This design comes from an exercise in tuning for small area and a short achievable clock period on the open sky130 flow, not from production work. RTL that was checked went through simulation tests only; none was proved equivalent to the original. Not every run is shown, and edits may drop behaviour that the tests do not exercise. No functional check of the RTL was part of runs 2 to 6.

$ cat design/flow/config.mk
export PLATFORM = sky130hd
export DESIGN_NAME = nco_core
export DESIGN_NICKNAME = nco_core
export VERILOG_FILES = /design/flow/design.v
export SDC_FILE = /design/flow/constraint.sdc
export NUM_CORES = 4
export LEC_CHECK = 0
export CAP_MARGIN = 20
export CORE_MARGIN = 2
export CORE_UTILIZATION = 30
export SLEW_MARGIN = 20
export SYNTH_MEMORY_MAX_BITS = 65536
$ cat design/flow/constraint.sdc
create_clock -name core_clock -period 7.0 [get_ports {clk}]
set_input_delay 1.4000 -clock core_clock [delete_from_list [all_inputs] [get_ports {clk}]]
set_output_delay 1.4000 -clock core_clock [all_outputs]
set_load 0.01 [all_outputs]
$ cat design/flow/design.v
module pac(clk, eo, phase, amplitude);
parameter N = 14;
parameter P = 12;
input clk, eo;
input [N-1:0] phase;
output [P-1:0] amplitude;
reg eos;
reg [P-1:0] data;
reg [N-3:0] address;
reg [P-2:0] magnitude;
wire [1:0] quadrant;
assign amplitude = eos ? data : {P{1'b0}};
assign quadrant  = phase[N-1:N-2];
always @(*) begin
    address = quadrant[0] ? ~phase[N-3:0] : phase[N-3:0];
    case (address)
        0 : magnitude = 11'h000;
        1 : magnitude = 11'h000;
        2 : magnitude = 11'h001;
        3 : magnitude = 11'h002;
        4 : magnitude = 11'h003;
        5 : magnitude = 11'h003;
        6 : magnitude = 11'h004;
        7 : magnitude = 11'h005;
        8 : magnitude = 11'h006;
        9 : magnitude = 11'h007;
        10 : magnitude = 11'h007;
        11 : magnitude = 11'h008;
        12 : magnitude = 11'h009;
        13 : magnitude = 11'h00a;
        14 : magnitude = 11'h00a;
        15 : magnitude = 11'h00b;
        16 : magnitude = 11'h00c;
        17 : magnitude = 11'h00d;
        18 : magnitude = 11'h00e;
        19 : magnitude = 11'h00e;
        20 : magnitude = 11'h00f;
        21 : magnitude = 11'h010;
        22 : magnitude = 11'h011;
        23 : magnitude = 11'h012;
        24 : magnitude = 11'h012;
        25 : magnitude = 11'h013;
        26 : magnitude = 11'h014;
        27 : magnitude = 11'h015;
        28 : magnitude = 11'h015;
        29 : magnitude = 11'h016;
        30 : magnitude = 11'h017;
        31 : magnitude = 11'h018;
        32 : magnitude = 11'h019;
        33 : magnitude = 11'h019;
        34 : magnitude = 11'h01a;
        35 : magnitude = 11'h01b;
        36 : magnitude = 11'h01c;
        37 : magnitude = 11'h01d;
        38 : magnitude = 11'h01d;
        39 : magnitude = 11'h01e;
        40 : magnitude = 11'h01f;
        41 : magnitude = 11'h020;
        42 : magnitude = 11'h020;
        43 : magnitude = 11'h021;
        44 : magnitude = 11'h022;
        45 : magnitude = 11'h023;
        46 : magnitude = 11'h024;
        47 : magnitude = 11'h024;
        48 : magnitude = 11'h025;
        49 : magnitude = 11'h026;
        50 : magnitude = 11'h027;
        51 : magnitude = 11'h028;
        52 : magnitude = 11'h028;
        53 : magnitude = 11'h029;
        54 : magnitude = 11'h02a;
        55 : magnitude = 11'h02b;
        56 : magnitude = 11'h02b;
        57 : magnitude = 11'h02c;
        58 : magnitude = 11'h02d;
        59 : magnitude = 11'h02e;
        60 : magnitude = 11'h02f;
        61 : magnitude = 11'h02f;
        62 : magnitude = 11'h030;
        63 : magnitude = 11'h031;
        64 : magnitude = 11'h032;
        65 : magnitude = 11'h033;
        66 : magnitude = 11'h033;
        67 : magnitude = 11'h034;
        68 : magnitude = 11'h035;
        69 : magnitude = 11'h036;
        70 : magnitude = 11'h036;
        71 : magnitude = 11'h037;
        72 : magnitude = 11'h038;
        73 : magnitude = 11'h039;
        74 : magnitude = 11'h03a;
        75 : magnitude = 11'h03a;
        76 : magnitude = 11'h03b;
        77 : magnitude = 11'h03c;
        78 : magnitude = 11'h03d;
        79 : magnitude = 11'h03e;
        80 : magnitude = 11'h03e;
        81 : magnitude = 11'h03f;
        82 : magnitude = 11'h040;
        83 : magnitude = 11'h041;
        84 : magnitude = 11'h041;
        85 : magnitude = 11'h042;
        86 : magnitude = 11'h043;
        87 : magnitude = 11'h044;
        88 : magnitude = 11'h045;
        89 : magnitude = 11'h045;
        90 : magnitude = 11'h046;
        91 : magnitude = 11'h047;
        92 : magnitude = 11'h048;
        93 : magnitude = 11'h049;
        94 : magnitude = 11'h049;
        95 : magnitude = 11'h04a;
        96 : magnitude = 11'h04b;
        97 : magnitude = 11'h04c;
        98 : magnitude = 11'h04c;
        99 : magnitude = 11'h04d;
        100 : magnitude = 11'h04e;
        101 : magnitude = 11'h04f;
        102 : magnitude = 11'h050;
        103 : magnitude = 11'h050;
        104 : magnitude = 11'h051;
        105 : magnitude = 11'h052;
        106 : magnitude = 11'h053;
        107 : magnitude = 11'h053;
        108 : magnitude = 11'h054;
        109 : magnitude = 11'h055;
        110 : magnitude = 11'h056;
        111 : magnitude = 11'h057;
        112 : magnitude = 11'h057;
        113 : magnitude = 11'h058;
        114 : magnitude = 11'h059;
        115 : magnitude = 11'h05a;
        116 : magnitude = 11'h05b;
        117 : magnitude = 11'h05b;
        118 : magnitude = 11'h05c;
        119 : magnitude = 11'h05d;
        120 : magnitude = 11'h05e;
        121 : magnitude = 11'h05e;
        122 : magnitude = 11'h05f;
        123 : magnitude = 11'h060;
        124 : magnitude = 11'h061;
        125 : magnitude = 11'h062;
        126 : magnitude = 11'h062;
        127 : magnitude = 11'h063;
        128 : magnitude = 11'h064;
        129 : magnitude = 11'h065;
        130 : magnitude = 11'h066;
        131 : magnitude = 11'h066;
        132 : magnitude = 11'h067;
        133 : magnitude = 11'h068;
        134 : magnitude = 11'h069;
        135 : magnitude = 11'h069;
        136 : magnitude = 11'h06a;
        137 : magnitude = 11'h06b;
        138 : magnitude = 11'h06c;
        139 : magnitude = 11'h06d;
        140 : magnitude = 11'h06d;
        141 : magnitude = 11'h06e;
        142 : magnitude = 11'h06f;
        143 : magnitude = 11'h070;
        144 : magnitude = 11'h071;
        145 : magnitude = 11'h071;
        146 : magnitude = 11'h072;
        147 : magnitude = 11'h073;
        148 : magnitude = 11'h074;
        149 : magnitude = 11'h074;
        150 : magnitude = 11'h075;
        151 : magnitude = 11'h076;
        152 : magnitude = 11'h077;
        153 : magnitude = 11'h078;
        154 : magnitude = 11'h078;
        155 : magnitude = 11'h079;
        156 : magnitude = 11'h07a;
        157 : magnitude = 11'h07b;
        158 : magnitude = 11'h07b;
        159 : magnitude = 11'h07c;
        160 : magnitude = 11'h07d;
        161 : magnitude = 11'h07e;
        162 : magnitude = 11'h07f;
        163 : magnitude = 11'h07f;
        164 : magnitude = 11'h080;
        165 : magnitude = 11'h081;
        166 : magnitude = 11'h082;
        167 : magnitude = 11'h083;
        168 : magnitude = 11'h083;
        169 : magnitude = 11'h084;
        170 : magnitude = 11'h085;
        171 : magnitude = 11'h086;
        172 : magnitude = 11'h086;
        173 : magnitude = 11'h087;
        174 : magnitude = 11'h088;
        175 : magnitude = 11'h089;
        176 : magnitude = 11'h08a;
        177 : magnitude = 11'h08a;
        178 : magnitude = 11'h08b;
        179 : magnitude = 11'h08c;
        180 : magnitude = 11'h08d;
        181 : magnitude = 11'h08e;
        182 : magnitude = 11'h08e;
        183 : magnitude = 11'h08f;
        184 : magnitude = 11'h090;
        185 : magnitude = 11'h091;
        186 : magnitude = 11'h091;
        187 : magnitude = 11'h092;
        188 : magnitude = 11'h093;
        189 : magnitude = 11'h094;
        190 : magnitude = 11'h095;
        191 : magnitude = 11'h095;
        192 : magnitude = 11'h096;
        193 : magnitude = 11'h097;
        194 : magnitude = 11'h098;
        195 : magnitude = 11'h098;
        196 : magnitude = 11'h099;
        197 : magnitude = 11'h09a;
        198 : magnitude = 11'h09b;
        199 : magnitude = 11'h09c;
        200 : magnitude = 11'h09c;
        201 : magnitude = 11'h09d;
        202 : magnitude = 11'h09e;
        203 : magnitude = 11'h09f;
        204 : magnitude = 11'h0a0;
        205 : magnitude = 11'h0a0;
        206 : magnitude = 11'h0a1;
        207 : magnitude = 11'h0a2;
        208 : magnitude = 11'h0a3;
        209 : magnitude = 11'h0a3;
        210 : magnitude = 11'h0a4;
        211 : magnitude = 11'h0a5;
        212 : magnitude = 11'h0a6;
        213 : magnitude = 11'h0a7;
        214 : magnitude = 11'h0a7;
        215 : magnitude = 11'h0a8;
        216 : magnitude = 11'h0a9;
        217 : magnitude = 11'h0aa;
        218 : magnitude = 11'h0aa;
        219 : magnitude = 11'h0ab;
        220 : magnitude = 11'h0ac;
        221 : magnitude = 11'h0ad;
        222 : magnitude = 11'h0ae;
        223 : magnitude = 11'h0ae;
        224 : magnitude = 11'h0af;
        225 : magnitude = 11'h0b0;
        226 : magnitude = 11'h0b1;
        227 : magnitude = 11'h0b2;
        228 : magnitude = 11'h0b2;
        229 : magnitude = 11'h0b3;
        230 : magnitude = 11'h0b4;
        231 : magnitude = 11'h0b5;
        232 : magnitude = 11'h0b5;
        233 : magnitude = 11'h0b6;
        234 : magnitude = 11'h0b7;
        235 : magnitude = 11'h0b8;
        236 : magnitude = 11'h0b9;
        237 : magnitude = 11'h0b9;
        238 : magnitude = 11'h0ba;
        239 : magnitude = 11'h0bb;
        240 : magnitude = 11'h0bc;
        241 : magnitude = 11'h0bc;
        242 : magnitude = 11'h0bd;
        243 : magnitude = 11'h0be;
        244 : magnitude = 11'h0bf;
        245 : magnitude = 11'h0c0;
        246 : magnitude = 11'h0c0;
        247 : magnitude = 11'h0c1;
        248 : magnitude = 11'h0c2;
        249 : magnitude = 11'h0c3;
        250 : magnitude = 11'h0c4;
        251 : magnitude = 11'h0c4;
        252 : magnitude = 11'h0c5;
        253 : magnitude = 11'h0c6;
        254 : magnitude = 11'h0c7;
        255 : magnitude = 11'h0c7;
        256 : magnitude = 11'h0c8;
        257 : magnitude = 11'h0c9;
        258 : magnitude = 11'h0ca;
        259 : magnitude = 11'h0cb;
        260 : magnitude = 11'h0cb;
        261 : magnitude = 11'h0cc;
        262 : magnitude = 11'h0cd;
        263 : magnitude = 11'h0ce;
        264 : magnitude = 11'h0ce;
        265 : magnitude = 11'h0cf;
        266 : magnitude = 11'h0d0;
        267 : magnitude = 11'h0d1;
        268 : magnitude = 11'h0d2;
        269 : magnitude = 11'h0d2;
        270 : magnitude = 11'h0d3;
        271 : magnitude = 11'h0d4;
        272 : magnitude = 11'h0d5;
        273 : magnitude = 11'h0d5;
        274 : magnitude = 11'h0d6;
        275 : magnitude = 11'h0d7;
        276 : magnitude = 11'h0d8;
        277 : magnitude = 11'h0d9;
        278 : magnitude = 11'h0d9;
        279 : magnitude = 11'h0da;
        280 : magnitude = 11'h0db;
        281 : magnitude = 11'h0dc;
        282 : magnitude = 11'h0dc;
        283 : magnitude = 11'h0dd;
        284 : magnitude = 11'h0de;
        285 : magnitude = 11'h0df;
        286 : magnitude = 11'h0e0;
        287 : magnitude = 11'h0e0;
        288 : magnitude = 11'h0e1;
        289 : magnitude = 11'h0e2;
        290 : magnitude = 11'h0e3;
        291 : magnitude = 11'h0e4;
        292 : magnitude = 11'h0e4;
        293 : magnitude = 11'h0e5;
        294 : magnitude = 11'h0e6;
        295 : magnitude = 11'h0e7;
        296 : magnitude = 11'h0e7;
        297 : magnitude = 11'h0e8;
        298 : magnitude = 11'h0e9;
        299 : magnitude = 11'h0ea;
        300 : magnitude = 11'h0eb;
        301 : magnitude = 11'h0eb;
        302 : magnitude = 11'h0ec;
        303 : magnitude = 11'h0ed;
        304 : magnitude = 11'h0ee;
        305 : magnitude = 11'h0ee;
        306 : magnitude = 11'h0ef;
        307 : magnitude = 11'h0f0;
        308 : magnitude = 11'h0f1;
        309 : magnitude = 11'h0f2;
        310 : magnitude = 11'h0f2;
        311 : magnitude = 11'h0f3;
        312 : magnitude = 11'h0f4;
        313 : magnitude = 11'h0f5;
        314 : magnitude = 11'h0f5;
        315 : magnitude = 11'h0f6;
        316 : magnitude = 11'h0f7;
        317 : magnitude = 11'h0f8;
        318 : magnitude = 11'h0f9;
        319 : magnitude = 11'h0f9;
        320 : magnitude = 11'h0fa;
        321 : magnitude = 11'h0fb;
        322 : magnitude = 11'h0fc;
        323 : magnitude = 11'h0fc;
        324 : magnitude = 11'h0fd;
        325 : magnitude = 11'h0fe;
        326 : magnitude = 11'h0ff;
        327 : magnitude = 11'h100;
        328 : magnitude = 11'h100;
        329 : magnitude = 11'h101;
        330 : magnitude = 11'h102;
        331 : magnitude = 11'h103;
        332 : magnitude = 11'h103;
        333 : magnitude = 11'h104;
        334 : magnitude = 11'h105;
        335 : magnitude = 11'h106;
        336 : magnitude = 11'h107;
        337 : magnitude = 11'h107;
        338 : magnitude = 11'h108;
        339 : magnitude = 11'h109;
        340 : magnitude = 11'h10a;
        341 : magnitude = 11'h10a;
        342 : magnitude = 11'h10b;
        343 : magnitude = 11'h10c;
        344 : magnitude = 11'h10d;
        345 : magnitude = 11'h10e;
        346 : magnitude = 11'h10e;
        347 : magnitude = 11'h10f;
        348 : magnitude = 11'h110;
        349 : magnitude = 11'h111;
        350 : magnitude = 11'h111;
        351 : magnitude = 11'h112;
        352 : magnitude = 11'h113;
        353 : magnitude = 11'h114;
        354 : magnitude = 11'h115;
        355 : magnitude = 11'h115;
        356 : magnitude = 11'h116;
        357 : magnitude = 11'h117;
        358 : magnitude = 11'h118;
        359 : magnitude = 11'h118;
        360 : magnitude = 11'h119;
        361 : magnitude = 11'h11a;
        362 : magnitude = 11'h11b;
        363 : magnitude = 11'h11c;
        364 : magnitude = 11'h11c;
        365 : magnitude = 11'h11d;
        366 : magnitude = 11'h11e;
        367 : magnitude = 11'h11f;
        368 : magnitude = 11'h11f;
        369 : magnitude = 11'h120;
        370 : magnitude = 11'h121;
        371 : magnitude = 11'h122;
        372 : magnitude = 11'h123;
        373 : magnitude = 11'h123;
        374 : magnitude = 11'h124;
        375 : magnitude = 11'h125;
        376 : magnitude = 11'h126;
        377 : magnitude = 11'h126;
        378 : magnitude = 11'h127;
        379 : magnitude = 11'h128;
        380 : magnitude = 11'h129;
        381 : magnitude = 11'h12a;
        382 : magnitude = 11'h12a;
        383 : magnitude = 11'h12b;
        384 : magnitude = 11'h12c;
        385 : magnitude = 11'h12d;
        386 : magnitude = 11'h12d;
        387 : magnitude = 11'h12e;
        388 : magnitude = 11'h12f;
        389 : magnitude = 11'h130;
        390 : magnitude = 11'h131;
        391 : magnitude = 11'h131;
        392 : magnitude = 11'h132;
        393 : magnitude = 11'h133;
        394 : magnitude = 11'h134;
        395 : magnitude = 11'h134;
        396 : magnitude = 11'h135;
        397 : magnitude = 11'h136;
        398 : magnitude = 11'h137;
        399 : magnitude = 11'h138;
        400 : magnitude = 11'h138;
        401 : magnitude = 11'h139;
        402 : magnitude = 11'h13a;
        403 : magnitude = 11'h13b;
        404 : magnitude = 11'h13b;
        405 : magnitude = 11'h13c;
        406 : magnitude = 11'h13d;
        407 : magnitude = 11'h13e;
        408 : magnitude = 11'h13f;
        409 : magnitude = 11'h13f;
        410 : magnitude = 11'h140;
        411 : magnitude = 11'h141;
        412 : magnitude = 11'h142;
        413 : magnitude = 11'h142;
        414 : magnitude = 11'h143;
        415 : magnitude = 11'h144;
        416 : magnitude = 11'h145;
        417 : magnitude = 11'h146;
        418 : magnitude = 11'h146;
        419 : magnitude = 11'h147;
        420 : magnitude = 11'h148;
        421 : magnitude = 11'h149;
        422 : magnitude = 11'h149;
        423 : magnitude = 11'h14a;
        424 : magnitude = 11'h14b;
        425 : magnitude = 11'h14c;
        426 : magnitude = 11'h14d;
        427 : magnitude = 11'h14d;
        428 : magnitude = 11'h14e;
        429 : magnitude = 11'h14f;
        430 : magnitude = 11'h150;
        431 : magnitude = 11'h150;
        432 : magnitude = 11'h151;
        433 : magnitude = 11'h152;
        434 : magnitude = 11'h153;
        435 : magnitude = 11'h153;
        436 : magnitude = 11'h154;
        437 : magnitude = 11'h155;
        438 : magnitude = 11'h156;
        439 : magnitude = 11'h157;
        440 : magnitude = 11'h157;
        441 : magnitude = 11'h158;
        442 : magnitude = 11'h159;
        443 : magnitude = 11'h15a;
        444 : magnitude = 11'h15a;
        445 : magnitude = 11'h15b;
        446 : magnitude = 11'h15c;
        447 : magnitude = 11'h15d;
        448 : magnitude = 11'h15e;
        449 : magnitude = 11'h15e;
        450 : magnitude = 11'h15f;
        451 : magnitude = 11'h160;
        452 : magnitude = 11'h161;
        453 : magnitude = 11'h161;
        454 : magnitude = 11'h162;
        455 : magnitude = 11'h163;
        456 : magnitude = 11'h164;
        457 : magnitude = 11'h165;
        458 : magnitude = 11'h165;
        459 : magnitude = 11'h166;
        460 : magnitude = 11'h167;
        461 : magnitude = 11'h168;
        462 : magnitude = 11'h168;
        463 : magnitude = 11'h169;
        464 : magnitude = 11'h16a;
        465 : magnitude = 11'h16b;
        466 : magnitude = 11'h16b;
        467 : magnitude = 11'h16c;
        468 : magnitude = 11'h16d;
        469 : magnitude = 11'h16e;
        470 : magnitude = 11'h16f;
        471 : magnitude = 11'h16f;
        472 : magnitude = 11'h170;
        473 : magnitude = 11'h171;
        474 : magnitude = 11'h172;
        475 : magnitude = 11'h172;
        476 : magnitude = 11'h173;
        477 : magnitude = 11'h174;
        478 : magnitude = 11'h175;
        479 : magnitude = 11'h176;
        480 : magnitude = 11'h176;
        481 : magnitude = 11'h177;
        482 : magnitude = 11'h178;
        483 : magnitude = 11'h179;
        484 : magnitude = 11'h179;
        485 : magnitude = 11'h17a;
        486 : magnitude = 11'h17b;
        487 : magnitude = 11'h17c;
        488 : magnitude = 11'h17c;
        489 : magnitude = 11'h17d;
        490 : magnitude = 11'h17e;
        491 : magnitude = 11'h17f;
        492 : magnitude = 11'h180;
        493 : magnitude = 11'h180;
        494 : magnitude = 11'h181;
        495 : magnitude = 11'h182;
        496 : magnitude = 11'h183;
        497 : magnitude = 11'h183;
        498 : magnitude = 11'h184;
        499 : magnitude = 11'h185;
        500 : magnitude = 11'h186;
        501 : magnitude = 11'h186;
        502 : magnitude = 11'h187;
        503 : magnitude = 11'h188;
        504 : magnitude = 11'h189;
        505 : magnitude = 11'h18a;
        506 : magnitude = 11'h18a;
        507 : magnitude = 11'h18b;
        508 : magnitude = 11'h18c;
        509 : magnitude = 11'h18d;
        510 : magnitude = 11'h18d;
        511 : magnitude = 11'h18e;
        512 : magnitude = 11'h18f;
        513 : magnitude = 11'h190;
        514 : magnitude = 11'h190;
        515 : magnitude = 11'h191;
        516 : magnitude = 11'h192;
        517 : magnitude = 11'h193;
        518 : magnitude = 11'h194;
        519 : magnitude = 11'h194;
        520 : magnitude = 11'h195;
        521 : magnitude = 11'h196;
        522 : magnitude = 11'h197;
        523 : magnitude = 11'h197;
        524 : magnitude = 11'h198;
        525 : magnitude = 11'h199;
        526 : magnitude = 11'h19a;
        527 : magnitude = 11'h19a;
        528 : magnitude = 11'h19b;
        529 : magnitude = 11'h19c;
        530 : magnitude = 11'h19d;
        531 : magnitude = 11'h19e;
        532 : magnitude = 11'h19e;
        533 : magnitude = 11'h19f;
        534 : magnitude = 11'h1a0;
        535 : magnitude = 11'h1a1;
        536 : magnitude = 11'h1a1;
        537 : magnitude = 11'h1a2;
        538 : magnitude = 11'h1a3;
        539 : magnitude = 11'h1a4;
        540 : magnitude = 11'h1a4;
        541 : magnitude = 11'h1a5;
        542 : magnitude = 11'h1a6;
        543 : magnitude = 11'h1a7;
        544 : magnitude = 11'h1a8;
        545 : magnitude = 11'h1a8;
        546 : magnitude = 11'h1a9;
        547 : magnitude = 11'h1aa;
        548 : magnitude = 11'h1ab;
        549 : magnitude = 11'h1ab;
        550 : magnitude = 11'h1ac;
        551 : magnitude = 11'h1ad;
        552 : magnitude = 11'h1ae;
        553 : magnitude = 11'h1ae;
        554 : magnitude = 11'h1af;
        555 : magnitude = 11'h1b0;
        556 : magnitude = 11'h1b1;
        557 : magnitude = 11'h1b2;
        558 : magnitude = 11'h1b2;
        559 : magnitude = 11'h1b3;
        560 : magnitude = 11'h1b4;
        561 : magnitude = 11'h1b5;
        562 : magnitude = 11'h1b5;
        563 : magnitude = 11'h1b6;
        564 : magnitude = 11'h1b7;
        565 : magnitude = 11'h1b8;
        566 : magnitude = 11'h1b8;
        567 : magnitude = 11'h1b9;
        568 : magnitude = 11'h1ba;
        569 : magnitude = 11'h1bb;
        570 : magnitude = 11'h1bc;
        571 : magnitude = 11'h1bc;
        572 : magnitude = 11'h1bd;
        573 : magnitude = 11'h1be;
        574 : magnitude = 11'h1bf;
        575 : magnitude = 11'h1bf;
        576 : magnitude = 11'h1c0;
        577 : magnitude = 11'h1c1;
        578 : magnitude = 11'h1c2;
        579 : magnitude = 11'h1c2;
        580 : magnitude = 11'h1c3;
        581 : magnitude = 11'h1c4;
        582 : magnitude = 11'h1c5;
        583 : magnitude = 11'h1c5;
        584 : magnitude = 11'h1c6;
        585 : magnitude = 11'h1c7;
        586 : magnitude = 11'h1c8;
        587 : magnitude = 11'h1c9;
        588 : magnitude = 11'h1c9;
        589 : magnitude = 11'h1ca;
        590 : magnitude = 11'h1cb;
        591 : magnitude = 11'h1cc;
        592 : magnitude = 11'h1cc;
        593 : magnitude = 11'h1cd;
        594 : magnitude = 11'h1ce;
        595 : magnitude = 11'h1cf;
        596 : magnitude = 11'h1cf;
        597 : magnitude = 11'h1d0;
        598 : magnitude = 11'h1d1;
        599 : magnitude = 11'h1d2;
        600 : magnitude = 11'h1d2;
        601 : magnitude = 11'h1d3;
        602 : magnitude = 11'h1d4;
        603 : magnitude = 11'h1d5;
        604 : magnitude = 11'h1d6;
        605 : magnitude = 11'h1d6;
        606 : magnitude = 11'h1d7;
        607 : magnitude = 11'h1d8;
        608 : magnitude = 11'h1d9;
        609 : magnitude = 11'h1d9;
        610 : magnitude = 11'h1da;
        611 : magnitude = 11'h1db;
        612 : magnitude = 11'h1dc;
        613 : magnitude = 11'h1dc;
        614 : magnitude = 11'h1dd;
        615 : magnitude = 11'h1de;
        616 : magnitude = 11'h1df;
        617 : magnitude = 11'h1df;
        618 : magnitude = 11'h1e0;
        619 : magnitude = 11'h1e1;
        620 : magnitude = 11'h1e2;
        621 : magnitude = 11'h1e3;
        622 : magnitude = 11'h1e3;
        623 : magnitude = 11'h1e4;
        624 : magnitude = 11'h1e5;
        625 : magnitude = 11'h1e6;
        626 : magnitude = 11'h1e6;
        627 : magnitude = 11'h1e7;
        628 : magnitude = 11'h1e8;
        629 : magnitude = 11'h1e9;
        630 : magnitude = 11'h1e9;
        631 : magnitude = 11'h1ea;
        632 : magnitude = 11'h1eb;
        633 : magnitude = 11'h1ec;
        634 : magnitude = 11'h1ec;
        635 : magnitude = 11'h1ed;
        636 : magnitude = 11'h1ee;
        637 : magnitude = 11'h1ef;
        638 : magnitude = 11'h1ef;
        639 : magnitude = 11'h1f0;
        640 : magnitude = 11'h1f1;
        641 : magnitude = 11'h1f2;
        642 : magnitude = 11'h1f3;
        643 : magnitude = 11'h1f3;
        644 : magnitude = 11'h1f4;
        645 : magnitude = 11'h1f5;
        646 : magnitude = 11'h1f6;
        647 : magnitude = 11'h1f6;
        648 : magnitude = 11'h1f7;
        649 : magnitude = 11'h1f8;
        650 : magnitude = 11'h1f9;
        651 : magnitude = 11'h1f9;
        652 : magnitude = 11'h1fa;
        653 : magnitude = 11'h1fb;
        654 : magnitude = 11'h1fc;
        655 : magnitude = 11'h1fc;
        656 : magnitude = 11'h1fd;
        657 : magnitude = 11'h1fe;
        658 : magnitude = 11'h1ff;
        659 : magnitude = 11'h1ff;
        660 : magnitude = 11'h200;
        661 : magnitude = 11'h201;
        662 : magnitude = 11'h202;
        663 : magnitude = 11'h203;
        664 : magnitude = 11'h203;
        665 : magnitude = 11'h204;
        666 : magnitude = 11'h205;
        667 : magnitude = 11'h206;
        668 : magnitude = 11'h206;
        669 : magnitude = 11'h207;
        670 : magnitude = 11'h208;
        671 : magnitude = 11'h209;
        672 : magnitude = 11'h209;
        673 : magnitude = 11'h20a;
        674 : magnitude = 11'h20b;
        675 : magnitude = 11'h20c;
        676 : magnitude = 11'h20c;
        677 : magnitude = 11'h20d;
        678 : magnitude = 11'h20e;
        679 : magnitude = 11'h20f;
        680 : magnitude = 11'h20f;
        681 : magnitude = 11'h210;
        682 : magnitude = 11'h211;
        683 : magnitude = 11'h212;
        684 : magnitude = 11'h212;
        685 : magnitude = 11'h213;
        686 : magnitude = 11'h214;
        687 : magnitude = 11'h215;
        688 : magnitude = 11'h215;
        689 : magnitude = 11'h216;
        690 : magnitude = 11'h217;
        691 : magnitude = 11'h218;
        692 : magnitude = 11'h219;
        693 : magnitude = 11'h219;
        694 : magnitude = 11'h21a;
        695 : magnitude = 11'h21b;
        696 : magnitude = 11'h21c;
        697 : magnitude = 11'h21c;
        698 : magnitude = 11'h21d;
        699 : magnitude = 11'h21e;
        700 : magnitude = 11'h21f;
        701 : magnitude = 11'h21f;
        702 : magnitude = 11'h220;
        703 : magnitude = 11'h221;
        704 : magnitude = 11'h222;
        705 : magnitude = 11'h222;
        706 : magnitude = 11'h223;
        707 : magnitude = 11'h224;
        708 : magnitude = 11'h225;
        709 : magnitude = 11'h225;
        710 : magnitude = 11'h226;
        711 : magnitude = 11'h227;
        712 : magnitude = 11'h228;
        713 : magnitude = 11'h228;
        714 : magnitude = 11'h229;
        715 : magnitude = 11'h22a;
        716 : magnitude = 11'h22b;
        717 : magnitude = 11'h22b;
        718 : magnitude = 11'h22c;
        719 : magnitude = 11'h22d;
        720 : magnitude = 11'h22e;
        721 : magnitude = 11'h22e;
        722 : magnitude = 11'h22f;
        723 : magnitude = 11'h230;
        724 : magnitude = 11'h231;
        725 : magnitude = 11'h231;
        726 : magnitude = 11'h232;
        727 : magnitude = 11'h233;
        728 : magnitude = 11'h234;
        729 : magnitude = 11'h234;
        730 : magnitude = 11'h235;
        731 : magnitude = 11'h236;
        732 : magnitude = 11'h237;
        733 : magnitude = 11'h238;
        734 : magnitude = 11'h238;
        735 : magnitude = 11'h239;
        736 : magnitude = 11'h23a;
        737 : magnitude = 11'h23b;
        738 : magnitude = 11'h23b;
        739 : magnitude = 11'h23c;
        740 : magnitude = 11'h23d;
        741 : magnitude = 11'h23e;
        742 : magnitude = 11'h23e;
        743 : magnitude = 11'h23f;
        744 : magnitude = 11'h240;
        745 : magnitude = 11'h241;
        746 : magnitude = 11'h241;
        747 : magnitude = 11'h242;
        748 : magnitude = 11'h243;
        749 : magnitude = 11'h244;
        750 : magnitude = 11'h244;
        751 : magnitude = 11'h245;
        752 : magnitude = 11'h246;
        753 : magnitude = 11'h247;
        754 : magnitude = 11'h247;
        755 : magnitude = 11'h248;
        756 : magnitude = 11'h249;
        757 : magnitude = 11'h24a;
        758 : magnitude = 11'h24a;
        759 : magnitude = 11'h24b;
        760 : magnitude = 11'h24c;
        761 : magnitude = 11'h24d;
        762 : magnitude = 11'h24d;
        763 : magnitude = 11'h24e;
        764 : magnitude = 11'h24f;
        765 : magnitude = 11'h250;
        766 : magnitude = 11'h250;
        767 : magnitude = 11'h251;
        768 : magnitude = 11'h252;
        769 : magnitude = 11'h253;
        770 : magnitude = 11'h253;
        771 : magnitude = 11'h254;
        772 : magnitude = 11'h255;
        773 : magnitude = 11'h256;
        774 : magnitude = 11'h256;
        775 : magnitude = 11'h257;
        776 : magnitude = 11'h258;
        777 : magnitude = 11'h259;
        778 : magnitude = 11'h259;
        779 : magnitude = 11'h25a;
        780 : magnitude = 11'h25b;
        781 : magnitude = 11'h25c;
        782 : magnitude = 11'h25c;
        783 : magnitude = 11'h25d;
        784 : magnitude = 11'h25e;
        785 : magnitude = 11'h25f;
        786 : magnitude = 11'h25f;
        787 : magnitude = 11'h260;
        788 : magnitude = 11'h261;
        789 : magnitude = 11'h262;
        790 : magnitude = 11'h262;
        791 : magnitude = 11'h263;
        792 : magnitude = 11'h264;
        793 : magnitude = 11'h265;
        794 : magnitude = 11'h265;
        795 : magnitude = 11'h266;
        796 : magnitude = 11'h267;
        797 : magnitude = 11'h268;
        798 : magnitude = 11'h268;
        799 : magnitude = 11'h269;
        800 : magnitude = 11'h26a;
        801 : magnitude = 11'h26b;
        802 : magnitude = 11'h26b;
        803 : magnitude = 11'h26c;
        804 : magnitude = 11'h26d;
        805 : magnitude = 11'h26e;
        806 : magnitude = 11'h26e;
        807 : magnitude = 11'h26f;
        808 : magnitude = 11'h270;
        809 : magnitude = 11'h271;
        810 : magnitude = 11'h271;
        811 : magnitude = 11'h272;
        812 : magnitude = 11'h273;
        813 : magnitude = 11'h274;
        814 : magnitude = 11'h274;
        815 : magnitude = 11'h275;
        816 : magnitude = 11'h276;
        817 : magnitude = 11'h277;
        818 : magnitude = 11'h277;
        819 : magnitude = 11'h278;
        820 : magnitude = 11'h279;
        821 : magnitude = 11'h27a;
        822 : magnitude = 11'h27a;
        823 : magnitude = 11'h27b;
        824 : magnitude = 11'h27c;
        825 : magnitude = 11'h27d;
        826 : magnitude = 11'h27d;
        827 : magnitude = 11'h27e;
        828 : magnitude = 11'h27f;
        829 : magnitude = 11'h280;
        830 : magnitude = 11'h280;
        831 : magnitude = 11'h281;
        832 : magnitude = 11'h282;
        833 : magnitude = 11'h283;
        834 : magnitude = 11'h283;
        835 : magnitude = 11'h284;
        836 : magnitude = 11'h285;
        837 : magnitude = 11'h285;
        838 : magnitude = 11'h286;
        839 : magnitude = 11'h287;
        840 : magnitude = 11'h288;
        841 : magnitude = 11'h288;
        842 : magnitude = 11'h289;
        843 : magnitude = 11'h28a;
        844 : magnitude = 11'h28b;
        845 : magnitude = 11'h28b;
        846 : magnitude = 11'h28c;
        847 : magnitude = 11'h28d;
        848 : magnitude = 11'h28e;
        849 : magnitude = 11'h28e;
        850 : magnitude = 11'h28f;
        851 : magnitude = 11'h290;
        852 : magnitude = 11'h291;
        853 : magnitude = 11'h291;
        854 : magnitude = 11'h292;
        855 : magnitude = 11'h293;
        856 : magnitude = 11'h294;
        857 : magnitude = 11'h294;
        858 : magnitude = 11'h295;
        859 : magnitude = 11'h296;
        860 : magnitude = 11'h297;
        861 : magnitude = 11'h297;
        862 : magnitude = 11'h298;
        863 : magnitude = 11'h299;
        864 : magnitude = 11'h29a;
        865 : magnitude = 11'h29a;
        866 : magnitude = 11'h29b;
        867 : magnitude = 11'h29c;
        868 : magnitude = 11'h29d;
        869 : magnitude = 11'h29d;
        870 : magnitude = 11'h29e;
        871 : magnitude = 11'h29f;
        872 : magnitude = 11'h2a0;
        873 : magnitude = 11'h2a0;
        874 : magnitude = 11'h2a1;
        875 : magnitude = 11'h2a2;
        876 : magnitude = 11'h2a2;
        877 : magnitude = 11'h2a3;
        878 : magnitude = 11'h2a4;
        879 : magnitude = 11'h2a5;
        880 : magnitude = 11'h2a5;
        881 : magnitude = 11'h2a6;
        882 : magnitude = 11'h2a7;
        883 : magnitude = 11'h2a8;
        884 : magnitude = 11'h2a8;
        885 : magnitude = 11'h2a9;
        886 : magnitude = 11'h2aa;
        887 : magnitude = 11'h2ab;
        888 : magnitude = 11'h2ab;
        889 : magnitude = 11'h2ac;
        890 : magnitude = 11'h2ad;
        891 : magnitude = 11'h2ae;
        892 : magnitude = 11'h2ae;
        893 : magnitude = 11'h2af;
        894 : magnitude = 11'h2b0;
        895 : magnitude = 11'h2b1;
        896 : magnitude = 11'h2b1;
        897 : magnitude = 11'h2b2;
        898 : magnitude = 11'h2b3;
        899 : magnitude = 11'h2b3;
        900 : magnitude = 11'h2b4;
        901 : magnitude = 11'h2b5;
        902 : magnitude = 11'h2b6;
        903 : magnitude = 11'h2b6;
        904 : magnitude = 11'h2b7;
        905 : magnitude = 11'h2b8;
        906 : magnitude = 11'h2b9;
        907 : magnitude = 11'h2b9;
        908 : magnitude = 11'h2ba;
        909 : magnitude = 11'h2bb;
        910 : magnitude = 11'h2bc;
        911 : magnitude = 11'h2bc;
        912 : magnitude = 11'h2bd;
        913 : magnitude = 11'h2be;
        914 : magnitude = 11'h2bf;
        915 : magnitude = 11'h2bf;
        916 : magnitude = 11'h2c0;
        917 : magnitude = 11'h2c1;
        918 : magnitude = 11'h2c2;
        919 : magnitude = 11'h2c2;
        920 : magnitude = 11'h2c3;
        921 : magnitude = 11'h2c4;
        922 : magnitude = 11'h2c4;
        923 : magnitude = 11'h2c5;
        924 : magnitude = 11'h2c6;
        925 : magnitude = 11'h2c7;
        926 : magnitude = 11'h2c7;
        927 : magnitude = 11'h2c8;
        928 : magnitude = 11'h2c9;
        929 : magnitude = 11'h2ca;
        930 : magnitude = 11'h2ca;
        931 : magnitude = 11'h2cb;
        932 : magnitude = 11'h2cc;
        933 : magnitude = 11'h2cd;
        934 : magnitude = 11'h2cd;
        935 : magnitude = 11'h2ce;
        936 : magnitude = 11'h2cf;
        937 : magnitude = 11'h2d0;
        938 : magnitude = 11'h2d0;
        939 : magnitude = 11'h2d1;
        940 : magnitude = 11'h2d2;
        941 : magnitude = 11'h2d2;
        942 : magnitude = 11'h2d3;
        943 : magnitude = 11'h2d4;
        944 : magnitude = 11'h2d5;
        945 : magnitude = 11'h2d5;
        946 : magnitude = 11'h2d6;
        947 : magnitude = 11'h2d7;
        948 : magnitude = 11'h2d8;
        949 : magnitude = 11'h2d8;
        950 : magnitude = 11'h2d9;
        951 : magnitude = 11'h2da;
        952 : magnitude = 11'h2db;
        953 : magnitude = 11'h2db;
        954 : magnitude = 11'h2dc;
        955 : magnitude = 11'h2dd;
        956 : magnitude = 11'h2dd;
        957 : magnitude = 11'h2de;
        958 : magnitude = 11'h2df;
        959 : magnitude = 11'h2e0;
        960 : magnitude = 11'h2e0;
        961 : magnitude = 11'h2e1;
        962 : magnitude = 11'h2e2;
        963 : magnitude = 11'h2e3;
        964 : magnitude = 11'h2e3;
        965 : magnitude = 11'h2e4;
        966 : magnitude = 11'h2e5;
        967 : magnitude = 11'h2e6;
        968 : magnitude = 11'h2e6;
        969 : magnitude = 11'h2e7;
        970 : magnitude = 11'h2e8;
        971 : magnitude = 11'h2e8;
        972 : magnitude = 11'h2e9;
        973 : magnitude = 11'h2ea;
        974 : magnitude = 11'h2eb;
        975 : magnitude = 11'h2eb;
        976 : magnitude = 11'h2ec;
        977 : magnitude = 11'h2ed;
        978 : magnitude = 11'h2ee;
        979 : magnitude = 11'h2ee;
        980 : magnitude = 11'h2ef;
        981 : magnitude = 11'h2f0;
        982 : magnitude = 11'h2f0;
        983 : magnitude = 11'h2f1;
        984 : magnitude = 11'h2f2;
        985 : magnitude = 11'h2f3;
        986 : magnitude = 11'h2f3;
        987 : magnitude = 11'h2f4;
        988 : magnitude = 11'h2f5;
        989 : magnitude = 11'h2f6;
        990 : magnitude = 11'h2f6;
        991 : magnitude = 11'h2f7;
        992 : magnitude = 11'h2f8;
        993 : magnitude = 11'h2f9;
        994 : magnitude = 11'h2f9;
        995 : magnitude = 11'h2fa;
        996 : magnitude = 11'h2fb;
        997 : magnitude = 11'h2fb;
        998 : magnitude = 11'h2fc;
        999 : magnitude = 11'h2fd;
        1000 : magnitude = 11'h2fe;
        1001 : magnitude = 11'h2fe;
        1002 : magnitude = 11'h2ff;
        1003 : magnitude = 11'h300;
        1004 : magnitude = 11'h301;
        1005 : magnitude = 11'h301;
        1006 : magnitude = 11'h302;
        1007 : magnitude = 11'h303;
        1008 : magnitude = 11'h303;
        1009 : magnitude = 11'h304;
        1010 : magnitude = 11'h305;
        1011 : magnitude = 11'h306;
        1012 : magnitude = 11'h306;
        1013 : magnitude = 11'h307;
        1014 : magnitude = 11'h308;
        1015 : magnitude = 11'h309;
        1016 : magnitude = 11'h309;
        1017 : magnitude = 11'h30a;
        1018 : magnitude = 11'h30b;
        1019 : magnitude = 11'h30b;
        1020 : magnitude = 11'h30c;
        1021 : magnitude = 11'h30d;
        1022 : magnitude = 11'h30e;
        1023 : magnitude = 11'h30e;
        1024 : magnitude = 11'h30f;
        1025 : magnitude = 11'h310;
        1026 : magnitude = 11'h310;
        1027 : magnitude = 11'h311;
        1028 : magnitude = 11'h312;
        1029 : magnitude = 11'h313;
        1030 : magnitude = 11'h313;
        1031 : magnitude = 11'h314;
        1032 : magnitude = 11'h315;
        1033 : magnitude = 11'h316;
        1034 : magnitude = 11'h316;
        1035 : magnitude = 11'h317;
        1036 : magnitude = 11'h318;
        1037 : magnitude = 11'h318;
        1038 : magnitude = 11'h319;
        1039 : magnitude = 11'h31a;
        1040 : magnitude = 11'h31b;
        1041 : magnitude = 11'h31b;
        1042 : magnitude = 11'h31c;
        1043 : magnitude = 11'h31d;
        1044 : magnitude = 11'h31e;
        1045 : magnitude = 11'h31e;
        1046 : magnitude = 11'h31f;
        1047 : magnitude = 11'h320;
        1048 : magnitude = 11'h320;
        1049 : magnitude = 11'h321;
        1050 : magnitude = 11'h322;
        1051 : magnitude = 11'h323;
        1052 : magnitude = 11'h323;
        1053 : magnitude = 11'h324;
        1054 : magnitude = 11'h325;
        1055 : magnitude = 11'h325;
        1056 : magnitude = 11'h326;
        1057 : magnitude = 11'h327;
        1058 : magnitude = 11'h328;
        1059 : magnitude = 11'h328;
        1060 : magnitude = 11'h329;
        1061 : magnitude = 11'h32a;
        1062 : magnitude = 11'h32b;
        1063 : magnitude = 11'h32b;
        1064 : magnitude = 11'h32c;
        1065 : magnitude = 11'h32d;
        1066 : magnitude = 11'h32d;
        1067 : magnitude = 11'h32e;
        1068 : magnitude = 11'h32f;
        1069 : magnitude = 11'h330;
        1070 : magnitude = 11'h330;
        1071 : magnitude = 11'h331;
        1072 : magnitude = 11'h332;
        1073 : magnitude = 11'h332;
        1074 : magnitude = 11'h333;
        1075 : magnitude = 11'h334;
        1076 : magnitude = 11'h335;
        1077 : magnitude = 11'h335;
        1078 : magnitude = 11'h336;
        1079 : magnitude = 11'h337;
        1080 : magnitude = 11'h337;
        1081 : magnitude = 11'h338;
        1082 : magnitude = 11'h339;
        1083 : magnitude = 11'h33a;
        1084 : magnitude = 11'h33a;
        1085 : magnitude = 11'h33b;
        1086 : magnitude = 11'h33c;
        1087 : magnitude = 11'h33d;
        1088 : magnitude = 11'h33d;
        1089 : magnitude = 11'h33e;
        1090 : magnitude = 11'h33f;
        1091 : magnitude = 11'h33f;
        1092 : magnitude = 11'h340;
        1093 : magnitude = 11'h341;
        1094 : magnitude = 11'h342;
        1095 : magnitude = 11'h342;
        1096 : magnitude = 11'h343;
        1097 : magnitude = 11'h344;
        1098 : magnitude = 11'h344;
        1099 : magnitude = 11'h345;
        1100 : magnitude = 11'h346;
        1101 : magnitude = 11'h347;
        1102 : magnitude = 11'h347;
        1103 : magnitude = 11'h348;
        1104 : magnitude = 11'h349;
        1105 : magnitude = 11'h349;
        1106 : magnitude = 11'h34a;
        1107 : magnitude = 11'h34b;
        1108 : magnitude = 11'h34c;
        1109 : magnitude = 11'h34c;
        1110 : magnitude = 11'h34d;
        1111 : magnitude = 11'h34e;
        1112 : magnitude = 11'h34e;
        1113 : magnitude = 11'h34f;
        1114 : magnitude = 11'h350;
        1115 : magnitude = 11'h351;
        1116 : magnitude = 11'h351;
        1117 : magnitude = 11'h352;
        1118 : magnitude = 11'h353;
        1119 : magnitude = 11'h353;
        1120 : magnitude = 11'h354;
        1121 : magnitude = 11'h355;
        1122 : magnitude = 11'h356;
        1123 : magnitude = 11'h356;
        1124 : magnitude = 11'h357;
        1125 : magnitude = 11'h358;
        1126 : magnitude = 11'h358;
        1127 : magnitude = 11'h359;
        1128 : magnitude = 11'h35a;
        1129 : magnitude = 11'h35b;
        1130 : magnitude = 11'h35b;
        1131 : magnitude = 11'h35c;
        1132 : magnitude = 11'h35d;
        1133 : magnitude = 11'h35d;
        1134 : magnitude = 11'h35e;
        1135 : magnitude = 11'h35f;
        1136 : magnitude = 11'h360;
        1137 : magnitude = 11'h360;
        1138 : magnitude = 11'h361;
        1139 : magnitude = 11'h362;
        1140 : magnitude = 11'h362;
        1141 : magnitude = 11'h363;
        1142 : magnitude = 11'h364;
        1143 : magnitude = 11'h365;
        1144 : magnitude = 11'h365;
        1145 : magnitude = 11'h366;
        1146 : magnitude = 11'h367;
        1147 : magnitude = 11'h367;
        1148 : magnitude = 11'h368;
        1149 : magnitude = 11'h369;
        1150 : magnitude = 11'h369;
        1151 : magnitude = 11'h36a;
        1152 : magnitude = 11'h36b;
        1153 : magnitude = 11'h36c;
        1154 : magnitude = 11'h36c;
        1155 : magnitude = 11'h36d;
        1156 : magnitude = 11'h36e;
        1157 : magnitude = 11'h36e;
        1158 : magnitude = 11'h36f;
        1159 : magnitude = 11'h370;
        1160 : magnitude = 11'h371;
        1161 : magnitude = 11'h371;
        1162 : magnitude = 11'h372;
        1163 : magnitude = 11'h373;
        1164 : magnitude = 11'h373;
        1165 : magnitude = 11'h374;
        1166 : magnitude = 11'h375;
        1167 : magnitude = 11'h376;
        1168 : magnitude = 11'h376;
        1169 : magnitude = 11'h377;
        1170 : magnitude = 11'h378;
        1171 : magnitude = 11'h378;
        1172 : magnitude = 11'h379;
        1173 : magnitude = 11'h37a;
        1174 : magnitude = 11'h37b;
        1175 : magnitude = 11'h37b;
        1176 : magnitude = 11'h37c;
        1177 : magnitude = 11'h37d;
        1178 : magnitude = 11'h37d;
        1179 : magnitude = 11'h37e;
        1180 : magnitude = 11'h37f;
        1181 : magnitude = 11'h37f;
        1182 : magnitude = 11'h380;
        1183 : magnitude = 11'h381;
        1184 : magnitude = 11'h382;
        1185 : magnitude = 11'h382;
        1186 : magnitude = 11'h383;
        1187 : magnitude = 11'h384;
        1188 : magnitude = 11'h384;
        1189 : magnitude = 11'h385;
        1190 : magnitude = 11'h386;
        1191 : magnitude = 11'h387;
        1192 : magnitude = 11'h387;
        1193 : magnitude = 11'h388;
        1194 : magnitude = 11'h389;
        1195 : magnitude = 11'h389;
        1196 : magnitude = 11'h38a;
        1197 : magnitude = 11'h38b;
        1198 : magnitude = 11'h38b;
        1199 : magnitude = 11'h38c;
        1200 : magnitude = 11'h38d;
        1201 : magnitude = 11'h38e;
        1202 : magnitude = 11'h38e;
        1203 : magnitude = 11'h38f;
        1204 : magnitude = 11'h390;
        1205 : magnitude = 11'h390;
        1206 : magnitude = 11'h391;
        1207 : magnitude = 11'h392;
        1208 : magnitude = 11'h392;
        1209 : magnitude = 11'h393;
        1210 : magnitude = 11'h394;
        1211 : magnitude = 11'h395;
        1212 : magnitude = 11'h395;
        1213 : magnitude = 11'h396;
        1214 : magnitude = 11'h397;
        1215 : magnitude = 11'h397;
        1216 : magnitude = 11'h398;
        1217 : magnitude = 11'h399;
        1218 : magnitude = 11'h399;
        1219 : magnitude = 11'h39a;
        1220 : magnitude = 11'h39b;
        1221 : magnitude = 11'h39c;
        1222 : magnitude = 11'h39c;
        1223 : magnitude = 11'h39d;
        1224 : magnitude = 11'h39e;
        1225 : magnitude = 11'h39e;
        1226 : magnitude = 11'h39f;
        1227 : magnitude = 11'h3a0;
        1228 : magnitude = 11'h3a0;
        1229 : magnitude = 11'h3a1;
        1230 : magnitude = 11'h3a2;
        1231 : magnitude = 11'h3a3;
        1232 : magnitude = 11'h3a3;
        1233 : magnitude = 11'h3a4;
        1234 : magnitude = 11'h3a5;
        1235 : magnitude = 11'h3a5;
        1236 : magnitude = 11'h3a6;
        1237 : magnitude = 11'h3a7;
        1238 : magnitude = 11'h3a7;
        1239 : magnitude = 11'h3a8;
        1240 : magnitude = 11'h3a9;
        1241 : magnitude = 11'h3aa;
        1242 : magnitude = 11'h3aa;
        1243 : magnitude = 11'h3ab;
        1244 : magnitude = 11'h3ac;
        1245 : magnitude = 11'h3ac;
        1246 : magnitude = 11'h3ad;
        1247 : magnitude = 11'h3ae;
        1248 : magnitude = 11'h3ae;
        1249 : magnitude = 11'h3af;
        1250 : magnitude = 11'h3b0;
        1251 : magnitude = 11'h3b1;
        1252 : magnitude = 11'h3b1;
        1253 : magnitude = 11'h3b2;
        1254 : magnitude = 11'h3b3;
        1255 : magnitude = 11'h3b3;
        1256 : magnitude = 11'h3b4;
        1257 : magnitude = 11'h3b5;
        1258 : magnitude = 11'h3b5;
        1259 : magnitude = 11'h3b6;
        1260 : magnitude = 11'h3b7;
        1261 : magnitude = 11'h3b8;
        1262 : magnitude = 11'h3b8;
        1263 : magnitude = 11'h3b9;
        1264 : magnitude = 11'h3ba;
        1265 : magnitude = 11'h3ba;
        1266 : magnitude = 11'h3bb;
        1267 : magnitude = 11'h3bc;
        1268 : magnitude = 11'h3bc;
        1269 : magnitude = 11'h3bd;
        1270 : magnitude = 11'h3be;
        1271 : magnitude = 11'h3be;
        1272 : magnitude = 11'h3bf;
        1273 : magnitude = 11'h3c0;
        1274 : magnitude = 11'h3c1;
        1275 : magnitude = 11'h3c1;
        1276 : magnitude = 11'h3c2;
        1277 : magnitude = 11'h3c3;
        1278 : magnitude = 11'h3c3;
        1279 : magnitude = 11'h3c4;
        1280 : magnitude = 11'h3c5;
        1281 : magnitude = 11'h3c5;
        1282 : magnitude = 11'h3c6;
        1283 : magnitude = 11'h3c7;
        1284 : magnitude = 11'h3c7;
        1285 : magnitude = 11'h3c8;
        1286 : magnitude = 11'h3c9;
        1287 : magnitude = 11'h3ca;
        1288 : magnitude = 11'h3ca;
        1289 : magnitude = 11'h3cb;
        1290 : magnitude = 11'h3cc;
        1291 : magnitude = 11'h3cc;
        1292 : magnitude = 11'h3cd;
        1293 : magnitude = 11'h3ce;
        1294 : magnitude = 11'h3ce;
        1295 : magnitude = 11'h3cf;
        1296 : magnitude = 11'h3d0;
        1297 : magnitude = 11'h3d0;
        1298 : magnitude = 11'h3d1;
        1299 : magnitude = 11'h3d2;
        1300 : magnitude = 11'h3d3;
        1301 : magnitude = 11'h3d3;
        1302 : magnitude = 11'h3d4;
        1303 : magnitude = 11'h3d5;
        1304 : magnitude = 11'h3d5;
        1305 : magnitude = 11'h3d6;
        1306 : magnitude = 11'h3d7;
        1307 : magnitude = 11'h3d7;
        1308 : magnitude = 11'h3d8;
        1309 : magnitude = 11'h3d9;
        1310 : magnitude = 11'h3d9;
        1311 : magnitude = 11'h3da;
        1312 : magnitude = 11'h3db;
        1313 : magnitude = 11'h3db;
        1314 : magnitude = 11'h3dc;
        1315 : magnitude = 11'h3dd;
        1316 : magnitude = 11'h3de;
        1317 : magnitude = 11'h3de;
        1318 : magnitude = 11'h3df;
        1319 : magnitude = 11'h3e0;
        1320 : magnitude = 11'h3e0;
        1321 : magnitude = 11'h3e1;
        1322 : magnitude = 11'h3e2;
        1323 : magnitude = 11'h3e2;
        1324 : magnitude = 11'h3e3;
        1325 : magnitude = 11'h3e4;
        1326 : magnitude = 11'h3e4;
        1327 : magnitude = 11'h3e5;
        1328 : magnitude = 11'h3e6;
        1329 : magnitude = 11'h3e6;
        1330 : magnitude = 11'h3e7;
        1331 : magnitude = 11'h3e8;
        1332 : magnitude = 11'h3e9;
        1333 : magnitude = 11'h3e9;
        1334 : magnitude = 11'h3ea;
        1335 : magnitude = 11'h3eb;
        1336 : magnitude = 11'h3eb;
        1337 : magnitude = 11'h3ec;
        1338 : magnitude = 11'h3ed;
        1339 : magnitude = 11'h3ed;
        1340 : magnitude = 11'h3ee;
        1341 : magnitude = 11'h3ef;
        1342 : magnitude = 11'h3ef;
        1343 : magnitude = 11'h3f0;
        1344 : magnitude = 11'h3f1;
        1345 : magnitude = 11'h3f1;
        1346 : magnitude = 11'h3f2;
        1347 : magnitude = 11'h3f3;
        1348 : magnitude = 11'h3f3;
        1349 : magnitude = 11'h3f4;
        1350 : magnitude = 11'h3f5;
        1351 : magnitude = 11'h3f5;
        1352 : magnitude = 11'h3f6;
        1353 : magnitude = 11'h3f7;
        1354 : magnitude = 11'h3f8;
        1355 : magnitude = 11'h3f8;
        1356 : magnitude = 11'h3f9;
        1357 : magnitude = 11'h3fa;
        1358 : magnitude = 11'h3fa;
        1359 : magnitude = 11'h3fb;
        1360 : magnitude = 11'h3fc;
        1361 : magnitude = 11'h3fc;
        1362 : magnitude = 11'h3fd;
        1363 : magnitude = 11'h3fe;
        1364 : magnitude = 11'h3fe;
        1365 : magnitude = 11'h3ff;
        1366 : magnitude = 11'h400;
        1367 : magnitude = 11'h400;
        1368 : magnitude = 11'h401;
        1369 : magnitude = 11'h402;
        1370 : magnitude = 11'h402;
        1371 : magnitude = 11'h403;
        1372 : magnitude = 11'h404;
        1373 : magnitude = 11'h404;
        1374 : magnitude = 11'h405;
        1375 : magnitude = 11'h406;
        1376 : magnitude = 11'h406;
        1377 : magnitude = 11'h407;
        1378 : magnitude = 11'h408;
        1379 : magnitude = 11'h409;
        1380 : magnitude = 11'h409;
        1381 : magnitude = 11'h40a;
        1382 : magnitude = 11'h40b;
        1383 : magnitude = 11'h40b;
        1384 : magnitude = 11'h40c;
        1385 : magnitude = 11'h40d;
        1386 : magnitude = 11'h40d;
        1387 : magnitude = 11'h40e;
        1388 : magnitude = 11'h40f;
        1389 : magnitude = 11'h40f;
        1390 : magnitude = 11'h410;
        1391 : magnitude = 11'h411;
        1392 : magnitude = 11'h411;
        1393 : magnitude = 11'h412;
        1394 : magnitude = 11'h413;
        1395 : magnitude = 11'h413;
        1396 : magnitude = 11'h414;
        1397 : magnitude = 11'h415;
        1398 : magnitude = 11'h415;
        1399 : magnitude = 11'h416;
        1400 : magnitude = 11'h417;
        1401 : magnitude = 11'h417;
        1402 : magnitude = 11'h418;
        1403 : magnitude = 11'h419;
        1404 : magnitude = 11'h419;
        1405 : magnitude = 11'h41a;
        1406 : magnitude = 11'h41b;
        1407 : magnitude = 11'h41b;
        1408 : magnitude = 11'h41c;
        1409 : magnitude = 11'h41d;
        1410 : magnitude = 11'h41d;
        1411 : magnitude = 11'h41e;
        1412 : magnitude = 11'h41f;
        1413 : magnitude = 11'h41f;
        1414 : magnitude = 11'h420;
        1415 : magnitude = 11'h421;
        1416 : magnitude = 11'h422;
        1417 : magnitude = 11'h422;
        1418 : magnitude = 11'h423;
        1419 : magnitude = 11'h424;
        1420 : magnitude = 11'h424;
        1421 : magnitude = 11'h425;
        1422 : magnitude = 11'h426;
        1423 : magnitude = 11'h426;
        1424 : magnitude = 11'h427;
        1425 : magnitude = 11'h428;
        1426 : magnitude = 11'h428;
        1427 : magnitude = 11'h429;
        1428 : magnitude = 11'h42a;
        1429 : magnitude = 11'h42a;
        1430 : magnitude = 11'h42b;
        1431 : magnitude = 11'h42c;
        1432 : magnitude = 11'h42c;
        1433 : magnitude = 11'h42d;
        1434 : magnitude = 11'h42e;
        1435 : magnitude = 11'h42e;
        1436 : magnitude = 11'h42f;
        1437 : magnitude = 11'h430;
        1438 : magnitude = 11'h430;
        1439 : magnitude = 11'h431;
        1440 : magnitude = 11'h432;
        1441 : magnitude = 11'h432;
        1442 : magnitude = 11'h433;
        1443 : magnitude = 11'h434;
        1444 : magnitude = 11'h434;
        1445 : magnitude = 11'h435;
        1446 : magnitude = 11'h436;
        1447 : magnitude = 11'h436;
        1448 : magnitude = 11'h437;
        1449 : magnitude = 11'h438;
        1450 : magnitude = 11'h438;
        1451 : magnitude = 11'h439;
        1452 : magnitude = 11'h43a;
        1453 : magnitude = 11'h43a;
        1454 : magnitude = 11'h43b;
        1455 : magnitude = 11'h43c;
        1456 : magnitude = 11'h43c;
        1457 : magnitude = 11'h43d;
        1458 : magnitude = 11'h43e;
        1459 : magnitude = 11'h43e;
        1460 : magnitude = 11'h43f;
        1461 : magnitude = 11'h440;
        1462 : magnitude = 11'h440;
        1463 : magnitude = 11'h441;
        1464 : magnitude = 11'h442;
        1465 : magnitude = 11'h442;
        1466 : magnitude = 11'h443;
        1467 : magnitude = 11'h444;
        1468 : magnitude = 11'h444;
        1469 : magnitude = 11'h445;
        1470 : magnitude = 11'h446;
        1471 : magnitude = 11'h446;
        1472 : magnitude = 11'h447;
        1473 : magnitude = 11'h448;
        1474 : magnitude = 11'h448;
        1475 : magnitude = 11'h449;
        1476 : magnitude = 11'h44a;
        1477 : magnitude = 11'h44a;
        1478 : magnitude = 11'h44b;
        1479 : magnitude = 11'h44c;
        1480 : magnitude = 11'h44c;
        1481 : magnitude = 11'h44d;
        1482 : magnitude = 11'h44e;
        1483 : magnitude = 11'h44e;
        1484 : magnitude = 11'h44f;
        1485 : magnitude = 11'h450;
        1486 : magnitude = 11'h450;
        1487 : magnitude = 11'h451;
        1488 : magnitude = 11'h452;
        1489 : magnitude = 11'h452;
        1490 : magnitude = 11'h453;
        1491 : magnitude = 11'h453;
        1492 : magnitude = 11'h454;
        1493 : magnitude = 11'h455;
        1494 : magnitude = 11'h455;
        1495 : magnitude = 11'h456;
        1496 : magnitude = 11'h457;
        1497 : magnitude = 11'h457;
        1498 : magnitude = 11'h458;
        1499 : magnitude = 11'h459;
        1500 : magnitude = 11'h459;
        1501 : magnitude = 11'h45a;
        1502 : magnitude = 11'h45b;
        1503 : magnitude = 11'h45b;
        1504 : magnitude = 11'h45c;
        1505 : magnitude = 11'h45d;
        1506 : magnitude = 11'h45d;
        1507 : magnitude = 11'h45e;
        1508 : magnitude = 11'h45f;
        1509 : magnitude = 11'h45f;
        1510 : magnitude = 11'h460;
        1511 : magnitude = 11'h461;
        1512 : magnitude = 11'h461;
        1513 : magnitude = 11'h462;
        1514 : magnitude = 11'h463;
        1515 : magnitude = 11'h463;
        1516 : magnitude = 11'h464;
        1517 : magnitude = 11'h465;
        1518 : magnitude = 11'h465;
        1519 : magnitude = 11'h466;
        1520 : magnitude = 11'h467;
        1521 : magnitude = 11'h467;
        1522 : magnitude = 11'h468;
        1523 : magnitude = 11'h469;
        1524 : magnitude = 11'h469;
        1525 : magnitude = 11'h46a;
        1526 : magnitude = 11'h46a;
        1527 : magnitude = 11'h46b;
        1528 : magnitude = 11'h46c;
        1529 : magnitude = 11'h46c;
        1530 : magnitude = 11'h46d;
        1531 : magnitude = 11'h46e;
        1532 : magnitude = 11'h46e;
        1533 : magnitude = 11'h46f;
        1534 : magnitude = 11'h470;
        1535 : magnitude = 11'h470;
        1536 : magnitude = 11'h471;
        1537 : magnitude = 11'h472;
        1538 : magnitude = 11'h472;
        1539 : magnitude = 11'h473;
        1540 : magnitude = 11'h474;
        1541 : magnitude = 11'h474;
        1542 : magnitude = 11'h475;
        1543 : magnitude = 11'h476;
        1544 : magnitude = 11'h476;
        1545 : magnitude = 11'h477;
        1546 : magnitude = 11'h478;
        1547 : magnitude = 11'h478;
        1548 : magnitude = 11'h479;
        1549 : magnitude = 11'h47a;
        1550 : magnitude = 11'h47a;
        1551 : magnitude = 11'h47b;
        1552 : magnitude = 11'h47b;
        1553 : magnitude = 11'h47c;
        1554 : magnitude = 11'h47d;
        1555 : magnitude = 11'h47d;
        1556 : magnitude = 11'h47e;
        1557 : magnitude = 11'h47f;
        1558 : magnitude = 11'h47f;
        1559 : magnitude = 11'h480;
        1560 : magnitude = 11'h481;
        1561 : magnitude = 11'h481;
        1562 : magnitude = 11'h482;
        1563 : magnitude = 11'h483;
        1564 : magnitude = 11'h483;
        1565 : magnitude = 11'h484;
        1566 : magnitude = 11'h485;
        1567 : magnitude = 11'h485;
        1568 : magnitude = 11'h486;
        1569 : magnitude = 11'h486;
        1570 : magnitude = 11'h487;
        1571 : magnitude = 11'h488;
        1572 : magnitude = 11'h488;
        1573 : magnitude = 11'h489;
        1574 : magnitude = 11'h48a;
        1575 : magnitude = 11'h48a;
        1576 : magnitude = 11'h48b;
        1577 : magnitude = 11'h48c;
        1578 : magnitude = 11'h48c;
        1579 : magnitude = 11'h48d;
        1580 : magnitude = 11'h48e;
        1581 : magnitude = 11'h48e;
        1582 : magnitude = 11'h48f;
        1583 : magnitude = 11'h490;
        1584 : magnitude = 11'h490;
        1585 : magnitude = 11'h491;
        1586 : magnitude = 11'h491;
        1587 : magnitude = 11'h492;
        1588 : magnitude = 11'h493;
        1589 : magnitude = 11'h493;
        1590 : magnitude = 11'h494;
        1591 : magnitude = 11'h495;
        1592 : magnitude = 11'h495;
        1593 : magnitude = 11'h496;
        1594 : magnitude = 11'h497;
        1595 : magnitude = 11'h497;
        1596 : magnitude = 11'h498;
        1597 : magnitude = 11'h499;
        1598 : magnitude = 11'h499;
        1599 : magnitude = 11'h49a;
        1600 : magnitude = 11'h49a;
        1601 : magnitude = 11'h49b;
        1602 : magnitude = 11'h49c;
        1603 : magnitude = 11'h49c;
        1604 : magnitude = 11'h49d;
        1605 : magnitude = 11'h49e;
        1606 : magnitude = 11'h49e;
        1607 : magnitude = 11'h49f;
        1608 : magnitude = 11'h4a0;
        1609 : magnitude = 11'h4a0;
        1610 : magnitude = 11'h4a1;
        1611 : magnitude = 11'h4a2;
        1612 : magnitude = 11'h4a2;
        1613 : magnitude = 11'h4a3;
        1614 : magnitude = 11'h4a3;
        1615 : magnitude = 11'h4a4;
        1616 : magnitude = 11'h4a5;
        1617 : magnitude = 11'h4a5;
        1618 : magnitude = 11'h4a6;
        1619 : magnitude = 11'h4a7;
        1620 : magnitude = 11'h4a7;
        1621 : magnitude = 11'h4a8;
        1622 : magnitude = 11'h4a9;
        1623 : magnitude = 11'h4a9;
        1624 : magnitude = 11'h4aa;
        1625 : magnitude = 11'h4aa;
        1626 : magnitude = 11'h4ab;
        1627 : magnitude = 11'h4ac;
        1628 : magnitude = 11'h4ac;
        1629 : magnitude = 11'h4ad;
        1630 : magnitude = 11'h4ae;
        1631 : magnitude = 11'h4ae;
        1632 : magnitude = 11'h4af;
        1633 : magnitude = 11'h4b0;
        1634 : magnitude = 11'h4b0;
        1635 : magnitude = 11'h4b1;
        1636 : magnitude = 11'h4b1;
        1637 : magnitude = 11'h4b2;
        1638 : magnitude = 11'h4b3;
        1639 : magnitude = 11'h4b3;
        1640 : magnitude = 11'h4b4;
        1641 : magnitude = 11'h4b5;
        1642 : magnitude = 11'h4b5;
        1643 : magnitude = 11'h4b6;
        1644 : magnitude = 11'h4b7;
        1645 : magnitude = 11'h4b7;
        1646 : magnitude = 11'h4b8;
        1647 : magnitude = 11'h4b8;
        1648 : magnitude = 11'h4b9;
        1649 : magnitude = 11'h4ba;
        1650 : magnitude = 11'h4ba;
        1651 : magnitude = 11'h4bb;
        1652 : magnitude = 11'h4bc;
        1653 : magnitude = 11'h4bc;
        1654 : magnitude = 11'h4bd;
        1655 : magnitude = 11'h4be;
        1656 : magnitude = 11'h4be;
        1657 : magnitude = 11'h4bf;
        1658 : magnitude = 11'h4bf;
        1659 : magnitude = 11'h4c0;
        1660 : magnitude = 11'h4c1;
        1661 : magnitude = 11'h4c1;
        1662 : magnitude = 11'h4c2;
        1663 : magnitude = 11'h4c3;
        1664 : magnitude = 11'h4c3;
        1665 : magnitude = 11'h4c4;
        1666 : magnitude = 11'h4c4;
        1667 : magnitude = 11'h4c5;
        1668 : magnitude = 11'h4c6;
        1669 : magnitude = 11'h4c6;
        1670 : magnitude = 11'h4c7;
        1671 : magnitude = 11'h4c8;
        1672 : magnitude = 11'h4c8;
        1673 : magnitude = 11'h4c9;
        1674 : magnitude = 11'h4c9;
        1675 : magnitude = 11'h4ca;
        1676 : magnitude = 11'h4cb;
        1677 : magnitude = 11'h4cb;
        1678 : magnitude = 11'h4cc;
        1679 : magnitude = 11'h4cd;
        1680 : magnitude = 11'h4cd;
        1681 : magnitude = 11'h4ce;
        1682 : magnitude = 11'h4cf;
        1683 : magnitude = 11'h4cf;
        1684 : magnitude = 11'h4d0;
        1685 : magnitude = 11'h4d0;
        1686 : magnitude = 11'h4d1;
        1687 : magnitude = 11'h4d2;
        1688 : magnitude = 11'h4d2;
        1689 : magnitude = 11'h4d3;
        1690 : magnitude = 11'h4d4;
        1691 : magnitude = 11'h4d4;
        1692 : magnitude = 11'h4d5;
        1693 : magnitude = 11'h4d5;
        1694 : magnitude = 11'h4d6;
        1695 : magnitude = 11'h4d7;
        1696 : magnitude = 11'h4d7;
        1697 : magnitude = 11'h4d8;
        1698 : magnitude = 11'h4d9;
        1699 : magnitude = 11'h4d9;
        1700 : magnitude = 11'h4da;
        1701 : magnitude = 11'h4da;
        1702 : magnitude = 11'h4db;
        1703 : magnitude = 11'h4dc;
        1704 : magnitude = 11'h4dc;
        1705 : magnitude = 11'h4dd;
        1706 : magnitude = 11'h4de;
        1707 : magnitude = 11'h4de;
        1708 : magnitude = 11'h4df;
        1709 : magnitude = 11'h4df;
        1710 : magnitude = 11'h4e0;
        1711 : magnitude = 11'h4e1;
        1712 : magnitude = 11'h4e1;
        1713 : magnitude = 11'h4e2;
        1714 : magnitude = 11'h4e3;
        1715 : magnitude = 11'h4e3;
        1716 : magnitude = 11'h4e4;
        1717 : magnitude = 11'h4e4;
        1718 : magnitude = 11'h4e5;
        1719 : magnitude = 11'h4e6;
        1720 : magnitude = 11'h4e6;
        1721 : magnitude = 11'h4e7;
        1722 : magnitude = 11'h4e7;
        1723 : magnitude = 11'h4e8;
        1724 : magnitude = 11'h4e9;
        1725 : magnitude = 11'h4e9;
        1726 : magnitude = 11'h4ea;
        1727 : magnitude = 11'h4eb;
        1728 : magnitude = 11'h4eb;
        1729 : magnitude = 11'h4ec;
        1730 : magnitude = 11'h4ec;
        1731 : magnitude = 11'h4ed;
        1732 : magnitude = 11'h4ee;
        1733 : magnitude = 11'h4ee;
        1734 : magnitude = 11'h4ef;
        1735 : magnitude = 11'h4f0;
        1736 : magnitude = 11'h4f0;
        1737 : magnitude = 11'h4f1;
        1738 : magnitude = 11'h4f1;
        1739 : magnitude = 11'h4f2;
        1740 : magnitude = 11'h4f3;
        1741 : magnitude = 11'h4f3;
        1742 : magnitude = 11'h4f4;
        1743 : magnitude = 11'h4f4;
        1744 : magnitude = 11'h4f5;
        1745 : magnitude = 11'h4f6;
        1746 : magnitude = 11'h4f6;
        1747 : magnitude = 11'h4f7;
        1748 : magnitude = 11'h4f8;
        1749 : magnitude = 11'h4f8;
        1750 : magnitude = 11'h4f9;
        1751 : magnitude = 11'h4f9;
        1752 : magnitude = 11'h4fa;
        1753 : magnitude = 11'h4fb;
        1754 : magnitude = 11'h4fb;
        1755 : magnitude = 11'h4fc;
        1756 : magnitude = 11'h4fc;
        1757 : magnitude = 11'h4fd;
        1758 : magnitude = 11'h4fe;
        1759 : magnitude = 11'h4fe;
        1760 : magnitude = 11'h4ff;
        1761 : magnitude = 11'h500;
        1762 : magnitude = 11'h500;
        1763 : magnitude = 11'h501;
        1764 : magnitude = 11'h501;
        1765 : magnitude = 11'h502;
        1766 : magnitude = 11'h503;
        1767 : magnitude = 11'h503;
        1768 : magnitude = 11'h504;
        1769 : magnitude = 11'h504;
        1770 : magnitude = 11'h505;
        1771 : magnitude = 11'h506;
        1772 : magnitude = 11'h506;
        1773 : magnitude = 11'h507;
        1774 : magnitude = 11'h507;
        1775 : magnitude = 11'h508;
        1776 : magnitude = 11'h509;
        1777 : magnitude = 11'h509;
        1778 : magnitude = 11'h50a;
        1779 : magnitude = 11'h50b;
        1780 : magnitude = 11'h50b;
        1781 : magnitude = 11'h50c;
        1782 : magnitude = 11'h50c;
        1783 : magnitude = 11'h50d;
        1784 : magnitude = 11'h50e;
        1785 : magnitude = 11'h50e;
        1786 : magnitude = 11'h50f;
        1787 : magnitude = 11'h50f;
        1788 : magnitude = 11'h510;
        1789 : magnitude = 11'h511;
        1790 : magnitude = 11'h511;
        1791 : magnitude = 11'h512;
        1792 : magnitude = 11'h512;
        1793 : magnitude = 11'h513;
        1794 : magnitude = 11'h514;
        1795 : magnitude = 11'h514;
        1796 : magnitude = 11'h515;
        1797 : magnitude = 11'h515;
        1798 : magnitude = 11'h516;
        1799 : magnitude = 11'h517;
        1800 : magnitude = 11'h517;
        1801 : magnitude = 11'h518;
        1802 : magnitude = 11'h518;
        1803 : magnitude = 11'h519;
        1804 : magnitude = 11'h51a;
        1805 : magnitude = 11'h51a;
        1806 : magnitude = 11'h51b;
        1807 : magnitude = 11'h51c;
        1808 : magnitude = 11'h51c;
        1809 : magnitude = 11'h51d;
        1810 : magnitude = 11'h51d;
        1811 : magnitude = 11'h51e;
        1812 : magnitude = 11'h51f;
        1813 : magnitude = 11'h51f;
        1814 : magnitude = 11'h520;
        1815 : magnitude = 11'h520;
        1816 : magnitude = 11'h521;
        1817 : magnitude = 11'h522;
        1818 : magnitude = 11'h522;
        1819 : magnitude = 11'h523;
        1820 : magnitude = 11'h523;
        1821 : magnitude = 11'h524;
        1822 : magnitude = 11'h525;
        1823 : magnitude = 11'h525;
        1824 : magnitude = 11'h526;
        1825 : magnitude = 11'h526;
        1826 : magnitude = 11'h527;
        1827 : magnitude = 11'h528;
        1828 : magnitude = 11'h528;
        1829 : magnitude = 11'h529;
        1830 : magnitude = 11'h529;
        1831 : magnitude = 11'h52a;
        1832 : magnitude = 11'h52b;
        1833 : magnitude = 11'h52b;
        1834 : magnitude = 11'h52c;
        1835 : magnitude = 11'h52c;
        1836 : magnitude = 11'h52d;
        1837 : magnitude = 11'h52e;
        1838 : magnitude = 11'h52e;
        1839 : magnitude = 11'h52f;
        1840 : magnitude = 11'h52f;
        1841 : magnitude = 11'h530;
        1842 : magnitude = 11'h531;
        1843 : magnitude = 11'h531;
        1844 : magnitude = 11'h532;
        1845 : magnitude = 11'h532;
        1846 : magnitude = 11'h533;
        1847 : magnitude = 11'h534;
        1848 : magnitude = 11'h534;
        1849 : magnitude = 11'h535;
        1850 : magnitude = 11'h535;
        1851 : magnitude = 11'h536;
        1852 : magnitude = 11'h536;
        1853 : magnitude = 11'h537;
        1854 : magnitude = 11'h538;
        1855 : magnitude = 11'h538;
        1856 : magnitude = 11'h539;
        1857 : magnitude = 11'h539;
        1858 : magnitude = 11'h53a;
        1859 : magnitude = 11'h53b;
        1860 : magnitude = 11'h53b;
        1861 : magnitude = 11'h53c;
        1862 : magnitude = 11'h53c;
        1863 : magnitude = 11'h53d;
        1864 : magnitude = 11'h53e;
        1865 : magnitude = 11'h53e;
        1866 : magnitude = 11'h53f;
        1867 : magnitude = 11'h53f;
        1868 : magnitude = 11'h540;
        1869 : magnitude = 11'h541;
        1870 : magnitude = 11'h541;
        1871 : magnitude = 11'h542;
        1872 : magnitude = 11'h542;
        1873 : magnitude = 11'h543;
        1874 : magnitude = 11'h544;
        1875 : magnitude = 11'h544;
        1876 : magnitude = 11'h545;
        1877 : magnitude = 11'h545;
        1878 : magnitude = 11'h546;
        1879 : magnitude = 11'h546;
        1880 : magnitude = 11'h547;
        1881 : magnitude = 11'h548;
        1882 : magnitude = 11'h548;
        1883 : magnitude = 11'h549;
        1884 : magnitude = 11'h549;
        1885 : magnitude = 11'h54a;
        1886 : magnitude = 11'h54b;
        1887 : magnitude = 11'h54b;
        1888 : magnitude = 11'h54c;
        1889 : magnitude = 11'h54c;
        1890 : magnitude = 11'h54d;
        1891 : magnitude = 11'h54e;
        1892 : magnitude = 11'h54e;
        1893 : magnitude = 11'h54f;
        1894 : magnitude = 11'h54f;
        1895 : magnitude = 11'h550;
        1896 : magnitude = 11'h550;
        1897 : magnitude = 11'h551;
        1898 : magnitude = 11'h552;
        1899 : magnitude = 11'h552;
        1900 : magnitude = 11'h553;
        1901 : magnitude = 11'h553;
        1902 : magnitude = 11'h554;
        1903 : magnitude = 11'h555;
        1904 : magnitude = 11'h555;
        1905 : magnitude = 11'h556;
        1906 : magnitude = 11'h556;
        1907 : magnitude = 11'h557;
        1908 : magnitude = 11'h558;
        1909 : magnitude = 11'h558;
        1910 : magnitude = 11'h559;
        1911 : magnitude = 11'h559;
        1912 : magnitude = 11'h55a;
        1913 : magnitude = 11'h55a;
        1914 : magnitude = 11'h55b;
        1915 : magnitude = 11'h55c;
        1916 : magnitude = 11'h55c;
        1917 : magnitude = 11'h55d;
        1918 : magnitude = 11'h55d;
        1919 : magnitude = 11'h55e;
        1920 : magnitude = 11'h55f;
        1921 : magnitude = 11'h55f;
        1922 : magnitude = 11'h560;
        1923 : magnitude = 11'h560;
        1924 : magnitude = 11'h561;
        1925 : magnitude = 11'h561;
        1926 : magnitude = 11'h562;
        1927 : magnitude = 11'h563;
        1928 : magnitude = 11'h563;
        1929 : magnitude = 11'h564;
        1930 : magnitude = 11'h564;
        1931 : magnitude = 11'h565;
        1932 : magnitude = 11'h565;
        1933 : magnitude = 11'h566;
        1934 : magnitude = 11'h567;
        1935 : magnitude = 11'h567;
        1936 : magnitude = 11'h568;
        1937 : magnitude = 11'h568;
        1938 : magnitude = 11'h569;
        1939 : magnitude = 11'h56a;
        1940 : magnitude = 11'h56a;
        1941 : magnitude = 11'h56b;
        1942 : magnitude = 11'h56b;
        1943 : magnitude = 11'h56c;
        1944 : magnitude = 11'h56c;
        1945 : magnitude = 11'h56d;
        1946 : magnitude = 11'h56e;
        1947 : magnitude = 11'h56e;
        1948 : magnitude = 11'h56f;
        1949 : magnitude = 11'h56f;
        1950 : magnitude = 11'h570;
        1951 : magnitude = 11'h570;
        1952 : magnitude = 11'h571;
        1953 : magnitude = 11'h572;
        1954 : magnitude = 11'h572;
        1955 : magnitude = 11'h573;
        1956 : magnitude = 11'h573;
        1957 : magnitude = 11'h574;
        1958 : magnitude = 11'h574;
        1959 : magnitude = 11'h575;
        1960 : magnitude = 11'h576;
        1961 : magnitude = 11'h576;
        1962 : magnitude = 11'h577;
        1963 : magnitude = 11'h577;
        1964 : magnitude = 11'h578;
        1965 : magnitude = 11'h578;
        1966 : magnitude = 11'h579;
        1967 : magnitude = 11'h57a;
        1968 : magnitude = 11'h57a;
        1969 : magnitude = 11'h57b;
        1970 : magnitude = 11'h57b;
        1971 : magnitude = 11'h57c;
        1972 : magnitude = 11'h57c;
        1973 : magnitude = 11'h57d;
        1974 : magnitude = 11'h57e;
        1975 : magnitude = 11'h57e;
        1976 : magnitude = 11'h57f;
        1977 : magnitude = 11'h57f;
        1978 : magnitude = 11'h580;
        1979 : magnitude = 11'h580;
        1980 : magnitude = 11'h581;
        1981 : magnitude = 11'h582;
        1982 : magnitude = 11'h582;
        1983 : magnitude = 11'h583;
        1984 : magnitude = 11'h583;
        1985 : magnitude = 11'h584;
        1986 : magnitude = 11'h584;
        1987 : magnitude = 11'h585;
        1988 : magnitude = 11'h586;
        1989 : magnitude = 11'h586;
        1990 : magnitude = 11'h587;
        1991 : magnitude = 11'h587;
        1992 : magnitude = 11'h588;
        1993 : magnitude = 11'h588;
        1994 : magnitude = 11'h589;
        1995 : magnitude = 11'h58a;
        1996 : magnitude = 11'h58a;
        1997 : magnitude = 11'h58b;
        1998 : magnitude = 11'h58b;
        1999 : magnitude = 11'h58c;
        2000 : magnitude = 11'h58c;
        2001 : magnitude = 11'h58d;
        2002 : magnitude = 11'h58e;
        2003 : magnitude = 11'h58e;
        2004 : magnitude = 11'h58f;
        2005 : magnitude = 11'h58f;
        2006 : magnitude = 11'h590;
        2007 : magnitude = 11'h590;
        2008 : magnitude = 11'h591;
        2009 : magnitude = 11'h591;
        2010 : magnitude = 11'h592;
        2011 : magnitude = 11'h593;
        2012 : magnitude = 11'h593;
        2013 : magnitude = 11'h594;
        2014 : magnitude = 11'h594;
        2015 : magnitude = 11'h595;
        2016 : magnitude = 11'h595;
        2017 : magnitude = 11'h596;
        2018 : magnitude = 11'h597;
        2019 : magnitude = 11'h597;
        2020 : magnitude = 11'h598;
        2021 : magnitude = 11'h598;
        2022 : magnitude = 11'h599;
        2023 : magnitude = 11'h599;
        2024 : magnitude = 11'h59a;
        2025 : magnitude = 11'h59a;
        2026 : magnitude = 11'h59b;
        2027 : magnitude = 11'h59c;
        2028 : magnitude = 11'h59c;
        2029 : magnitude = 11'h59d;
        2030 : magnitude = 11'h59d;
        2031 : magnitude = 11'h59e;
        2032 : magnitude = 11'h59e;
        2033 : magnitude = 11'h59f;
        2034 : magnitude = 11'h5a0;
        2035 : magnitude = 11'h5a0;
        2036 : magnitude = 11'h5a1;
        2037 : magnitude = 11'h5a1;
        2038 : magnitude = 11'h5a2;
        2039 : magnitude = 11'h5a2;
        2040 : magnitude = 11'h5a3;
        2041 : magnitude = 11'h5a3;
        2042 : magnitude = 11'h5a4;
        2043 : magnitude = 11'h5a5;
        2044 : magnitude = 11'h5a5;
        2045 : magnitude = 11'h5a6;
        2046 : magnitude = 11'h5a6;
        2047 : magnitude = 11'h5a7;
        2048 : magnitude = 11'h5a7;
        2049 : magnitude = 11'h5a8;
        2050 : magnitude = 11'h5a8;
        2051 : magnitude = 11'h5a9;
        2052 : magnitude = 11'h5aa;
        2053 : magnitude = 11'h5aa;
        2054 : magnitude = 11'h5ab;
        2055 : magnitude = 11'h5ab;
        2056 : magnitude = 11'h5ac;
        2057 : magnitude = 11'h5ac;
        2058 : magnitude = 11'h5ad;
        2059 : magnitude = 11'h5ad;
        2060 : magnitude = 11'h5ae;
        2061 : magnitude = 11'h5af;
        2062 : magnitude = 11'h5af;
        2063 : magnitude = 11'h5b0;
        2064 : magnitude = 11'h5b0;
        2065 : magnitude = 11'h5b1;
        2066 : magnitude = 11'h5b1;
        2067 : magnitude = 11'h5b2;
        2068 : magnitude = 11'h5b2;
        2069 : magnitude = 11'h5b3;
        2070 : magnitude = 11'h5b3;
        2071 : magnitude = 11'h5b4;
        2072 : magnitude = 11'h5b5;
        2073 : magnitude = 11'h5b5;
        2074 : magnitude = 11'h5b6;
        2075 : magnitude = 11'h5b6;
        2076 : magnitude = 11'h5b7;
        2077 : magnitude = 11'h5b7;
        2078 : magnitude = 11'h5b8;
        2079 : magnitude = 11'h5b8;
        2080 : magnitude = 11'h5b9;
        2081 : magnitude = 11'h5ba;
        2082 : magnitude = 11'h5ba;
        2083 : magnitude = 11'h5bb;
        2084 : magnitude = 11'h5bb;
        2085 : magnitude = 11'h5bc;
        2086 : magnitude = 11'h5bc;
        2087 : magnitude = 11'h5bd;
        2088 : magnitude = 11'h5bd;
        2089 : magnitude = 11'h5be;
        2090 : magnitude = 11'h5be;
        2091 : magnitude = 11'h5bf;
        2092 : magnitude = 11'h5c0;
        2093 : magnitude = 11'h5c0;
        2094 : magnitude = 11'h5c1;
        2095 : magnitude = 11'h5c1;
        2096 : magnitude = 11'h5c2;
        2097 : magnitude = 11'h5c2;
        2098 : magnitude = 11'h5c3;
        2099 : magnitude = 11'h5c3;
        2100 : magnitude = 11'h5c4;
        2101 : magnitude = 11'h5c4;
        2102 : magnitude = 11'h5c5;
        2103 : magnitude = 11'h5c6;
        2104 : magnitude = 11'h5c6;
        2105 : magnitude = 11'h5c7;
        2106 : magnitude = 11'h5c7;
        2107 : magnitude = 11'h5c8;
        2108 : magnitude = 11'h5c8;
        2109 : magnitude = 11'h5c9;
        2110 : magnitude = 11'h5c9;
        2111 : magnitude = 11'h5ca;
        2112 : magnitude = 11'h5ca;
        2113 : magnitude = 11'h5cb;
        2114 : magnitude = 11'h5cb;
        2115 : magnitude = 11'h5cc;
        2116 : magnitude = 11'h5cd;
        2117 : magnitude = 11'h5cd;
        2118 : magnitude = 11'h5ce;
        2119 : magnitude = 11'h5ce;
        2120 : magnitude = 11'h5cf;
        2121 : magnitude = 11'h5cf;
        2122 : magnitude = 11'h5d0;
        2123 : magnitude = 11'h5d0;
        2124 : magnitude = 11'h5d1;
        2125 : magnitude = 11'h5d1;
        2126 : magnitude = 11'h5d2;
        2127 : magnitude = 11'h5d2;
        2128 : magnitude = 11'h5d3;
        2129 : magnitude = 11'h5d4;
        2130 : magnitude = 11'h5d4;
        2131 : magnitude = 11'h5d5;
        2132 : magnitude = 11'h5d5;
        2133 : magnitude = 11'h5d6;
        2134 : magnitude = 11'h5d6;
        2135 : magnitude = 11'h5d7;
        2136 : magnitude = 11'h5d7;
        2137 : magnitude = 11'h5d8;
        2138 : magnitude = 11'h5d8;
        2139 : magnitude = 11'h5d9;
        2140 : magnitude = 11'h5d9;
        2141 : magnitude = 11'h5da;
        2142 : magnitude = 11'h5db;
        2143 : magnitude = 11'h5db;
        2144 : magnitude = 11'h5dc;
        2145 : magnitude = 11'h5dc;
        2146 : magnitude = 11'h5dd;
        2147 : magnitude = 11'h5dd;
        2148 : magnitude = 11'h5de;
        2149 : magnitude = 11'h5de;
        2150 : magnitude = 11'h5df;
        2151 : magnitude = 11'h5df;
        2152 : magnitude = 11'h5e0;
        2153 : magnitude = 11'h5e0;
        2154 : magnitude = 11'h5e1;
        2155 : magnitude = 11'h5e1;
        2156 : magnitude = 11'h5e2;
        2157 : magnitude = 11'h5e3;
        2158 : magnitude = 11'h5e3;
        2159 : magnitude = 11'h5e4;
        2160 : magnitude = 11'h5e4;
        2161 : magnitude = 11'h5e5;
        2162 : magnitude = 11'h5e5;
        2163 : magnitude = 11'h5e6;
        2164 : magnitude = 11'h5e6;
        2165 : magnitude = 11'h5e7;
        2166 : magnitude = 11'h5e7;
        2167 : magnitude = 11'h5e8;
        2168 : magnitude = 11'h5e8;
        2169 : magnitude = 11'h5e9;
        2170 : magnitude = 11'h5e9;
        2171 : magnitude = 11'h5ea;
        2172 : magnitude = 11'h5ea;
        2173 : magnitude = 11'h5eb;
        2174 : magnitude = 11'h5ec;
        2175 : magnitude = 11'h5ec;
        2176 : magnitude = 11'h5ed;
        2177 : magnitude = 11'h5ed;
        2178 : magnitude = 11'h5ee;
        2179 : magnitude = 11'h5ee;
        2180 : magnitude = 11'h5ef;
        2181 : magnitude = 11'h5ef;
        2182 : magnitude = 11'h5f0;
        2183 : magnitude = 11'h5f0;
        2184 : magnitude = 11'h5f1;
        2185 : magnitude = 11'h5f1;
        2186 : magnitude = 11'h5f2;
        2187 : magnitude = 11'h5f2;
        2188 : magnitude = 11'h5f3;
        2189 : magnitude = 11'h5f3;
        2190 : magnitude = 11'h5f4;
        2191 : magnitude = 11'h5f4;
        2192 : magnitude = 11'h5f5;
        2193 : magnitude = 11'h5f6;
        2194 : magnitude = 11'h5f6;
        2195 : magnitude = 11'h5f7;
        2196 : magnitude = 11'h5f7;
        2197 : magnitude = 11'h5f8;
        2198 : magnitude = 11'h5f8;
        2199 : magnitude = 11'h5f9;
        2200 : magnitude = 11'h5f9;
        2201 : magnitude = 11'h5fa;
        2202 : magnitude = 11'h5fa;
        2203 : magnitude = 11'h5fb;
        2204 : magnitude = 11'h5fb;
        2205 : magnitude = 11'h5fc;
        2206 : magnitude = 11'h5fc;
        2207 : magnitude = 11'h5fd;
        2208 : magnitude = 11'h5fd;
        2209 : magnitude = 11'h5fe;
        2210 : magnitude = 11'h5fe;
        2211 : magnitude = 11'h5ff;
        2212 : magnitude = 11'h5ff;
        2213 : magnitude = 11'h600;
        2214 : magnitude = 11'h600;
        2215 : magnitude = 11'h601;
        2216 : magnitude = 11'h602;
        2217 : magnitude = 11'h602;
        2218 : magnitude = 11'h603;
        2219 : magnitude = 11'h603;
        2220 : magnitude = 11'h604;
        2221 : magnitude = 11'h604;
        2222 : magnitude = 11'h605;
        2223 : magnitude = 11'h605;
        2224 : magnitude = 11'h606;
        2225 : magnitude = 11'h606;
        2226 : magnitude = 11'h607;
        2227 : magnitude = 11'h607;
        2228 : magnitude = 11'h608;
        2229 : magnitude = 11'h608;
        2230 : magnitude = 11'h609;
        2231 : magnitude = 11'h609;
        2232 : magnitude = 11'h60a;
        2233 : magnitude = 11'h60a;
        2234 : magnitude = 11'h60b;
        2235 : magnitude = 11'h60b;
        2236 : magnitude = 11'h60c;
        2237 : magnitude = 11'h60c;
        2238 : magnitude = 11'h60d;
        2239 : magnitude = 11'h60d;
        2240 : magnitude = 11'h60e;
        2241 : magnitude = 11'h60e;
        2242 : magnitude = 11'h60f;
        2243 : magnitude = 11'h60f;
        2244 : magnitude = 11'h610;
        2245 : magnitude = 11'h610;
        2246 : magnitude = 11'h611;
        2247 : magnitude = 11'h611;
        2248 : magnitude = 11'h612;
        2249 : magnitude = 11'h612;
        2250 : magnitude = 11'h613;
        2251 : magnitude = 11'h614;
        2252 : magnitude = 11'h614;
        2253 : magnitude = 11'h615;
        2254 : magnitude = 11'h615;
        2255 : magnitude = 11'h616;
        2256 : magnitude = 11'h616;
        2257 : magnitude = 11'h617;
        2258 : magnitude = 11'h617;
        2259 : magnitude = 11'h618;
        2260 : magnitude = 11'h618;
        2261 : magnitude = 11'h619;
        2262 : magnitude = 11'h619;
        2263 : magnitude = 11'h61a;
        2264 : magnitude = 11'h61a;
        2265 : magnitude = 11'h61b;
        2266 : magnitude = 11'h61b;
        2267 : magnitude = 11'h61c;
        2268 : magnitude = 11'h61c;
        2269 : magnitude = 11'h61d;
        2270 : magnitude = 11'h61d;
        2271 : magnitude = 11'h61e;
        2272 : magnitude = 11'h61e;
        2273 : magnitude = 11'h61f;
        2274 : magnitude = 11'h61f;
        2275 : magnitude = 11'h620;
        2276 : magnitude = 11'h620;
        2277 : magnitude = 11'h621;
        2278 : magnitude = 11'h621;
        2279 : magnitude = 11'h622;
        2280 : magnitude = 11'h622;
        2281 : magnitude = 11'h623;
        2282 : magnitude = 11'h623;
        2283 : magnitude = 11'h624;
        2284 : magnitude = 11'h624;
        2285 : magnitude = 11'h625;
        2286 : magnitude = 11'h625;
        2287 : magnitude = 11'h626;
        2288 : magnitude = 11'h626;
        2289 : magnitude = 11'h627;
        2290 : magnitude = 11'h627;
        2291 : magnitude = 11'h628;
        2292 : magnitude = 11'h628;
        2293 : magnitude = 11'h629;
        2294 : magnitude = 11'h629;
        2295 : magnitude = 11'h62a;
        2296 : magnitude = 11'h62a;
        2297 : magnitude = 11'h62b;
        2298 : magnitude = 11'h62b;
        2299 : magnitude = 11'h62c;
        2300 : magnitude = 11'h62c;
        2301 : magnitude = 11'h62d;
        2302 : magnitude = 11'h62d;
        2303 : magnitude = 11'h62e;
        2304 : magnitude = 11'h62e;
        2305 : magnitude = 11'h62f;
        2306 : magnitude = 11'h62f;
        2307 : magnitude = 11'h630;
        2308 : magnitude = 11'h630;
        2309 : magnitude = 11'h631;
        2310 : magnitude = 11'h631;
        2311 : magnitude = 11'h632;
        2312 : magnitude = 11'h632;
        2313 : magnitude = 11'h633;
        2314 : magnitude = 11'h633;
        2315 : magnitude = 11'h634;
        2316 : magnitude = 11'h634;
        2317 : magnitude = 11'h635;
        2318 : magnitude = 11'h635;
        2319 : magnitude = 11'h636;
        2320 : magnitude = 11'h636;
        2321 : magnitude = 11'h637;
        2322 : magnitude = 11'h637;
        2323 : magnitude = 11'h638;
        2324 : magnitude = 11'h638;
        2325 : magnitude = 11'h639;
        2326 : magnitude = 11'h639;
        2327 : magnitude = 11'h63a;
        2328 : magnitude = 11'h63a;
        2329 : magnitude = 11'h63b;
        2330 : magnitude = 11'h63b;
        2331 : magnitude = 11'h63c;
        2332 : magnitude = 11'h63c;
        2333 : magnitude = 11'h63d;
        2334 : magnitude = 11'h63d;
        2335 : magnitude = 11'h63e;
        2336 : magnitude = 11'h63e;
        2337 : magnitude = 11'h63f;
        2338 : magnitude = 11'h63f;
        2339 : magnitude = 11'h640;
        2340 : magnitude = 11'h640;
        2341 : magnitude = 11'h641;
        2342 : magnitude = 11'h641;
        2343 : magnitude = 11'h641;
        2344 : magnitude = 11'h642;
        2345 : magnitude = 11'h642;
        2346 : magnitude = 11'h643;
        2347 : magnitude = 11'h643;
        2348 : magnitude = 11'h644;
        2349 : magnitude = 11'h644;
        2350 : magnitude = 11'h645;
        2351 : magnitude = 11'h645;
        2352 : magnitude = 11'h646;
        2353 : magnitude = 11'h646;
        2354 : magnitude = 11'h647;
        2355 : magnitude = 11'h647;
        2356 : magnitude = 11'h648;
        2357 : magnitude = 11'h648;
        2358 : magnitude = 11'h649;
        2359 : magnitude = 11'h649;
        2360 : magnitude = 11'h64a;
        2361 : magnitude = 11'h64a;
        2362 : magnitude = 11'h64b;
        2363 : magnitude = 11'h64b;
        2364 : magnitude = 11'h64c;
        2365 : magnitude = 11'h64c;
        2366 : magnitude = 11'h64d;
        2367 : magnitude = 11'h64d;
        2368 : magnitude = 11'h64e;
        2369 : magnitude = 11'h64e;
        2370 : magnitude = 11'h64f;
        2371 : magnitude = 11'h64f;
        2372 : magnitude = 11'h650;
        2373 : magnitude = 11'h650;
        2374 : magnitude = 11'h651;
        2375 : magnitude = 11'h651;
        2376 : magnitude = 11'h651;
        2377 : magnitude = 11'h652;
        2378 : magnitude = 11'h652;
        2379 : magnitude = 11'h653;
        2380 : magnitude = 11'h653;
        2381 : magnitude = 11'h654;
        2382 : magnitude = 11'h654;
        2383 : magnitude = 11'h655;
        2384 : magnitude = 11'h655;
        2385 : magnitude = 11'h656;
        2386 : magnitude = 11'h656;
        2387 : magnitude = 11'h657;
        2388 : magnitude = 11'h657;
        2389 : magnitude = 11'h658;
        2390 : magnitude = 11'h658;
        2391 : magnitude = 11'h659;
        2392 : magnitude = 11'h659;
        2393 : magnitude = 11'h65a;
        2394 : magnitude = 11'h65a;
        2395 : magnitude = 11'h65b;
        2396 : magnitude = 11'h65b;
        2397 : magnitude = 11'h65c;
        2398 : magnitude = 11'h65c;
        2399 : magnitude = 11'h65d;
        2400 : magnitude = 11'h65d;
        2401 : magnitude = 11'h65d;
        2402 : magnitude = 11'h65e;
        2403 : magnitude = 11'h65e;
        2404 : magnitude = 11'h65f;
        2405 : magnitude = 11'h65f;
        2406 : magnitude = 11'h660;
        2407 : magnitude = 11'h660;
        2408 : magnitude = 11'h661;
        2409 : magnitude = 11'h661;
        2410 : magnitude = 11'h662;
        2411 : magnitude = 11'h662;
        2412 : magnitude = 11'h663;
        2413 : magnitude = 11'h663;
        2414 : magnitude = 11'h664;
        2415 : magnitude = 11'h664;
        2416 : magnitude = 11'h665;
        2417 : magnitude = 11'h665;
        2418 : magnitude = 11'h665;
        2419 : magnitude = 11'h666;
        2420 : magnitude = 11'h666;
        2421 : magnitude = 11'h667;
        2422 : magnitude = 11'h667;
        2423 : magnitude = 11'h668;
        2424 : magnitude = 11'h668;
        2425 : magnitude = 11'h669;
        2426 : magnitude = 11'h669;
        2427 : magnitude = 11'h66a;
        2428 : magnitude = 11'h66a;
        2429 : magnitude = 11'h66b;
        2430 : magnitude = 11'h66b;
        2431 : magnitude = 11'h66c;
        2432 : magnitude = 11'h66c;
        2433 : magnitude = 11'h66d;
        2434 : magnitude = 11'h66d;
        2435 : magnitude = 11'h66d;
        2436 : magnitude = 11'h66e;
        2437 : magnitude = 11'h66e;
        2438 : magnitude = 11'h66f;
        2439 : magnitude = 11'h66f;
        2440 : magnitude = 11'h670;
        2441 : magnitude = 11'h670;
        2442 : magnitude = 11'h671;
        2443 : magnitude = 11'h671;
        2444 : magnitude = 11'h672;
        2445 : magnitude = 11'h672;
        2446 : magnitude = 11'h673;
        2447 : magnitude = 11'h673;
        2448 : magnitude = 11'h674;
        2449 : magnitude = 11'h674;
        2450 : magnitude = 11'h674;
        2451 : magnitude = 11'h675;
        2452 : magnitude = 11'h675;
        2453 : magnitude = 11'h676;
        2454 : magnitude = 11'h676;
        2455 : magnitude = 11'h677;
        2456 : magnitude = 11'h677;
        2457 : magnitude = 11'h678;
        2458 : magnitude = 11'h678;
        2459 : magnitude = 11'h679;
        2460 : magnitude = 11'h679;
        2461 : magnitude = 11'h67a;
        2462 : magnitude = 11'h67a;
        2463 : magnitude = 11'h67a;
        2464 : magnitude = 11'h67b;
        2465 : magnitude = 11'h67b;
        2466 : magnitude = 11'h67c;
        2467 : magnitude = 11'h67c;
        2468 : magnitude = 11'h67d;
        2469 : magnitude = 11'h67d;
        2470 : magnitude = 11'h67e;
        2471 : magnitude = 11'h67e;
        2472 : magnitude = 11'h67f;
        2473 : magnitude = 11'h67f;
        2474 : magnitude = 11'h67f;
        2475 : magnitude = 11'h680;
        2476 : magnitude = 11'h680;
        2477 : magnitude = 11'h681;
        2478 : magnitude = 11'h681;
        2479 : magnitude = 11'h682;
        2480 : magnitude = 11'h682;
        2481 : magnitude = 11'h683;
        2482 : magnitude = 11'h683;
        2483 : magnitude = 11'h684;
        2484 : magnitude = 11'h684;
        2485 : magnitude = 11'h685;
        2486 : magnitude = 11'h685;
        2487 : magnitude = 11'h685;
        2488 : magnitude = 11'h686;
        2489 : magnitude = 11'h686;
        2490 : magnitude = 11'h687;
        2491 : magnitude = 11'h687;
        2492 : magnitude = 11'h688;
        2493 : magnitude = 11'h688;
        2494 : magnitude = 11'h689;
        2495 : magnitude = 11'h689;
        2496 : magnitude = 11'h68a;
        2497 : magnitude = 11'h68a;
        2498 : magnitude = 11'h68a;
        2499 : magnitude = 11'h68b;
        2500 : magnitude = 11'h68b;
        2501 : magnitude = 11'h68c;
        2502 : magnitude = 11'h68c;
        2503 : magnitude = 11'h68d;
        2504 : magnitude = 11'h68d;
        2505 : magnitude = 11'h68e;
        2506 : magnitude = 11'h68e;
        2507 : magnitude = 11'h68e;
        2508 : magnitude = 11'h68f;
        2509 : magnitude = 11'h68f;
        2510 : magnitude = 11'h690;
        2511 : magnitude = 11'h690;
        2512 : magnitude = 11'h691;
        2513 : magnitude = 11'h691;
        2514 : magnitude = 11'h692;
        2515 : magnitude = 11'h692;
        2516 : magnitude = 11'h692;
        2517 : magnitude = 11'h693;
        2518 : magnitude = 11'h693;
        2519 : magnitude = 11'h694;
        2520 : magnitude = 11'h694;
        2521 : magnitude = 11'h695;
        2522 : magnitude = 11'h695;
        2523 : magnitude = 11'h696;
        2524 : magnitude = 11'h696;
        2525 : magnitude = 11'h697;
        2526 : magnitude = 11'h697;
        2527 : magnitude = 11'h697;
        2528 : magnitude = 11'h698;
        2529 : magnitude = 11'h698;
        2530 : magnitude = 11'h699;
        2531 : magnitude = 11'h699;
        2532 : magnitude = 11'h69a;
        2533 : magnitude = 11'h69a;
        2534 : magnitude = 11'h69b;
        2535 : magnitude = 11'h69b;
        2536 : magnitude = 11'h69b;
        2537 : magnitude = 11'h69c;
        2538 : magnitude = 11'h69c;
        2539 : magnitude = 11'h69d;
        2540 : magnitude = 11'h69d;
        2541 : magnitude = 11'h69e;
        2542 : magnitude = 11'h69e;
        2543 : magnitude = 11'h69e;
        2544 : magnitude = 11'h69f;
        2545 : magnitude = 11'h69f;
        2546 : magnitude = 11'h6a0;
        2547 : magnitude = 11'h6a0;
        2548 : magnitude = 11'h6a1;
        2549 : magnitude = 11'h6a1;
        2550 : magnitude = 11'h6a2;
        2551 : magnitude = 11'h6a2;
        2552 : magnitude = 11'h6a2;
        2553 : magnitude = 11'h6a3;
        2554 : magnitude = 11'h6a3;
        2555 : magnitude = 11'h6a4;
        2556 : magnitude = 11'h6a4;
        2557 : magnitude = 11'h6a5;
        2558 : magnitude = 11'h6a5;
        2559 : magnitude = 11'h6a5;
        2560 : magnitude = 11'h6a6;
        2561 : magnitude = 11'h6a6;
        2562 : magnitude = 11'h6a7;
        2563 : magnitude = 11'h6a7;
        2564 : magnitude = 11'h6a8;
        2565 : magnitude = 11'h6a8;
        2566 : magnitude = 11'h6a9;
        2567 : magnitude = 11'h6a9;
        2568 : magnitude = 11'h6a9;
        2569 : magnitude = 11'h6aa;
        2570 : magnitude = 11'h6aa;
        2571 : magnitude = 11'h6ab;
        2572 : magnitude = 11'h6ab;
        2573 : magnitude = 11'h6ac;
        2574 : magnitude = 11'h6ac;
        2575 : magnitude = 11'h6ac;
        2576 : magnitude = 11'h6ad;
        2577 : magnitude = 11'h6ad;
        2578 : magnitude = 11'h6ae;
        2579 : magnitude = 11'h6ae;
        2580 : magnitude = 11'h6af;
        2581 : magnitude = 11'h6af;
        2582 : magnitude = 11'h6af;
        2583 : magnitude = 11'h6b0;
        2584 : magnitude = 11'h6b0;
        2585 : magnitude = 11'h6b1;
        2586 : magnitude = 11'h6b1;
        2587 : magnitude = 11'h6b2;
        2588 : magnitude = 11'h6b2;
        2589 : magnitude = 11'h6b2;
        2590 : magnitude = 11'h6b3;
        2591 : magnitude = 11'h6b3;
        2592 : magnitude = 11'h6b4;
        2593 : magnitude = 11'h6b4;
        2594 : magnitude = 11'h6b5;
        2595 : magnitude = 11'h6b5;
        2596 : magnitude = 11'h6b5;
        2597 : magnitude = 11'h6b6;
        2598 : magnitude = 11'h6b6;
        2599 : magnitude = 11'h6b7;
        2600 : magnitude = 11'h6b7;
        2601 : magnitude = 11'h6b8;
        2602 : magnitude = 11'h6b8;
        2603 : magnitude = 11'h6b8;
        2604 : magnitude = 11'h6b9;
        2605 : magnitude = 11'h6b9;
        2606 : magnitude = 11'h6ba;
        2607 : magnitude = 11'h6ba;
        2608 : magnitude = 11'h6bb;
        2609 : magnitude = 11'h6bb;
        2610 : magnitude = 11'h6bb;
        2611 : magnitude = 11'h6bc;
        2612 : magnitude = 11'h6bc;
        2613 : magnitude = 11'h6bd;
        2614 : magnitude = 11'h6bd;
        2615 : magnitude = 11'h6be;
        2616 : magnitude = 11'h6be;
        2617 : magnitude = 11'h6be;
        2618 : magnitude = 11'h6bf;
        2619 : magnitude = 11'h6bf;
        2620 : magnitude = 11'h6c0;
        2621 : magnitude = 11'h6c0;
        2622 : magnitude = 11'h6c0;
        2623 : magnitude = 11'h6c1;
        2624 : magnitude = 11'h6c1;
        2625 : magnitude = 11'h6c2;
        2626 : magnitude = 11'h6c2;
        2627 : magnitude = 11'h6c3;
        2628 : magnitude = 11'h6c3;
        2629 : magnitude = 11'h6c3;
        2630 : magnitude = 11'h6c4;
        2631 : magnitude = 11'h6c4;
        2632 : magnitude = 11'h6c5;
        2633 : magnitude = 11'h6c5;
        2634 : magnitude = 11'h6c6;
        2635 : magnitude = 11'h6c6;
        2636 : magnitude = 11'h6c6;
        2637 : magnitude = 11'h6c7;
        2638 : magnitude = 11'h6c7;
        2639 : magnitude = 11'h6c8;
        2640 : magnitude = 11'h6c8;
        2641 : magnitude = 11'h6c8;
        2642 : magnitude = 11'h6c9;
        2643 : magnitude = 11'h6c9;
        2644 : magnitude = 11'h6ca;
        2645 : magnitude = 11'h6ca;
        2646 : magnitude = 11'h6cb;
        2647 : magnitude = 11'h6cb;
        2648 : magnitude = 11'h6cb;
        2649 : magnitude = 11'h6cc;
        2650 : magnitude = 11'h6cc;
        2651 : magnitude = 11'h6cd;
        2652 : magnitude = 11'h6cd;
        2653 : magnitude = 11'h6cd;
        2654 : magnitude = 11'h6ce;
        2655 : magnitude = 11'h6ce;
        2656 : magnitude = 11'h6cf;
        2657 : magnitude = 11'h6cf;
        2658 : magnitude = 11'h6cf;
        2659 : magnitude = 11'h6d0;
        2660 : magnitude = 11'h6d0;
        2661 : magnitude = 11'h6d1;
        2662 : magnitude = 11'h6d1;
        2663 : magnitude = 11'h6d2;
        2664 : magnitude = 11'h6d2;
        2665 : magnitude = 11'h6d2;
        2666 : magnitude = 11'h6d3;
        2667 : magnitude = 11'h6d3;
        2668 : magnitude = 11'h6d4;
        2669 : magnitude = 11'h6d4;
        2670 : magnitude = 11'h6d4;
        2671 : magnitude = 11'h6d5;
        2672 : magnitude = 11'h6d5;
        2673 : magnitude = 11'h6d6;
        2674 : magnitude = 11'h6d6;
        2675 : magnitude = 11'h6d6;
        2676 : magnitude = 11'h6d7;
        2677 : magnitude = 11'h6d7;
        2678 : magnitude = 11'h6d8;
        2679 : magnitude = 11'h6d8;
        2680 : magnitude = 11'h6d8;
        2681 : magnitude = 11'h6d9;
        2682 : magnitude = 11'h6d9;
        2683 : magnitude = 11'h6da;
        2684 : magnitude = 11'h6da;
        2685 : magnitude = 11'h6da;
        2686 : magnitude = 11'h6db;
        2687 : magnitude = 11'h6db;
        2688 : magnitude = 11'h6dc;
        2689 : magnitude = 11'h6dc;
        2690 : magnitude = 11'h6dd;
        2691 : magnitude = 11'h6dd;
        2692 : magnitude = 11'h6dd;
        2693 : magnitude = 11'h6de;
        2694 : magnitude = 11'h6de;
        2695 : magnitude = 11'h6df;
        2696 : magnitude = 11'h6df;
        2697 : magnitude = 11'h6df;
        2698 : magnitude = 11'h6e0;
        2699 : magnitude = 11'h6e0;
        2700 : magnitude = 11'h6e1;
        2701 : magnitude = 11'h6e1;
        2702 : magnitude = 11'h6e1;
        2703 : magnitude = 11'h6e2;
        2704 : magnitude = 11'h6e2;
        2705 : magnitude = 11'h6e3;
        2706 : magnitude = 11'h6e3;
        2707 : magnitude = 11'h6e3;
        2708 : magnitude = 11'h6e4;
        2709 : magnitude = 11'h6e4;
        2710 : magnitude = 11'h6e5;
        2711 : magnitude = 11'h6e5;
        2712 : magnitude = 11'h6e5;
        2713 : magnitude = 11'h6e6;
        2714 : magnitude = 11'h6e6;
        2715 : magnitude = 11'h6e7;
        2716 : magnitude = 11'h6e7;
        2717 : magnitude = 11'h6e7;
        2718 : magnitude = 11'h6e8;
        2719 : magnitude = 11'h6e8;
        2720 : magnitude = 11'h6e8;
        2721 : magnitude = 11'h6e9;
        2722 : magnitude = 11'h6e9;
        2723 : magnitude = 11'h6ea;
        2724 : magnitude = 11'h6ea;
        2725 : magnitude = 11'h6ea;
        2726 : magnitude = 11'h6eb;
        2727 : magnitude = 11'h6eb;
        2728 : magnitude = 11'h6ec;
        2729 : magnitude = 11'h6ec;
        2730 : magnitude = 11'h6ec;
        2731 : magnitude = 11'h6ed;
        2732 : magnitude = 11'h6ed;
        2733 : magnitude = 11'h6ee;
        2734 : magnitude = 11'h6ee;
        2735 : magnitude = 11'h6ee;
        2736 : magnitude = 11'h6ef;
        2737 : magnitude = 11'h6ef;
        2738 : magnitude = 11'h6f0;
        2739 : magnitude = 11'h6f0;
        2740 : magnitude = 11'h6f0;
        2741 : magnitude = 11'h6f1;
        2742 : magnitude = 11'h6f1;
        2743 : magnitude = 11'h6f2;
        2744 : magnitude = 11'h6f2;
        2745 : magnitude = 11'h6f2;
        2746 : magnitude = 11'h6f3;
        2747 : magnitude = 11'h6f3;
        2748 : magnitude = 11'h6f3;
        2749 : magnitude = 11'h6f4;
        2750 : magnitude = 11'h6f4;
        2751 : magnitude = 11'h6f5;
        2752 : magnitude = 11'h6f5;
        2753 : magnitude = 11'h6f5;
        2754 : magnitude = 11'h6f6;
        2755 : magnitude = 11'h6f6;
        2756 : magnitude = 11'h6f7;
        2757 : magnitude = 11'h6f7;
        2758 : magnitude = 11'h6f7;
        2759 : magnitude = 11'h6f8;
        2760 : magnitude = 11'h6f8;
        2761 : magnitude = 11'h6f8;
        2762 : magnitude = 11'h6f9;
        2763 : magnitude = 11'h6f9;
        2764 : magnitude = 11'h6fa;
        2765 : magnitude = 11'h6fa;
        2766 : magnitude = 11'h6fa;
        2767 : magnitude = 11'h6fb;
        2768 : magnitude = 11'h6fb;
        2769 : magnitude = 11'h6fc;
        2770 : magnitude = 11'h6fc;
        2771 : magnitude = 11'h6fc;
        2772 : magnitude = 11'h6fd;
        2773 : magnitude = 11'h6fd;
        2774 : magnitude = 11'h6fd;
        2775 : magnitude = 11'h6fe;
        2776 : magnitude = 11'h6fe;
        2777 : magnitude = 11'h6ff;
        2778 : magnitude = 11'h6ff;
        2779 : magnitude = 11'h6ff;
        2780 : magnitude = 11'h700;
        2781 : magnitude = 11'h700;
        2782 : magnitude = 11'h700;
        2783 : magnitude = 11'h701;
        2784 : magnitude = 11'h701;
        2785 : magnitude = 11'h702;
        2786 : magnitude = 11'h702;
        2787 : magnitude = 11'h702;
        2788 : magnitude = 11'h703;
        2789 : magnitude = 11'h703;
        2790 : magnitude = 11'h704;
        2791 : magnitude = 11'h704;
        2792 : magnitude = 11'h704;
        2793 : magnitude = 11'h705;
        2794 : magnitude = 11'h705;
        2795 : magnitude = 11'h705;
        2796 : magnitude = 11'h706;
        2797 : magnitude = 11'h706;
        2798 : magnitude = 11'h707;
        2799 : magnitude = 11'h707;
        2800 : magnitude = 11'h707;
        2801 : magnitude = 11'h708;
        2802 : magnitude = 11'h708;
        2803 : magnitude = 11'h708;
        2804 : magnitude = 11'h709;
        2805 : magnitude = 11'h709;
        2806 : magnitude = 11'h70a;
        2807 : magnitude = 11'h70a;
        2808 : magnitude = 11'h70a;
        2809 : magnitude = 11'h70b;
        2810 : magnitude = 11'h70b;
        2811 : magnitude = 11'h70b;
        2812 : magnitude = 11'h70c;
        2813 : magnitude = 11'h70c;
        2814 : magnitude = 11'h70c;
        2815 : magnitude = 11'h70d;
        2816 : magnitude = 11'h70d;
        2817 : magnitude = 11'h70e;
        2818 : magnitude = 11'h70e;
        2819 : magnitude = 11'h70e;
        2820 : magnitude = 11'h70f;
        2821 : magnitude = 11'h70f;
        2822 : magnitude = 11'h70f;
        2823 : magnitude = 11'h710;
        2824 : magnitude = 11'h710;
        2825 : magnitude = 11'h711;
        2826 : magnitude = 11'h711;
        2827 : magnitude = 11'h711;
        2828 : magnitude = 11'h712;
        2829 : magnitude = 11'h712;
        2830 : magnitude = 11'h712;
        2831 : magnitude = 11'h713;
        2832 : magnitude = 11'h713;
        2833 : magnitude = 11'h713;
        2834 : magnitude = 11'h714;
        2835 : magnitude = 11'h714;
        2836 : magnitude = 11'h715;
        2837 : magnitude = 11'h715;
        2838 : magnitude = 11'h715;
        2839 : magnitude = 11'h716;
        2840 : magnitude = 11'h716;
        2841 : magnitude = 11'h716;
        2842 : magnitude = 11'h717;
        2843 : magnitude = 11'h717;
        2844 : magnitude = 11'h717;
        2845 : magnitude = 11'h718;
        2846 : magnitude = 11'h718;
        2847 : magnitude = 11'h719;
        2848 : magnitude = 11'h719;
        2849 : magnitude = 11'h719;
        2850 : magnitude = 11'h71a;
        2851 : magnitude = 11'h71a;
        2852 : magnitude = 11'h71a;
        2853 : magnitude = 11'h71b;
        2854 : magnitude = 11'h71b;
        2855 : magnitude = 11'h71b;
        2856 : magnitude = 11'h71c;
        2857 : magnitude = 11'h71c;
        2858 : magnitude = 11'h71d;
        2859 : magnitude = 11'h71d;
        2860 : magnitude = 11'h71d;
        2861 : magnitude = 11'h71e;
        2862 : magnitude = 11'h71e;
        2863 : magnitude = 11'h71e;
        2864 : magnitude = 11'h71f;
        2865 : magnitude = 11'h71f;
        2866 : magnitude = 11'h71f;
        2867 : magnitude = 11'h720;
        2868 : magnitude = 11'h720;
        2869 : magnitude = 11'h720;
        2870 : magnitude = 11'h721;
        2871 : magnitude = 11'h721;
        2872 : magnitude = 11'h722;
        2873 : magnitude = 11'h722;
        2874 : magnitude = 11'h722;
        2875 : magnitude = 11'h723;
        2876 : magnitude = 11'h723;
        2877 : magnitude = 11'h723;
        2878 : magnitude = 11'h724;
        2879 : magnitude = 11'h724;
        2880 : magnitude = 11'h724;
        2881 : magnitude = 11'h725;
        2882 : magnitude = 11'h725;
        2883 : magnitude = 11'h725;
        2884 : magnitude = 11'h726;
        2885 : magnitude = 11'h726;
        2886 : magnitude = 11'h726;
        2887 : magnitude = 11'h727;
        2888 : magnitude = 11'h727;
        2889 : magnitude = 11'h728;
        2890 : magnitude = 11'h728;
        2891 : magnitude = 11'h728;
        2892 : magnitude = 11'h729;
        2893 : magnitude = 11'h729;
        2894 : magnitude = 11'h729;
        2895 : magnitude = 11'h72a;
        2896 : magnitude = 11'h72a;
        2897 : magnitude = 11'h72a;
        2898 : magnitude = 11'h72b;
        2899 : magnitude = 11'h72b;
        2900 : magnitude = 11'h72b;
        2901 : magnitude = 11'h72c;
        2902 : magnitude = 11'h72c;
        2903 : magnitude = 11'h72c;
        2904 : magnitude = 11'h72d;
        2905 : magnitude = 11'h72d;
        2906 : magnitude = 11'h72d;
        2907 : magnitude = 11'h72e;
        2908 : magnitude = 11'h72e;
        2909 : magnitude = 11'h72f;
        2910 : magnitude = 11'h72f;
        2911 : magnitude = 11'h72f;
        2912 : magnitude = 11'h730;
        2913 : magnitude = 11'h730;
        2914 : magnitude = 11'h730;
        2915 : magnitude = 11'h731;
        2916 : magnitude = 11'h731;
        2917 : magnitude = 11'h731;
        2918 : magnitude = 11'h732;
        2919 : magnitude = 11'h732;
        2920 : magnitude = 11'h732;
        2921 : magnitude = 11'h733;
        2922 : magnitude = 11'h733;
        2923 : magnitude = 11'h733;
        2924 : magnitude = 11'h734;
        2925 : magnitude = 11'h734;
        2926 : magnitude = 11'h734;
        2927 : magnitude = 11'h735;
        2928 : magnitude = 11'h735;
        2929 : magnitude = 11'h735;
        2930 : magnitude = 11'h736;
        2931 : magnitude = 11'h736;
        2932 : magnitude = 11'h736;
        2933 : magnitude = 11'h737;
        2934 : magnitude = 11'h737;
        2935 : magnitude = 11'h737;
        2936 : magnitude = 11'h738;
        2937 : magnitude = 11'h738;
        2938 : magnitude = 11'h738;
        2939 : magnitude = 11'h739;
        2940 : magnitude = 11'h739;
        2941 : magnitude = 11'h739;
        2942 : magnitude = 11'h73a;
        2943 : magnitude = 11'h73a;
        2944 : magnitude = 11'h73a;
        2945 : magnitude = 11'h73b;
        2946 : magnitude = 11'h73b;
        2947 : magnitude = 11'h73b;
        2948 : magnitude = 11'h73c;
        2949 : magnitude = 11'h73c;
        2950 : magnitude = 11'h73c;
        2951 : magnitude = 11'h73d;
        2952 : magnitude = 11'h73d;
        2953 : magnitude = 11'h73d;
        2954 : magnitude = 11'h73e;
        2955 : magnitude = 11'h73e;
        2956 : magnitude = 11'h73e;
        2957 : magnitude = 11'h73f;
        2958 : magnitude = 11'h73f;
        2959 : magnitude = 11'h73f;
        2960 : magnitude = 11'h740;
        2961 : magnitude = 11'h740;
        2962 : magnitude = 11'h740;
        2963 : magnitude = 11'h741;
        2964 : magnitude = 11'h741;
        2965 : magnitude = 11'h741;
        2966 : magnitude = 11'h742;
        2967 : magnitude = 11'h742;
        2968 : magnitude = 11'h742;
        2969 : magnitude = 11'h743;
        2970 : magnitude = 11'h743;
        2971 : magnitude = 11'h743;
        2972 : magnitude = 11'h744;
        2973 : magnitude = 11'h744;
        2974 : magnitude = 11'h744;
        2975 : magnitude = 11'h745;
        2976 : magnitude = 11'h745;
        2977 : magnitude = 11'h745;
        2978 : magnitude = 11'h746;
        2979 : magnitude = 11'h746;
        2980 : magnitude = 11'h746;
        2981 : magnitude = 11'h747;
        2982 : magnitude = 11'h747;
        2983 : magnitude = 11'h747;
        2984 : magnitude = 11'h748;
        2985 : magnitude = 11'h748;
        2986 : magnitude = 11'h748;
        2987 : magnitude = 11'h749;
        2988 : magnitude = 11'h749;
        2989 : magnitude = 11'h749;
        2990 : magnitude = 11'h74a;
        2991 : magnitude = 11'h74a;
        2992 : magnitude = 11'h74a;
        2993 : magnitude = 11'h74b;
        2994 : magnitude = 11'h74b;
        2995 : magnitude = 11'h74b;
        2996 : magnitude = 11'h74c;
        2997 : magnitude = 11'h74c;
        2998 : magnitude = 11'h74c;
        2999 : magnitude = 11'h74c;
        3000 : magnitude = 11'h74d;
        3001 : magnitude = 11'h74d;
        3002 : magnitude = 11'h74d;
        3003 : magnitude = 11'h74e;
        3004 : magnitude = 11'h74e;
        3005 : magnitude = 11'h74e;
        3006 : magnitude = 11'h74f;
        3007 : magnitude = 11'h74f;
        3008 : magnitude = 11'h74f;
        3009 : magnitude = 11'h750;
        3010 : magnitude = 11'h750;
        3011 : magnitude = 11'h750;
        3012 : magnitude = 11'h751;
        3013 : magnitude = 11'h751;
        3014 : magnitude = 11'h751;
        3015 : magnitude = 11'h752;
        3016 : magnitude = 11'h752;
        3017 : magnitude = 11'h752;
        3018 : magnitude = 11'h753;
        3019 : magnitude = 11'h753;
        3020 : magnitude = 11'h753;
        3021 : magnitude = 11'h753;
        3022 : magnitude = 11'h754;
        3023 : magnitude = 11'h754;
        3024 : magnitude = 11'h754;
        3025 : magnitude = 11'h755;
        3026 : magnitude = 11'h755;
        3027 : magnitude = 11'h755;
        3028 : magnitude = 11'h756;
        3029 : magnitude = 11'h756;
        3030 : magnitude = 11'h756;
        3031 : magnitude = 11'h757;
        3032 : magnitude = 11'h757;
        3033 : magnitude = 11'h757;
        3034 : magnitude = 11'h758;
        3035 : magnitude = 11'h758;
        3036 : magnitude = 11'h758;
        3037 : magnitude = 11'h758;
        3038 : magnitude = 11'h759;
        3039 : magnitude = 11'h759;
        3040 : magnitude = 11'h759;
        3041 : magnitude = 11'h75a;
        3042 : magnitude = 11'h75a;
        3043 : magnitude = 11'h75a;
        3044 : magnitude = 11'h75b;
        3045 : magnitude = 11'h75b;
        3046 : magnitude = 11'h75b;
        3047 : magnitude = 11'h75c;
        3048 : magnitude = 11'h75c;
        3049 : magnitude = 11'h75c;
        3050 : magnitude = 11'h75c;
        3051 : magnitude = 11'h75d;
        3052 : magnitude = 11'h75d;
        3053 : magnitude = 11'h75d;
        3054 : magnitude = 11'h75e;
        3055 : magnitude = 11'h75e;
        3056 : magnitude = 11'h75e;
        3057 : magnitude = 11'h75f;
        3058 : magnitude = 11'h75f;
        3059 : magnitude = 11'h75f;
        3060 : magnitude = 11'h760;
        3061 : magnitude = 11'h760;
        3062 : magnitude = 11'h760;
        3063 : magnitude = 11'h760;
        3064 : magnitude = 11'h761;
        3065 : magnitude = 11'h761;
        3066 : magnitude = 11'h761;
        3067 : magnitude = 11'h762;
        3068 : magnitude = 11'h762;
        3069 : magnitude = 11'h762;
        3070 : magnitude = 11'h763;
        3071 : magnitude = 11'h763;
        3072 : magnitude = 11'h763;
        3073 : magnitude = 11'h763;
        3074 : magnitude = 11'h764;
        3075 : magnitude = 11'h764;
        3076 : magnitude = 11'h764;
        3077 : magnitude = 11'h765;
        3078 : magnitude = 11'h765;
        3079 : magnitude = 11'h765;
        3080 : magnitude = 11'h766;
        3081 : magnitude = 11'h766;
        3082 : magnitude = 11'h766;
        3083 : magnitude = 11'h766;
        3084 : magnitude = 11'h767;
        3085 : magnitude = 11'h767;
        3086 : magnitude = 11'h767;
        3087 : magnitude = 11'h768;
        3088 : magnitude = 11'h768;
        3089 : magnitude = 11'h768;
        3090 : magnitude = 11'h769;
        3091 : magnitude = 11'h769;
        3092 : magnitude = 11'h769;
        3093 : magnitude = 11'h769;
        3094 : magnitude = 11'h76a;
        3095 : magnitude = 11'h76a;
        3096 : magnitude = 11'h76a;
        3097 : magnitude = 11'h76b;
        3098 : magnitude = 11'h76b;
        3099 : magnitude = 11'h76b;
        3100 : magnitude = 11'h76b;
        3101 : magnitude = 11'h76c;
        3102 : magnitude = 11'h76c;
        3103 : magnitude = 11'h76c;
        3104 : magnitude = 11'h76d;
        3105 : magnitude = 11'h76d;
        3106 : magnitude = 11'h76d;
        3107 : magnitude = 11'h76d;
        3108 : magnitude = 11'h76e;
        3109 : magnitude = 11'h76e;
        3110 : magnitude = 11'h76e;
        3111 : magnitude = 11'h76f;
        3112 : magnitude = 11'h76f;
        3113 : magnitude = 11'h76f;
        3114 : magnitude = 11'h770;
        3115 : magnitude = 11'h770;
        3116 : magnitude = 11'h770;
        3117 : magnitude = 11'h770;
        3118 : magnitude = 11'h771;
        3119 : magnitude = 11'h771;
        3120 : magnitude = 11'h771;
        3121 : magnitude = 11'h772;
        3122 : magnitude = 11'h772;
        3123 : magnitude = 11'h772;
        3124 : magnitude = 11'h772;
        3125 : magnitude = 11'h773;
        3126 : magnitude = 11'h773;
        3127 : magnitude = 11'h773;
        3128 : magnitude = 11'h774;
        3129 : magnitude = 11'h774;
        3130 : magnitude = 11'h774;
        3131 : magnitude = 11'h774;
        3132 : magnitude = 11'h775;
        3133 : magnitude = 11'h775;
        3134 : magnitude = 11'h775;
        3135 : magnitude = 11'h776;
        3136 : magnitude = 11'h776;
        3137 : magnitude = 11'h776;
        3138 : magnitude = 11'h776;
        3139 : magnitude = 11'h777;
        3140 : magnitude = 11'h777;
        3141 : magnitude = 11'h777;
        3142 : magnitude = 11'h777;
        3143 : magnitude = 11'h778;
        3144 : magnitude = 11'h778;
        3145 : magnitude = 11'h778;
        3146 : magnitude = 11'h779;
        3147 : magnitude = 11'h779;
        3148 : magnitude = 11'h779;
        3149 : magnitude = 11'h779;
        3150 : magnitude = 11'h77a;
        3151 : magnitude = 11'h77a;
        3152 : magnitude = 11'h77a;
        3153 : magnitude = 11'h77b;
        3154 : magnitude = 11'h77b;
        3155 : magnitude = 11'h77b;
        3156 : magnitude = 11'h77b;
        3157 : magnitude = 11'h77c;
        3158 : magnitude = 11'h77c;
        3159 : magnitude = 11'h77c;
        3160 : magnitude = 11'h77d;
        3161 : magnitude = 11'h77d;
        3162 : magnitude = 11'h77d;
        3163 : magnitude = 11'h77d;
        3164 : magnitude = 11'h77e;
        3165 : magnitude = 11'h77e;
        3166 : magnitude = 11'h77e;
        3167 : magnitude = 11'h77e;
        3168 : magnitude = 11'h77f;
        3169 : magnitude = 11'h77f;
        3170 : magnitude = 11'h77f;
        3171 : magnitude = 11'h780;
        3172 : magnitude = 11'h780;
        3173 : magnitude = 11'h780;
        3174 : magnitude = 11'h780;
        3175 : magnitude = 11'h781;
        3176 : magnitude = 11'h781;
        3177 : magnitude = 11'h781;
        3178 : magnitude = 11'h781;
        3179 : magnitude = 11'h782;
        3180 : magnitude = 11'h782;
        3181 : magnitude = 11'h782;
        3182 : magnitude = 11'h783;
        3183 : magnitude = 11'h783;
        3184 : magnitude = 11'h783;
        3185 : magnitude = 11'h783;
        3186 : magnitude = 11'h784;
        3187 : magnitude = 11'h784;
        3188 : magnitude = 11'h784;
        3189 : magnitude = 11'h784;
        3190 : magnitude = 11'h785;
        3191 : magnitude = 11'h785;
        3192 : magnitude = 11'h785;
        3193 : magnitude = 11'h785;
        3194 : magnitude = 11'h786;
        3195 : magnitude = 11'h786;
        3196 : magnitude = 11'h786;
        3197 : magnitude = 11'h787;
        3198 : magnitude = 11'h787;
        3199 : magnitude = 11'h787;
        3200 : magnitude = 11'h787;
        3201 : magnitude = 11'h788;
        3202 : magnitude = 11'h788;
        3203 : magnitude = 11'h788;
        3204 : magnitude = 11'h788;
        3205 : magnitude = 11'h789;
        3206 : magnitude = 11'h789;
        3207 : magnitude = 11'h789;
        3208 : magnitude = 11'h789;
        3209 : magnitude = 11'h78a;
        3210 : magnitude = 11'h78a;
        3211 : magnitude = 11'h78a;
        3212 : magnitude = 11'h78a;
        3213 : magnitude = 11'h78b;
        3214 : magnitude = 11'h78b;
        3215 : magnitude = 11'h78b;
        3216 : magnitude = 11'h78c;
        3217 : magnitude = 11'h78c;
        3218 : magnitude = 11'h78c;
        3219 : magnitude = 11'h78c;
        3220 : magnitude = 11'h78d;
        3221 : magnitude = 11'h78d;
        3222 : magnitude = 11'h78d;
        3223 : magnitude = 11'h78d;
        3224 : magnitude = 11'h78e;
        3225 : magnitude = 11'h78e;
        3226 : magnitude = 11'h78e;
        3227 : magnitude = 11'h78e;
        3228 : magnitude = 11'h78f;
        3229 : magnitude = 11'h78f;
        3230 : magnitude = 11'h78f;
        3231 : magnitude = 11'h78f;
        3232 : magnitude = 11'h790;
        3233 : magnitude = 11'h790;
        3234 : magnitude = 11'h790;
        3235 : magnitude = 11'h790;
        3236 : magnitude = 11'h791;
        3237 : magnitude = 11'h791;
        3238 : magnitude = 11'h791;
        3239 : magnitude = 11'h791;
        3240 : magnitude = 11'h792;
        3241 : magnitude = 11'h792;
        3242 : magnitude = 11'h792;
        3243 : magnitude = 11'h792;
        3244 : magnitude = 11'h793;
        3245 : magnitude = 11'h793;
        3246 : magnitude = 11'h793;
        3247 : magnitude = 11'h793;
        3248 : magnitude = 11'h794;
        3249 : magnitude = 11'h794;
        3250 : magnitude = 11'h794;
        3251 : magnitude = 11'h794;
        3252 : magnitude = 11'h795;
        3253 : magnitude = 11'h795;
        3254 : magnitude = 11'h795;
        3255 : magnitude = 11'h795;
        3256 : magnitude = 11'h796;
        3257 : magnitude = 11'h796;
        3258 : magnitude = 11'h796;
        3259 : magnitude = 11'h796;
        3260 : magnitude = 11'h797;
        3261 : magnitude = 11'h797;
        3262 : magnitude = 11'h797;
        3263 : magnitude = 11'h797;
        3264 : magnitude = 11'h798;
        3265 : magnitude = 11'h798;
        3266 : magnitude = 11'h798;
        3267 : magnitude = 11'h798;
        3268 : magnitude = 11'h799;
        3269 : magnitude = 11'h799;
        3270 : magnitude = 11'h799;
        3271 : magnitude = 11'h799;
        3272 : magnitude = 11'h79a;
        3273 : magnitude = 11'h79a;
        3274 : magnitude = 11'h79a;
        3275 : magnitude = 11'h79a;
        3276 : magnitude = 11'h79b;
        3277 : magnitude = 11'h79b;
        3278 : magnitude = 11'h79b;
        3279 : magnitude = 11'h79b;
        3280 : magnitude = 11'h79c;
        3281 : magnitude = 11'h79c;
        3282 : magnitude = 11'h79c;
        3283 : magnitude = 11'h79c;
        3284 : magnitude = 11'h79d;
        3285 : magnitude = 11'h79d;
        3286 : magnitude = 11'h79d;
        3287 : magnitude = 11'h79d;
        3288 : magnitude = 11'h79d;
        3289 : magnitude = 11'h79e;
        3290 : magnitude = 11'h79e;
        3291 : magnitude = 11'h79e;
        3292 : magnitude = 11'h79e;
        3293 : magnitude = 11'h79f;
        3294 : magnitude = 11'h79f;
        3295 : magnitude = 11'h79f;
        3296 : magnitude = 11'h79f;
        3297 : magnitude = 11'h7a0;
        3298 : magnitude = 11'h7a0;
        3299 : magnitude = 11'h7a0;
        3300 : magnitude = 11'h7a0;
        3301 : magnitude = 11'h7a1;
        3302 : magnitude = 11'h7a1;
        3303 : magnitude = 11'h7a1;
        3304 : magnitude = 11'h7a1;
        3305 : magnitude = 11'h7a2;
        3306 : magnitude = 11'h7a2;
        3307 : magnitude = 11'h7a2;
        3308 : magnitude = 11'h7a2;
        3309 : magnitude = 11'h7a2;
        3310 : magnitude = 11'h7a3;
        3311 : magnitude = 11'h7a3;
        3312 : magnitude = 11'h7a3;
        3313 : magnitude = 11'h7a3;
        3314 : magnitude = 11'h7a4;
        3315 : magnitude = 11'h7a4;
        3316 : magnitude = 11'h7a4;
        3317 : magnitude = 11'h7a4;
        3318 : magnitude = 11'h7a5;
        3319 : magnitude = 11'h7a5;
        3320 : magnitude = 11'h7a5;
        3321 : magnitude = 11'h7a5;
        3322 : magnitude = 11'h7a5;
        3323 : magnitude = 11'h7a6;
        3324 : magnitude = 11'h7a6;
        3325 : magnitude = 11'h7a6;
        3326 : magnitude = 11'h7a6;
        3327 : magnitude = 11'h7a7;
        3328 : magnitude = 11'h7a7;
        3329 : magnitude = 11'h7a7;
        3330 : magnitude = 11'h7a7;
        3331 : magnitude = 11'h7a8;
        3332 : magnitude = 11'h7a8;
        3333 : magnitude = 11'h7a8;
        3334 : magnitude = 11'h7a8;
        3335 : magnitude = 11'h7a8;
        3336 : magnitude = 11'h7a9;
        3337 : magnitude = 11'h7a9;
        3338 : magnitude = 11'h7a9;
        3339 : magnitude = 11'h7a9;
        3340 : magnitude = 11'h7aa;
        3341 : magnitude = 11'h7aa;
        3342 : magnitude = 11'h7aa;
        3343 : magnitude = 11'h7aa;
        3344 : magnitude = 11'h7aa;
        3345 : magnitude = 11'h7ab;
        3346 : magnitude = 11'h7ab;
        3347 : magnitude = 11'h7ab;
        3348 : magnitude = 11'h7ab;
        3349 : magnitude = 11'h7ac;
        3350 : magnitude = 11'h7ac;
        3351 : magnitude = 11'h7ac;
        3352 : magnitude = 11'h7ac;
        3353 : magnitude = 11'h7ac;
        3354 : magnitude = 11'h7ad;
        3355 : magnitude = 11'h7ad;
        3356 : magnitude = 11'h7ad;
        3357 : magnitude = 11'h7ad;
        3358 : magnitude = 11'h7ae;
        3359 : magnitude = 11'h7ae;
        3360 : magnitude = 11'h7ae;
        3361 : magnitude = 11'h7ae;
        3362 : magnitude = 11'h7ae;
        3363 : magnitude = 11'h7af;
        3364 : magnitude = 11'h7af;
        3365 : magnitude = 11'h7af;
        3366 : magnitude = 11'h7af;
        3367 : magnitude = 11'h7b0;
        3368 : magnitude = 11'h7b0;
        3369 : magnitude = 11'h7b0;
        3370 : magnitude = 11'h7b0;
        3371 : magnitude = 11'h7b0;
        3372 : magnitude = 11'h7b1;
        3373 : magnitude = 11'h7b1;
        3374 : magnitude = 11'h7b1;
        3375 : magnitude = 11'h7b1;
        3376 : magnitude = 11'h7b1;
        3377 : magnitude = 11'h7b2;
        3378 : magnitude = 11'h7b2;
        3379 : magnitude = 11'h7b2;
        3380 : magnitude = 11'h7b2;
        3381 : magnitude = 11'h7b3;
        3382 : magnitude = 11'h7b3;
        3383 : magnitude = 11'h7b3;
        3384 : magnitude = 11'h7b3;
        3385 : magnitude = 11'h7b3;
        3386 : magnitude = 11'h7b4;
        3387 : magnitude = 11'h7b4;
        3388 : magnitude = 11'h7b4;
        3389 : magnitude = 11'h7b4;
        3390 : magnitude = 11'h7b4;
        3391 : magnitude = 11'h7b5;
        3392 : magnitude = 11'h7b5;
        3393 : magnitude = 11'h7b5;
        3394 : magnitude = 11'h7b5;
        3395 : magnitude = 11'h7b5;
        3396 : magnitude = 11'h7b6;
        3397 : magnitude = 11'h7b6;
        3398 : magnitude = 11'h7b6;
        3399 : magnitude = 11'h7b6;
        3400 : magnitude = 11'h7b6;
        3401 : magnitude = 11'h7b7;
        3402 : magnitude = 11'h7b7;
        3403 : magnitude = 11'h7b7;
        3404 : magnitude = 11'h7b7;
        3405 : magnitude = 11'h7b8;
        3406 : magnitude = 11'h7b8;
        3407 : magnitude = 11'h7b8;
        3408 : magnitude = 11'h7b8;
        3409 : magnitude = 11'h7b8;
        3410 : magnitude = 11'h7b9;
        3411 : magnitude = 11'h7b9;
        3412 : magnitude = 11'h7b9;
        3413 : magnitude = 11'h7b9;
        3414 : magnitude = 11'h7b9;
        3415 : magnitude = 11'h7ba;
        3416 : magnitude = 11'h7ba;
        3417 : magnitude = 11'h7ba;
        3418 : magnitude = 11'h7ba;
        3419 : magnitude = 11'h7ba;
        3420 : magnitude = 11'h7bb;
        3421 : magnitude = 11'h7bb;
        3422 : magnitude = 11'h7bb;
        3423 : magnitude = 11'h7bb;
        3424 : magnitude = 11'h7bb;
        3425 : magnitude = 11'h7bc;
        3426 : magnitude = 11'h7bc;
        3427 : magnitude = 11'h7bc;
        3428 : magnitude = 11'h7bc;
        3429 : magnitude = 11'h7bc;
        3430 : magnitude = 11'h7bd;
        3431 : magnitude = 11'h7bd;
        3432 : magnitude = 11'h7bd;
        3433 : magnitude = 11'h7bd;
        3434 : magnitude = 11'h7bd;
        3435 : magnitude = 11'h7be;
        3436 : magnitude = 11'h7be;
        3437 : magnitude = 11'h7be;
        3438 : magnitude = 11'h7be;
        3439 : magnitude = 11'h7be;
        3440 : magnitude = 11'h7bf;
        3441 : magnitude = 11'h7bf;
        3442 : magnitude = 11'h7bf;
        3443 : magnitude = 11'h7bf;
        3444 : magnitude = 11'h7bf;
        3445 : magnitude = 11'h7c0;
        3446 : magnitude = 11'h7c0;
        3447 : magnitude = 11'h7c0;
        3448 : magnitude = 11'h7c0;
        3449 : magnitude = 11'h7c0;
        3450 : magnitude = 11'h7c0;
        3451 : magnitude = 11'h7c1;
        3452 : magnitude = 11'h7c1;
        3453 : magnitude = 11'h7c1;
        3454 : magnitude = 11'h7c1;
        3455 : magnitude = 11'h7c1;
        3456 : magnitude = 11'h7c2;
        3457 : magnitude = 11'h7c2;
        3458 : magnitude = 11'h7c2;
        3459 : magnitude = 11'h7c2;
        3460 : magnitude = 11'h7c2;
        3461 : magnitude = 11'h7c3;
        3462 : magnitude = 11'h7c3;
        3463 : magnitude = 11'h7c3;
        3464 : magnitude = 11'h7c3;
        3465 : magnitude = 11'h7c3;
        3466 : magnitude = 11'h7c4;
        3467 : magnitude = 11'h7c4;
        3468 : magnitude = 11'h7c4;
        3469 : magnitude = 11'h7c4;
        3470 : magnitude = 11'h7c4;
        3471 : magnitude = 11'h7c4;
        3472 : magnitude = 11'h7c5;
        3473 : magnitude = 11'h7c5;
        3474 : magnitude = 11'h7c5;
        3475 : magnitude = 11'h7c5;
        3476 : magnitude = 11'h7c5;
        3477 : magnitude = 11'h7c6;
        3478 : magnitude = 11'h7c6;
        3479 : magnitude = 11'h7c6;
        3480 : magnitude = 11'h7c6;
        3481 : magnitude = 11'h7c6;
        3482 : magnitude = 11'h7c7;
        3483 : magnitude = 11'h7c7;
        3484 : magnitude = 11'h7c7;
        3485 : magnitude = 11'h7c7;
        3486 : magnitude = 11'h7c7;
        3487 : magnitude = 11'h7c7;
        3488 : magnitude = 11'h7c8;
        3489 : magnitude = 11'h7c8;
        3490 : magnitude = 11'h7c8;
        3491 : magnitude = 11'h7c8;
        3492 : magnitude = 11'h7c8;
        3493 : magnitude = 11'h7c8;
        3494 : magnitude = 11'h7c9;
        3495 : magnitude = 11'h7c9;
        3496 : magnitude = 11'h7c9;
        3497 : magnitude = 11'h7c9;
        3498 : magnitude = 11'h7c9;
        3499 : magnitude = 11'h7ca;
        3500 : magnitude = 11'h7ca;
        3501 : magnitude = 11'h7ca;
        3502 : magnitude = 11'h7ca;
        3503 : magnitude = 11'h7ca;
        3504 : magnitude = 11'h7ca;
        3505 : magnitude = 11'h7cb;
        3506 : magnitude = 11'h7cb;
        3507 : magnitude = 11'h7cb;
        3508 : magnitude = 11'h7cb;
        3509 : magnitude = 11'h7cb;
        3510 : magnitude = 11'h7cc;
        3511 : magnitude = 11'h7cc;
        3512 : magnitude = 11'h7cc;
        3513 : magnitude = 11'h7cc;
        3514 : magnitude = 11'h7cc;
        3515 : magnitude = 11'h7cc;
        3516 : magnitude = 11'h7cd;
        3517 : magnitude = 11'h7cd;
        3518 : magnitude = 11'h7cd;
        3519 : magnitude = 11'h7cd;
        3520 : magnitude = 11'h7cd;
        3521 : magnitude = 11'h7cd;
        3522 : magnitude = 11'h7ce;
        3523 : magnitude = 11'h7ce;
        3524 : magnitude = 11'h7ce;
        3525 : magnitude = 11'h7ce;
        3526 : magnitude = 11'h7ce;
        3527 : magnitude = 11'h7ce;
        3528 : magnitude = 11'h7cf;
        3529 : magnitude = 11'h7cf;
        3530 : magnitude = 11'h7cf;
        3531 : magnitude = 11'h7cf;
        3532 : magnitude = 11'h7cf;
        3533 : magnitude = 11'h7cf;
        3534 : magnitude = 11'h7d0;
        3535 : magnitude = 11'h7d0;
        3536 : magnitude = 11'h7d0;
        3537 : magnitude = 11'h7d0;
        3538 : magnitude = 11'h7d0;
        3539 : magnitude = 11'h7d0;
        3540 : magnitude = 11'h7d1;
        3541 : magnitude = 11'h7d1;
        3542 : magnitude = 11'h7d1;
        3543 : magnitude = 11'h7d1;
        3544 : magnitude = 11'h7d1;
        3545 : magnitude = 11'h7d1;
        3546 : magnitude = 11'h7d2;
        3547 : magnitude = 11'h7d2;
        3548 : magnitude = 11'h7d2;
        3549 : magnitude = 11'h7d2;
        3550 : magnitude = 11'h7d2;
        3551 : magnitude = 11'h7d2;
        3552 : magnitude = 11'h7d3;
        3553 : magnitude = 11'h7d3;
        3554 : magnitude = 11'h7d3;
        3555 : magnitude = 11'h7d3;
        3556 : magnitude = 11'h7d3;
        3557 : magnitude = 11'h7d3;
        3558 : magnitude = 11'h7d4;
        3559 : magnitude = 11'h7d4;
        3560 : magnitude = 11'h7d4;
        3561 : magnitude = 11'h7d4;
        3562 : magnitude = 11'h7d4;
        3563 : magnitude = 11'h7d4;
        3564 : magnitude = 11'h7d5;
        3565 : magnitude = 11'h7d5;
        3566 : magnitude = 11'h7d5;
        3567 : magnitude = 11'h7d5;
        3568 : magnitude = 11'h7d5;
        3569 : magnitude = 11'h7d5;
        3570 : magnitude = 11'h7d5;
        3571 : magnitude = 11'h7d6;
        3572 : magnitude = 11'h7d6;
        3573 : magnitude = 11'h7d6;
        3574 : magnitude = 11'h7d6;
        3575 : magnitude = 11'h7d6;
        3576 : magnitude = 11'h7d6;
        3577 : magnitude = 11'h7d7;
        3578 : magnitude = 11'h7d7;
        3579 : magnitude = 11'h7d7;
        3580 : magnitude = 11'h7d7;
        3581 : magnitude = 11'h7d7;
        3582 : magnitude = 11'h7d7;
        3583 : magnitude = 11'h7d8;
        3584 : magnitude = 11'h7d8;
        3585 : magnitude = 11'h7d8;
        3586 : magnitude = 11'h7d8;
        3587 : magnitude = 11'h7d8;
        3588 : magnitude = 11'h7d8;
        3589 : magnitude = 11'h7d8;
        3590 : magnitude = 11'h7d9;
        3591 : magnitude = 11'h7d9;
        3592 : magnitude = 11'h7d9;
        3593 : magnitude = 11'h7d9;
        3594 : magnitude = 11'h7d9;
        3595 : magnitude = 11'h7d9;
        3596 : magnitude = 11'h7d9;
        3597 : magnitude = 11'h7da;
        3598 : magnitude = 11'h7da;
        3599 : magnitude = 11'h7da;
        3600 : magnitude = 11'h7da;
        3601 : magnitude = 11'h7da;
        3602 : magnitude = 11'h7da;
        3603 : magnitude = 11'h7db;
        3604 : magnitude = 11'h7db;
        3605 : magnitude = 11'h7db;
        3606 : magnitude = 11'h7db;
        3607 : magnitude = 11'h7db;
        3608 : magnitude = 11'h7db;
        3609 : magnitude = 11'h7db;
        3610 : magnitude = 11'h7dc;
        3611 : magnitude = 11'h7dc;
        3612 : magnitude = 11'h7dc;
        3613 : magnitude = 11'h7dc;
        3614 : magnitude = 11'h7dc;
        3615 : magnitude = 11'h7dc;
        3616 : magnitude = 11'h7dc;
        3617 : magnitude = 11'h7dd;
        3618 : magnitude = 11'h7dd;
        3619 : magnitude = 11'h7dd;
        3620 : magnitude = 11'h7dd;
        3621 : magnitude = 11'h7dd;
        3622 : magnitude = 11'h7dd;
        3623 : magnitude = 11'h7dd;
        3624 : magnitude = 11'h7de;
        3625 : magnitude = 11'h7de;
        3626 : magnitude = 11'h7de;
        3627 : magnitude = 11'h7de;
        3628 : magnitude = 11'h7de;
        3629 : magnitude = 11'h7de;
        3630 : magnitude = 11'h7de;
        3631 : magnitude = 11'h7df;
        3632 : magnitude = 11'h7df;
        3633 : magnitude = 11'h7df;
        3634 : magnitude = 11'h7df;
        3635 : magnitude = 11'h7df;
        3636 : magnitude = 11'h7df;
        3637 : magnitude = 11'h7df;
        3638 : magnitude = 11'h7df;
        3639 : magnitude = 11'h7e0;
        3640 : magnitude = 11'h7e0;
        3641 : magnitude = 11'h7e0;
        3642 : magnitude = 11'h7e0;
        3643 : magnitude = 11'h7e0;
        3644 : magnitude = 11'h7e0;
        3645 : magnitude = 11'h7e0;
        3646 : magnitude = 11'h7e1;
        3647 : magnitude = 11'h7e1;
        3648 : magnitude = 11'h7e1;
        3649 : magnitude = 11'h7e1;
        3650 : magnitude = 11'h7e1;
        3651 : magnitude = 11'h7e1;
        3652 : magnitude = 11'h7e1;
        3653 : magnitude = 11'h7e2;
        3654 : magnitude = 11'h7e2;
        3655 : magnitude = 11'h7e2;
        3656 : magnitude = 11'h7e2;
        3657 : magnitude = 11'h7e2;
        3658 : magnitude = 11'h7e2;
        3659 : magnitude = 11'h7e2;
        3660 : magnitude = 11'h7e2;
        3661 : magnitude = 11'h7e3;
        3662 : magnitude = 11'h7e3;
        3663 : magnitude = 11'h7e3;
        3664 : magnitude = 11'h7e3;
        3665 : magnitude = 11'h7e3;
        3666 : magnitude = 11'h7e3;
        3667 : magnitude = 11'h7e3;
        3668 : magnitude = 11'h7e3;
        3669 : magnitude = 11'h7e4;
        3670 : magnitude = 11'h7e4;
        3671 : magnitude = 11'h7e4;
        3672 : magnitude = 11'h7e4;
        3673 : magnitude = 11'h7e4;
        3674 : magnitude = 11'h7e4;
        3675 : magnitude = 11'h7e4;
        3676 : magnitude = 11'h7e4;
        3677 : magnitude = 11'h7e5;
        3678 : magnitude = 11'h7e5;
        3679 : magnitude = 11'h7e5;
        3680 : magnitude = 11'h7e5;
        3681 : magnitude = 11'h7e5;
        3682 : magnitude = 11'h7e5;
        3683 : magnitude = 11'h7e5;
        3684 : magnitude = 11'h7e5;
        3685 : magnitude = 11'h7e6;
        3686 : magnitude = 11'h7e6;
        3687 : magnitude = 11'h7e6;
        3688 : magnitude = 11'h7e6;
        3689 : magnitude = 11'h7e6;
        3690 : magnitude = 11'h7e6;
        3691 : magnitude = 11'h7e6;
        3692 : magnitude = 11'h7e6;
        3693 : magnitude = 11'h7e7;
        3694 : magnitude = 11'h7e7;
        3695 : magnitude = 11'h7e7;
        3696 : magnitude = 11'h7e7;
        3697 : magnitude = 11'h7e7;
        3698 : magnitude = 11'h7e7;
        3699 : magnitude = 11'h7e7;
        3700 : magnitude = 11'h7e7;
        3701 : magnitude = 11'h7e8;
        3702 : magnitude = 11'h7e8;
        3703 : magnitude = 11'h7e8;
        3704 : magnitude = 11'h7e8;
        3705 : magnitude = 11'h7e8;
        3706 : magnitude = 11'h7e8;
        3707 : magnitude = 11'h7e8;
        3708 : magnitude = 11'h7e8;
        3709 : magnitude = 11'h7e8;
        3710 : magnitude = 11'h7e9;
        3711 : magnitude = 11'h7e9;
        3712 : magnitude = 11'h7e9;
        3713 : magnitude = 11'h7e9;
        3714 : magnitude = 11'h7e9;
        3715 : magnitude = 11'h7e9;
        3716 : magnitude = 11'h7e9;
        3717 : magnitude = 11'h7e9;
        3718 : magnitude = 11'h7ea;
        3719 : magnitude = 11'h7ea;
        3720 : magnitude = 11'h7ea;
        3721 : magnitude = 11'h7ea;
        3722 : magnitude = 11'h7ea;
        3723 : magnitude = 11'h7ea;
        3724 : magnitude = 11'h7ea;
        3725 : magnitude = 11'h7ea;
        3726 : magnitude = 11'h7ea;
        3727 : magnitude = 11'h7eb;
        3728 : magnitude = 11'h7eb;
        3729 : magnitude = 11'h7eb;
        3730 : magnitude = 11'h7eb;
        3731 : magnitude = 11'h7eb;
        3732 : magnitude = 11'h7eb;
        3733 : magnitude = 11'h7eb;
        3734 : magnitude = 11'h7eb;
        3735 : magnitude = 11'h7eb;
        3736 : magnitude = 11'h7ec;
        3737 : magnitude = 11'h7ec;
        3738 : magnitude = 11'h7ec;
        3739 : magnitude = 11'h7ec;
        3740 : magnitude = 11'h7ec;
        3741 : magnitude = 11'h7ec;
        3742 : magnitude = 11'h7ec;
        3743 : magnitude = 11'h7ec;
        3744 : magnitude = 11'h7ec;
        3745 : magnitude = 11'h7ec;
        3746 : magnitude = 11'h7ed;
        3747 : magnitude = 11'h7ed;
        3748 : magnitude = 11'h7ed;
        3749 : magnitude = 11'h7ed;
        3750 : magnitude = 11'h7ed;
        3751 : magnitude = 11'h7ed;
        3752 : magnitude = 11'h7ed;
        3753 : magnitude = 11'h7ed;
        3754 : magnitude = 11'h7ed;
        3755 : magnitude = 11'h7ee;
        3756 : magnitude = 11'h7ee;
        3757 : magnitude = 11'h7ee;
        3758 : magnitude = 11'h7ee;
        3759 : magnitude = 11'h7ee;
        3760 : magnitude = 11'h7ee;
        3761 : magnitude = 11'h7ee;
        3762 : magnitude = 11'h7ee;
        3763 : magnitude = 11'h7ee;
        3764 : magnitude = 11'h7ee;
        3765 : magnitude = 11'h7ef;
        3766 : magnitude = 11'h7ef;
        3767 : magnitude = 11'h7ef;
        3768 : magnitude = 11'h7ef;
        3769 : magnitude = 11'h7ef;
        3770 : magnitude = 11'h7ef;
        3771 : magnitude = 11'h7ef;
        3772 : magnitude = 11'h7ef;
        3773 : magnitude = 11'h7ef;
        3774 : magnitude = 11'h7ef;
        3775 : magnitude = 11'h7f0;
        3776 : magnitude = 11'h7f0;
        3777 : magnitude = 11'h7f0;
        3778 : magnitude = 11'h7f0;
        3779 : magnitude = 11'h7f0;
        3780 : magnitude = 11'h7f0;
        3781 : magnitude = 11'h7f0;
        3782 : magnitude = 11'h7f0;
        3783 : magnitude = 11'h7f0;
        3784 : magnitude = 11'h7f0;
        3785 : magnitude = 11'h7f0;
        3786 : magnitude = 11'h7f1;
        3787 : magnitude = 11'h7f1;
        3788 : magnitude = 11'h7f1;
        3789 : magnitude = 11'h7f1;
        3790 : magnitude = 11'h7f1;
        3791 : magnitude = 11'h7f1;
        3792 : magnitude = 11'h7f1;
        3793 : magnitude = 11'h7f1;
        3794 : magnitude = 11'h7f1;
        3795 : magnitude = 11'h7f1;
        3796 : magnitude = 11'h7f1;
        3797 : magnitude = 11'h7f2;
        3798 : magnitude = 11'h7f2;
        3799 : magnitude = 11'h7f2;
        3800 : magnitude = 11'h7f2;
        3801 : magnitude = 11'h7f2;
        3802 : magnitude = 11'h7f2;
        3803 : magnitude = 11'h7f2;
        3804 : magnitude = 11'h7f2;
        3805 : magnitude = 11'h7f2;
        3806 : magnitude = 11'h7f2;
        3807 : magnitude = 11'h7f2;
        3808 : magnitude = 11'h7f3;
        3809 : magnitude = 11'h7f3;
        3810 : magnitude = 11'h7f3;
        3811 : magnitude = 11'h7f3;
        3812 : magnitude = 11'h7f3;
        3813 : magnitude = 11'h7f3;
        3814 : magnitude = 11'h7f3;
        3815 : magnitude = 11'h7f3;
        3816 : magnitude = 11'h7f3;
        3817 : magnitude = 11'h7f3;
        3818 : magnitude = 11'h7f3;
        3819 : magnitude = 11'h7f3;
        3820 : magnitude = 11'h7f4;
        3821 : magnitude = 11'h7f4;
        3822 : magnitude = 11'h7f4;
        3823 : magnitude = 11'h7f4;
        3824 : magnitude = 11'h7f4;
        3825 : magnitude = 11'h7f4;
        3826 : magnitude = 11'h7f4;
        3827 : magnitude = 11'h7f4;
        3828 : magnitude = 11'h7f4;
        3829 : magnitude = 11'h7f4;
        3830 : magnitude = 11'h7f4;
        3831 : magnitude = 11'h7f4;
        3832 : magnitude = 11'h7f5;
        3833 : magnitude = 11'h7f5;
        3834 : magnitude = 11'h7f5;
        3835 : magnitude = 11'h7f5;
        3836 : magnitude = 11'h7f5;
        3837 : magnitude = 11'h7f5;
        3838 : magnitude = 11'h7f5;
        3839 : magnitude = 11'h7f5;
        3840 : magnitude = 11'h7f5;
        3841 : magnitude = 11'h7f5;
        3842 : magnitude = 11'h7f5;
        3843 : magnitude = 11'h7f5;
        3844 : magnitude = 11'h7f5;
        3845 : magnitude = 11'h7f6;
        3846 : magnitude = 11'h7f6;
        3847 : magnitude = 11'h7f6;
        3848 : magnitude = 11'h7f6;
        3849 : magnitude = 11'h7f6;
        3850 : magnitude = 11'h7f6;
        3851 : magnitude = 11'h7f6;
        3852 : magnitude = 11'h7f6;
        3853 : magnitude = 11'h7f6;
        3854 : magnitude = 11'h7f6;
        3855 : magnitude = 11'h7f6;
        3856 : magnitude = 11'h7f6;
        3857 : magnitude = 11'h7f6;
        3858 : magnitude = 11'h7f6;
        3859 : magnitude = 11'h7f7;
        3860 : magnitude = 11'h7f7;
        3861 : magnitude = 11'h7f7;
        3862 : magnitude = 11'h7f7;
        3863 : magnitude = 11'h7f7;
        3864 : magnitude = 11'h7f7;
        3865 : magnitude = 11'h7f7;
        3866 : magnitude = 11'h7f7;
        3867 : magnitude = 11'h7f7;
        3868 : magnitude = 11'h7f7;
        3869 : magnitude = 11'h7f7;
        3870 : magnitude = 11'h7f7;
        3871 : magnitude = 11'h7f7;
        3872 : magnitude = 11'h7f7;
        3873 : magnitude = 11'h7f8;
        3874 : magnitude = 11'h7f8;
        3875 : magnitude = 11'h7f8;
        3876 : magnitude = 11'h7f8;
        3877 : magnitude = 11'h7f8;
        3878 : magnitude = 11'h7f8;
        3879 : magnitude = 11'h7f8;
        3880 : magnitude = 11'h7f8;
        3881 : magnitude = 11'h7f8;
        3882 : magnitude = 11'h7f8;
        3883 : magnitude = 11'h7f8;
        3884 : magnitude = 11'h7f8;
        3885 : magnitude = 11'h7f8;
        3886 : magnitude = 11'h7f8;
        3887 : magnitude = 11'h7f8;
        3888 : magnitude = 11'h7f8;
        3889 : magnitude = 11'h7f9;
        3890 : magnitude = 11'h7f9;
        3891 : magnitude = 11'h7f9;
        3892 : magnitude = 11'h7f9;
        3893 : magnitude = 11'h7f9;
        3894 : magnitude = 11'h7f9;
        3895 : magnitude = 11'h7f9;
        3896 : magnitude = 11'h7f9;
        3897 : magnitude = 11'h7f9;
        3898 : magnitude = 11'h7f9;
        3899 : magnitude = 11'h7f9;
        3900 : magnitude = 11'h7f9;
        3901 : magnitude = 11'h7f9;
        3902 : magnitude = 11'h7f9;
        3903 : magnitude = 11'h7f9;
        3904 : magnitude = 11'h7f9;
        3905 : magnitude = 11'h7fa;
        3906 : magnitude = 11'h7fa;
        3907 : magnitude = 11'h7fa;
        3908 : magnitude = 11'h7fa;
        3909 : magnitude = 11'h7fa;
        3910 : magnitude = 11'h7fa;
        3911 : magnitude = 11'h7fa;
        3912 : magnitude = 11'h7fa;
        3913 : magnitude = 11'h7fa;
        3914 : magnitude = 11'h7fa;
        3915 : magnitude = 11'h7fa;
        3916 : magnitude = 11'h7fa;
        3917 : magnitude = 11'h7fa;
        3918 : magnitude = 11'h7fa;
        3919 : magnitude = 11'h7fa;
        3920 : magnitude = 11'h7fa;
        3921 : magnitude = 11'h7fa;
        3922 : magnitude = 11'h7fa;
        3923 : magnitude = 11'h7fa;
        3924 : magnitude = 11'h7fb;
        3925 : magnitude = 11'h7fb;
        3926 : magnitude = 11'h7fb;
        3927 : magnitude = 11'h7fb;
        3928 : magnitude = 11'h7fb;
        3929 : magnitude = 11'h7fb;
        3930 : magnitude = 11'h7fb;
        3931 : magnitude = 11'h7fb;
        3932 : magnitude = 11'h7fb;
        3933 : magnitude = 11'h7fb;
        3934 : magnitude = 11'h7fb;
        3935 : magnitude = 11'h7fb;
        3936 : magnitude = 11'h7fb;
        3937 : magnitude = 11'h7fb;
        3938 : magnitude = 11'h7fb;
        3939 : magnitude = 11'h7fb;
        3940 : magnitude = 11'h7fb;
        3941 : magnitude = 11'h7fb;
        3942 : magnitude = 11'h7fb;
        3943 : magnitude = 11'h7fb;
        3944 : magnitude = 11'h7fc;
        3945 : magnitude = 11'h7fc;
        3946 : magnitude = 11'h7fc;
        3947 : magnitude = 11'h7fc;
        3948 : magnitude = 11'h7fc;
        3949 : magnitude = 11'h7fc;
        3950 : magnitude = 11'h7fc;
        3951 : magnitude = 11'h7fc;
        3952 : magnitude = 11'h7fc;
        3953 : magnitude = 11'h7fc;
        3954 : magnitude = 11'h7fc;
        3955 : magnitude = 11'h7fc;
        3956 : magnitude = 11'h7fc;
        3957 : magnitude = 11'h7fc;
        3958 : magnitude = 11'h7fc;
        3959 : magnitude = 11'h7fc;
        3960 : magnitude = 11'h7fc;
        3961 : magnitude = 11'h7fc;
        3962 : magnitude = 11'h7fc;
        3963 : magnitude = 11'h7fc;
        3964 : magnitude = 11'h7fc;
        3965 : magnitude = 11'h7fc;
        3966 : magnitude = 11'h7fc;
        3967 : magnitude = 11'h7fc;
        3968 : magnitude = 11'h7fd;
        3969 : magnitude = 11'h7fd;
        3970 : magnitude = 11'h7fd;
        3971 : magnitude = 11'h7fd;
        3972 : magnitude = 11'h7fd;
        3973 : magnitude = 11'h7fd;
        3974 : magnitude = 11'h7fd;
        3975 : magnitude = 11'h7fd;
        3976 : magnitude = 11'h7fd;
        3977 : magnitude = 11'h7fd;
        3978 : magnitude = 11'h7fd;
        3979 : magnitude = 11'h7fd;
        3980 : magnitude = 11'h7fd;
        3981 : magnitude = 11'h7fd;
        3982 : magnitude = 11'h7fd;
        3983 : magnitude = 11'h7fd;
        3984 : magnitude = 11'h7fd;
        3985 : magnitude = 11'h7fd;
        3986 : magnitude = 11'h7fd;
        3987 : magnitude = 11'h7fd;
        3988 : magnitude = 11'h7fd;
        3989 : magnitude = 11'h7fd;
        3990 : magnitude = 11'h7fd;
        3991 : magnitude = 11'h7fd;
        3992 : magnitude = 11'h7fd;
        3993 : magnitude = 11'h7fd;
        3994 : magnitude = 11'h7fd;
        3995 : magnitude = 11'h7fd;
        3996 : magnitude = 11'h7fd;
        3997 : magnitude = 11'h7fe;
        3998 : magnitude = 11'h7fe;
        3999 : magnitude = 11'h7fe;
        4000 : magnitude = 11'h7fe;
        4001 : magnitude = 11'h7fe;
        4002 : magnitude = 11'h7fe;
        4003 : magnitude = 11'h7fe;
        4004 : magnitude = 11'h7fe;
        4005 : magnitude = 11'h7fe;
        4006 : magnitude = 11'h7fe;
        4007 : magnitude = 11'h7fe;
        4008 : magnitude = 11'h7fe;
        4009 : magnitude = 11'h7fe;
        4010 : magnitude = 11'h7fe;
        4011 : magnitude = 11'h7fe;
        4012 : magnitude = 11'h7fe;
        4013 : magnitude = 11'h7fe;
        4014 : magnitude = 11'h7fe;
        4015 : magnitude = 11'h7fe;
        4016 : magnitude = 11'h7fe;
        4017 : magnitude = 11'h7fe;
        4018 : magnitude = 11'h7fe;
        4019 : magnitude = 11'h7fe;
        4020 : magnitude = 11'h7fe;
        4021 : magnitude = 11'h7fe;
        4022 : magnitude = 11'h7fe;
        4023 : magnitude = 11'h7fe;
        4024 : magnitude = 11'h7fe;
        4025 : magnitude = 11'h7fe;
        4026 : magnitude = 11'h7fe;
        4027 : magnitude = 11'h7fe;
        4028 : magnitude = 11'h7fe;
        4029 : magnitude = 11'h7fe;
        4030 : magnitude = 11'h7fe;
        4031 : magnitude = 11'h7fe;
        4032 : magnitude = 11'h7fe;
        4033 : magnitude = 11'h7fe;
        4034 : magnitude = 11'h7fe;
        4035 : magnitude = 11'h7fe;
        4036 : magnitude = 11'h7fe;
        4037 : magnitude = 11'h7fe;
        4038 : magnitude = 11'h7fe;
        4039 : magnitude = 11'h7ff;
        4040 : magnitude = 11'h7ff;
        4041 : magnitude = 11'h7ff;
        4042 : magnitude = 11'h7ff;
        4043 : magnitude = 11'h7ff;
        4044 : magnitude = 11'h7ff;
        4045 : magnitude = 11'h7ff;
        4046 : magnitude = 11'h7ff;
        4047 : magnitude = 11'h7ff;
        4048 : magnitude = 11'h7ff;
        4049 : magnitude = 11'h7ff;
        4050 : magnitude = 11'h7ff;
        4051 : magnitude = 11'h7ff;
        4052 : magnitude = 11'h7ff;
        4053 : magnitude = 11'h7ff;
        4054 : magnitude = 11'h7ff;
        4055 : magnitude = 11'h7ff;
        4056 : magnitude = 11'h7ff;
        4057 : magnitude = 11'h7ff;
        4058 : magnitude = 11'h7ff;
        4059 : magnitude = 11'h7ff;
        4060 : magnitude = 11'h7ff;
        4061 : magnitude = 11'h7ff;
        4062 : magnitude = 11'h7ff;
        4063 : magnitude = 11'h7ff;
        4064 : magnitude = 11'h7ff;
        4065 : magnitude = 11'h7ff;
        4066 : magnitude = 11'h7ff;
        4067 : magnitude = 11'h7ff;
        4068 : magnitude = 11'h7ff;
        4069 : magnitude = 11'h7ff;
        4070 : magnitude = 11'h7ff;
        4071 : magnitude = 11'h7ff;
        4072 : magnitude = 11'h7ff;
        4073 : magnitude = 11'h7ff;
        4074 : magnitude = 11'h7ff;
        4075 : magnitude = 11'h7ff;
        4076 : magnitude = 11'h7ff;
        4077 : magnitude = 11'h7ff;
        4078 : magnitude = 11'h7ff;
        4079 : magnitude = 11'h7ff;
        4080 : magnitude = 11'h7ff;
        4081 : magnitude = 11'h7ff;
        4082 : magnitude = 11'h7ff;
        4083 : magnitude = 11'h7ff;
        4084 : magnitude = 11'h7ff;
        4085 : magnitude = 11'h7ff;
        4086 : magnitude = 11'h7ff;
        4087 : magnitude = 11'h7ff;
        4088 : magnitude = 11'h7ff;
        4089 : magnitude = 11'h7ff;
        4090 : magnitude = 11'h7ff;
        4091 : magnitude = 11'h7ff;
        4092 : magnitude = 11'h7ff;
        4093 : magnitude = 11'h7ff;
        4094 : magnitude = 11'h7ff;
        4095 : magnitude = 11'h7ff;
    endcase
end
always @(posedge clk) begin
    eos  <= eo;
    data <= quadrant[1] ? {1'b0, ~magnitude} : {1'b1, magnitude};
end
endmodule
module phase_accumulator(clk, reset, mode, fph, word_in, word_out, phase);
    parameter M = 48;
    parameter N = 14;
    input clk, reset, fph;
    input [1:0] mode;
    input  [M-1:0] word_in;
    output [M-1:0] word_out;
    output [N-1:0] phase;
    reg [M-1:0] freq, acc;
    assign phase    = acc[M-1:M-N];
    assign word_out = mode == 2'b10 ? (fph ? freq : acc) : {M{1'b0}};
    always @ (posedge clk, posedge reset)
    begin
        if (reset) begin
            freq  <= 'b0;
            acc   <= 'b0;
        end
        else begin
            if (!mode)
                acc <= acc + freq;
            else if (mode == 2'b11) begin
                if (fph)
                    freq <= word_in;
                else
                    acc  <= word_in;
            end
        end
    end
endmodule
module nco_core(clk, reset, mode, fph, word_in, word_out, amplitude);
    parameter M = 48;
    parameter N = 14;
    parameter P = 12;
    input clk, reset, fph;
    input [1:0] mode;
    input  [M-1:0] word_in;
    output [M-1:0] word_out;
    output [P-1:0] amplitude;
    wire [N-1:0] phase;
    phase_accumulator #(.M(M), .N(N)) U2_pa (
        .clk        (clk),
        .reset      (reset),
        .mode       (mode),
        .fph        (fph),
        .word_in    (word_in),
        .word_out   (word_out),
        .phase      (phase)
    );
    pac #(.N(N), .P(P)) U4_pac (
        .clk        (clk),
        .eo         (!reset && mode == 2'b00),
        .phase      (phase),
        .amplitude  (amplitude)
    );
endmodule
$ cat design/flow/run.sh
#!/bin/bash
# synth_recipe.tcl (not shown) runs the flow's synth.tcl, then flattens the netlist and writes it again
# the make line also repeats each setting of config.mk as NAME=value (left out here)
make -C /OpenROAD-flow-scripts/flow DESIGN_CONFIG=/design/flow/config.mk WORK_HOME=/design/flow/orfs CLKGATE_MAP_FILE= SYNTH_SCRIPT=/design/flow/synth_recipe.tcl finish
Figure 1. Critical path on the layout (run 1).
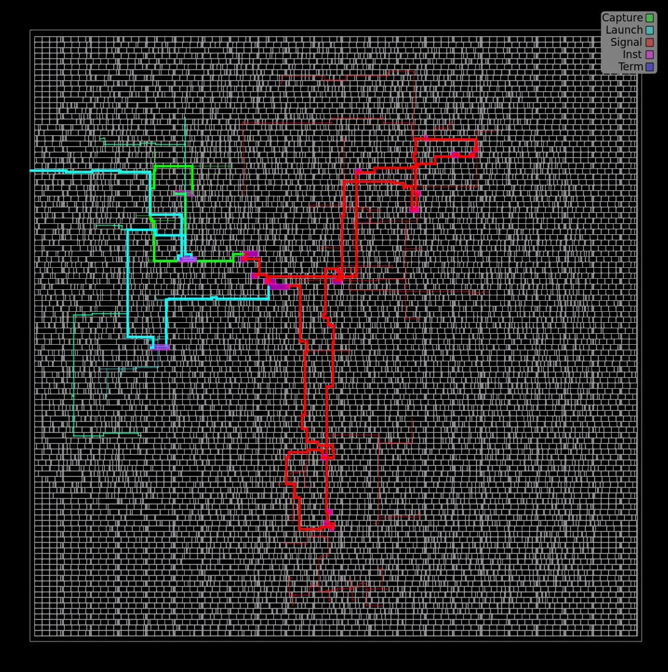
Non-Filler Instances: 5044
worst setup margin: 1.12 ns

Figure 2. Gate-type map (run 1).
Scale bar: 100 um.
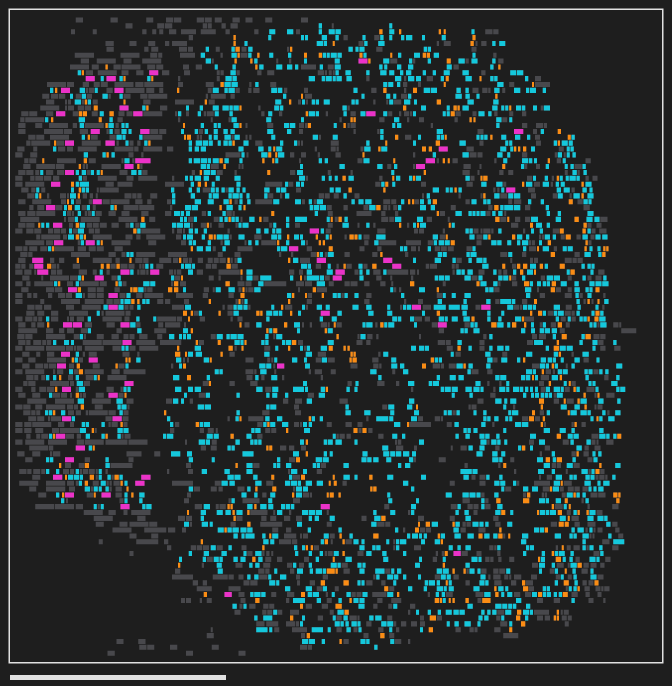
Key: cyan = aoi and oai cells [cells 1649, most used a21oi_1, where widely spread]; orange = nand cells [cells 508, most used nand2_1, where widely spread]; magenta = fa/ha/maj cells [cells 73, most used ha_1]

==> results.txt, run 1 <==
DPL Wire Length=between 150000 and 200000 um; number of synthesized flops with an enable pin=0; dpl cells=approximately 5000; First-pass DRT Iterations=13; Yosys Warn Count=2; Max-Slew Margin vs Limit=around 6.6%; H-tree levels=3; Cell variety after synth=around 120; worst hold start=U2_pa.acc[10]; minimum clock period=about 5.9 ns; RSZ-0062 raised after global routing=false; worst-case clock skew=0.0295 ns; setup TNS=0 ns; final hold vios=0; Hold WC Path Type=flop to flop; critical path class=flop to flop; Final Max Slew Viols=0; Clk Latency, worst-skew pair=0.41 ns; Reg2Reg Launch Point=U2_pa.acc[46]; total gr overflow=0; Clock Path Buffers=2; gpl congestion=approximately 1.2; worst slew pin tran=1.37 ns; CTS root buffer=clkbuf_16; highest clock rate=170 MHz; mean post-synth cell area=6.77 um^2; top cells by area, synth=dfrtp_1, a21oi_1, o21ai_0; initial antenna violation count=25; number of routed nets with antenna violations=0; post_cts resized=0; DR vias=39900; R2R setup slack=1.12 ns; crit path cell chain=buf_4 > inv_2 > a21boi_0 > buf_4 > inv_1 > ha_1 > nor2b_1 > o22ai_1 > buf_4 > nor2_1 > a21oi_1 > nor2b_1 > a2111oi_0 > nor3b_1 > a2111oi_2 > o311ai_1 > xnor2_1; Slowest-stage cell, CP=a2111oi_0; CTS tree=done; largest net degree at the start of global routing=124; Syn Std Cell Area=about 27000 um^2; CP arrival=6.15 ns; worst hold path cell count=2; Worst setup SP type=flop; IO Port Bufs=112; most frequent cells in the layout=a21oi_1, o21ai_0, nand2_1; CTS Hold Bufs=0; Finished Cell Area=29700 um^2; Synth Instances=a little under 4000; Worst path most repeated cell=buf_4; FF-to-FF path depth=17; commonest non-fill, non-tap cell in the layout=a21oi_1; share of cells above drive strength 1=12.0%; worst path bufs/invs=5; hold slack=0.510 ns; Worst Hold End=U2_pa.acc[10]; clock sink total=109; die area=91500 um^2; gr usage total=47.4%; final wirelength=226000 um; Die Y=302 um; vias in the first global route=36300; drt via density=between 7 and 8; number of post-CTS setup repair buffers=0; Synth Flop Type=dfrtp_1; CP Depth=17; CP Launch Point=U2_pa.acc[46]; area fraction of the dominant cell type after synthesis=8.99%; Final #Nets=roughly 4000; slowest stage delay, CP=0.95 ns; Worst setup EP type=flop; Clock transition at path regs=0.08 ns; r2r endpoint=U4_pac.data[1]; Layout area overhead=10.9%; synthesis-stage register bit count=between 100 and 150; cell taking the most area after synthesis=dfrtp_1; core area=88400 um^2; Post-DP Area=29300 um^2; Seq/Total Area, Yosys=9.96%; synthesized net count=4070; worst setup path end=U4_pac.data[1]; post-DR wirelength/cell=between 40 and 50 um; Initial Util=30.2%; worst-path fanout max=31; max cap viols=0; DIE WIDTH=302 um; Final period util=a little over four fifths; # setup viols final=0; clock buffer count from CTS=9; I/O pins=between 100 and 150; first-pass GRT wire length=305000 um; Core Rows=109; status=complete, no violations; drt initial violations=8584; crit-path leading delay family=compound AO/OA/AOI/OAI gates; Async SR Flop Fraction=between 80% and 90%; CP required=7.27 ns; Remaining DRCs=0
Figure 3. The metal 2 layer (run 1).
Cells faint in the background.
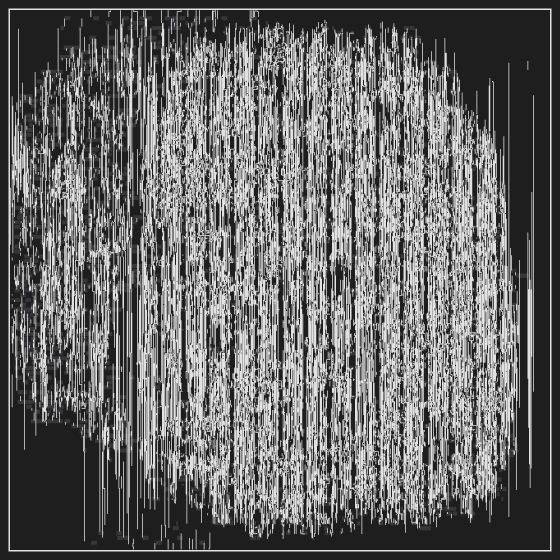
The wires run mostly vertical. The layer holds 37% of the routed length. The layer carries 82.9 mm of wire. 3218 nets have wire on it. The longest straight run is 166 um.

## run 1: cell type report
cell class	count	area, um^2
Fill cell	9829	58700
Multi-Input combinational cell	3316	21800
Timing Repair Buffer	369	3180
Sequential cell	109	2690
Tap cell	1165	1460
Clock buffer	12	246
Inverter	46	176
Antenna cell	23	57.6
Clock inverter	4	31.3
## run 1: stage by stage
step / setup WS (ns) / utilization [%]
2_1_floorplan: 2.68 / -
3_3_place_gp: 1.57 / 33.1
3_5_place_dp: 1.59 / 33.1
4_1_cts: 1.59 / 33.4
5_1_grt: 1.26 / 33.5
6_report: 1.12 / 33.6
## run 1: sequential cells by signal, indices dropped and copies added (netlist names)
signal and cells:
U2_pa.freq 48, U2_pa.acc 48, U4_pac.data 12, U4_pac.eos 1
## run 1: cell families after synthesis
group           count (synthesis)  share of synthesized area [%]
compound gates               1831                           45.9
xor+xnor                      107                           3.76
fa+ha+maj                      73                           3.42
buf+inv                       522                           9.36
flops                         109                           9.96
mux                           148                           5.98
simple gates                 1157                           21.6
## run 1: worst min-delay path, stage by stage, from the launching register on
cell,delay [ns]
dfrtp_1,0.37
nand2_1,0.05
o21ai_0,0.06
## run 1: layer usage
layer / share of wire, % / GRT usage [%] / up-vias / wire [um]
met5: 0.27 / 2.38 / - / 601
met4: 10 / 33.9 / 30 / 22600
met3: 18 / 28.2 / 1560 / 40400
met2: 37 / 62.8 / 4377 / 82900
met1: 35 / 55.6 / 18800 / 79500
li1: - / - / 15100 / -
## run 1: synth_stat cells (51+ instances only)
master,number
ha_1,69
nor2b_1,94
nand2_1,303
xnor2_1,78
buf_2,190
mux2_2,54
nor2_1,277
o22ai_1,136
o221ai_1,87
clkbuf_1,186
a21oi_1,424
dfrtp_1,96
a211oi_1,88
a31oi_1,81
o21ai_0,347
nand3_1,95
nor3_1,84
mux2i_1,90
nand2b_1,62
a221oi_1,75
o211ai_1,75
a21o_1,52
a22oi_1,51
## Run 2: files that changed since run 1, shown whole
==> design/flow/design.v <==
module pac(clk, eo, phase, amplitude);
parameter N = 14;
parameter P = 12;
input clk, eo;
input [N-1:0] phase;
output [P-1:0] amplitude;
wire [11:0] a = phase[12] ? ~phase[11:0] : phase[11:0];
reg [12:0] t0;
wire [7:0] x0 = {a[11],a[10],a[9],a[8],a[7],a[6],a[5],a[4]};
always @(*) begin
  case (x0)
    8'd0: t0 = 13'd0;
    8'd1: t0 = 13'd50;
    8'd2: t0 = 13'd101;
    8'd3: t0 = 13'd151;
    8'd4: t0 = 13'd200;
    8'd5: t0 = 13'd250;
    8'd6: t0 = 13'd301;
    8'd7: t0 = 13'd351;
    8'd8: t0 = 13'd402;
    8'd9: t0 = 13'd452;
    8'd10: t0 = 13'd503;
    8'd11: t0 = 13'd553;
    8'd12: t0 = 13'd602;
    8'd13: t0 = 13'd652;
    8'd14: t0 = 13'd703;
    8'd15: t0 = 13'd753;
    8'd16: t0 = 13'd803;
    8'd17: t0 = 13'd854;
    8'd18: t0 = 13'd903;
    8'd19: t0 = 13'd952;
    8'd20: t0 = 13'd1002;
    8'd21: t0 = 13'd1052;
    8'd22: t0 = 13'd1101;
    8'd23: t0 = 13'd1151;
    8'd24: t0 = 13'd1201;
    8'd25: t0 = 13'd1251;
    8'd26: t0 = 13'd1300;
    8'd27: t0 = 13'd1350;
    8'd28: t0 = 13'd1401;
    8'd29: t0 = 13'd1450;
    8'd30: t0 = 13'd1499;
    8'd31: t0 = 13'd1548;
    8'd32: t0 = 13'd1598;
    8'd33: t0 = 13'd1647;
    8'd34: t0 = 13'd1696;
    8'd35: t0 = 13'd1745;
    8'd36: t0 = 13'd1794;
    8'd37: t0 = 13'd1843;
    8'd38: t0 = 13'd1892;
    8'd39: t0 = 13'd1941;
    8'd40: t0 = 13'd1988;
    8'd41: t0 = 13'd2037;
    8'd42: t0 = 13'd2086;
    8'd43: t0 = 13'd2135;
    8'd44: t0 = 13'd2184;
    8'd45: t0 = 13'd2233;
    8'd46: t0 = 13'd2283;
    8'd47: t0 = 13'd2330;
    8'd48: t0 = 13'd2379;
    8'd49: t0 = 13'd2427;
    8'd50: t0 = 13'd2475;
    8'd51: t0 = 13'd2520;
    8'd52: t0 = 13'd2570;
    8'd53: t0 = 13'd2617;
    8'd54: t0 = 13'd2664;
    8'd55: t0 = 13'd2711;
    8'd56: t0 = 13'd2759;
    8'd57: t0 = 13'd2806;
    8'd58: t0 = 13'd2853;
    8'd59: t0 = 13'd2900;
    8'd60: t0 = 13'd2947;
    8'd61: t0 = 13'd2993;
    8'd62: t0 = 13'd3040;
    8'd63: t0 = 13'd3086;
    8'd64: t0 = 13'd3134;
    8'd65: t0 = 13'd3180;
    8'd66: t0 = 13'd3227;
    8'd67: t0 = 13'd3273;
    8'd68: t0 = 13'd3319;
    8'd69: t0 = 13'd3365;
    8'd70: t0 = 13'd3410;
    8'd71: t0 = 13'd3456;
    8'd72: t0 = 13'd3502;
    8'd73: t0 = 13'd3547;
    8'd74: t0 = 13'd3592;
    8'd75: t0 = 13'd3637;
    8'd76: t0 = 13'd3681;
    8'd77: t0 = 13'd3726;
    8'd78: t0 = 13'd3771;
    8'd79: t0 = 13'd3816;
    8'd80: t0 = 13'd3860;
    8'd81: t0 = 13'd3907;
    8'd82: t0 = 13'd3951;
    8'd83: t0 = 13'd3993;
    8'd84: t0 = 13'd4037;
    8'd85: t0 = 13'd4080;
    8'd86: t0 = 13'd4123;
    8'd87: t0 = 13'd4166;
    8'd88: t0 = 13'd4210;
    8'd89: t0 = 13'd4253;
    8'd90: t0 = 13'd4296;
    8'd91: t0 = 13'd4339;
    8'd92: t0 = 13'd4383;
    8'd93: t0 = 13'd4424;
    8'd94: t0 = 13'd4467;
    8'd95: t0 = 13'd4509;
    8'd96: t0 = 13'd4550;
    8'd97: t0 = 13'd4591;
    8'd98: t0 = 13'd4632;
    8'd99: t0 = 13'd4673;
    8'd100: t0 = 13'd4715;
    8'd101: t0 = 13'd4756;
    8'd102: t0 = 13'd4797;
    8'd103: t0 = 13'd4838;
    8'd104: t0 = 13'd4876;
    8'd105: t0 = 13'd4919;
    8'd106: t0 = 13'd4959;
    8'd107: t0 = 13'd4997;
    8'd108: t0 = 13'd5039;
    8'd109: t0 = 13'd5078;
    8'd110: t0 = 13'd5117;
    8'd111: t0 = 13'd5156;
    8'd112: t0 = 13'd5195;
    8'd113: t0 = 13'd5233;
    8'd114: t0 = 13'd5272;
    8'd115: t0 = 13'd5310;
    8'd116: t0 = 13'd5349;
    8'd117: t0 = 13'd5387;
    8'd118: t0 = 13'd5424;
    8'd119: t0 = 13'd5462;
    8'd120: t0 = 13'd5500;
    8'd121: t0 = 13'd5537;
    8'd122: t0 = 13'd5574;
    8'd123: t0 = 13'd5611;
    8'd124: t0 = 13'd5644;
    8'd125: t0 = 13'd5683;
    8'd126: t0 = 13'd5719;
    8'd127: t0 = 13'd5753;
    8'd128: t0 = 13'd5791;
    8'd129: t0 = 13'd5826;
    8'd130: t0 = 13'd5861;
    8'd131: t0 = 13'd5896;
    8'd132: t0 = 13'd5931;
    8'd133: t0 = 13'd5966;
    8'd134: t0 = 13'd6000;
    8'd135: t0 = 13'd6033;
    8'd136: t0 = 13'd6069;
    8'd137: t0 = 13'd6102;
    8'd138: t0 = 13'd6135;
    8'd139: t0 = 13'd6168;
    8'd140: t0 = 13'd6200;
    8'd141: t0 = 13'd6235;
    8'd142: t0 = 13'd6267;
    8'd143: t0 = 13'd6297;
    8'd144: t0 = 13'd6331;
    8'd145: t0 = 13'd6363;
    8'd146: t0 = 13'd6394;
    8'd147: t0 = 13'd6424;
    8'd148: t0 = 13'd6457;
    8'd149: t0 = 13'd6487;
    8'd150: t0 = 13'd6518;
    8'd151: t0 = 13'd6548;
    8'd152: t0 = 13'd6578;
    8'd153: t0 = 13'd6608;
    8'd154: t0 = 13'd6637;
    8'd155: t0 = 13'd6667;
    8'd156: t0 = 13'd6696;
    8'd157: t0 = 13'd6725;
    8'd158: t0 = 13'd6755;
    8'd159: t0 = 13'd6782;
    8'd160: t0 = 13'd6811;
    8'd161: t0 = 13'd6838;
    8'd162: t0 = 13'd6865;
    8'd163: t0 = 13'd6892;
    8'd164: t0 = 13'd6919;
    8'd165: t0 = 13'd6945;
    8'd166: t0 = 13'd6972;
    8'd167: t0 = 13'd6998;
    8'd168: t0 = 13'd7025;
    8'd169: t0 = 13'd7050;
    8'd170: t0 = 13'd7075;
    8'd171: t0 = 13'd7100;
    8'd172: t0 = 13'd7124;
    8'd173: t0 = 13'd7149;
    8'd174: t0 = 13'd7175;
    8'd175: t0 = 13'd7198;
    8'd176: t0 = 13'd7223;
    8'd177: t0 = 13'd7246;
    8'd178: t0 = 13'd7269;
    8'd179: t0 = 13'd7292;
    8'd180: t0 = 13'd7315;
    8'd181: t0 = 13'd7338;
    8'd182: t0 = 13'd7360;
    8'd183: t0 = 13'd7381;
    8'd184: t0 = 13'd7403;
    8'd185: t0 = 13'd7424;
    8'd186: t0 = 13'd7445;
    8'd187: t0 = 13'd7466;
    8'd188: t0 = 13'd7487;
    8'd189: t0 = 13'd7507;
    8'd190: t0 = 13'd7526;
    8'd191: t0 = 13'd7544;
    8'd192: t0 = 13'd7566;
    8'd193: t0 = 13'd7585;
    8'd194: t0 = 13'd7604;
    8'd195: t0 = 13'd7623;
    8'd196: t0 = 13'd7641;
    8'd197: t0 = 13'd7659;
    8'd198: t0 = 13'd7676;
    8'd199: t0 = 13'd7694;
    8'd200: t0 = 13'd7711;
    8'd201: t0 = 13'd7730;
    8'd202: t0 = 13'd7746;
    8'd203: t0 = 13'd7760;
    8'd204: t0 = 13'd7777;
    8'd205: t0 = 13'd7792;
    8'd206: t0 = 13'd7807;
    8'd207: t0 = 13'd7822;
    8'd208: t0 = 13'd7836;
    8'd209: t0 = 13'd7851;
    8'd210: t0 = 13'd7865;
    8'd211: t0 = 13'd7878;
    8'd212: t0 = 13'd7893;
    8'd213: t0 = 13'd7906;
    8'd214: t0 = 13'd7919;
    8'd215: t0 = 13'd7932;
    8'd216: t0 = 13'd7945;
    8'd217: t0 = 13'd7957;
    8'd218: t0 = 13'd7968;
    8'd219: t0 = 13'd7978;
    8'd220: t0 = 13'd7991;
    8'd221: t0 = 13'd8001;
    8'd222: t0 = 13'd8012;
    8'd223: t0 = 13'd8022;
    8'd224: t0 = 13'd8033;
    8'd225: t0 = 13'd8042;
    8'd226: t0 = 13'd8051;
    8'd227: t0 = 13'd8060;
    8'd228: t0 = 13'd8071;
    8'd229: t0 = 13'd8079;
    8'd230: t0 = 13'd8087;
    8'd231: t0 = 13'd8092;
    8'd232: t0 = 13'd8101;
    8'd233: t0 = 13'd8108;
    8'd234: t0 = 13'd8115;
    8'd235: t0 = 13'd8122;
    8'd236: t0 = 13'd8129;
    8'd237: t0 = 13'd8135;
    8'd238: t0 = 13'd8140;
    8'd239: t0 = 13'd8146;
    8'd240: t0 = 13'd8148;
    8'd241: t0 = 13'd8153;
    8'd242: t0 = 13'd8159;
    8'd243: t0 = 13'd8162;
    8'd244: t0 = 13'd8167;
    8'd245: t0 = 13'd8170;
    8'd246: t0 = 13'd8173;
    8'd247: t0 = 13'd8176;
    8'd248: t0 = 13'd8182;
    8'd249: t0 = 13'd8183;
    8'd250: t0 = 13'd8184;
    8'd251: t0 = 13'd8184;
    8'd252: t0 = 13'd8187;
    8'd253: t0 = 13'd8188;
    8'd254: t0 = 13'd8188;
    8'd255: t0 = 13'd8188;
    default: t0 = 13'd0;
  endcase
end
reg [5:0] t1;
wire [9:0] x1 = {a[11],a[10],a[9],a[8],a[7],a[6],a[3],a[2],a[1],a[0]};
always @(*) begin
  case (x1)
    10'd0: t1 = 6'd0;
    10'd1: t1 = 6'd2;
    10'd2: t1 = 6'd6;
    10'd3: t1 = 6'd9;
    10'd4: t1 = 6'd12;
    10'd5: t1 = 6'd15;
    10'd6: t1 = 6'd18;
    10'd7: t1 = 6'd22;
    10'd8: t1 = 6'd24;
    10'd9: t1 = 6'd28;
    10'd10: t1 = 6'd30;
    10'd11: t1 = 6'd34;
    10'd12: t1 = 6'd37;
    10'd13: t1 = 6'd40;
    10'd14: t1 = 6'd43;
    10'd15: t1 = 6'd46;
    10'd16: t1 = 6'd0;
    10'd17: t1 = 6'd4;
    10'd18: t1 = 6'd6;
    10'd19: t1 = 6'd10;
    10'd20: t1 = 6'd13;
    10'd21: t1 = 6'd16;
    10'd22: t1 = 6'd19;
    10'd23: t1 = 6'd22;
    10'd24: t1 = 6'd26;
    10'd25: t1 = 6'd28;
    10'd26: t1 = 6'd32;
    10'd27: t1 = 6'd34;
    10'd28: t1 = 6'd38;
    10'd29: t1 = 6'd42;
    10'd30: t1 = 6'd44;
    10'd31: t1 = 6'd48;
    10'd32: t1 = 6'd0;
    10'd33: t1 = 6'd2;
    10'd34: t1 = 6'd6;
    10'd35: t1 = 6'd8;
    10'd36: t1 = 6'd12;
    10'd37: t1 = 6'd15;
    10'd38: t1 = 6'd18;
    10'd39: t1 = 6'd21;
    10'd40: t1 = 6'd24;
    10'd41: t1 = 6'd28;
    10'd42: t1 = 6'd30;
    10'd43: t1 = 6'd34;
    10'd44: t1 = 6'd36;
    10'd45: t1 = 6'd40;
    10'd46: t1 = 6'd43;
    10'd47: t1 = 6'd46;
    10'd48: t1 = 6'd0;
    10'd49: t1 = 6'd2;
    10'd50: t1 = 6'd6;
    10'd51: t1 = 6'd9;
    10'd52: t1 = 6'd12;
    10'd53: t1 = 6'd16;
    10'd54: t1 = 6'd18;
    10'd55: t1 = 6'd22;
    10'd56: t1 = 6'd24;
    10'd57: t1 = 6'd28;
    10'd58: t1 = 6'd31;
    10'd59: t1 = 6'd34;
    10'd60: t1 = 6'd38;
    10'd61: t1 = 6'd40;
    10'd62: t1 = 6'd44;
    10'd63: t1 = 6'd46;
    10'd64: t1 = 6'd0;
    10'd65: t1 = 6'd1;
    10'd66: t1 = 6'd5;
    10'd67: t1 = 6'd9;
    10'd68: t1 = 6'd12;
    10'd69: t1 = 6'd16;
    10'd70: t1 = 6'd17;
    10'd71: t1 = 6'd21;
    10'd72: t1 = 6'd24;
    10'd73: t1 = 6'd28;
    10'd74: t1 = 6'd29;
    10'd75: t1 = 6'd33;
    10'd76: t1 = 6'd37;
    10'd77: t1 = 6'd40;
    10'd78: t1 = 6'd44;
    10'd79: t1 = 6'd45;
    10'd80: t1 = 6'd0;
    10'd81: t1 = 6'd3;
    10'd82: t1 = 6'd7;
    10'd83: t1 = 6'd9;
    10'd84: t1 = 6'd13;
    10'd85: t1 = 6'd15;
    10'd86: t1 = 6'd19;
    10'd87: t1 = 6'd22;
    10'd88: t1 = 6'd25;
    10'd89: t1 = 6'd28;
    10'd90: t1 = 6'd31;
    10'd91: t1 = 6'd35;
    10'd92: t1 = 6'd37;
    10'd93: t1 = 6'd41;
    10'd94: t1 = 6'd43;
    10'd95: t1 = 6'd47;
    10'd96: t1 = 6'd0;
    10'd97: t1 = 6'd4;
    10'd98: t1 = 6'd6;
    10'd99: t1 = 6'd9;
    10'd100: t1 = 6'd12;
    10'd101: t1 = 6'd16;
    10'd102: t1 = 6'd19;
    10'd103: t1 = 6'd22;
    10'd104: t1 = 6'd25;
    10'd105: t1 = 6'd28;
    10'd106: t1 = 6'd32;
    10'd107: t1 = 6'd34;
    10'd108: t1 = 6'd37;
    10'd109: t1 = 6'd40;
    10'd110: t1 = 6'd44;
    10'd111: t1 = 6'd47;
    10'd112: t1 = 6'd0;
    10'd113: t1 = 6'd2;
    10'd114: t1 = 6'd5;
    10'd115: t1 = 6'd9;
    10'd116: t1 = 6'd12;
    10'd117: t1 = 6'd14;
    10'd118: t1 = 6'd18;
    10'd119: t1 = 6'd21;
    10'd120: t1 = 6'd24;
    10'd121: t1 = 6'd28;
    10'd122: t1 = 6'd30;
    10'd123: t1 = 6'd33;
    10'd124: t1 = 6'd37;
    10'd125: t1 = 6'd40;
    10'd126: t1 = 6'd42;
    10'd127: t1 = 6'd46;
    10'd128: t1 = 6'd0;
    10'd129: t1 = 6'd3;
    10'd130: t1 = 6'd5;
    10'd131: t1 = 6'd9;
    10'd132: t1 = 6'd12;
    10'd133: t1 = 6'd15;
    10'd134: t1 = 6'd18;
    10'd135: t1 = 6'd21;
    10'd136: t1 = 6'd24;
    10'd137: t1 = 6'd27;
    10'd138: t1 = 6'd31;
    10'd139: t1 = 6'd33;
    10'd140: t1 = 6'd36;
    10'd141: t1 = 6'd40;
    10'd142: t1 = 6'd43;
    10'd143: t1 = 6'd45;
    10'd144: t1 = 6'd0;
    10'd145: t1 = 6'd3;
    10'd146: t1 = 6'd6;
    10'd147: t1 = 6'd9;
    10'd148: t1 = 6'd12;
    10'd149: t1 = 6'd15;
    10'd150: t1 = 6'd18;
    10'd151: t1 = 6'd21;
    10'd152: t1 = 6'd24;
    10'd153: t1 = 6'd27;
    10'd154: t1 = 6'd30;
    10'd155: t1 = 6'd34;
    10'd156: t1 = 6'd37;
    10'd157: t1 = 6'd40;
    10'd158: t1 = 6'd42;
    10'd159: t1 = 6'd46;
    10'd160: t1 = 6'd0;
    10'd161: t1 = 6'd4;
    10'd162: t1 = 6'd8;
    10'd163: t1 = 6'd10;
    10'd164: t1 = 6'd13;
    10'd165: t1 = 6'd16;
    10'd166: t1 = 6'd20;
    10'd167: t1 = 6'd23;
    10'd168: t1 = 6'd25;
    10'd169: t1 = 6'd28;
    10'd170: t1 = 6'd32;
    10'd171: t1 = 6'd35;
    10'd172: t1 = 6'd37;
    10'd173: t1 = 6'd40;
    10'd174: t1 = 6'd44;
    10'd175: t1 = 6'd47;
    10'd176: t1 = 6'd0;
    10'd177: t1 = 6'd2;
    10'd178: t1 = 6'd4;
    10'd179: t1 = 6'd8;
    10'd180: t1 = 6'd12;
    10'd181: t1 = 6'd14;
    10'd182: t1 = 6'd16;
    10'd183: t1 = 6'd20;
    10'd184: t1 = 6'd24;
    10'd185: t1 = 6'd26;
    10'd186: t1 = 6'd28;
    10'd187: t1 = 6'd32;
    10'd188: t1 = 6'd36;
    10'd189: t1 = 6'd39;
    10'd190: t1 = 6'd40;
    10'd191: t1 = 6'd44;
    10'd192: t1 = 6'd0;
    10'd193: t1 = 6'd4;
    10'd194: t1 = 6'd4;
    10'd195: t1 = 6'd8;
    10'd196: t1 = 6'd12;
    10'd197: t1 = 6'd16;
    10'd198: t1 = 6'd16;
    10'd199: t1 = 6'd20;
    10'd200: t1 = 6'd24;
    10'd201: t1 = 6'd28;
    10'd202: t1 = 6'd28;
    10'd203: t1 = 6'd32;
    10'd204: t1 = 6'd36;
    10'd205: t1 = 6'd40;
    10'd206: t1 = 6'd40;
    10'd207: t1 = 6'd44;
    10'd208: t1 = 6'd0;
    10'd209: t1 = 6'd2;
    10'd210: t1 = 6'd5;
    10'd211: t1 = 6'd9;
    10'd212: t1 = 6'd12;
    10'd213: t1 = 6'd13;
    10'd214: t1 = 6'd17;
    10'd215: t1 = 6'd21;
    10'd216: t1 = 6'd24;
    10'd217: t1 = 6'd25;
    10'd218: t1 = 6'd29;
    10'd219: t1 = 6'd33;
    10'd220: t1 = 6'd35;
    10'd221: t1 = 6'd37;
    10'd222: t1 = 6'd41;
    10'd223: t1 = 6'd45;
    10'd224: t1 = 6'd0;
    10'd225: t1 = 6'd3;
    10'd226: t1 = 6'd6;
    10'd227: t1 = 6'd8;
    10'd228: t1 = 6'd12;
    10'd229: t1 = 6'd15;
    10'd230: t1 = 6'd18;
    10'd231: t1 = 6'd20;
    10'd232: t1 = 6'd24;
    10'd233: t1 = 6'd27;
    10'd234: t1 = 6'd29;
    10'd235: t1 = 6'd32;
    10'd236: t1 = 6'd35;
    10'd237: t1 = 6'd38;
    10'd238: t1 = 6'd41;
    10'd239: t1 = 6'd44;
    10'd240: t1 = 6'd0;
    10'd241: t1 = 6'd4;
    10'd242: t1 = 6'd7;
    10'd243: t1 = 6'd10;
    10'd244: t1 = 6'd12;
    10'd245: t1 = 6'd15;
    10'd246: t1 = 6'd18;
    10'd247: t1 = 6'd22;
    10'd248: t1 = 6'd24;
    10'd249: t1 = 6'd27;
    10'd250: t1 = 6'd30;
    10'd251: t1 = 6'd32;
    10'd252: t1 = 6'd36;
    10'd253: t1 = 6'd39;
    10'd254: t1 = 6'd42;
    10'd255: t1 = 6'd44;
    10'd256: t1 = 6'd0;
    10'd257: t1 = 6'd2;
    10'd258: t1 = 6'd5;
    10'd259: t1 = 6'd8;
    10'd260: t1 = 6'd12;
    10'd261: t1 = 6'd14;
    10'd262: t1 = 6'd17;
    10'd263: t1 = 6'd20;
    10'd264: t1 = 6'd22;
    10'd265: t1 = 6'd26;
    10'd266: t1 = 6'd28;
    10'd267: t1 = 6'd32;
    10'd268: t1 = 6'd34;
    10'd269: t1 = 6'd37;
    10'd270: t1 = 6'd40;
    10'd271: t1 = 6'd43;
    10'd272: t1 = 6'd0;
    10'd273: t1 = 6'd2;
    10'd274: t1 = 6'd6;
    10'd275: t1 = 6'd8;
    10'd276: t1 = 6'd11;
    10'd277: t1 = 6'd14;
    10'd278: t1 = 6'd17;
    10'd279: t1 = 6'd20;
    10'd280: t1 = 6'd22;
    10'd281: t1 = 6'd26;
    10'd282: t1 = 6'd28;
    10'd283: t1 = 6'd31;
    10'd284: t1 = 6'd34;
    10'd285: t1 = 6'd37;
    10'd286: t1 = 6'd39;
    10'd287: t1 = 6'd42;
    10'd288: t1 = 6'd0;
    10'd289: t1 = 6'd3;
    10'd290: t1 = 6'd5;
    10'd291: t1 = 6'd8;
    10'd292: t1 = 6'd11;
    10'd293: t1 = 6'd13;
    10'd294: t1 = 6'd17;
    10'd295: t1 = 6'd20;
    10'd296: t1 = 6'd22;
    10'd297: t1 = 6'd25;
    10'd298: t1 = 6'd28;
    10'd299: t1 = 6'd31;
    10'd300: t1 = 6'd33;
    10'd301: t1 = 6'd36;
    10'd302: t1 = 6'd39;
    10'd303: t1 = 6'd42;
    10'd304: t1 = 6'd0;
    10'd305: t1 = 6'd3;
    10'd306: t1 = 6'd6;
    10'd307: t1 = 6'd9;
    10'd308: t1 = 6'd11;
    10'd309: t1 = 6'd15;
    10'd310: t1 = 6'd17;
    10'd311: t1 = 6'd19;
    10'd312: t1 = 6'd23;
    10'd313: t1 = 6'd26;
    10'd314: t1 = 6'd28;
    10'd315: t1 = 6'd31;
    10'd316: t1 = 6'd34;
    10'd317: t1 = 6'd37;
    10'd318: t1 = 6'd39;
    10'd319: t1 = 6'd43;
    10'd320: t1 = 6'd0;
    10'd321: t1 = 6'd0;
    10'd322: t1 = 6'd4;
    10'd323: t1 = 6'd8;
    10'd324: t1 = 6'd11;
    10'd325: t1 = 6'd12;
    10'd326: t1 = 6'd16;
    10'd327: t1 = 6'd20;
    10'd328: t1 = 6'd20;
    10'd329: t1 = 6'd24;
    10'd330: t1 = 6'd28;
    10'd331: t1 = 6'd28;
    10'd332: t1 = 6'd32;
    10'd333: t1 = 6'd36;
    10'd334: t1 = 6'd36;
    10'd335: t1 = 6'd40;
    10'd336: t1 = 6'd0;
    10'd337: t1 = 6'd2;
    10'd338: t1 = 6'd6;
    10'd339: t1 = 6'd9;
    10'd340: t1 = 6'd10;
    10'd341: t1 = 6'd14;
    10'd342: t1 = 6'd17;
    10'd343: t1 = 6'd18;
    10'd344: t1 = 6'd22;
    10'd345: t1 = 6'd25;
    10'd346: t1 = 6'd27;
    10'd347: t1 = 6'd30;
    10'd348: t1 = 6'd33;
    10'd349: t1 = 6'd35;
    10'd350: t1 = 6'd38;
    10'd351: t1 = 6'd41;
    10'd352: t1 = 6'd0;
    10'd353: t1 = 6'd3;
    10'd354: t1 = 6'd5;
    10'd355: t1 = 6'd8;
    10'd356: t1 = 6'd11;
    10'd357: t1 = 6'd13;
    10'd358: t1 = 6'd16;
    10'd359: t1 = 6'd19;
    10'd360: t1 = 6'd22;
    10'd361: t1 = 6'd24;
    10'd362: t1 = 6'd27;
    10'd363: t1 = 6'd30;
    10'd364: t1 = 6'd32;
    10'd365: t1 = 6'd35;
    10'd366: t1 = 6'd38;
    10'd367: t1 = 6'd40;
    10'd368: t1 = 6'd0;
    10'd369: t1 = 6'd1;
    10'd370: t1 = 6'd4;
    10'd371: t1 = 6'd7;
    10'd372: t1 = 6'd9;
    10'd373: t1 = 6'd12;
    10'd374: t1 = 6'd13;
    10'd375: t1 = 6'd17;
    10'd376: t1 = 6'd20;
    10'd377: t1 = 6'd21;
    10'd378: t1 = 6'd25;
    10'd379: t1 = 6'd28;
    10'd380: t1 = 6'd29;
    10'd381: t1 = 6'd33;
    10'd382: t1 = 6'd36;
    10'd383: t1 = 6'd37;
    10'd384: t1 = 6'd0;
    10'd385: t1 = 6'd3;
    10'd386: t1 = 6'd5;
    10'd387: t1 = 6'd8;
    10'd388: t1 = 6'd11;
    10'd389: t1 = 6'd13;
    10'd390: t1 = 6'd16;
    10'd391: t1 = 6'd19;
    10'd392: t1 = 6'd21;
    10'd393: t1 = 6'd24;
    10'd394: t1 = 6'd27;
    10'd395: t1 = 6'd29;
    10'd396: t1 = 6'd32;
    10'd397: t1 = 6'd35;
    10'd398: t1 = 6'd37;
    10'd399: t1 = 6'd40;
    10'd400: t1 = 6'd0;
    10'd401: t1 = 6'd3;
    10'd402: t1 = 6'd5;
    10'd403: t1 = 6'd8;
    10'd404: t1 = 6'd10;
    10'd405: t1 = 6'd13;
    10'd406: t1 = 6'd16;
    10'd407: t1 = 6'd18;
    10'd408: t1 = 6'd21;
    10'd409: t1 = 6'd23;
    10'd410: t1 = 6'd25;
    10'd411: t1 = 6'd29;
    10'd412: t1 = 6'd31;
    10'd413: t1 = 6'd33;
    10'd414: t1 = 6'd36;
    10'd415: t1 = 6'd38;
    10'd416: t1 = 6'd0;
    10'd417: t1 = 6'd4;
    10'd418: t1 = 6'd7;
    10'd419: t1 = 6'd8;
    10'd420: t1 = 6'd12;
    10'd421: t1 = 6'd12;
    10'd422: t1 = 6'd16;
    10'd423: t1 = 6'd20;
    10'd424: t1 = 6'd20;
    10'd425: t1 = 6'd24;
    10'd426: t1 = 6'd25;
    10'd427: t1 = 6'd28;
    10'd428: t1 = 6'd32;
    10'd429: t1 = 6'd32;
    10'd430: t1 = 6'd36;
    10'd431: t1 = 6'd40;
    10'd432: t1 = 6'd0;
    10'd433: t1 = 6'd3;
    10'd434: t1 = 6'd4;
    10'd435: t1 = 6'd8;
    10'd436: t1 = 6'd10;
    10'd437: t1 = 6'd12;
    10'd438: t1 = 6'd15;
    10'd439: t1 = 6'd17;
    10'd440: t1 = 6'd20;
    10'd441: t1 = 6'd22;
    10'd442: t1 = 6'd24;
    10'd443: t1 = 6'd27;
    10'd444: t1 = 6'd29;
    10'd445: t1 = 6'd32;
    10'd446: t1 = 6'd34;
    10'd447: t1 = 6'd36;
    10'd448: t1 = 6'd0;
    10'd449: t1 = 6'd3;
    10'd450: t1 = 6'd6;
    10'd451: t1 = 6'd8;
    10'd452: t1 = 6'd11;
    10'd453: t1 = 6'd12;
    10'd454: t1 = 6'd15;
    10'd455: t1 = 6'd18;
    10'd456: t1 = 6'd20;
    10'd457: t1 = 6'd23;
    10'd458: t1 = 6'd24;
    10'd459: t1 = 6'd27;
    10'd460: t1 = 6'd29;
    10'd461: t1 = 6'd32;
    10'd462: t1 = 6'd35;
    10'd463: t1 = 6'd37;
    10'd464: t1 = 6'd0;
    10'd465: t1 = 6'd2;
    10'd466: t1 = 6'd5;
    10'd467: t1 = 6'd8;
    10'd468: t1 = 6'd10;
    10'd469: t1 = 6'd12;
    10'd470: t1 = 6'd14;
    10'd471: t1 = 6'd16;
    10'd472: t1 = 6'd19;
    10'd473: t1 = 6'd21;
    10'd474: t1 = 6'd24;
    10'd475: t1 = 6'd26;
    10'd476: t1 = 6'd28;
    10'd477: t1 = 6'd31;
    10'd478: t1 = 6'd33;
    10'd479: t1 = 6'd36;
    10'd480: t1 = 6'd0;
    10'd481: t1 = 6'd2;
    10'd482: t1 = 6'd4;
    10'd483: t1 = 6'd7;
    10'd484: t1 = 6'd8;
    10'd485: t1 = 6'd11;
    10'd486: t1 = 6'd13;
    10'd487: t1 = 6'd16;
    10'd488: t1 = 6'd18;
    10'd489: t1 = 6'd20;
    10'd490: t1 = 6'd23;
    10'd491: t1 = 6'd24;
    10'd492: t1 = 6'd27;
    10'd493: t1 = 6'd29;
    10'd494: t1 = 6'd32;
    10'd495: t1 = 6'd34;
    10'd496: t1 = 6'd0;
    10'd497: t1 = 6'd4;
    10'd498: t1 = 6'd7;
    10'd499: t1 = 6'd8;
    10'd500: t1 = 6'd12;
    10'd501: t1 = 6'd12;
    10'd502: t1 = 6'd16;
    10'd503: t1 = 6'd16;
    10'd504: t1 = 6'd20;
    10'd505: t1 = 6'd20;
    10'd506: t1 = 6'd24;
    10'd507: t1 = 6'd28;
    10'd508: t1 = 6'd28;
    10'd509: t1 = 6'd32;
    10'd510: t1 = 6'd32;
    10'd511: t1 = 6'd36;
    10'd512: t1 = 6'd0;
    10'd513: t1 = 6'd3;
    10'd514: t1 = 6'd4;
    10'd515: t1 = 6'd7;
    10'd516: t1 = 6'd9;
    10'd517: t1 = 6'd11;
    10'd518: t1 = 6'd13;
    10'd519: t1 = 6'd16;
    10'd520: t1 = 6'd18;
    10'd521: t1 = 6'd20;
    10'd522: t1 = 6'd22;
    10'd523: t1 = 6'd24;
    10'd524: t1 = 6'd27;
    10'd525: t1 = 6'd29;
    10'd526: t1 = 6'd31;
    10'd527: t1 = 6'd33;
    10'd528: t1 = 6'd0;
    10'd529: t1 = 6'd3;
    10'd530: t1 = 6'd4;
    10'd531: t1 = 6'd7;
    10'd532: t1 = 6'd9;
    10'd533: t1 = 6'd11;
    10'd534: t1 = 6'd13;
    10'd535: t1 = 6'd15;
    10'd536: t1 = 6'd17;
    10'd537: t1 = 6'd19;
    10'd538: t1 = 6'd21;
    10'd539: t1 = 6'd23;
    10'd540: t1 = 6'd25;
    10'd541: t1 = 6'd28;
    10'd542: t1 = 6'd31;
    10'd543: t1 = 6'd32;
    10'd544: t1 = 6'd0;
    10'd545: t1 = 6'd2;
    10'd546: t1 = 6'd4;
    10'd547: t1 = 6'd6;
    10'd548: t1 = 6'd8;
    10'd549: t1 = 6'd10;
    10'd550: t1 = 6'd12;
    10'd551: t1 = 6'd14;
    10'd552: t1 = 6'd17;
    10'd553: t1 = 6'd18;
    10'd554: t1 = 6'd21;
    10'd555: t1 = 6'd22;
    10'd556: t1 = 6'd25;
    10'd557: t1 = 6'd26;
    10'd558: t1 = 6'd29;
    10'd559: t1 = 6'd30;
    10'd560: t1 = 6'd0;
    10'd561: t1 = 6'd3;
    10'd562: t1 = 6'd4;
    10'd563: t1 = 6'd7;
    10'd564: t1 = 6'd8;
    10'd565: t1 = 6'd11;
    10'd566: t1 = 6'd12;
    10'd567: t1 = 6'd15;
    10'd568: t1 = 6'd16;
    10'd569: t1 = 6'd19;
    10'd570: t1 = 6'd20;
    10'd571: t1 = 6'd24;
    10'd572: t1 = 6'd24;
    10'd573: t1 = 6'd28;
    10'd574: t1 = 6'd28;
    10'd575: t1 = 6'd32;
    10'd576: t1 = 6'd0;
    10'd577: t1 = 6'd2;
    10'd578: t1 = 6'd4;
    10'd579: t1 = 6'd6;
    10'd580: t1 = 6'd8;
    10'd581: t1 = 6'd10;
    10'd582: t1 = 6'd12;
    10'd583: t1 = 6'd13;
    10'd584: t1 = 6'd16;
    10'd585: t1 = 6'd17;
    10'd586: t1 = 6'd20;
    10'd587: t1 = 6'd21;
    10'd588: t1 = 6'd24;
    10'd589: t1 = 6'd25;
    10'd590: t1 = 6'd28;
    10'd591: t1 = 6'd29;
    10'd592: t1 = 6'd0;
    10'd593: t1 = 6'd1;
    10'd594: t1 = 6'd3;
    10'd595: t1 = 6'd5;
    10'd596: t1 = 6'd7;
    10'd597: t1 = 6'd9;
    10'd598: t1 = 6'd11;
    10'd599: t1 = 6'd13;
    10'd600: t1 = 6'd14;
    10'd601: t1 = 6'd17;
    10'd602: t1 = 6'd18;
    10'd603: t1 = 6'd21;
    10'd604: t1 = 6'd22;
    10'd605: t1 = 6'd25;
    10'd606: t1 = 6'd26;
    10'd607: t1 = 6'd29;
    10'd608: t1 = 6'd0;
    10'd609: t1 = 6'd2;
    10'd610: t1 = 6'd3;
    10'd611: t1 = 6'd5;
    10'd612: t1 = 6'd7;
    10'd613: t1 = 6'd9;
    10'd614: t1 = 6'd11;
    10'd615: t1 = 6'd12;
    10'd616: t1 = 6'd15;
    10'd617: t1 = 6'd16;
    10'd618: t1 = 6'd18;
    10'd619: t1 = 6'd20;
    10'd620: t1 = 6'd22;
    10'd621: t1 = 6'd24;
    10'd622: t1 = 6'd26;
    10'd623: t1 = 6'd27;
    10'd624: t1 = 6'd0;
    10'd625: t1 = 6'd0;
    10'd626: t1 = 6'd3;
    10'd627: t1 = 6'd4;
    10'd628: t1 = 6'd6;
    10'd629: t1 = 6'd8;
    10'd630: t1 = 6'd10;
    10'd631: t1 = 6'd12;
    10'd632: t1 = 6'd12;
    10'd633: t1 = 6'd16;
    10'd634: t1 = 6'd16;
    10'd635: t1 = 6'd19;
    10'd636: t1 = 6'd20;
    10'd637: t1 = 6'd23;
    10'd638: t1 = 6'd24;
    10'd639: t1 = 6'd24;
    10'd640: t1 = 6'd0;
    10'd641: t1 = 6'd0;
    10'd642: t1 = 6'd3;
    10'd643: t1 = 6'd4;
    10'd644: t1 = 6'd6;
    10'd645: t1 = 6'd8;
    10'd646: t1 = 6'd9;
    10'd647: t1 = 6'd12;
    10'd648: t1 = 6'd12;
    10'd649: t1 = 6'd15;
    10'd650: t1 = 6'd16;
    10'd651: t1 = 6'd18;
    10'd652: t1 = 6'd20;
    10'd653: t1 = 6'd21;
    10'd654: t1 = 6'd23;
    10'd655: t1 = 6'd24;
    10'd656: t1 = 6'd0;
    10'd657: t1 = 6'd2;
    10'd658: t1 = 6'd3;
    10'd659: t1 = 6'd5;
    10'd660: t1 = 6'd7;
    10'd661: t1 = 6'd8;
    10'd662: t1 = 6'd11;
    10'd663: t1 = 6'd12;
    10'd664: t1 = 6'd13;
    10'd665: t1 = 6'd15;
    10'd666: t1 = 6'd17;
    10'd667: t1 = 6'd19;
    10'd668: t1 = 6'd20;
    10'd669: t1 = 6'd21;
    10'd670: t1 = 6'd23;
    10'd671: t1 = 6'd25;
    10'd672: t1 = 6'd0;
    10'd673: t1 = 6'd2;
    10'd674: t1 = 6'd4;
    10'd675: t1 = 6'd5;
    10'd676: t1 = 6'd6;
    10'd677: t1 = 6'd8;
    10'd678: t1 = 6'd10;
    10'd679: t1 = 6'd12;
    10'd680: t1 = 6'd13;
    10'd681: t1 = 6'd14;
    10'd682: t1 = 6'd16;
    10'd683: t1 = 6'd18;
    10'd684: t1 = 6'd19;
    10'd685: t1 = 6'd21;
    10'd686: t1 = 6'd22;
    10'd687: t1 = 6'd24;
    10'd688: t1 = 6'd0;
    10'd689: t1 = 6'd3;
    10'd690: t1 = 6'd4;
    10'd691: t1 = 6'd4;
    10'd692: t1 = 6'd8;
    10'd693: t1 = 6'd8;
    10'd694: t1 = 6'd10;
    10'd695: t1 = 6'd12;
    10'd696: t1 = 6'd12;
    10'd697: t1 = 6'd15;
    10'd698: t1 = 6'd16;
    10'd699: t1 = 6'd16;
    10'd700: t1 = 6'd20;
    10'd701: t1 = 6'd20;
    10'd702: t1 = 6'd21;
    10'd703: t1 = 6'd24;
    10'd704: t1 = 6'd0;
    10'd705: t1 = 6'd1;
    10'd706: t1 = 6'd3;
    10'd707: t1 = 6'd4;
    10'd708: t1 = 6'd6;
    10'd709: t1 = 6'd7;
    10'd710: t1 = 6'd8;
    10'd711: t1 = 6'd10;
    10'd712: t1 = 6'd12;
    10'd713: t1 = 6'd13;
    10'd714: t1 = 6'd15;
    10'd715: t1 = 6'd16;
    10'd716: t1 = 6'd17;
    10'd717: t1 = 6'd19;
    10'd718: t1 = 6'd20;
    10'd719: t1 = 6'd22;
    10'd720: t1 = 6'd0;
    10'd721: t1 = 6'd1;
    10'd722: t1 = 6'd3;
    10'd723: t1 = 6'd4;
    10'd724: t1 = 6'd5;
    10'd725: t1 = 6'd7;
    10'd726: t1 = 6'd8;
    10'd727: t1 = 6'd9;
    10'd728: t1 = 6'd11;
    10'd729: t1 = 6'd13;
    10'd730: t1 = 6'd13;
    10'd731: t1 = 6'd15;
    10'd732: t1 = 6'd17;
    10'd733: t1 = 6'd18;
    10'd734: t1 = 6'd19;
    10'd735: t1 = 6'd21;
    10'd736: t1 = 6'd0;
    10'd737: t1 = 6'd2;
    10'd738: t1 = 6'd3;
    10'd739: t1 = 6'd4;
    10'd740: t1 = 6'd6;
    10'd741: t1 = 6'd7;
    10'd742: t1 = 6'd8;
    10'd743: t1 = 6'd9;
    10'd744: t1 = 6'd11;
    10'd745: t1 = 6'd12;
    10'd746: t1 = 6'd13;
    10'd747: t1 = 6'd15;
    10'd748: t1 = 6'd16;
    10'd749: t1 = 6'd17;
    10'd750: t1 = 6'd19;
    10'd751: t1 = 6'd20;
    10'd752: t1 = 6'd0;
    10'd753: t1 = 6'd4;
    10'd754: t1 = 6'd4;
    10'd755: t1 = 6'd4;
    10'd756: t1 = 6'd8;
    10'd757: t1 = 6'd8;
    10'd758: t1 = 6'd8;
    10'd759: t1 = 6'd10;
    10'd760: t1 = 6'd12;
    10'd761: t1 = 6'd12;
    10'd762: t1 = 6'd13;
    10'd763: t1 = 6'd16;
    10'd764: t1 = 6'd16;
    10'd765: t1 = 6'd16;
    10'd766: t1 = 6'd20;
    10'd767: t1 = 6'd20;
    10'd768: t1 = 6'd0;
    10'd769: t1 = 6'd1;
    10'd770: t1 = 6'd3;
    10'd771: t1 = 6'd3;
    10'd772: t1 = 6'd4;
    10'd773: t1 = 6'd6;
    10'd774: t1 = 6'd7;
    10'd775: t1 = 6'd8;
    10'd776: t1 = 6'd10;
    10'd777: t1 = 6'd11;
    10'd778: t1 = 6'd12;
    10'd779: t1 = 6'd12;
    10'd780: t1 = 6'd14;
    10'd781: t1 = 6'd15;
    10'd782: t1 = 6'd16;
    10'd783: t1 = 6'd18;
    10'd784: t1 = 6'd0;
    10'd785: t1 = 6'd1;
    10'd786: t1 = 6'd2;
    10'd787: t1 = 6'd4;
    10'd788: t1 = 6'd4;
    10'd789: t1 = 6'd5;
    10'd790: t1 = 6'd6;
    10'd791: t1 = 6'd8;
    10'd792: t1 = 6'd9;
    10'd793: t1 = 6'd9;
    10'd794: t1 = 6'd11;
    10'd795: t1 = 6'd12;
    10'd796: t1 = 6'd13;
    10'd797: t1 = 6'd14;
    10'd798: t1 = 6'd16;
    10'd799: t1 = 6'd16;
    10'd800: t1 = 6'd0;
    10'd801: t1 = 6'd1;
    10'd802: t1 = 6'd1;
    10'd803: t1 = 6'd1;
    10'd804: t1 = 6'd4;
    10'd805: t1 = 6'd5;
    10'd806: t1 = 6'd5;
    10'd807: t1 = 6'd5;
    10'd808: t1 = 6'd8;
    10'd809: t1 = 6'd9;
    10'd810: t1 = 6'd9;
    10'd811: t1 = 6'd9;
    10'd812: t1 = 6'd12;
    10'd813: t1 = 6'd13;
    10'd814: t1 = 6'd13;
    10'd815: t1 = 6'd13;
    10'd816: t1 = 6'd0;
    10'd817: t1 = 6'd1;
    10'd818: t1 = 6'd2;
    10'd819: t1 = 6'd2;
    10'd820: t1 = 6'd4;
    10'd821: t1 = 6'd5;
    10'd822: t1 = 6'd6;
    10'd823: t1 = 6'd6;
    10'd824: t1 = 6'd7;
    10'd825: t1 = 6'd9;
    10'd826: t1 = 6'd9;
    10'd827: t1 = 6'd10;
    10'd828: t1 = 6'd11;
    10'd829: t1 = 6'd12;
    10'd830: t1 = 6'd13;
    10'd831: t1 = 6'd14;
    10'd832: t1 = 6'd0;
    10'd833: t1 = 6'd2;
    10'd834: t1 = 6'd2;
    10'd835: t1 = 6'd4;
    10'd836: t1 = 6'd4;
    10'd837: t1 = 6'd6;
    10'd838: t1 = 6'd6;
    10'd839: t1 = 6'd7;
    10'd840: t1 = 6'd8;
    10'd841: t1 = 6'd8;
    10'd842: t1 = 6'd10;
    10'd843: t1 = 6'd10;
    10'd844: t1 = 6'd12;
    10'd845: t1 = 6'd12;
    10'd846: t1 = 6'd13;
    10'd847: t1 = 6'd14;
    10'd848: t1 = 6'd0;
    10'd849: t1 = 6'd1;
    10'd850: t1 = 6'd2;
    10'd851: t1 = 6'd2;
    10'd852: t1 = 6'd3;
    10'd853: t1 = 6'd4;
    10'd854: t1 = 6'd5;
    10'd855: t1 = 6'd6;
    10'd856: t1 = 6'd6;
    10'd857: t1 = 6'd7;
    10'd858: t1 = 6'd7;
    10'd859: t1 = 6'd9;
    10'd860: t1 = 6'd10;
    10'd861: t1 = 6'd11;
    10'd862: t1 = 6'd11;
    10'd863: t1 = 6'd11;
    10'd864: t1 = 6'd0;
    10'd865: t1 = 6'd2;
    10'd866: t1 = 6'd2;
    10'd867: t1 = 6'd2;
    10'd868: t1 = 6'd2;
    10'd869: t1 = 6'd3;
    10'd870: t1 = 6'd6;
    10'd871: t1 = 6'd6;
    10'd872: t1 = 6'd6;
    10'd873: t1 = 6'd6;
    10'd874: t1 = 6'd7;
    10'd875: t1 = 6'd8;
    10'd876: t1 = 6'd10;
    10'd877: t1 = 6'd10;
    10'd878: t1 = 6'd10;
    10'd879: t1 = 6'd10;
    10'd880: t1 = 6'd0;
    10'd881: t1 = 6'd0;
    10'd882: t1 = 6'd1;
    10'd883: t1 = 6'd2;
    10'd884: t1 = 6'd3;
    10'd885: t1 = 6'd3;
    10'd886: t1 = 6'd4;
    10'd887: t1 = 6'd4;
    10'd888: t1 = 6'd5;
    10'd889: t1 = 6'd6;
    10'd890: t1 = 6'd7;
    10'd891: t1 = 6'd7;
    10'd892: t1 = 6'd8;
    10'd893: t1 = 6'd8;
    10'd894: t1 = 6'd9;
    10'd895: t1 = 6'd10;
    10'd896: t1 = 6'd0;
    10'd897: t1 = 6'd1;
    10'd898: t1 = 6'd1;
    10'd899: t1 = 6'd2;
    10'd900: t1 = 6'd2;
    10'd901: t1 = 6'd2;
    10'd902: t1 = 6'd3;
    10'd903: t1 = 6'd4;
    10'd904: t1 = 6'd5;
    10'd905: t1 = 6'd5;
    10'd906: t1 = 6'd6;
    10'd907: t1 = 6'd6;
    10'd908: t1 = 6'd6;
    10'd909: t1 = 6'd7;
    10'd910: t1 = 6'd8;
    10'd911: t1 = 6'd9;
    10'd912: t1 = 6'd0;
    10'd913: t1 = 6'd0;
    10'd914: t1 = 6'd0;
    10'd915: t1 = 6'd0;
    10'd916: t1 = 6'd0;
    10'd917: t1 = 6'd4;
    10'd918: t1 = 6'd4;
    10'd919: t1 = 6'd4;
    10'd920: t1 = 6'd4;
    10'd921: t1 = 6'd4;
    10'd922: t1 = 6'd4;
    10'd923: t1 = 6'd4;
    10'd924: t1 = 6'd4;
    10'd925: t1 = 6'd5;
    10'd926: t1 = 6'd8;
    10'd927: t1 = 6'd8;
    10'd928: t1 = 6'd0;
    10'd929: t1 = 6'd0;
    10'd930: t1 = 6'd1;
    10'd931: t1 = 6'd1;
    10'd932: t1 = 6'd1;
    10'd933: t1 = 6'd2;
    10'd934: t1 = 6'd3;
    10'd935: t1 = 6'd3;
    10'd936: t1 = 6'd4;
    10'd937: t1 = 6'd4;
    10'd938: t1 = 6'd4;
    10'd939: t1 = 6'd5;
    10'd940: t1 = 6'd5;
    10'd941: t1 = 6'd5;
    10'd942: t1 = 6'd5;
    10'd943: t1 = 6'd7;
    10'd944: t1 = 6'd0;
    10'd945: t1 = 6'd0;
    10'd946: t1 = 6'd0;
    10'd947: t1 = 6'd0;
    10'd948: t1 = 6'd0;
    10'd949: t1 = 6'd1;
    10'd950: t1 = 6'd1;
    10'd951: t1 = 6'd1;
    10'd952: t1 = 6'd2;
    10'd953: t1 = 6'd2;
    10'd954: t1 = 6'd3;
    10'd955: t1 = 6'd3;
    10'd956: t1 = 6'd4;
    10'd957: t1 = 6'd4;
    10'd958: t1 = 6'd4;
    10'd959: t1 = 6'd4;
    10'd960: t1 = 6'd0;
    10'd961: t1 = 6'd2;
    10'd962: t1 = 6'd2;
    10'd963: t1 = 6'd3;
    10'd964: t1 = 6'd3;
    10'd965: t1 = 6'd4;
    10'd966: t1 = 6'd4;
    10'd967: t1 = 6'd4;
    10'd968: t1 = 6'd4;
    10'd969: t1 = 6'd4;
    10'd970: t1 = 6'd4;
    10'd971: t1 = 6'd4;
    10'd972: t1 = 6'd4;
    10'd973: t1 = 6'd4;
    10'd974: t1 = 6'd4;
    10'd975: t1 = 6'd4;
    10'd976: t1 = 6'd0;
    10'd977: t1 = 6'd1;
    10'd978: t1 = 6'd1;
    10'd979: t1 = 6'd1;
    10'd980: t1 = 6'd2;
    10'd981: t1 = 6'd2;
    10'd982: t1 = 6'd2;
    10'd983: t1 = 6'd2;
    10'd984: t1 = 6'd3;
    10'd985: t1 = 6'd3;
    10'd986: t1 = 6'd3;
    10'd987: t1 = 6'd3;
    10'd988: t1 = 6'd3;
    10'd989: t1 = 6'd3;
    10'd990: t1 = 6'd3;
    10'd991: t1 = 6'd3;
    10'd992: t1 = 6'd0;
    10'd993: t1 = 6'd0;
    10'd994: t1 = 6'd0;
    10'd995: t1 = 6'd0;
    10'd996: t1 = 6'd0;
    10'd997: t1 = 6'd0;
    10'd998: t1 = 6'd0;
    10'd999: t1 = 6'd0;
    10'd1000: t1 = 6'd0;
    10'd1001: t1 = 6'd0;
    10'd1002: t1 = 6'd0;
    10'd1003: t1 = 6'd0;
    10'd1004: t1 = 6'd0;
    10'd1005: t1 = 6'd1;
    10'd1006: t1 = 6'd1;
    10'd1007: t1 = 6'd1;
    10'd1008: t1 = 6'd0;
    10'd1009: t1 = 6'd0;
    10'd1010: t1 = 6'd0;
    10'd1011: t1 = 6'd0;
    10'd1012: t1 = 6'd0;
    10'd1013: t1 = 6'd0;
    10'd1014: t1 = 6'd0;
    10'd1015: t1 = 6'd1;
    10'd1016: t1 = 6'd1;
    10'd1017: t1 = 6'd1;
    10'd1018: t1 = 6'd1;
    10'd1019: t1 = 6'd1;
    10'd1020: t1 = 6'd1;
    10'd1021: t1 = 6'd1;
    10'd1022: t1 = 6'd1;
    10'd1023: t1 = 6'd1;
    default: t1 = 6'd0;
  endcase
end
wire [14:0] s = t0 + t1 + 15'd0;
wire [10:0] m = s[12:2];
reg [P-1:0] data;
always @(posedge clk) data <= eo ? (phase[13] ? {1'b0, ~m} : {1'b1, m}) : {P{1'b0}};
assign amplitude = data;
endmodule
module phase_accumulator(clk, reset, mode, fph, word_in, word_out, phase);
    parameter M = 48;
    parameter N = 14;
    input clk, reset, fph;
    input [1:0] mode;
    input  [M-1:0] word_in;
    output [M-1:0] word_out;
    output [N-1:0] phase;
    reg [M-1:0] freq, acc;
    assign phase    = acc[M-1:M-N];
    assign word_out = mode == 2'b10 ? (fph ? freq : acc) : {M{1'b0}};
    always @ (posedge clk, posedge reset)
    begin
        if (reset) begin
            freq  <= 'b0;
            acc   <= 'b0;
        end
        else begin
            if (!mode)
                acc <= acc + freq;
            else if (mode == 2'b11) begin
                if (fph)
                    freq <= word_in;
                else
                    acc  <= word_in;
            end
        end
    end
endmodule
module nco_core(clk, reset, mode, fph, word_in, word_out, amplitude);
    parameter M = 48;
    parameter N = 14;
    parameter P = 12;
    input clk, reset, fph;
    input [1:0] mode;
    input  [M-1:0] word_in;
    output [M-1:0] word_out;
    output [P-1:0] amplitude;
    wire [N-1:0] phase;
    phase_accumulator #(.M(M), .N(N)) U2_pa (
        .clk        (clk),
        .reset      (reset),
        .mode       (mode),
        .fph        (fph),
        .word_in    (word_in),
        .word_out   (word_out),
        .phase      (phase)
    );
    pac #(.N(N), .P(P)) U4_pac (
        .clk        (clk),
        .eo         (!reset && mode == 2'b00),
        .phase      (phase),
        .amplitude  (amplitude)
    );
endmodule
==> design/flow/config.mk <==
export PLATFORM = sky130hd
export DESIGN_NAME = nco_core
export DESIGN_NICKNAME = nco_core
export VERILOG_FILES = /design/flow/design.v
export SDC_FILE = /design/flow/constraint.sdc
export NUM_CORES = 4
export LEC_CHECK = 0
export ABC_AREA = 1
export CAP_MARGIN = 20
export CORE_MARGIN = 2
export CORE_UTILIZATION = 40
export SLEW_MARGIN = 20
export SYNTH_MEMORY_MAX_BITS = 65536
==> results.txt, run 2 <==
drt initial violations=2318 (-73%); R2R setup slack=1.62 ns (+0.50 ns); gpl congestion=1.05 (-10%); Initial Util=40.7% (+10 points); top cells by area, synth=nand2_1, dfrtp_1, o21ai_0; Worst setup SP type=input port; Layout area overhead=11.1%; highest clock rate=180 MHz (+6.0%); Clock Path Buffers=2 (unchanged); status=complete, no violations; gr usage total=38.0% (-9.4 points); Worst path most repeated cell=clkdlybuf4s50_1; I/O pins=113 (unchanged); hold slack=0.524 ns (+0.0138 ns); Final period util=79.3% (-4.8 points); first-pass GRT wire length=115000 um (-63%); number of synthesized flops with an enable pin=0 (unchanged); worst setup margin=1.45 ns (+0.335 ns); H-tree levels=3 (unchanged); final wirelength=76100 um (-66%); DIE WIDTH=200 um (-34%); Seq/Total Area, Yosys=17.3% (+7.3 points); # setup viols final=0 (unchanged); post-DR wirelength/cell=24.0 um (-47%); Cell variety after synth=64 (-48%); Syn Std Cell Area=15300 um^2 (-43%); Max-Slew Margin vs Limit=37.5% (+31 points); clock buffer count from CTS=9 (unchanged); pre-CTS setup slack=1.47 ns (-0.128 ns); number of post-CTS setup repair buffers=0 (unchanged); synthesis-stage register bit count=108 (-0.92%); setup TNS=0 ns (unchanged); critical path class=input port to output port; top flop regs=U2_pa.acc (48), U2_pa.freq (48), U4_pac.data (12); cell taking the most area after synthesis=nand2_1; total gr overflow=0 (unchanged); worst-case clock skew=0.00983 ns (-0.0197 ns); crit path cell chain=clkdlybuf4s50_1 > inv_2 > buf_4 > o21ai_0 > a21oi_1 > clkdlybuf4s50_1; Core Rows=71 (-35%); Synth Instances=2624 (-34%); Synth top cells by count=nand2_1, o21ai_0, inv_1, a21oi_1, nor2_1; Final #Nets=2789 (-30%); commonest non-fill, non-tap cell in the layout=nand2_1; Die Y=200 um (-34%); worst-path fanout max=77 (+150%); most common cell in the netlist=nand2_1; Synth Flop Type=dfrtp_1; final hold vios=0 (unchanged); DPL Wire Length=56600 um (-64%); clock sink total=108 (-0.92%); RSZ-0062 raised after global routing=false; Worst setup EP type=output port; CTS root buffer=clkbuf_16; post_cts resized=0 (unchanged); vias in the first global route=18900 (-48%); core area=37700 um^2 (-57%); Remaining DRCs=0 (unchanged); Clock transition at path regs=0.08 ns (about the same); CTS Hold Bufs=0 (unchanged); share of cells above drive strength 1=6.27% (-5.7 points); die area=39900 um^2 (-56%); initial antenna violation count=2 (-92%); Hold WC Path Type=flop to flop; Final Max Slew Viols=0 (unchanged); mean post-synth cell area=5.84 um^2 (-14%); most frequent cells in the layout=nand2_1, o21ai_0, inv_1; DR vias=19500 (-51%); minimum clock period=5.55 ns (-0.335 ns); crit-path leading delay family=buffers and inverters; worst slew pin tran=0.938 ns (-0.435 ns); worst path bufs/invs=4 (-1); First-pass DRT Iterations=8 (-5); slowest stage delay, CP=0.81 ns (-0.14 ns); largest net degree at the start of global routing=92 (-26%); max cap viols=0 (unchanged); IO Port Bufs=112 (unchanged); final-layout fill cell count=4221 (-57%); CTS tree=done; area fraction of the dominant cell type after synthesis=17.1% (+8.1 points); Slowest-stage cell, CP=clkdlybuf4s50_1; Yosys Warn Count=2 (unchanged); number of routed nets with antenna violations=0 (unchanged); Async SR Flop Fraction=88.9% (+0.82 points); CP arrival=4.15 ns (-2.00 ns); synthesized net count=2755 (-32%); Clk Latency, worst-skew pair=0.39 ns (-0.02 ns); drt via density=6.13 (-22%); CP required=5.60 ns (-1.67 ns)
==> run 2: cell types whose count changed in the layout (fill, tap and decap cells not counted), sizes merged, moves of 78 or more <==
| cell | before | now |
|---|---|---|
| nand2 | 304 | 751 |
| inv | 42 | 307 |
| buf | 258 | 41 |
| a21oi | 425 | 268 |
| o22ai | 137 | 13 |
| nor2b | 95 | 0 |
| mux2i | 90 | 0 |
| a211oi | 90 | 6 |
| nand3 | 95 | 174 |
| o221ai | 88 | 10 |
==> run 2: cell type report <==
cell class | count | area (um^2) | area share [%]
Multi-Input combinational cell | 2080 | 10900 | 63.8
Antenna cell | 1 | 2.50 | 0.0147
Clock inverter | 6 | 53.8 | 0.316
Clock buffer | 10 | 239 | 1.40
Timing Repair Buffer | 153 | 1430 | 8.40
Sequential cell | 108 | 2640 | 15.5
Tap cell | 511 | 639 | 3.76
Inverter | 306 | 1150 | 6.77
==> run 2: cells by family (layout without fill, tap and decap cells) <==
family                   after synthesis  in the layout  share of synthesized area, %
AND/OR/NAND/NOR                     1183           1183                          32.8
XOR/XNOR                              48             48                          2.87
AO/OA/AOI/OAI                        766            766                          28.2
multiplexers                           5              5                         0.368
other                                  0              1                             0
adder cells (fa/ha/maj)               78             78                          6.42
buffers and inverters                436            475                          12.1
flip-flops                           108            108                          17.3
==> run 2: final timing paths <==
path / from / to / depth (start not counted)
max: fph / word_out[43] / 6
min: U2_pa.freq[25] / U2_pa.freq[25] / 2
max reg2reg: U2_pa.acc[46] / U4_pac.data[6] / 27
min reg2reg: U2_pa.freq[25] / U2_pa.freq[25] / 2
max in group asynchronous: reset / U2_pa.freq[30] / 3
min in group asynchronous: reset / U2_pa.freq[3] / 2
==> run 2: per-layer routing <==
layer  vias up  share of wire, %  global-route usage [%]
li1       8909                 -                       -
met1      9017                38                    46.6
met2      1253                44                    60.3
met3       294                11                    9.35
met4         2               6.4                    22.7
met5         -             0.013                       0
==> run 2: metrics by stage <==
step	std cells	utilization (%)	area, um^2
after global placement	3158	44.4	16700
after CTS	3174	45.2	17000
after floorplan	2624	-	15300
final	3175	45.2	17000
after global routing	3174	45.2	17000
after detailed placement	3158	44.4	16700
==> run 2: worst register-to-register path: cells and delay by family (launching register included) <==
kind	cells	cell delay (ns)
adders and majority gates	2	0.65
AOI/OAI and AO/OA	6	1.42
and+or+nand+nor	15	1.83
DFF	1	0.44
buffers and inverters	4	0.99
Figure 4. Critical path on the layout (run 2).
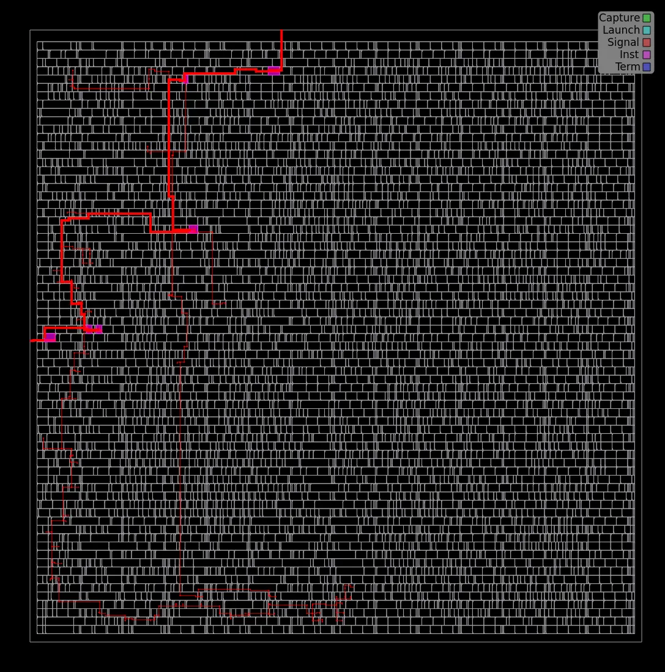
final core occ: 45.2%
Non-Filler Instances: 3175

Figure 5. I/O nets highlighted (run 2).
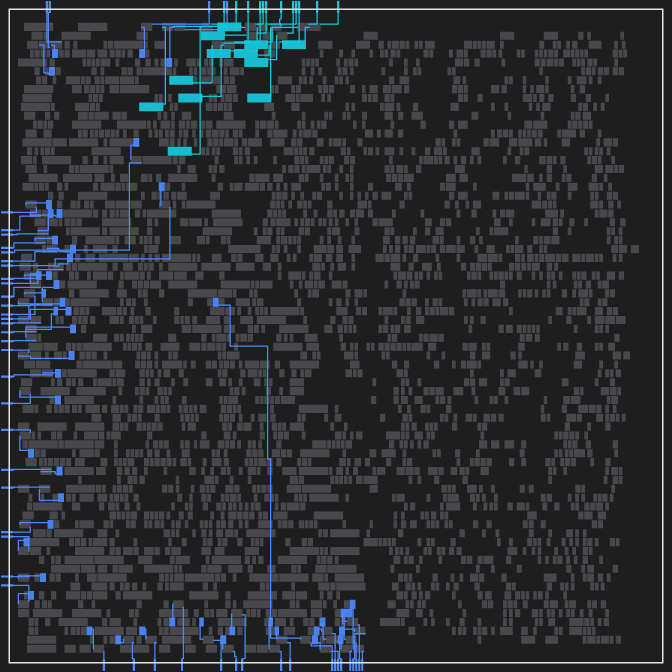
Key: cyan = `amplitude` [bits 12, direction output, end cells 12, buffers 12, wire 336 um]; blue = `word_out` [bits 48, direction output, end cells 48, buffers 48, wire 1090 um]

Figure 6. Gate-type map (run 2).
Scale bar: 50 um.
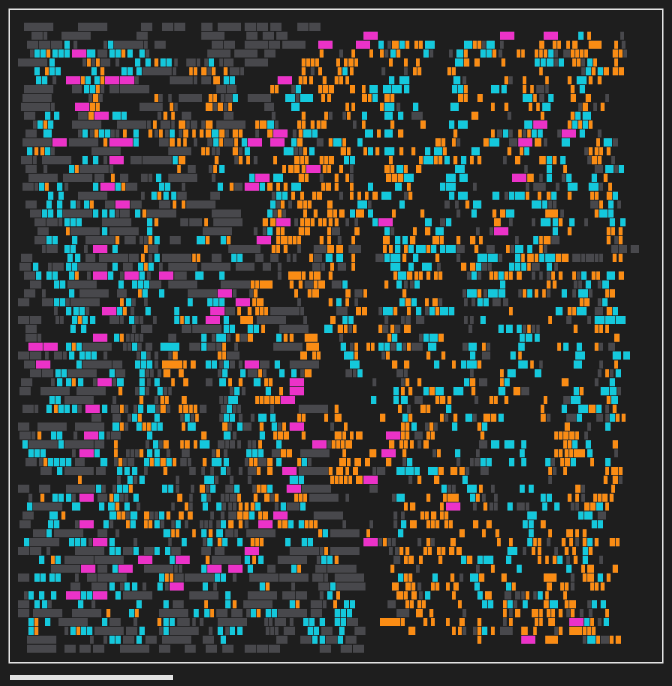

==> run 3: changes to the inputs <==
--- a/design/flow/config.mk
+++ b/design/flow/config.mk
@@ -9,5 +9,6 @@
 export CAP_MARGIN = 20
 export CORE_MARGIN = 2
 export CORE_UTILIZATION = 40
+export SETUP_SLACK_MARGIN = 3.5
 export SLEW_MARGIN = 20
 export SYNTH_MEMORY_MAX_BITS = 65536
Figure 7. Gate-type map (run 3).
Scale bar: 50 um.
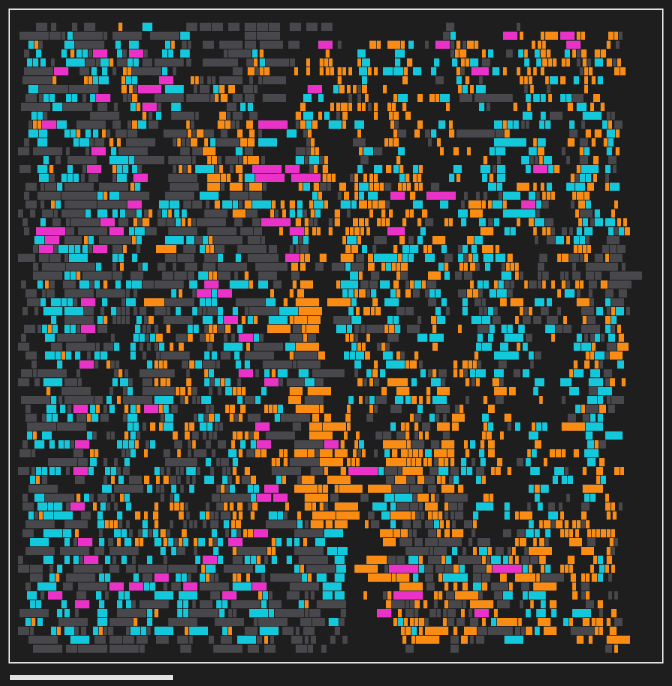
commonest non-fill, non-tap cell in the layout: nand2_1
Non-Filler Instances: 3314
multi-input combinational area share: 63.1%

==> results.txt, run 3 <==
R2R setup slack=2.94 ns (+1.32 ns); Clock Path Buffers=2 (unchanged); Final Max Slew Viols=0 (unchanged); Worst setup EP type=flop; slowest stage delay, CP=0.55 ns (-0.26 ns); # diodes=0 (-1); mean post-synth cell area=5.84 um^2 (unchanged); Slowest-stage cell, CP=dfrtp_2; Final #Nets=2929 (+5.0%); final hold vios=0 (unchanged); Synth Flop Type=dfrtp_1; IO Port Bufs=112 (unchanged); Layout area overhead=34.9%; cell taking the most area after synthesis=nand2_1; die area=39900 um^2 (unchanged); largest net degree at the start of global routing=92 (unchanged); I/O pins=113 (unchanged); Seq/Total Area, Yosys=17.3% (unchanged); drt via density=6.40 (+4.4%); WL met1=31000 um (+7.0%); Highest Signal Layer=met5; status=complete, no violations; worst-case clock skew=0.00990 ns (+0.0000755 ns); minimum clock period=4.06 ns (-1.49 ns); First-pass DRT Iterations=8 (unchanged); worst slew pin tran=0.932 ns (-0.00555 ns); worst setup margin=2.94 ns (+1.49 ns); Max-Slew Margin vs Limit=37.8% (+0.30 points); critical path class=flop to flop; core area=37700 um^2 (unchanged); final wirelength=87100 um (+14%); setup TNS=0 ns (unchanged); Clock transition at path regs=0.08 ns (about the same); Core Rows=71 (unchanged); Worst path most repeated cell=nand2_2; clock sink total=108 (unchanged); max cap viols=0 (unchanged); Async SR Flop Fraction=88.9% (unchanged); Die Y=200 um (unchanged); initial antenna violation count=2 (unchanged); CTS tree=done; Worst setup SP type=flop; first-pass GRT wire length=126000 um (+10%); top flop regs=U2_pa.acc (48), U2_pa.freq (48), U4_pac.data (12); FF-to-FF path depth=25 (-7.4%); r2r endpoint=U4_pac.data[8]; final core occ=54.9% (+9.7 points); Initial Util=40.7% (unchanged); # setup viols final=0 (unchanged); CP Launch Point=U2_pa.acc[46]; met2 WL post-DR=38300 um (+13%); worst hold path cell count=2 (unchanged); number of synthesized flops with an enable pin=0 (unchanged); Reg2Reg Launch Point=U2_pa.acc[46]; CTS root buffer=clkbuf_16; vias in the first global route=20500 (+8.4%); pre-CTS setup slack=1.11 ns (-0.360 ns); gpl congestion=1.05 (about the same); total gr overflow=0 (unchanged); DR vias=21200 (+8.9%); RSZ-0062 raised after global routing=true; final-layout fill cell count=3866 (-8.4%); Final period util=58.0% (-21 points); number of routed nets with antenna violations=0 (unchanged); Clk Latency, worst-skew pair=0.36 ns (-0.03 ns); most frequent cells in the layout=nand2_1, inv_1, o21ai_0; most common cell in the netlist=nand2_1; worst-path fanout max=8 (-90%); clock buffer count from CTS=9 (unchanged); highest clock rate=246 MHz (+37%); drt initial violations=2616 (+13%); Worst Hold End=U2_pa.freq[32]; synthesized net count=2755 (unchanged); Hold WC Path Type=flop to flop; Remaining DRCs=0 (unchanged); CP required=7.25 ns (+1.65 ns); gr usage total=42.2% (+4.2 points); Syn Std Cell Area=15300 um^2 (unchanged); Cell variety after synth=64 (unchanged); Yosys Warn Count=2 (unchanged); top cells by area, synth=nand2_1, dfrtp_1, o21ai_0; DIE WIDTH=200 um (unchanged); Synth top cells by count=nand2_1, o21ai_0, inv_1, a21oi_1, nor2_1; post-DR wirelength/cell=26.3 um (+9.6%); Met3 Wirelength=11100 um (+33%); CP arrival=4.31 ns (+0.16 ns); hold slack=0.524 ns (+0.000363 ns); Synth Instances=2624 (unchanged); DPL Wire Length=55500 um (-2.0%); worst hold start=U2_pa.freq[32]; H-tree levels=3 (unchanged); share of cells above drive strength 1=23.5% (+17 points); synthesis-stage register bit count=108 (unchanged); area fraction of the dominant cell type after synthesis=17.1% (unchanged)
Figure 8. The metal 2 layer (run 3).
Cells faint in the background.
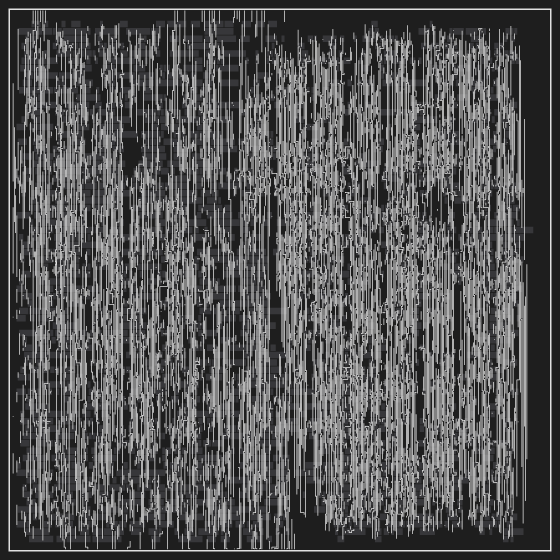
2455 nets have wire on it. The longest straight run is 89.1 um. The layer holds 44% of the routed length.

==> run 3: critical path: cells and delay by family (launching register included) <==
family          cells  cell delay (ns)
xor+xnor            1             0.13
fa+ha+maj           2             0.57
simple gates       13             1.23
compound gates      4             0.90
flops               1             0.55
buf+inv             5             0.56
==> run 3: cell type report <==
type                            count  area (um^2)  area share, %
Multi-Input combinational cell   2093        13000           63.1
Timing Repair Buffer              276         2700           13.1
Sequential cell                   108         2650           12.8
Inverter                          306         1270           6.15
Tap cell                          511          639           3.09
Clock buffer                       11          233           1.13
Timing Repair inverter              4         68.8          0.333
Clock inverter                      5         60.1          0.291
==> run 3: repair_timing <==
action                                  in CTS  in global routing
pin swaps                                   80                 60
cloned                                      19                  5
hold buffers                                 0                  0
setup buffers                               97                 31
endpoints found under the setup margin     151                123
gates resized for setup                    599                204
==> run 3: worst max path at each step <==
stage,endpoint,slack (ns),cells past startpoint
2_1_floorplan,word_out[22],3.47,5
5_1_grt,U4_pac.data[6],2.84,28
4_1_cts,word_out[2],3.13,9
6_report,U4_pac.data[8],2.94,25
3_3_place_gp,word_out[40],1.15,4
3_5_place_dp,word_out[40],1.11,4
==> run 3: per-layer routing <==
metal | GRT usage (%) | vias up
met1 | 49.5 | 9885
li1 | - | 9218
met2 | 66.3 | 1623
met4 | 26.7 | 2
met5 | 0 | -
met3 | 14.0 | 485
==> run 3: cells by family (layout without fill, tap and decap cells) <==
| logic type | after synthesis | count (layout) | synth area share (%) |
|---|---|---|---|
| buf+inv | 436 | 602 | 12.1 |
| mux | 5 | 5 | 0.368 |
| fa+ha+maj | 78 | 78 | 6.42 |
| xor+xnor | 48 | 48 | 2.87 |
| compound gates | 766 | 766 | 28.2 |
| flops | 108 | 108 | 17.3 |
| simple gates | 1183 | 1196 | 32.8 |
==> run 3: metrics by stage <==
step	std cells	instance area [um^2]
after floorplan	2624	15600
after global placement	3146	16800
after detailed placement	3146	16800
after CTS	3278	19600
after global routing	3314	20700
final	3314	20700
==> run 4: changes to the inputs <==
--- a/design/flow/config.mk
+++ b/design/flow/config.mk
@@ -9,6 +9,6 @@
 export CAP_MARGIN = 20
 export CORE_MARGIN = 2
 export CORE_UTILIZATION = 40
-export SETUP_SLACK_MARGIN = 3.5
+export SETUP_SLACK_MARGIN = 2.5
 export SLEW_MARGIN = 20
 export SYNTH_MEMORY_MAX_BITS = 65536
Figure 9. The metal 2 layer (run 4).
Cells faint in the background.
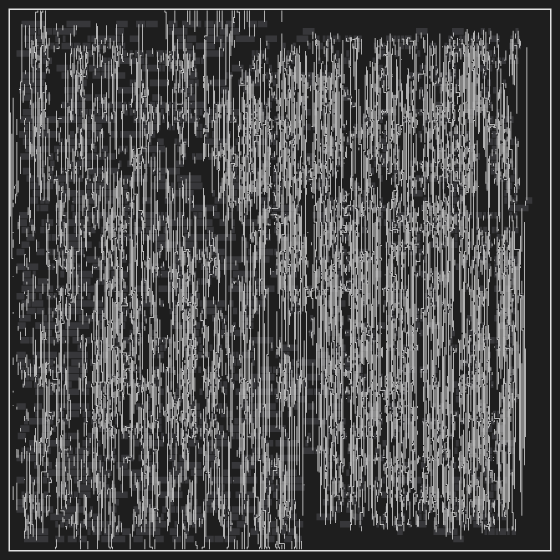
2256 nets have wire on it. The layer carries 34.3 mm of wire. The longest straight run is 89.8 um. The wires run mostly vertical.

Figure 10. I/O pins on the die edge (run 4).
Scale bar: 50 um. Pins as bars across the die edge, other pins in grey.
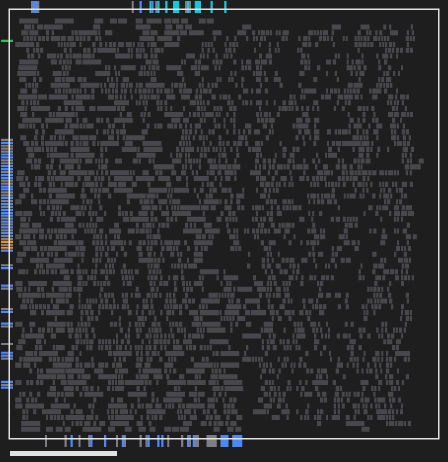
Key: orange = `mode` [pins 2, direction input, edge left]; cyan = `amplitude` [pins 12, direction output, edge top]; green = `clk` [pins 1, direction input, edge left]; blue = `word_out` [pins 48, direction output, edge 26 left, 18 bottom, 4 top]
All pins by edge: 55 left, 36 bottom, 22 top.

==> results.txt, run 4 <==
status=complete, no violations; Hold WC Path Type=flop to flop; met2 WL post-DR=34300 um (-10%); die area=39900 um^2 (unchanged); gpl congestion=1.05 (about the same); IO Port Bufs=112 (unchanged); Async SR Flop Fraction=88.9% (unchanged); Synth Instances=2624 (unchanged); largest net degree at the start of global routing=92 (unchanged); Synth top cells by count=nand2_1, o21ai_0, inv_1, a21oi_1, nor2_1; Slowest-stage cell, CP=clkdlybuf4s50_1; worst slew pin tran=0.935 ns (+0.00256 ns); synthesis-stage register bit count=108 (unchanged); commonest non-fill, non-tap cell in the layout=nand2_1; top flop regs=U2_pa.acc (48), U2_pa.freq (48), U4_pac.data (12); highest clock rate=227 MHz (-7.7%); Worst setup SP type=input port; Clk Latency, worst-skew pair=0.38 ns (+0.02 ns); initial antenna violation count=3 (+1); Clock transition at path regs=0.07 ns (about the same); DIE WIDTH=200 um (unchanged); final hold vios=0 (unchanged); mean post-synth cell area=5.84 um^2 (unchanged); Worst setup EP type=output port; First-pass DRT Iterations=7 (-1); CTS tree=done; critical path class=input port to output port; Yosys Warn Count=2 (unchanged); setup TNS=0 ns (unchanged); most common cell in the netlist=nand2_1; Max-Slew Margin vs Limit=37.7% (-0.10 points); worst-case clock skew=0.00866 ns (-0.00124 ns); RSZ-0062 raised after global routing=true; H-tree levels=3 (unchanged); CP arrival=3.00 ns (-1.31 ns); DR vias=19700 (-7.0%); number of synthesized flops with an enable pin=0 (unchanged); Final Max Slew Viols=0 (unchanged); Highest Signal Layer=met5; Final period util=62.8% (+4.8 points); most frequent cells in the layout=nand2_1, o21ai_0, inv_1; number of routed nets with antenna violations=0 (unchanged); post-DR wirelength/cell=24.0 um (-8.6%); Initial Util=40.7% (unchanged); gr usage total=38.2% (-4.0 points); # setup viols final=0 (unchanged); Syn Std Cell Area=15300 um^2 (unchanged); CTS Hold Bufs=0 (unchanged); total gr overflow=0 (unchanged); DPL Wire Length=56600 um (+2.0%); drt initial violations=2415 (-7.7%); final wirelength=76900 um (-12%); crit path cell chain=clkdlybuf4s50_1 > inv_2 > ha_4 > buf_4 > clkbuf_16 > o21ai_0 > a21oi_1 > dlygate4sd2_1; CP required=5.60 ns (-1.65 ns); final core occ=46.8% (-8.0 points); I/O pins=113 (unchanged); area fraction of the dominant cell type after synthesis=17.1% (unchanged); share of cells above drive strength 1=8.89% (-15 points); minimum clock period=4.40 ns (+0.336 ns); Met3 Wirelength=8360 um (-25%); drt via density=6.16 (-3.8%); WL met1=29200 um (-5.9%); R2R setup slack=2.64 ns (-0.30 ns); CTS root buffer=clkbuf_16; vias in the first global route=19000 (-7.2%); clock buffer count from CTS=9 (unchanged); Synth Flop Type=dfrtp_1; synthesized net count=2755 (unchanged); slowest stage delay, CP=0.44 ns (-0.11 ns); max cap viols=0 (unchanged); Clock Path Buffers=2 (unchanged); Final #Nets=2814 (-3.9%); core area=37700 um^2 (unchanged); clock sink total=108 (unchanged); Seq/Total Area, Yosys=17.3% (unchanged); Die Y=200 um (unchanged); worst path bufs/invs=5 (unchanged); Core Rows=71 (unchanged); crit-path leading delay family=buffers and inverters; worst-path fanout max=13 (+5); cell taking the most area after synthesis=nand2_1; Cell variety after synth=64 (unchanged); first-pass GRT wire length=115000 um (-8.9%); top cells by area, synth=nand2_1, dfrtp_1, o21ai_0; Remaining DRCs=0 (unchanged); Layout area overhead=15.1%
-- run 4: cell counts after synthesis --
Identical to the previous run, type by type.
-- run 4: final cells by class --
cell class	count	area, um^2
clock buffer	10	239
multi-input combinational	2080	11200
antenna	3	7.51
sequential	108	2640
tap	511	639
fill	4194	20000
inverter	306	1180
timing repair buffer	178	1680
clock inverter	6	53.8
-- run 4: routing by layer --
metal | vias up | track usage (%)
met3 | 329 | 9.72
met1 | 9099 | 46.7
met2 | 1344 | 60.2
li1 | 8945 | -
met4 | 4 | 23.5
met5 | - | 0
-- run 4: logic make-up after synthesis --
kind of cell               Yosys count  synth area share [%]
muxes                                5                 0.368
xor gates and xnor gates            48                  2.87
and+or+nand+nor                   1183                  32.8
DFF                                108                  17.3
adders and majority gates           78                  6.42
buffers and inverters              436                  12.1
AOI/OAI and AO/OA                  766                  28.2
-- run 4: worst reg2reg max path, delay by kind of cell, from the launching register on --
kind	cells	cell delay (ns)
xor+xnor	1	0.12
simple gates	11	1.79
flops	1	0.47
fa+ha+maj	1	0.38
compound gates	3	0.63
buf+inv	4	0.85
-- run 4: worst paths after layout --
kind / start / to / depth (start not counted)
worst max-delay path: mode[0] / word_out[15] / 8
worst min-delay path: U2_pa.freq[20] / U2_pa.freq[20] / 2
worst max register to register: U2_pa.acc[46] / U4_pac.data[8] / 20
worst min register to register: U2_pa.freq[20] / U2_pa.freq[20] / 2
max in group asynchronous: reset / U2_pa.freq[30] / 3
min in group asynchronous: reset / U2_pa.acc[7] / 2
-- run 4: through the flow --
stage / hold WS, ns / instances / cell area [um^2] / setup slack [ns]
floorplan: 0.472 / 2624 / 15300 / 3.09
global placement: 0.501 / 3158 / 16700 / 1.55
detailed placement: 0.504 / 3158 / 16700 / 1.47
CTS: 0.522 / 3180 / 17200 / 2.48
global route: 0.550 / 3199 / 17600 / 2.48
finish: 0.524 / 3202 / 17600 / 2.60
-- run 4: repair_timing --
| action | in CTS | in global routing |
|---|---|---|
| setup endpoints to repair | 59 | 18 |
| buffers inserted | 6 | 18 |
| pin swaps | 2 | 7 |
| hold endpoints to repair | 0 | 0 |
| gates cloned | 0 | 1 |
| gates resized for setup | 86 | 70 |
==> run 5: changes to the inputs <==
--- a/design/flow/design.v
+++ b/design/flow/design.v
@@ -1314,25 +1314,41 @@
     output [M-1:0] word_out;
     output [N-1:0] phase;
     reg [M-1:0] freq, acc;
+    wire run = mode == 2'b00;
+    wire wr  = mode == 2'b11;
+    wire rd  = mode == 2'b10;
+    wire wf = wr & fph;
+    wire wa = wr & ~fph;
     assign phase    = acc[M-1:M-N];
-    assign word_out = mode == 2'b10 ? (fph ? freq : acc) : {M{1'b0}};
+    assign word_out = ({M{rd & fph}} & freq) | ({M{rd & ~fph}} & acc);
+    wire [M-1:0] g0 = acc & freq;
+    wire [M-1:0] p0 = acc ^ freq;
+    localparam TOPL = 1 << ($clog2(M) - 2);
+    reg [M-1:0] G, P;
+    integer l, i;
+    always @(*) begin
+        G = g0; P = p0;
+        for (l = 1; l < M; l = l * 2)
+            for (i = 2*l-1; i < M; i = i + 2*l) begin
+                G[i] = G[i] | (P[i] & G[i-l]);
+                P[i] = P[i] & P[i-l];
+            end
+        for (l = TOPL; l >= 1; l = l / 2)
+            for (i = 3*l-1; i < M; i = i + 2*l) begin
+                G[i] = G[i] | (P[i] & G[i-l]);
+                P[i] = P[i] & P[i-l];
+            end
+    end
+    wire [M-1:0] sum = p0 ^ {G[M-2:0], 1'b0};
+    wire [M-1:0] acc_n = run ? sum : (wa ? word_in : acc);
     always @ (posedge clk, posedge reset)
-    begin
         if (reset) begin
             freq  <= 'b0;
             acc   <= 'b0;
+        end else begin
+            acc <= acc_n;
+            if (wf) freq <= word_in;
         end
-        else begin
-            if (!mode)
-                acc <= acc + freq;
-            else if (mode == 2'b11) begin
-                if (fph)
-                    freq <= word_in;
-                else
-                    acc  <= word_in;
-            end
-        end
-    end
 endmodule
 module nco_core(clk, reset, mode, fph, word_in, word_out, amplitude);
     parameter M = 48;
==> results.txt, run 5 <==
status=complete, no violations; RSZ-0062 raised after global routing=true; Worst setup SP type=flop; gr usage total=37.8% (-0.48 points); Multi-input gate area=10400 um^2 (-7.2%); Clk Latency, worst-skew pair=0.36 ns (-0.02 ns); Cell variety after synth=59 (-7.8%); drt via density=6.29 (+2.1%); clock buffer count from CTS=9 (unchanged); number of routed nets with antenna violations=0 (unchanged); Final Max Slew Viols=0 (unchanged); Worst setup EP type=flop; most frequent cells in the layout=nand2_1, inv_1, o21ai_0; Max-Slew Margin vs Limit=39.9% (+2.2 points); Layout area overhead=18.8%; Remaining DRCs=0 (unchanged); Yosys Warn Count=2 (unchanged); DR vias=17400 (-12%); Core Rows=68 (-4.2%); number of synthesized flops with an enable pin=0 (unchanged); largest net degree at the start of global routing=97 (+5.4%); CP arrival=4.60 ns (+1.60 ns); critical path class=flop to flop; Final #Nets=2453 (-13%); gpl congestion=1.05 (-0.21%); Final period util=62.4% (-0.45 points); synthesis-stage register bit count=108 (unchanged); Die Y=191 um (-4.3%); first-pass GRT wire length=105000 um (-8.5%); area fraction of the dominant cell type after synthesis=17.2% (+0.049 points); drt initial violations=2275 (-5.8%); commonest non-fill, non-tap cell in the layout=nand2_1; H-tree levels=3 (unchanged); I/O pins=113 (unchanged); total gr overflow=0 (unchanged); Initial Util=40.5% (-0.12 points); DPL Wire Length=48100 um (-15%); Synth Instances=2242 (-15%); CTS tree=done; CP required=7.24 ns (+1.64 ns); minimum clock period=4.37 ns (-0.0316 ns); final-layout fill cell count=3697 (-12%); Sequential cell area=2650 um^2 (about the same); core area=34500 um^2 (-8.3%); Post-DP Area=15400 um^2 (-8.1%); hold slack=0.527 ns (+0.00350 ns); Hold WC Path Type=flop to flop; share of cells above drive strength 1=10.9% (+2.0 points); mean post-synth cell area=6.24 um^2 (+7.0%); die area=36500 um^2 (-8.4%); top cells by area, synth=dfrtp_1, nand2_1, inv_1; post-DR wirelength/cell=25.0 um (+4.0%); crit-path leading delay family=simple AND/OR/NAND/NOR gates; Syn Std Cell Area=14000 um^2 (-8.6%); max cap viols=0 (unchanged); Clock transition at path regs=0.08 ns (about the same); worst path bufs/invs=3 (-2); Slowest-stage cell, CP=ha_1; Seq/Total Area, Yosys=18.9% (+1.6 points); Async SR Flop Fraction=88.9% (unchanged); worst-path fanout max=12 (-1); cell taking the most area after synthesis=dfrtp_1
-- run 5: cell count changes after synthesis, sizes merged, moves of 23 or more --
cell and delta:
inv -25, nand2 -115, o221ai +35, a21oi -113, fa +23, nor2 -52
o21ai -125, o22ai +51
-- run 5: cell type report --
class | instances | area share (%)
Sequential cell | 108 | 15.9
Tap cell | 455 | 3.42
Timing Repair Buffer | 164 | 9.99
Clock buffer | 11 | 1.46
Clock inverter | 5 | 0.361
Antenna cell | 2 | 0.0301
Multi-Input combinational cell | 1738 | 62.4
Inverter | 278 | 6.44
-- run 5: layer usage --
metal / track usage (%) / vias to the layer above / share of wire (%)
li1: - / 7724 / -
met5: 0 / - / 0
met2: 59.5 / 1226 / 45
met4: 19.6 / 0 / 5.5
met1: 47.3 / 8133 / 38
met3: 10.0 / 285 / 11
-- run 5: timing repair --
item	CTS	global route
pin swaps	5	4
setup endpoints to repair	60	57
resized for setup	72	85
gates cloned	7	3
setup buffers	11	6
-- run 5: worst paths after layout --
| kind | depth (start not counted) | end | start | slack [ns] |
|---|---|---|---|---|
| min in group asynchronous | 2 | U2_pa.acc[2] | reset | 1.46 |
| setup / recovery | 21 | U4_pac.data[5] | U2_pa.acc[46] | 2.63 |
| hold / removal | 2 | U2_pa.freq[21] | U2_pa.freq[21] | 0.53 |
| setup reg to reg | 21 | U4_pac.data[5] | U2_pa.acc[46] | 2.63 |
| max in group asynchronous | 3 | U2_pa.acc[36] | reset | 4.30 |
| hold reg to reg | 2 | U2_pa.freq[21] | U2_pa.freq[21] | 0.53 |
-- run 5: metrics by stage --
| step | std cells | setup slack [ns] |
|---|---|---|
| after CTS | 2749 | 2.47 |
| final | 2761 | 2.63 |
| after detailed placement | 2715 | 1.61 |
| after global routing | 2759 | 2.42 |
| after floorplan | 2242 | 3.09 |
| after global placement | 2715 | 1.07 |
-- run 5: logic make-up after synthesis --
group | synth area share (%)
AO/OA/AOI/OAI | 25.7
AND/OR/NAND/NOR | 30.5
adder cells (fa/ha/maj) | 10.3
buffers and inverters | 12.2
XOR/XNOR | 2.40
flip-flops | 18.9
Figure 11. I/O pins on the die edge (run 5).
Scale bar: 50 um. Pins as bars across the die edge, other pins in grey.
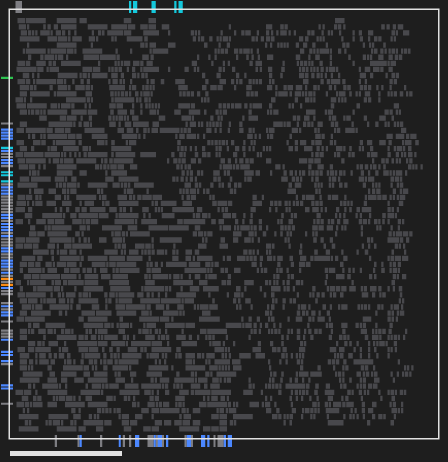
Key: cyan = `amplitude` [pins 12, direction output, edge 8 top, 4 left]; blue = `word_out` [pins 48, direction output, edge 32 left, 16 bottom]; green = `clk` [pins 1, direction input, edge left]; orange = `mode` [pins 2, direction input, edge left]
All pins by edge: 70 left, 32 bottom, 11 top.

Figure 12. Critical path on the layout (run 5).
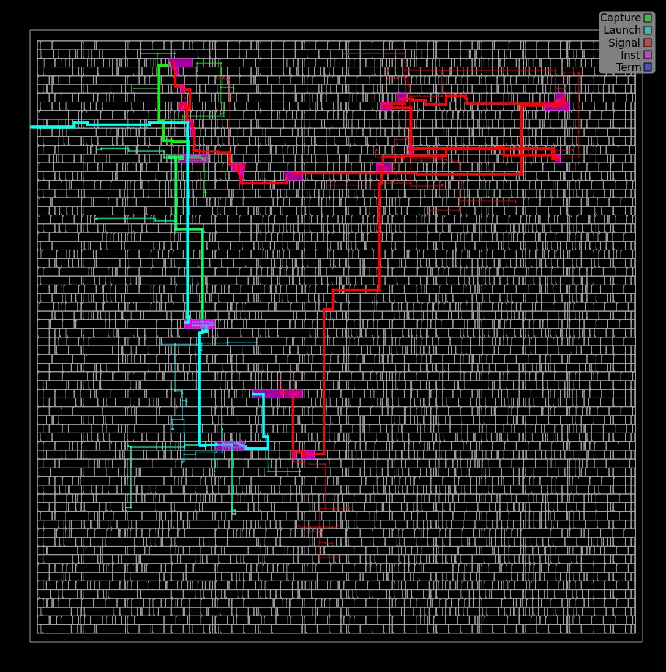
worst setup margin: 2.63 ns
final core occ: 48.2%
Non-Filler Instances: 2761
setup TNS: 0 ns

Figure 13. Gate-type map (run 5).
Scale bar: 50 um.
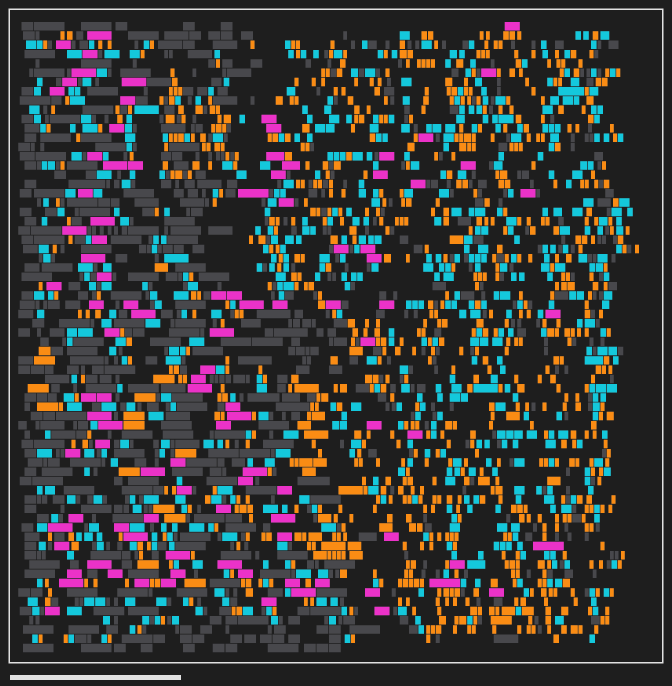

==> run 6: changes to the inputs <==
==> design/flow/flow/run.sh (new file) <==
#!/bin/bash
# Standard synthesis and layout (standard.sh), with two layout settings changed:
# ports are buffered with buf_2 instead of the delay-cell buffer buffer_ports picks,
# and timing repair may resize a cell into one of a different footprint.
set -euo pipefail
cd "$(dirname "$0")/.."
bash standard.sh \
  "BUFFER_PORTS_ARGS=-buffer_cell sky130_fd_sc_hd__buf_2" \
  MATCH_CELL_FOOTPRINT=0 \
  finish > flow_make.log 2>&1
==> design/flow/standard.sh (new file) <==
#!/bin/bash
# synth_recipe.tcl (not shown) runs the flow's synth.tcl, then flattens the netlist and writes it again
# the make line also repeats each setting of config.mk as NAME=value (left out here)
make -C /OpenROAD-flow-scripts/flow DESIGN_CONFIG=/design/flow/config.mk WORK_HOME=/design/flow/orfs CLKGATE_MAP_FILE= SYNTH_SCRIPT=/design/flow/synth_recipe.tcl "${@:-finish}"
removed: design/flow/run.sh
Figure 14. Gate-type map (run 6).
Scale bar: 50 um.
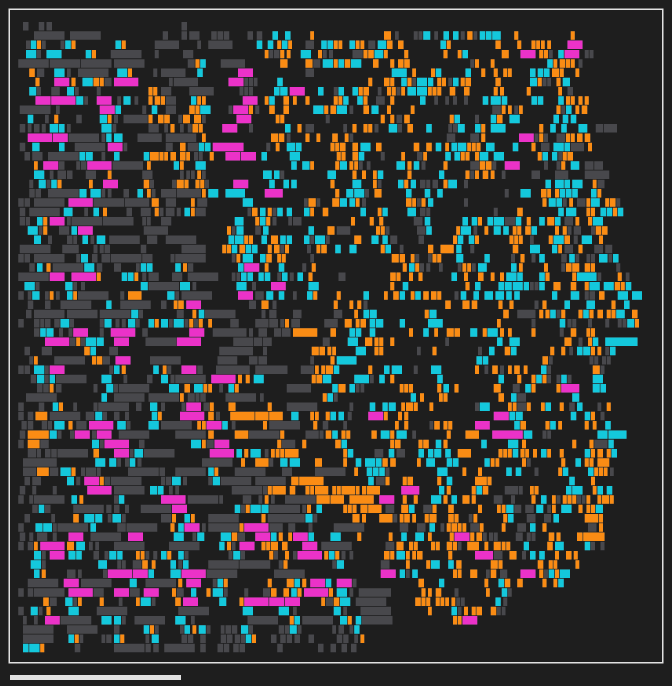
Key: orange = nand cells [cells 809, most used nand2_1, where widely spread]; cyan = aoi and oai cells [cells 585, most used o21ai_0, where widely spread]; magenta = fa/ha/maj cells [cells 101, most used ha_1, where widely spread]

==> results.txt, run 6 <==
Seq/Total Area, Yosys=18.9% (unchanged); commonest non-fill, non-tap cell in the layout=nand2_1; Max-Slew Margin vs Limit=46.2% (+6.3 points); Clock transition at path regs=0.08 ns (about the same); crit-path leading delay family=simple AND/OR/NAND/NOR gates; DPL Wire Length=46800 um (-2.7%); Remaining DRCs=0 (unchanged); first-pass GRT wire length=101000 um (-4.3%); max cap viols=0 (unchanged); worst slew pin tran=0.807 ns; cell taking the most area after synthesis=dfrtp_1; share of cells above drive strength 1=14.6% (+3.7 points); slowest stage delay, CP=between 0.4 and 0.5 ns; Post-DP Area=14800 um^2 (-3.9%); die area=36500 um^2 (unchanged); minimum clock period=4.34 ns (-0.0208 ns); H-tree levels=3 (unchanged); Initial Util=40.5% (unchanged); drt via density=6.27 (-0.40%); crit path cell chain=buf_12 > inv_6 > nand2_1 > nand2_4 > buf_4 > nor2_2 > nand2_1 > nand2_1 > nor2_1 > a2111oi_0 > o21ai_0 > a21oi_1 > o21ai_1 > a21oi_2 > ha_2 > a21oi_4 > o21ai_2 > nand3_1 > nand2_1 > inv_1 > nand2_2 > nand2_1 > xor2_1 > nor2_1; Final Max Slew Viols=0 (unchanged); final hold vios=0; Multi-input gate area=10000 um^2 (-3.6%); number of routed nets with antenna violations=0 (unchanged); final-layout fill cell count=3791 (+2.5%); final core occ=45.6% (-2.6 points); Clk Latency, worst-skew pair=0.37 ns (about the same); Cell variety after synth=59 (unchanged); Async SR Flop Fraction=88.9% (unchanged); Yosys Warn Count=2 (unchanged); vias in the first global route=16500; core area=34500 um^2 (unchanged); Slowest-stage cell, CP=dfrtp_2; Die Y=191 um (unchanged); Synth Instances=2242 (unchanged); number of synthesized flops with an enable pin=0 (unchanged); CP required=7.25 ns (about the same); DIE WIDTH=~190 um; area fraction of the dominant cell type after synthesis=17.2% (unchanged); initial antenna violation count=2; Final #Nets=2456 (+0.12%); status=complete, no violations; CP arrival=4.59 ns (about the same); CTS tree=done; top flop regs=U2_pa.acc (48), U2_pa.freq (48), U4_pac.data (12); # setup viols final=0; Worst setup SP type=flop; top cells by area, synth=dfrtp_1, nand2_1, inv_1; Sequential cell area=2650 um^2 (unchanged); DR vias=17300 (-0.29%); hold slack=0.498 ns (-0.0290 ns); total gr overflow=0 (unchanged); Layout area overhead=12.5%; Worst setup EP type=flop; First-pass DRT Iterations=7; worst path bufs/invs=4 (+1); largest net degree at the start of global routing=97 (unchanged); drt initial violations=2407 (+5.8%); clock buffer count from CTS=9 (unchanged); synthesis-stage register bit count=108 (unchanged); most frequent cells in the layout=nand2_1, inv_1, o21ai_0; critical path class=flop to flop; worst-path fanout max=16 (+4); gr usage total=36.2% (-1.6 points); Hold WC Path Type=flop to flop; setup TNS=0 ns (unchanged); RSZ-0062 raised after global routing=true; post-DR wirelength/cell=24.4 um (-2.1%); mean post-synth cell area=6.24 um^2 (unchanged); Syn Std Cell Area=14000 um^2 (unchanged); Final period util=62.1% (-0.30 points); Core Rows=68 (unchanged); Clock Path Buffers=2; final wirelength=67500 um; gpl congestion=1.04 (-0.57%)
Figure 15. I/O nets highlighted (run 6).
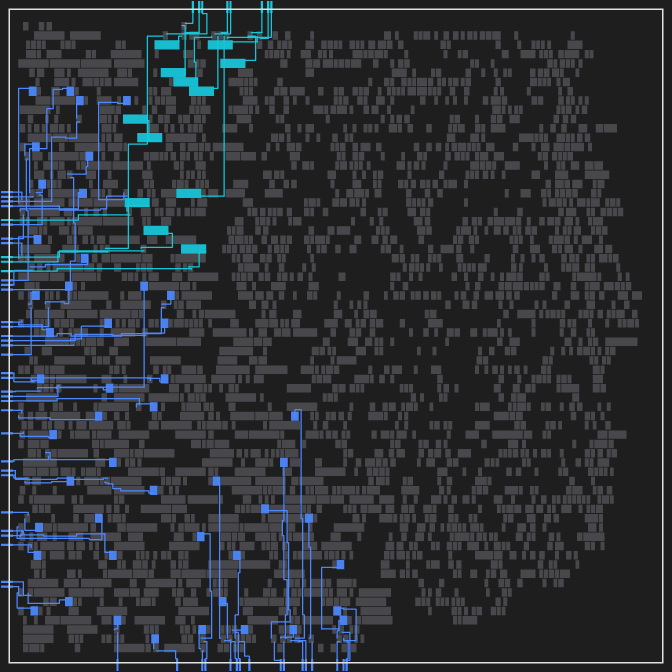
IO Port Bufs: 112
I/O pins: 113

run 6: cell counts after synthesis:
Identical to the previous run, type by type.
run 6: layout make-up:
cell class              instances  area share, %
multi-input cells            1730           63.6
well taps                     455           3.61
flip-flops and latches        108           16.8
inverters                     278           6.83
diodes                          2         0.0318
repair inverters                1         0.0318
clock inverters                 5          0.389
repair buffers                174           7.21
clock buffers                  11           1.54
run 6: kinds of logic after synthesis:
| logic type | after synthesis | synth area share [%] |
|---|---|---|
| and+or+nand+nor | 1000 | 30.5 |
| DFF | 108 | 18.9 |
| adders and majority gates | 101 | 10.3 |
| buffers and inverters | 406 | 12.2 |
| AOI/OAI and AO/OA | 596 | 25.7 |
| xor gates and xnor gates | 31 | 2.40 |
run 6: final timing paths:
path,from,to,slack (ns),cells after the start
worst min-delay path,U2_pa.freq[47],U2_pa.freq[47],0.50,2
max in group asynchronous,reset,U2_pa.acc[34],4.71,3
worst max register to register,U2_pa.acc[46],U4_pac.data[8],2.66,24
min in group asynchronous,reset,U2_pa.acc[11],1.07,2
worst max-delay path,U2_pa.acc[46],U4_pac.data[8],2.66,24
worst min register to register,U2_pa.freq[47],U2_pa.freq[47],0.50,2
run 6: metal layers:
layer,track usage (%),vias to the layer above,wire [um]
met3,9.47,292,8040
met5,0,-,0
met2,55.1,1279,29200
met4,17.8,0,3780
li1,-,7724,-
met1,47.3,8023,26500
run 6: what timing repair did:
action | 4_1_cts | 5_1_grt
pin swaps | 2 | 12
gates cloned | 1 | 4
setup buffers | 4 | 25
hold buffers | 0 | 0
endpoints found under the setup margin | 12 | 11
resized for setup | 42 | 53
run 6: metrics by stage:
step	cells	setup slack [ns]
floorplan	2242	3.09
global placement	2711	1.44
detailed placement	2711	1.47
CTS	2732	2.51
global route	2762	2.44
finish	2764	2.66
run 6: worst min-delay path: stages, from the launching register on:
cell	delay [ns]
dfrtp_1	0.35
nand2_1	0.05
o21ai_0	0.06

## Gallery

I/O pins on the die edge.
picture 1
Scale bar: 100 um. Pins as bars across the die edge, other pins in grey.
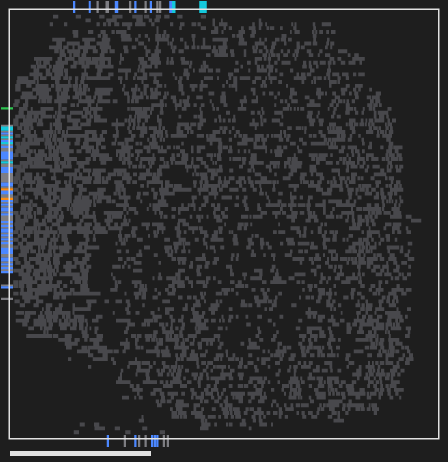
picture 2
Scale bar: 50 um. Pins as bars across the die edge, other pins in grey.
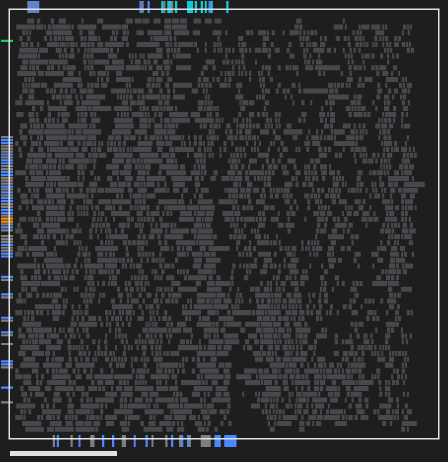
Of these, largest die: picture 1
Run 1 is picture 1.
Run 3 is picture 2.

Key to picture 1:
Key: cyan = `amplitude` [pins 12, direction output, edge 7 top, 5 left]; orange = `mode` [pins 2, direction input, edge left]; blue = `word_out` [pins 48, direction output, edge 35 left, 8 top, 5 bottom]; green = `clk` [pins 1, direction input, edge left]


==> gallery <==
I/O nets highlighted.
Plate I
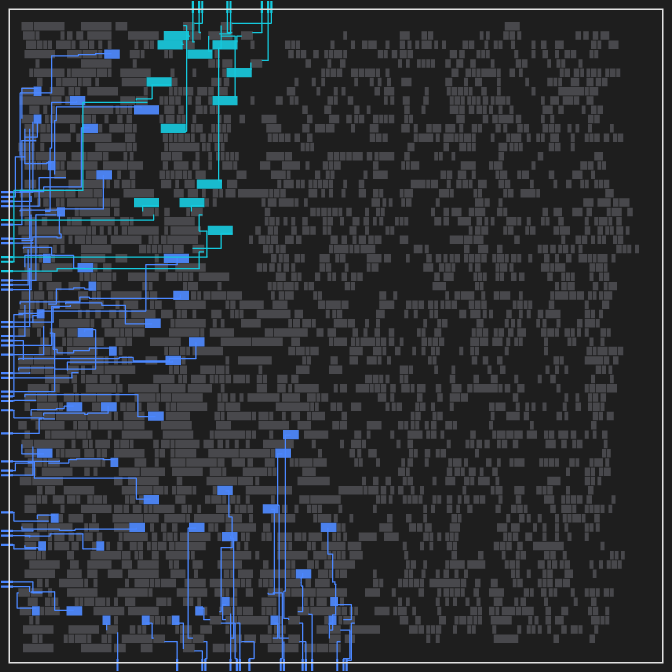
Plate II
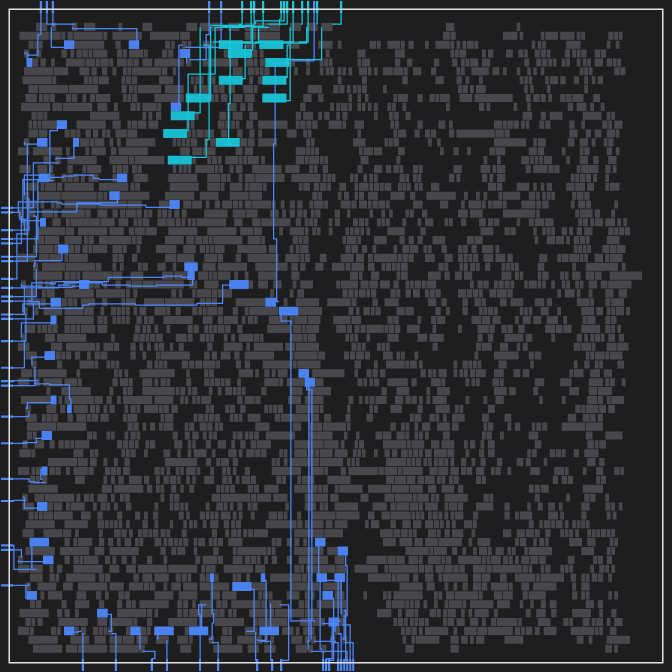
Plate III
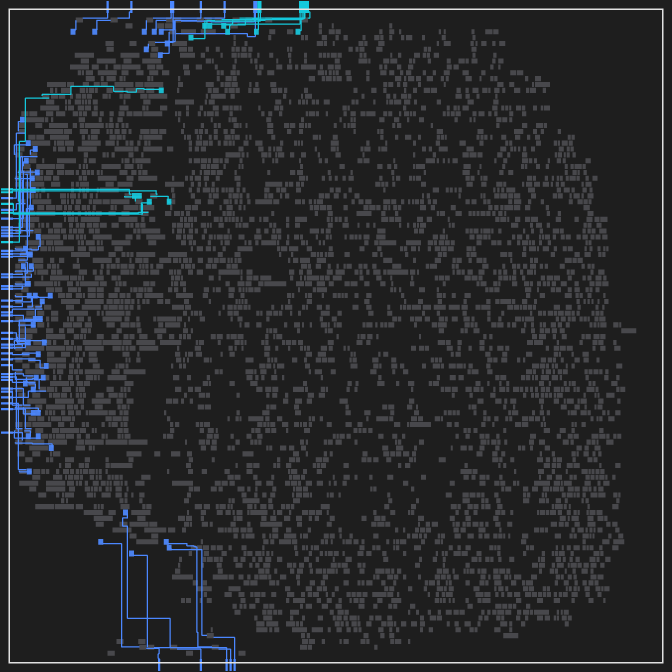
Of these, fewest cells: Plate I
- run 5 = Plate I
- run 1 = Plate III
- run 3 = Plate II

Key to Plate I:
Key: cyan = `amplitude` [bits 12, direction output, end cells 12, buffers 12, wire 502 um]; blue = `word_out` [bits 48, direction output, end cells 48, buffers 48, wire 1980 um]

==> re-timing with driven ports <==
The results above use ideal ports. As a check the final layouts listed here were re-extracted and re-timed, cells and wires unchanged. Step 1: set_driving_cell puts a clkbuf_16 on clk and a buf_2 on each other input, an assumption about the parent block. Step 2 adds t to the input delays and takes it off the output delays; t is the mean of the earliest and latest rising clock arrival at the registers after step 1. Input paths then give back, and output paths get back, about the clock's delay inside the block. Slacks: ideal ports / drivers / drivers and shift; pairs: ideal ports / drivers.
| run | t, ns | setup slack, ns | slew at the worst register clock pin (ns) | pins driven straight from the clock port |
|---|---|---|---|---|
| run 1 | 0.438 | 1.115 / 1.115 / 1.115 | 0.11 / 0.11 | 1 |
| run 2 | 0.430 | 1.450 / 1.421 / 1.421 | 0.08 / 0.08 | 1 |
| run 3 | 0.409 | 2.940 / 2.940 / 2.940 | 0.08 / 0.08 | 1 |
| run 4 | 0.425 | 2.603 / 2.581 / 2.581 | 0.08 / 0.08 | 1 |
| run 5 | 0.400 | 2.635 / 2.634 / 2.634 | 0.08 / 0.08 | 1 |
| run 6 | 0.411 | 2.656 / 2.656 / 2.656 | 0.08 / 0.08 | 1 |
After both steps every run listed still meets setup and hold. For run 2, which loses most, drivers alone change the setup slack by -0.029 ns; drivers and shift together by -0.029 ns.
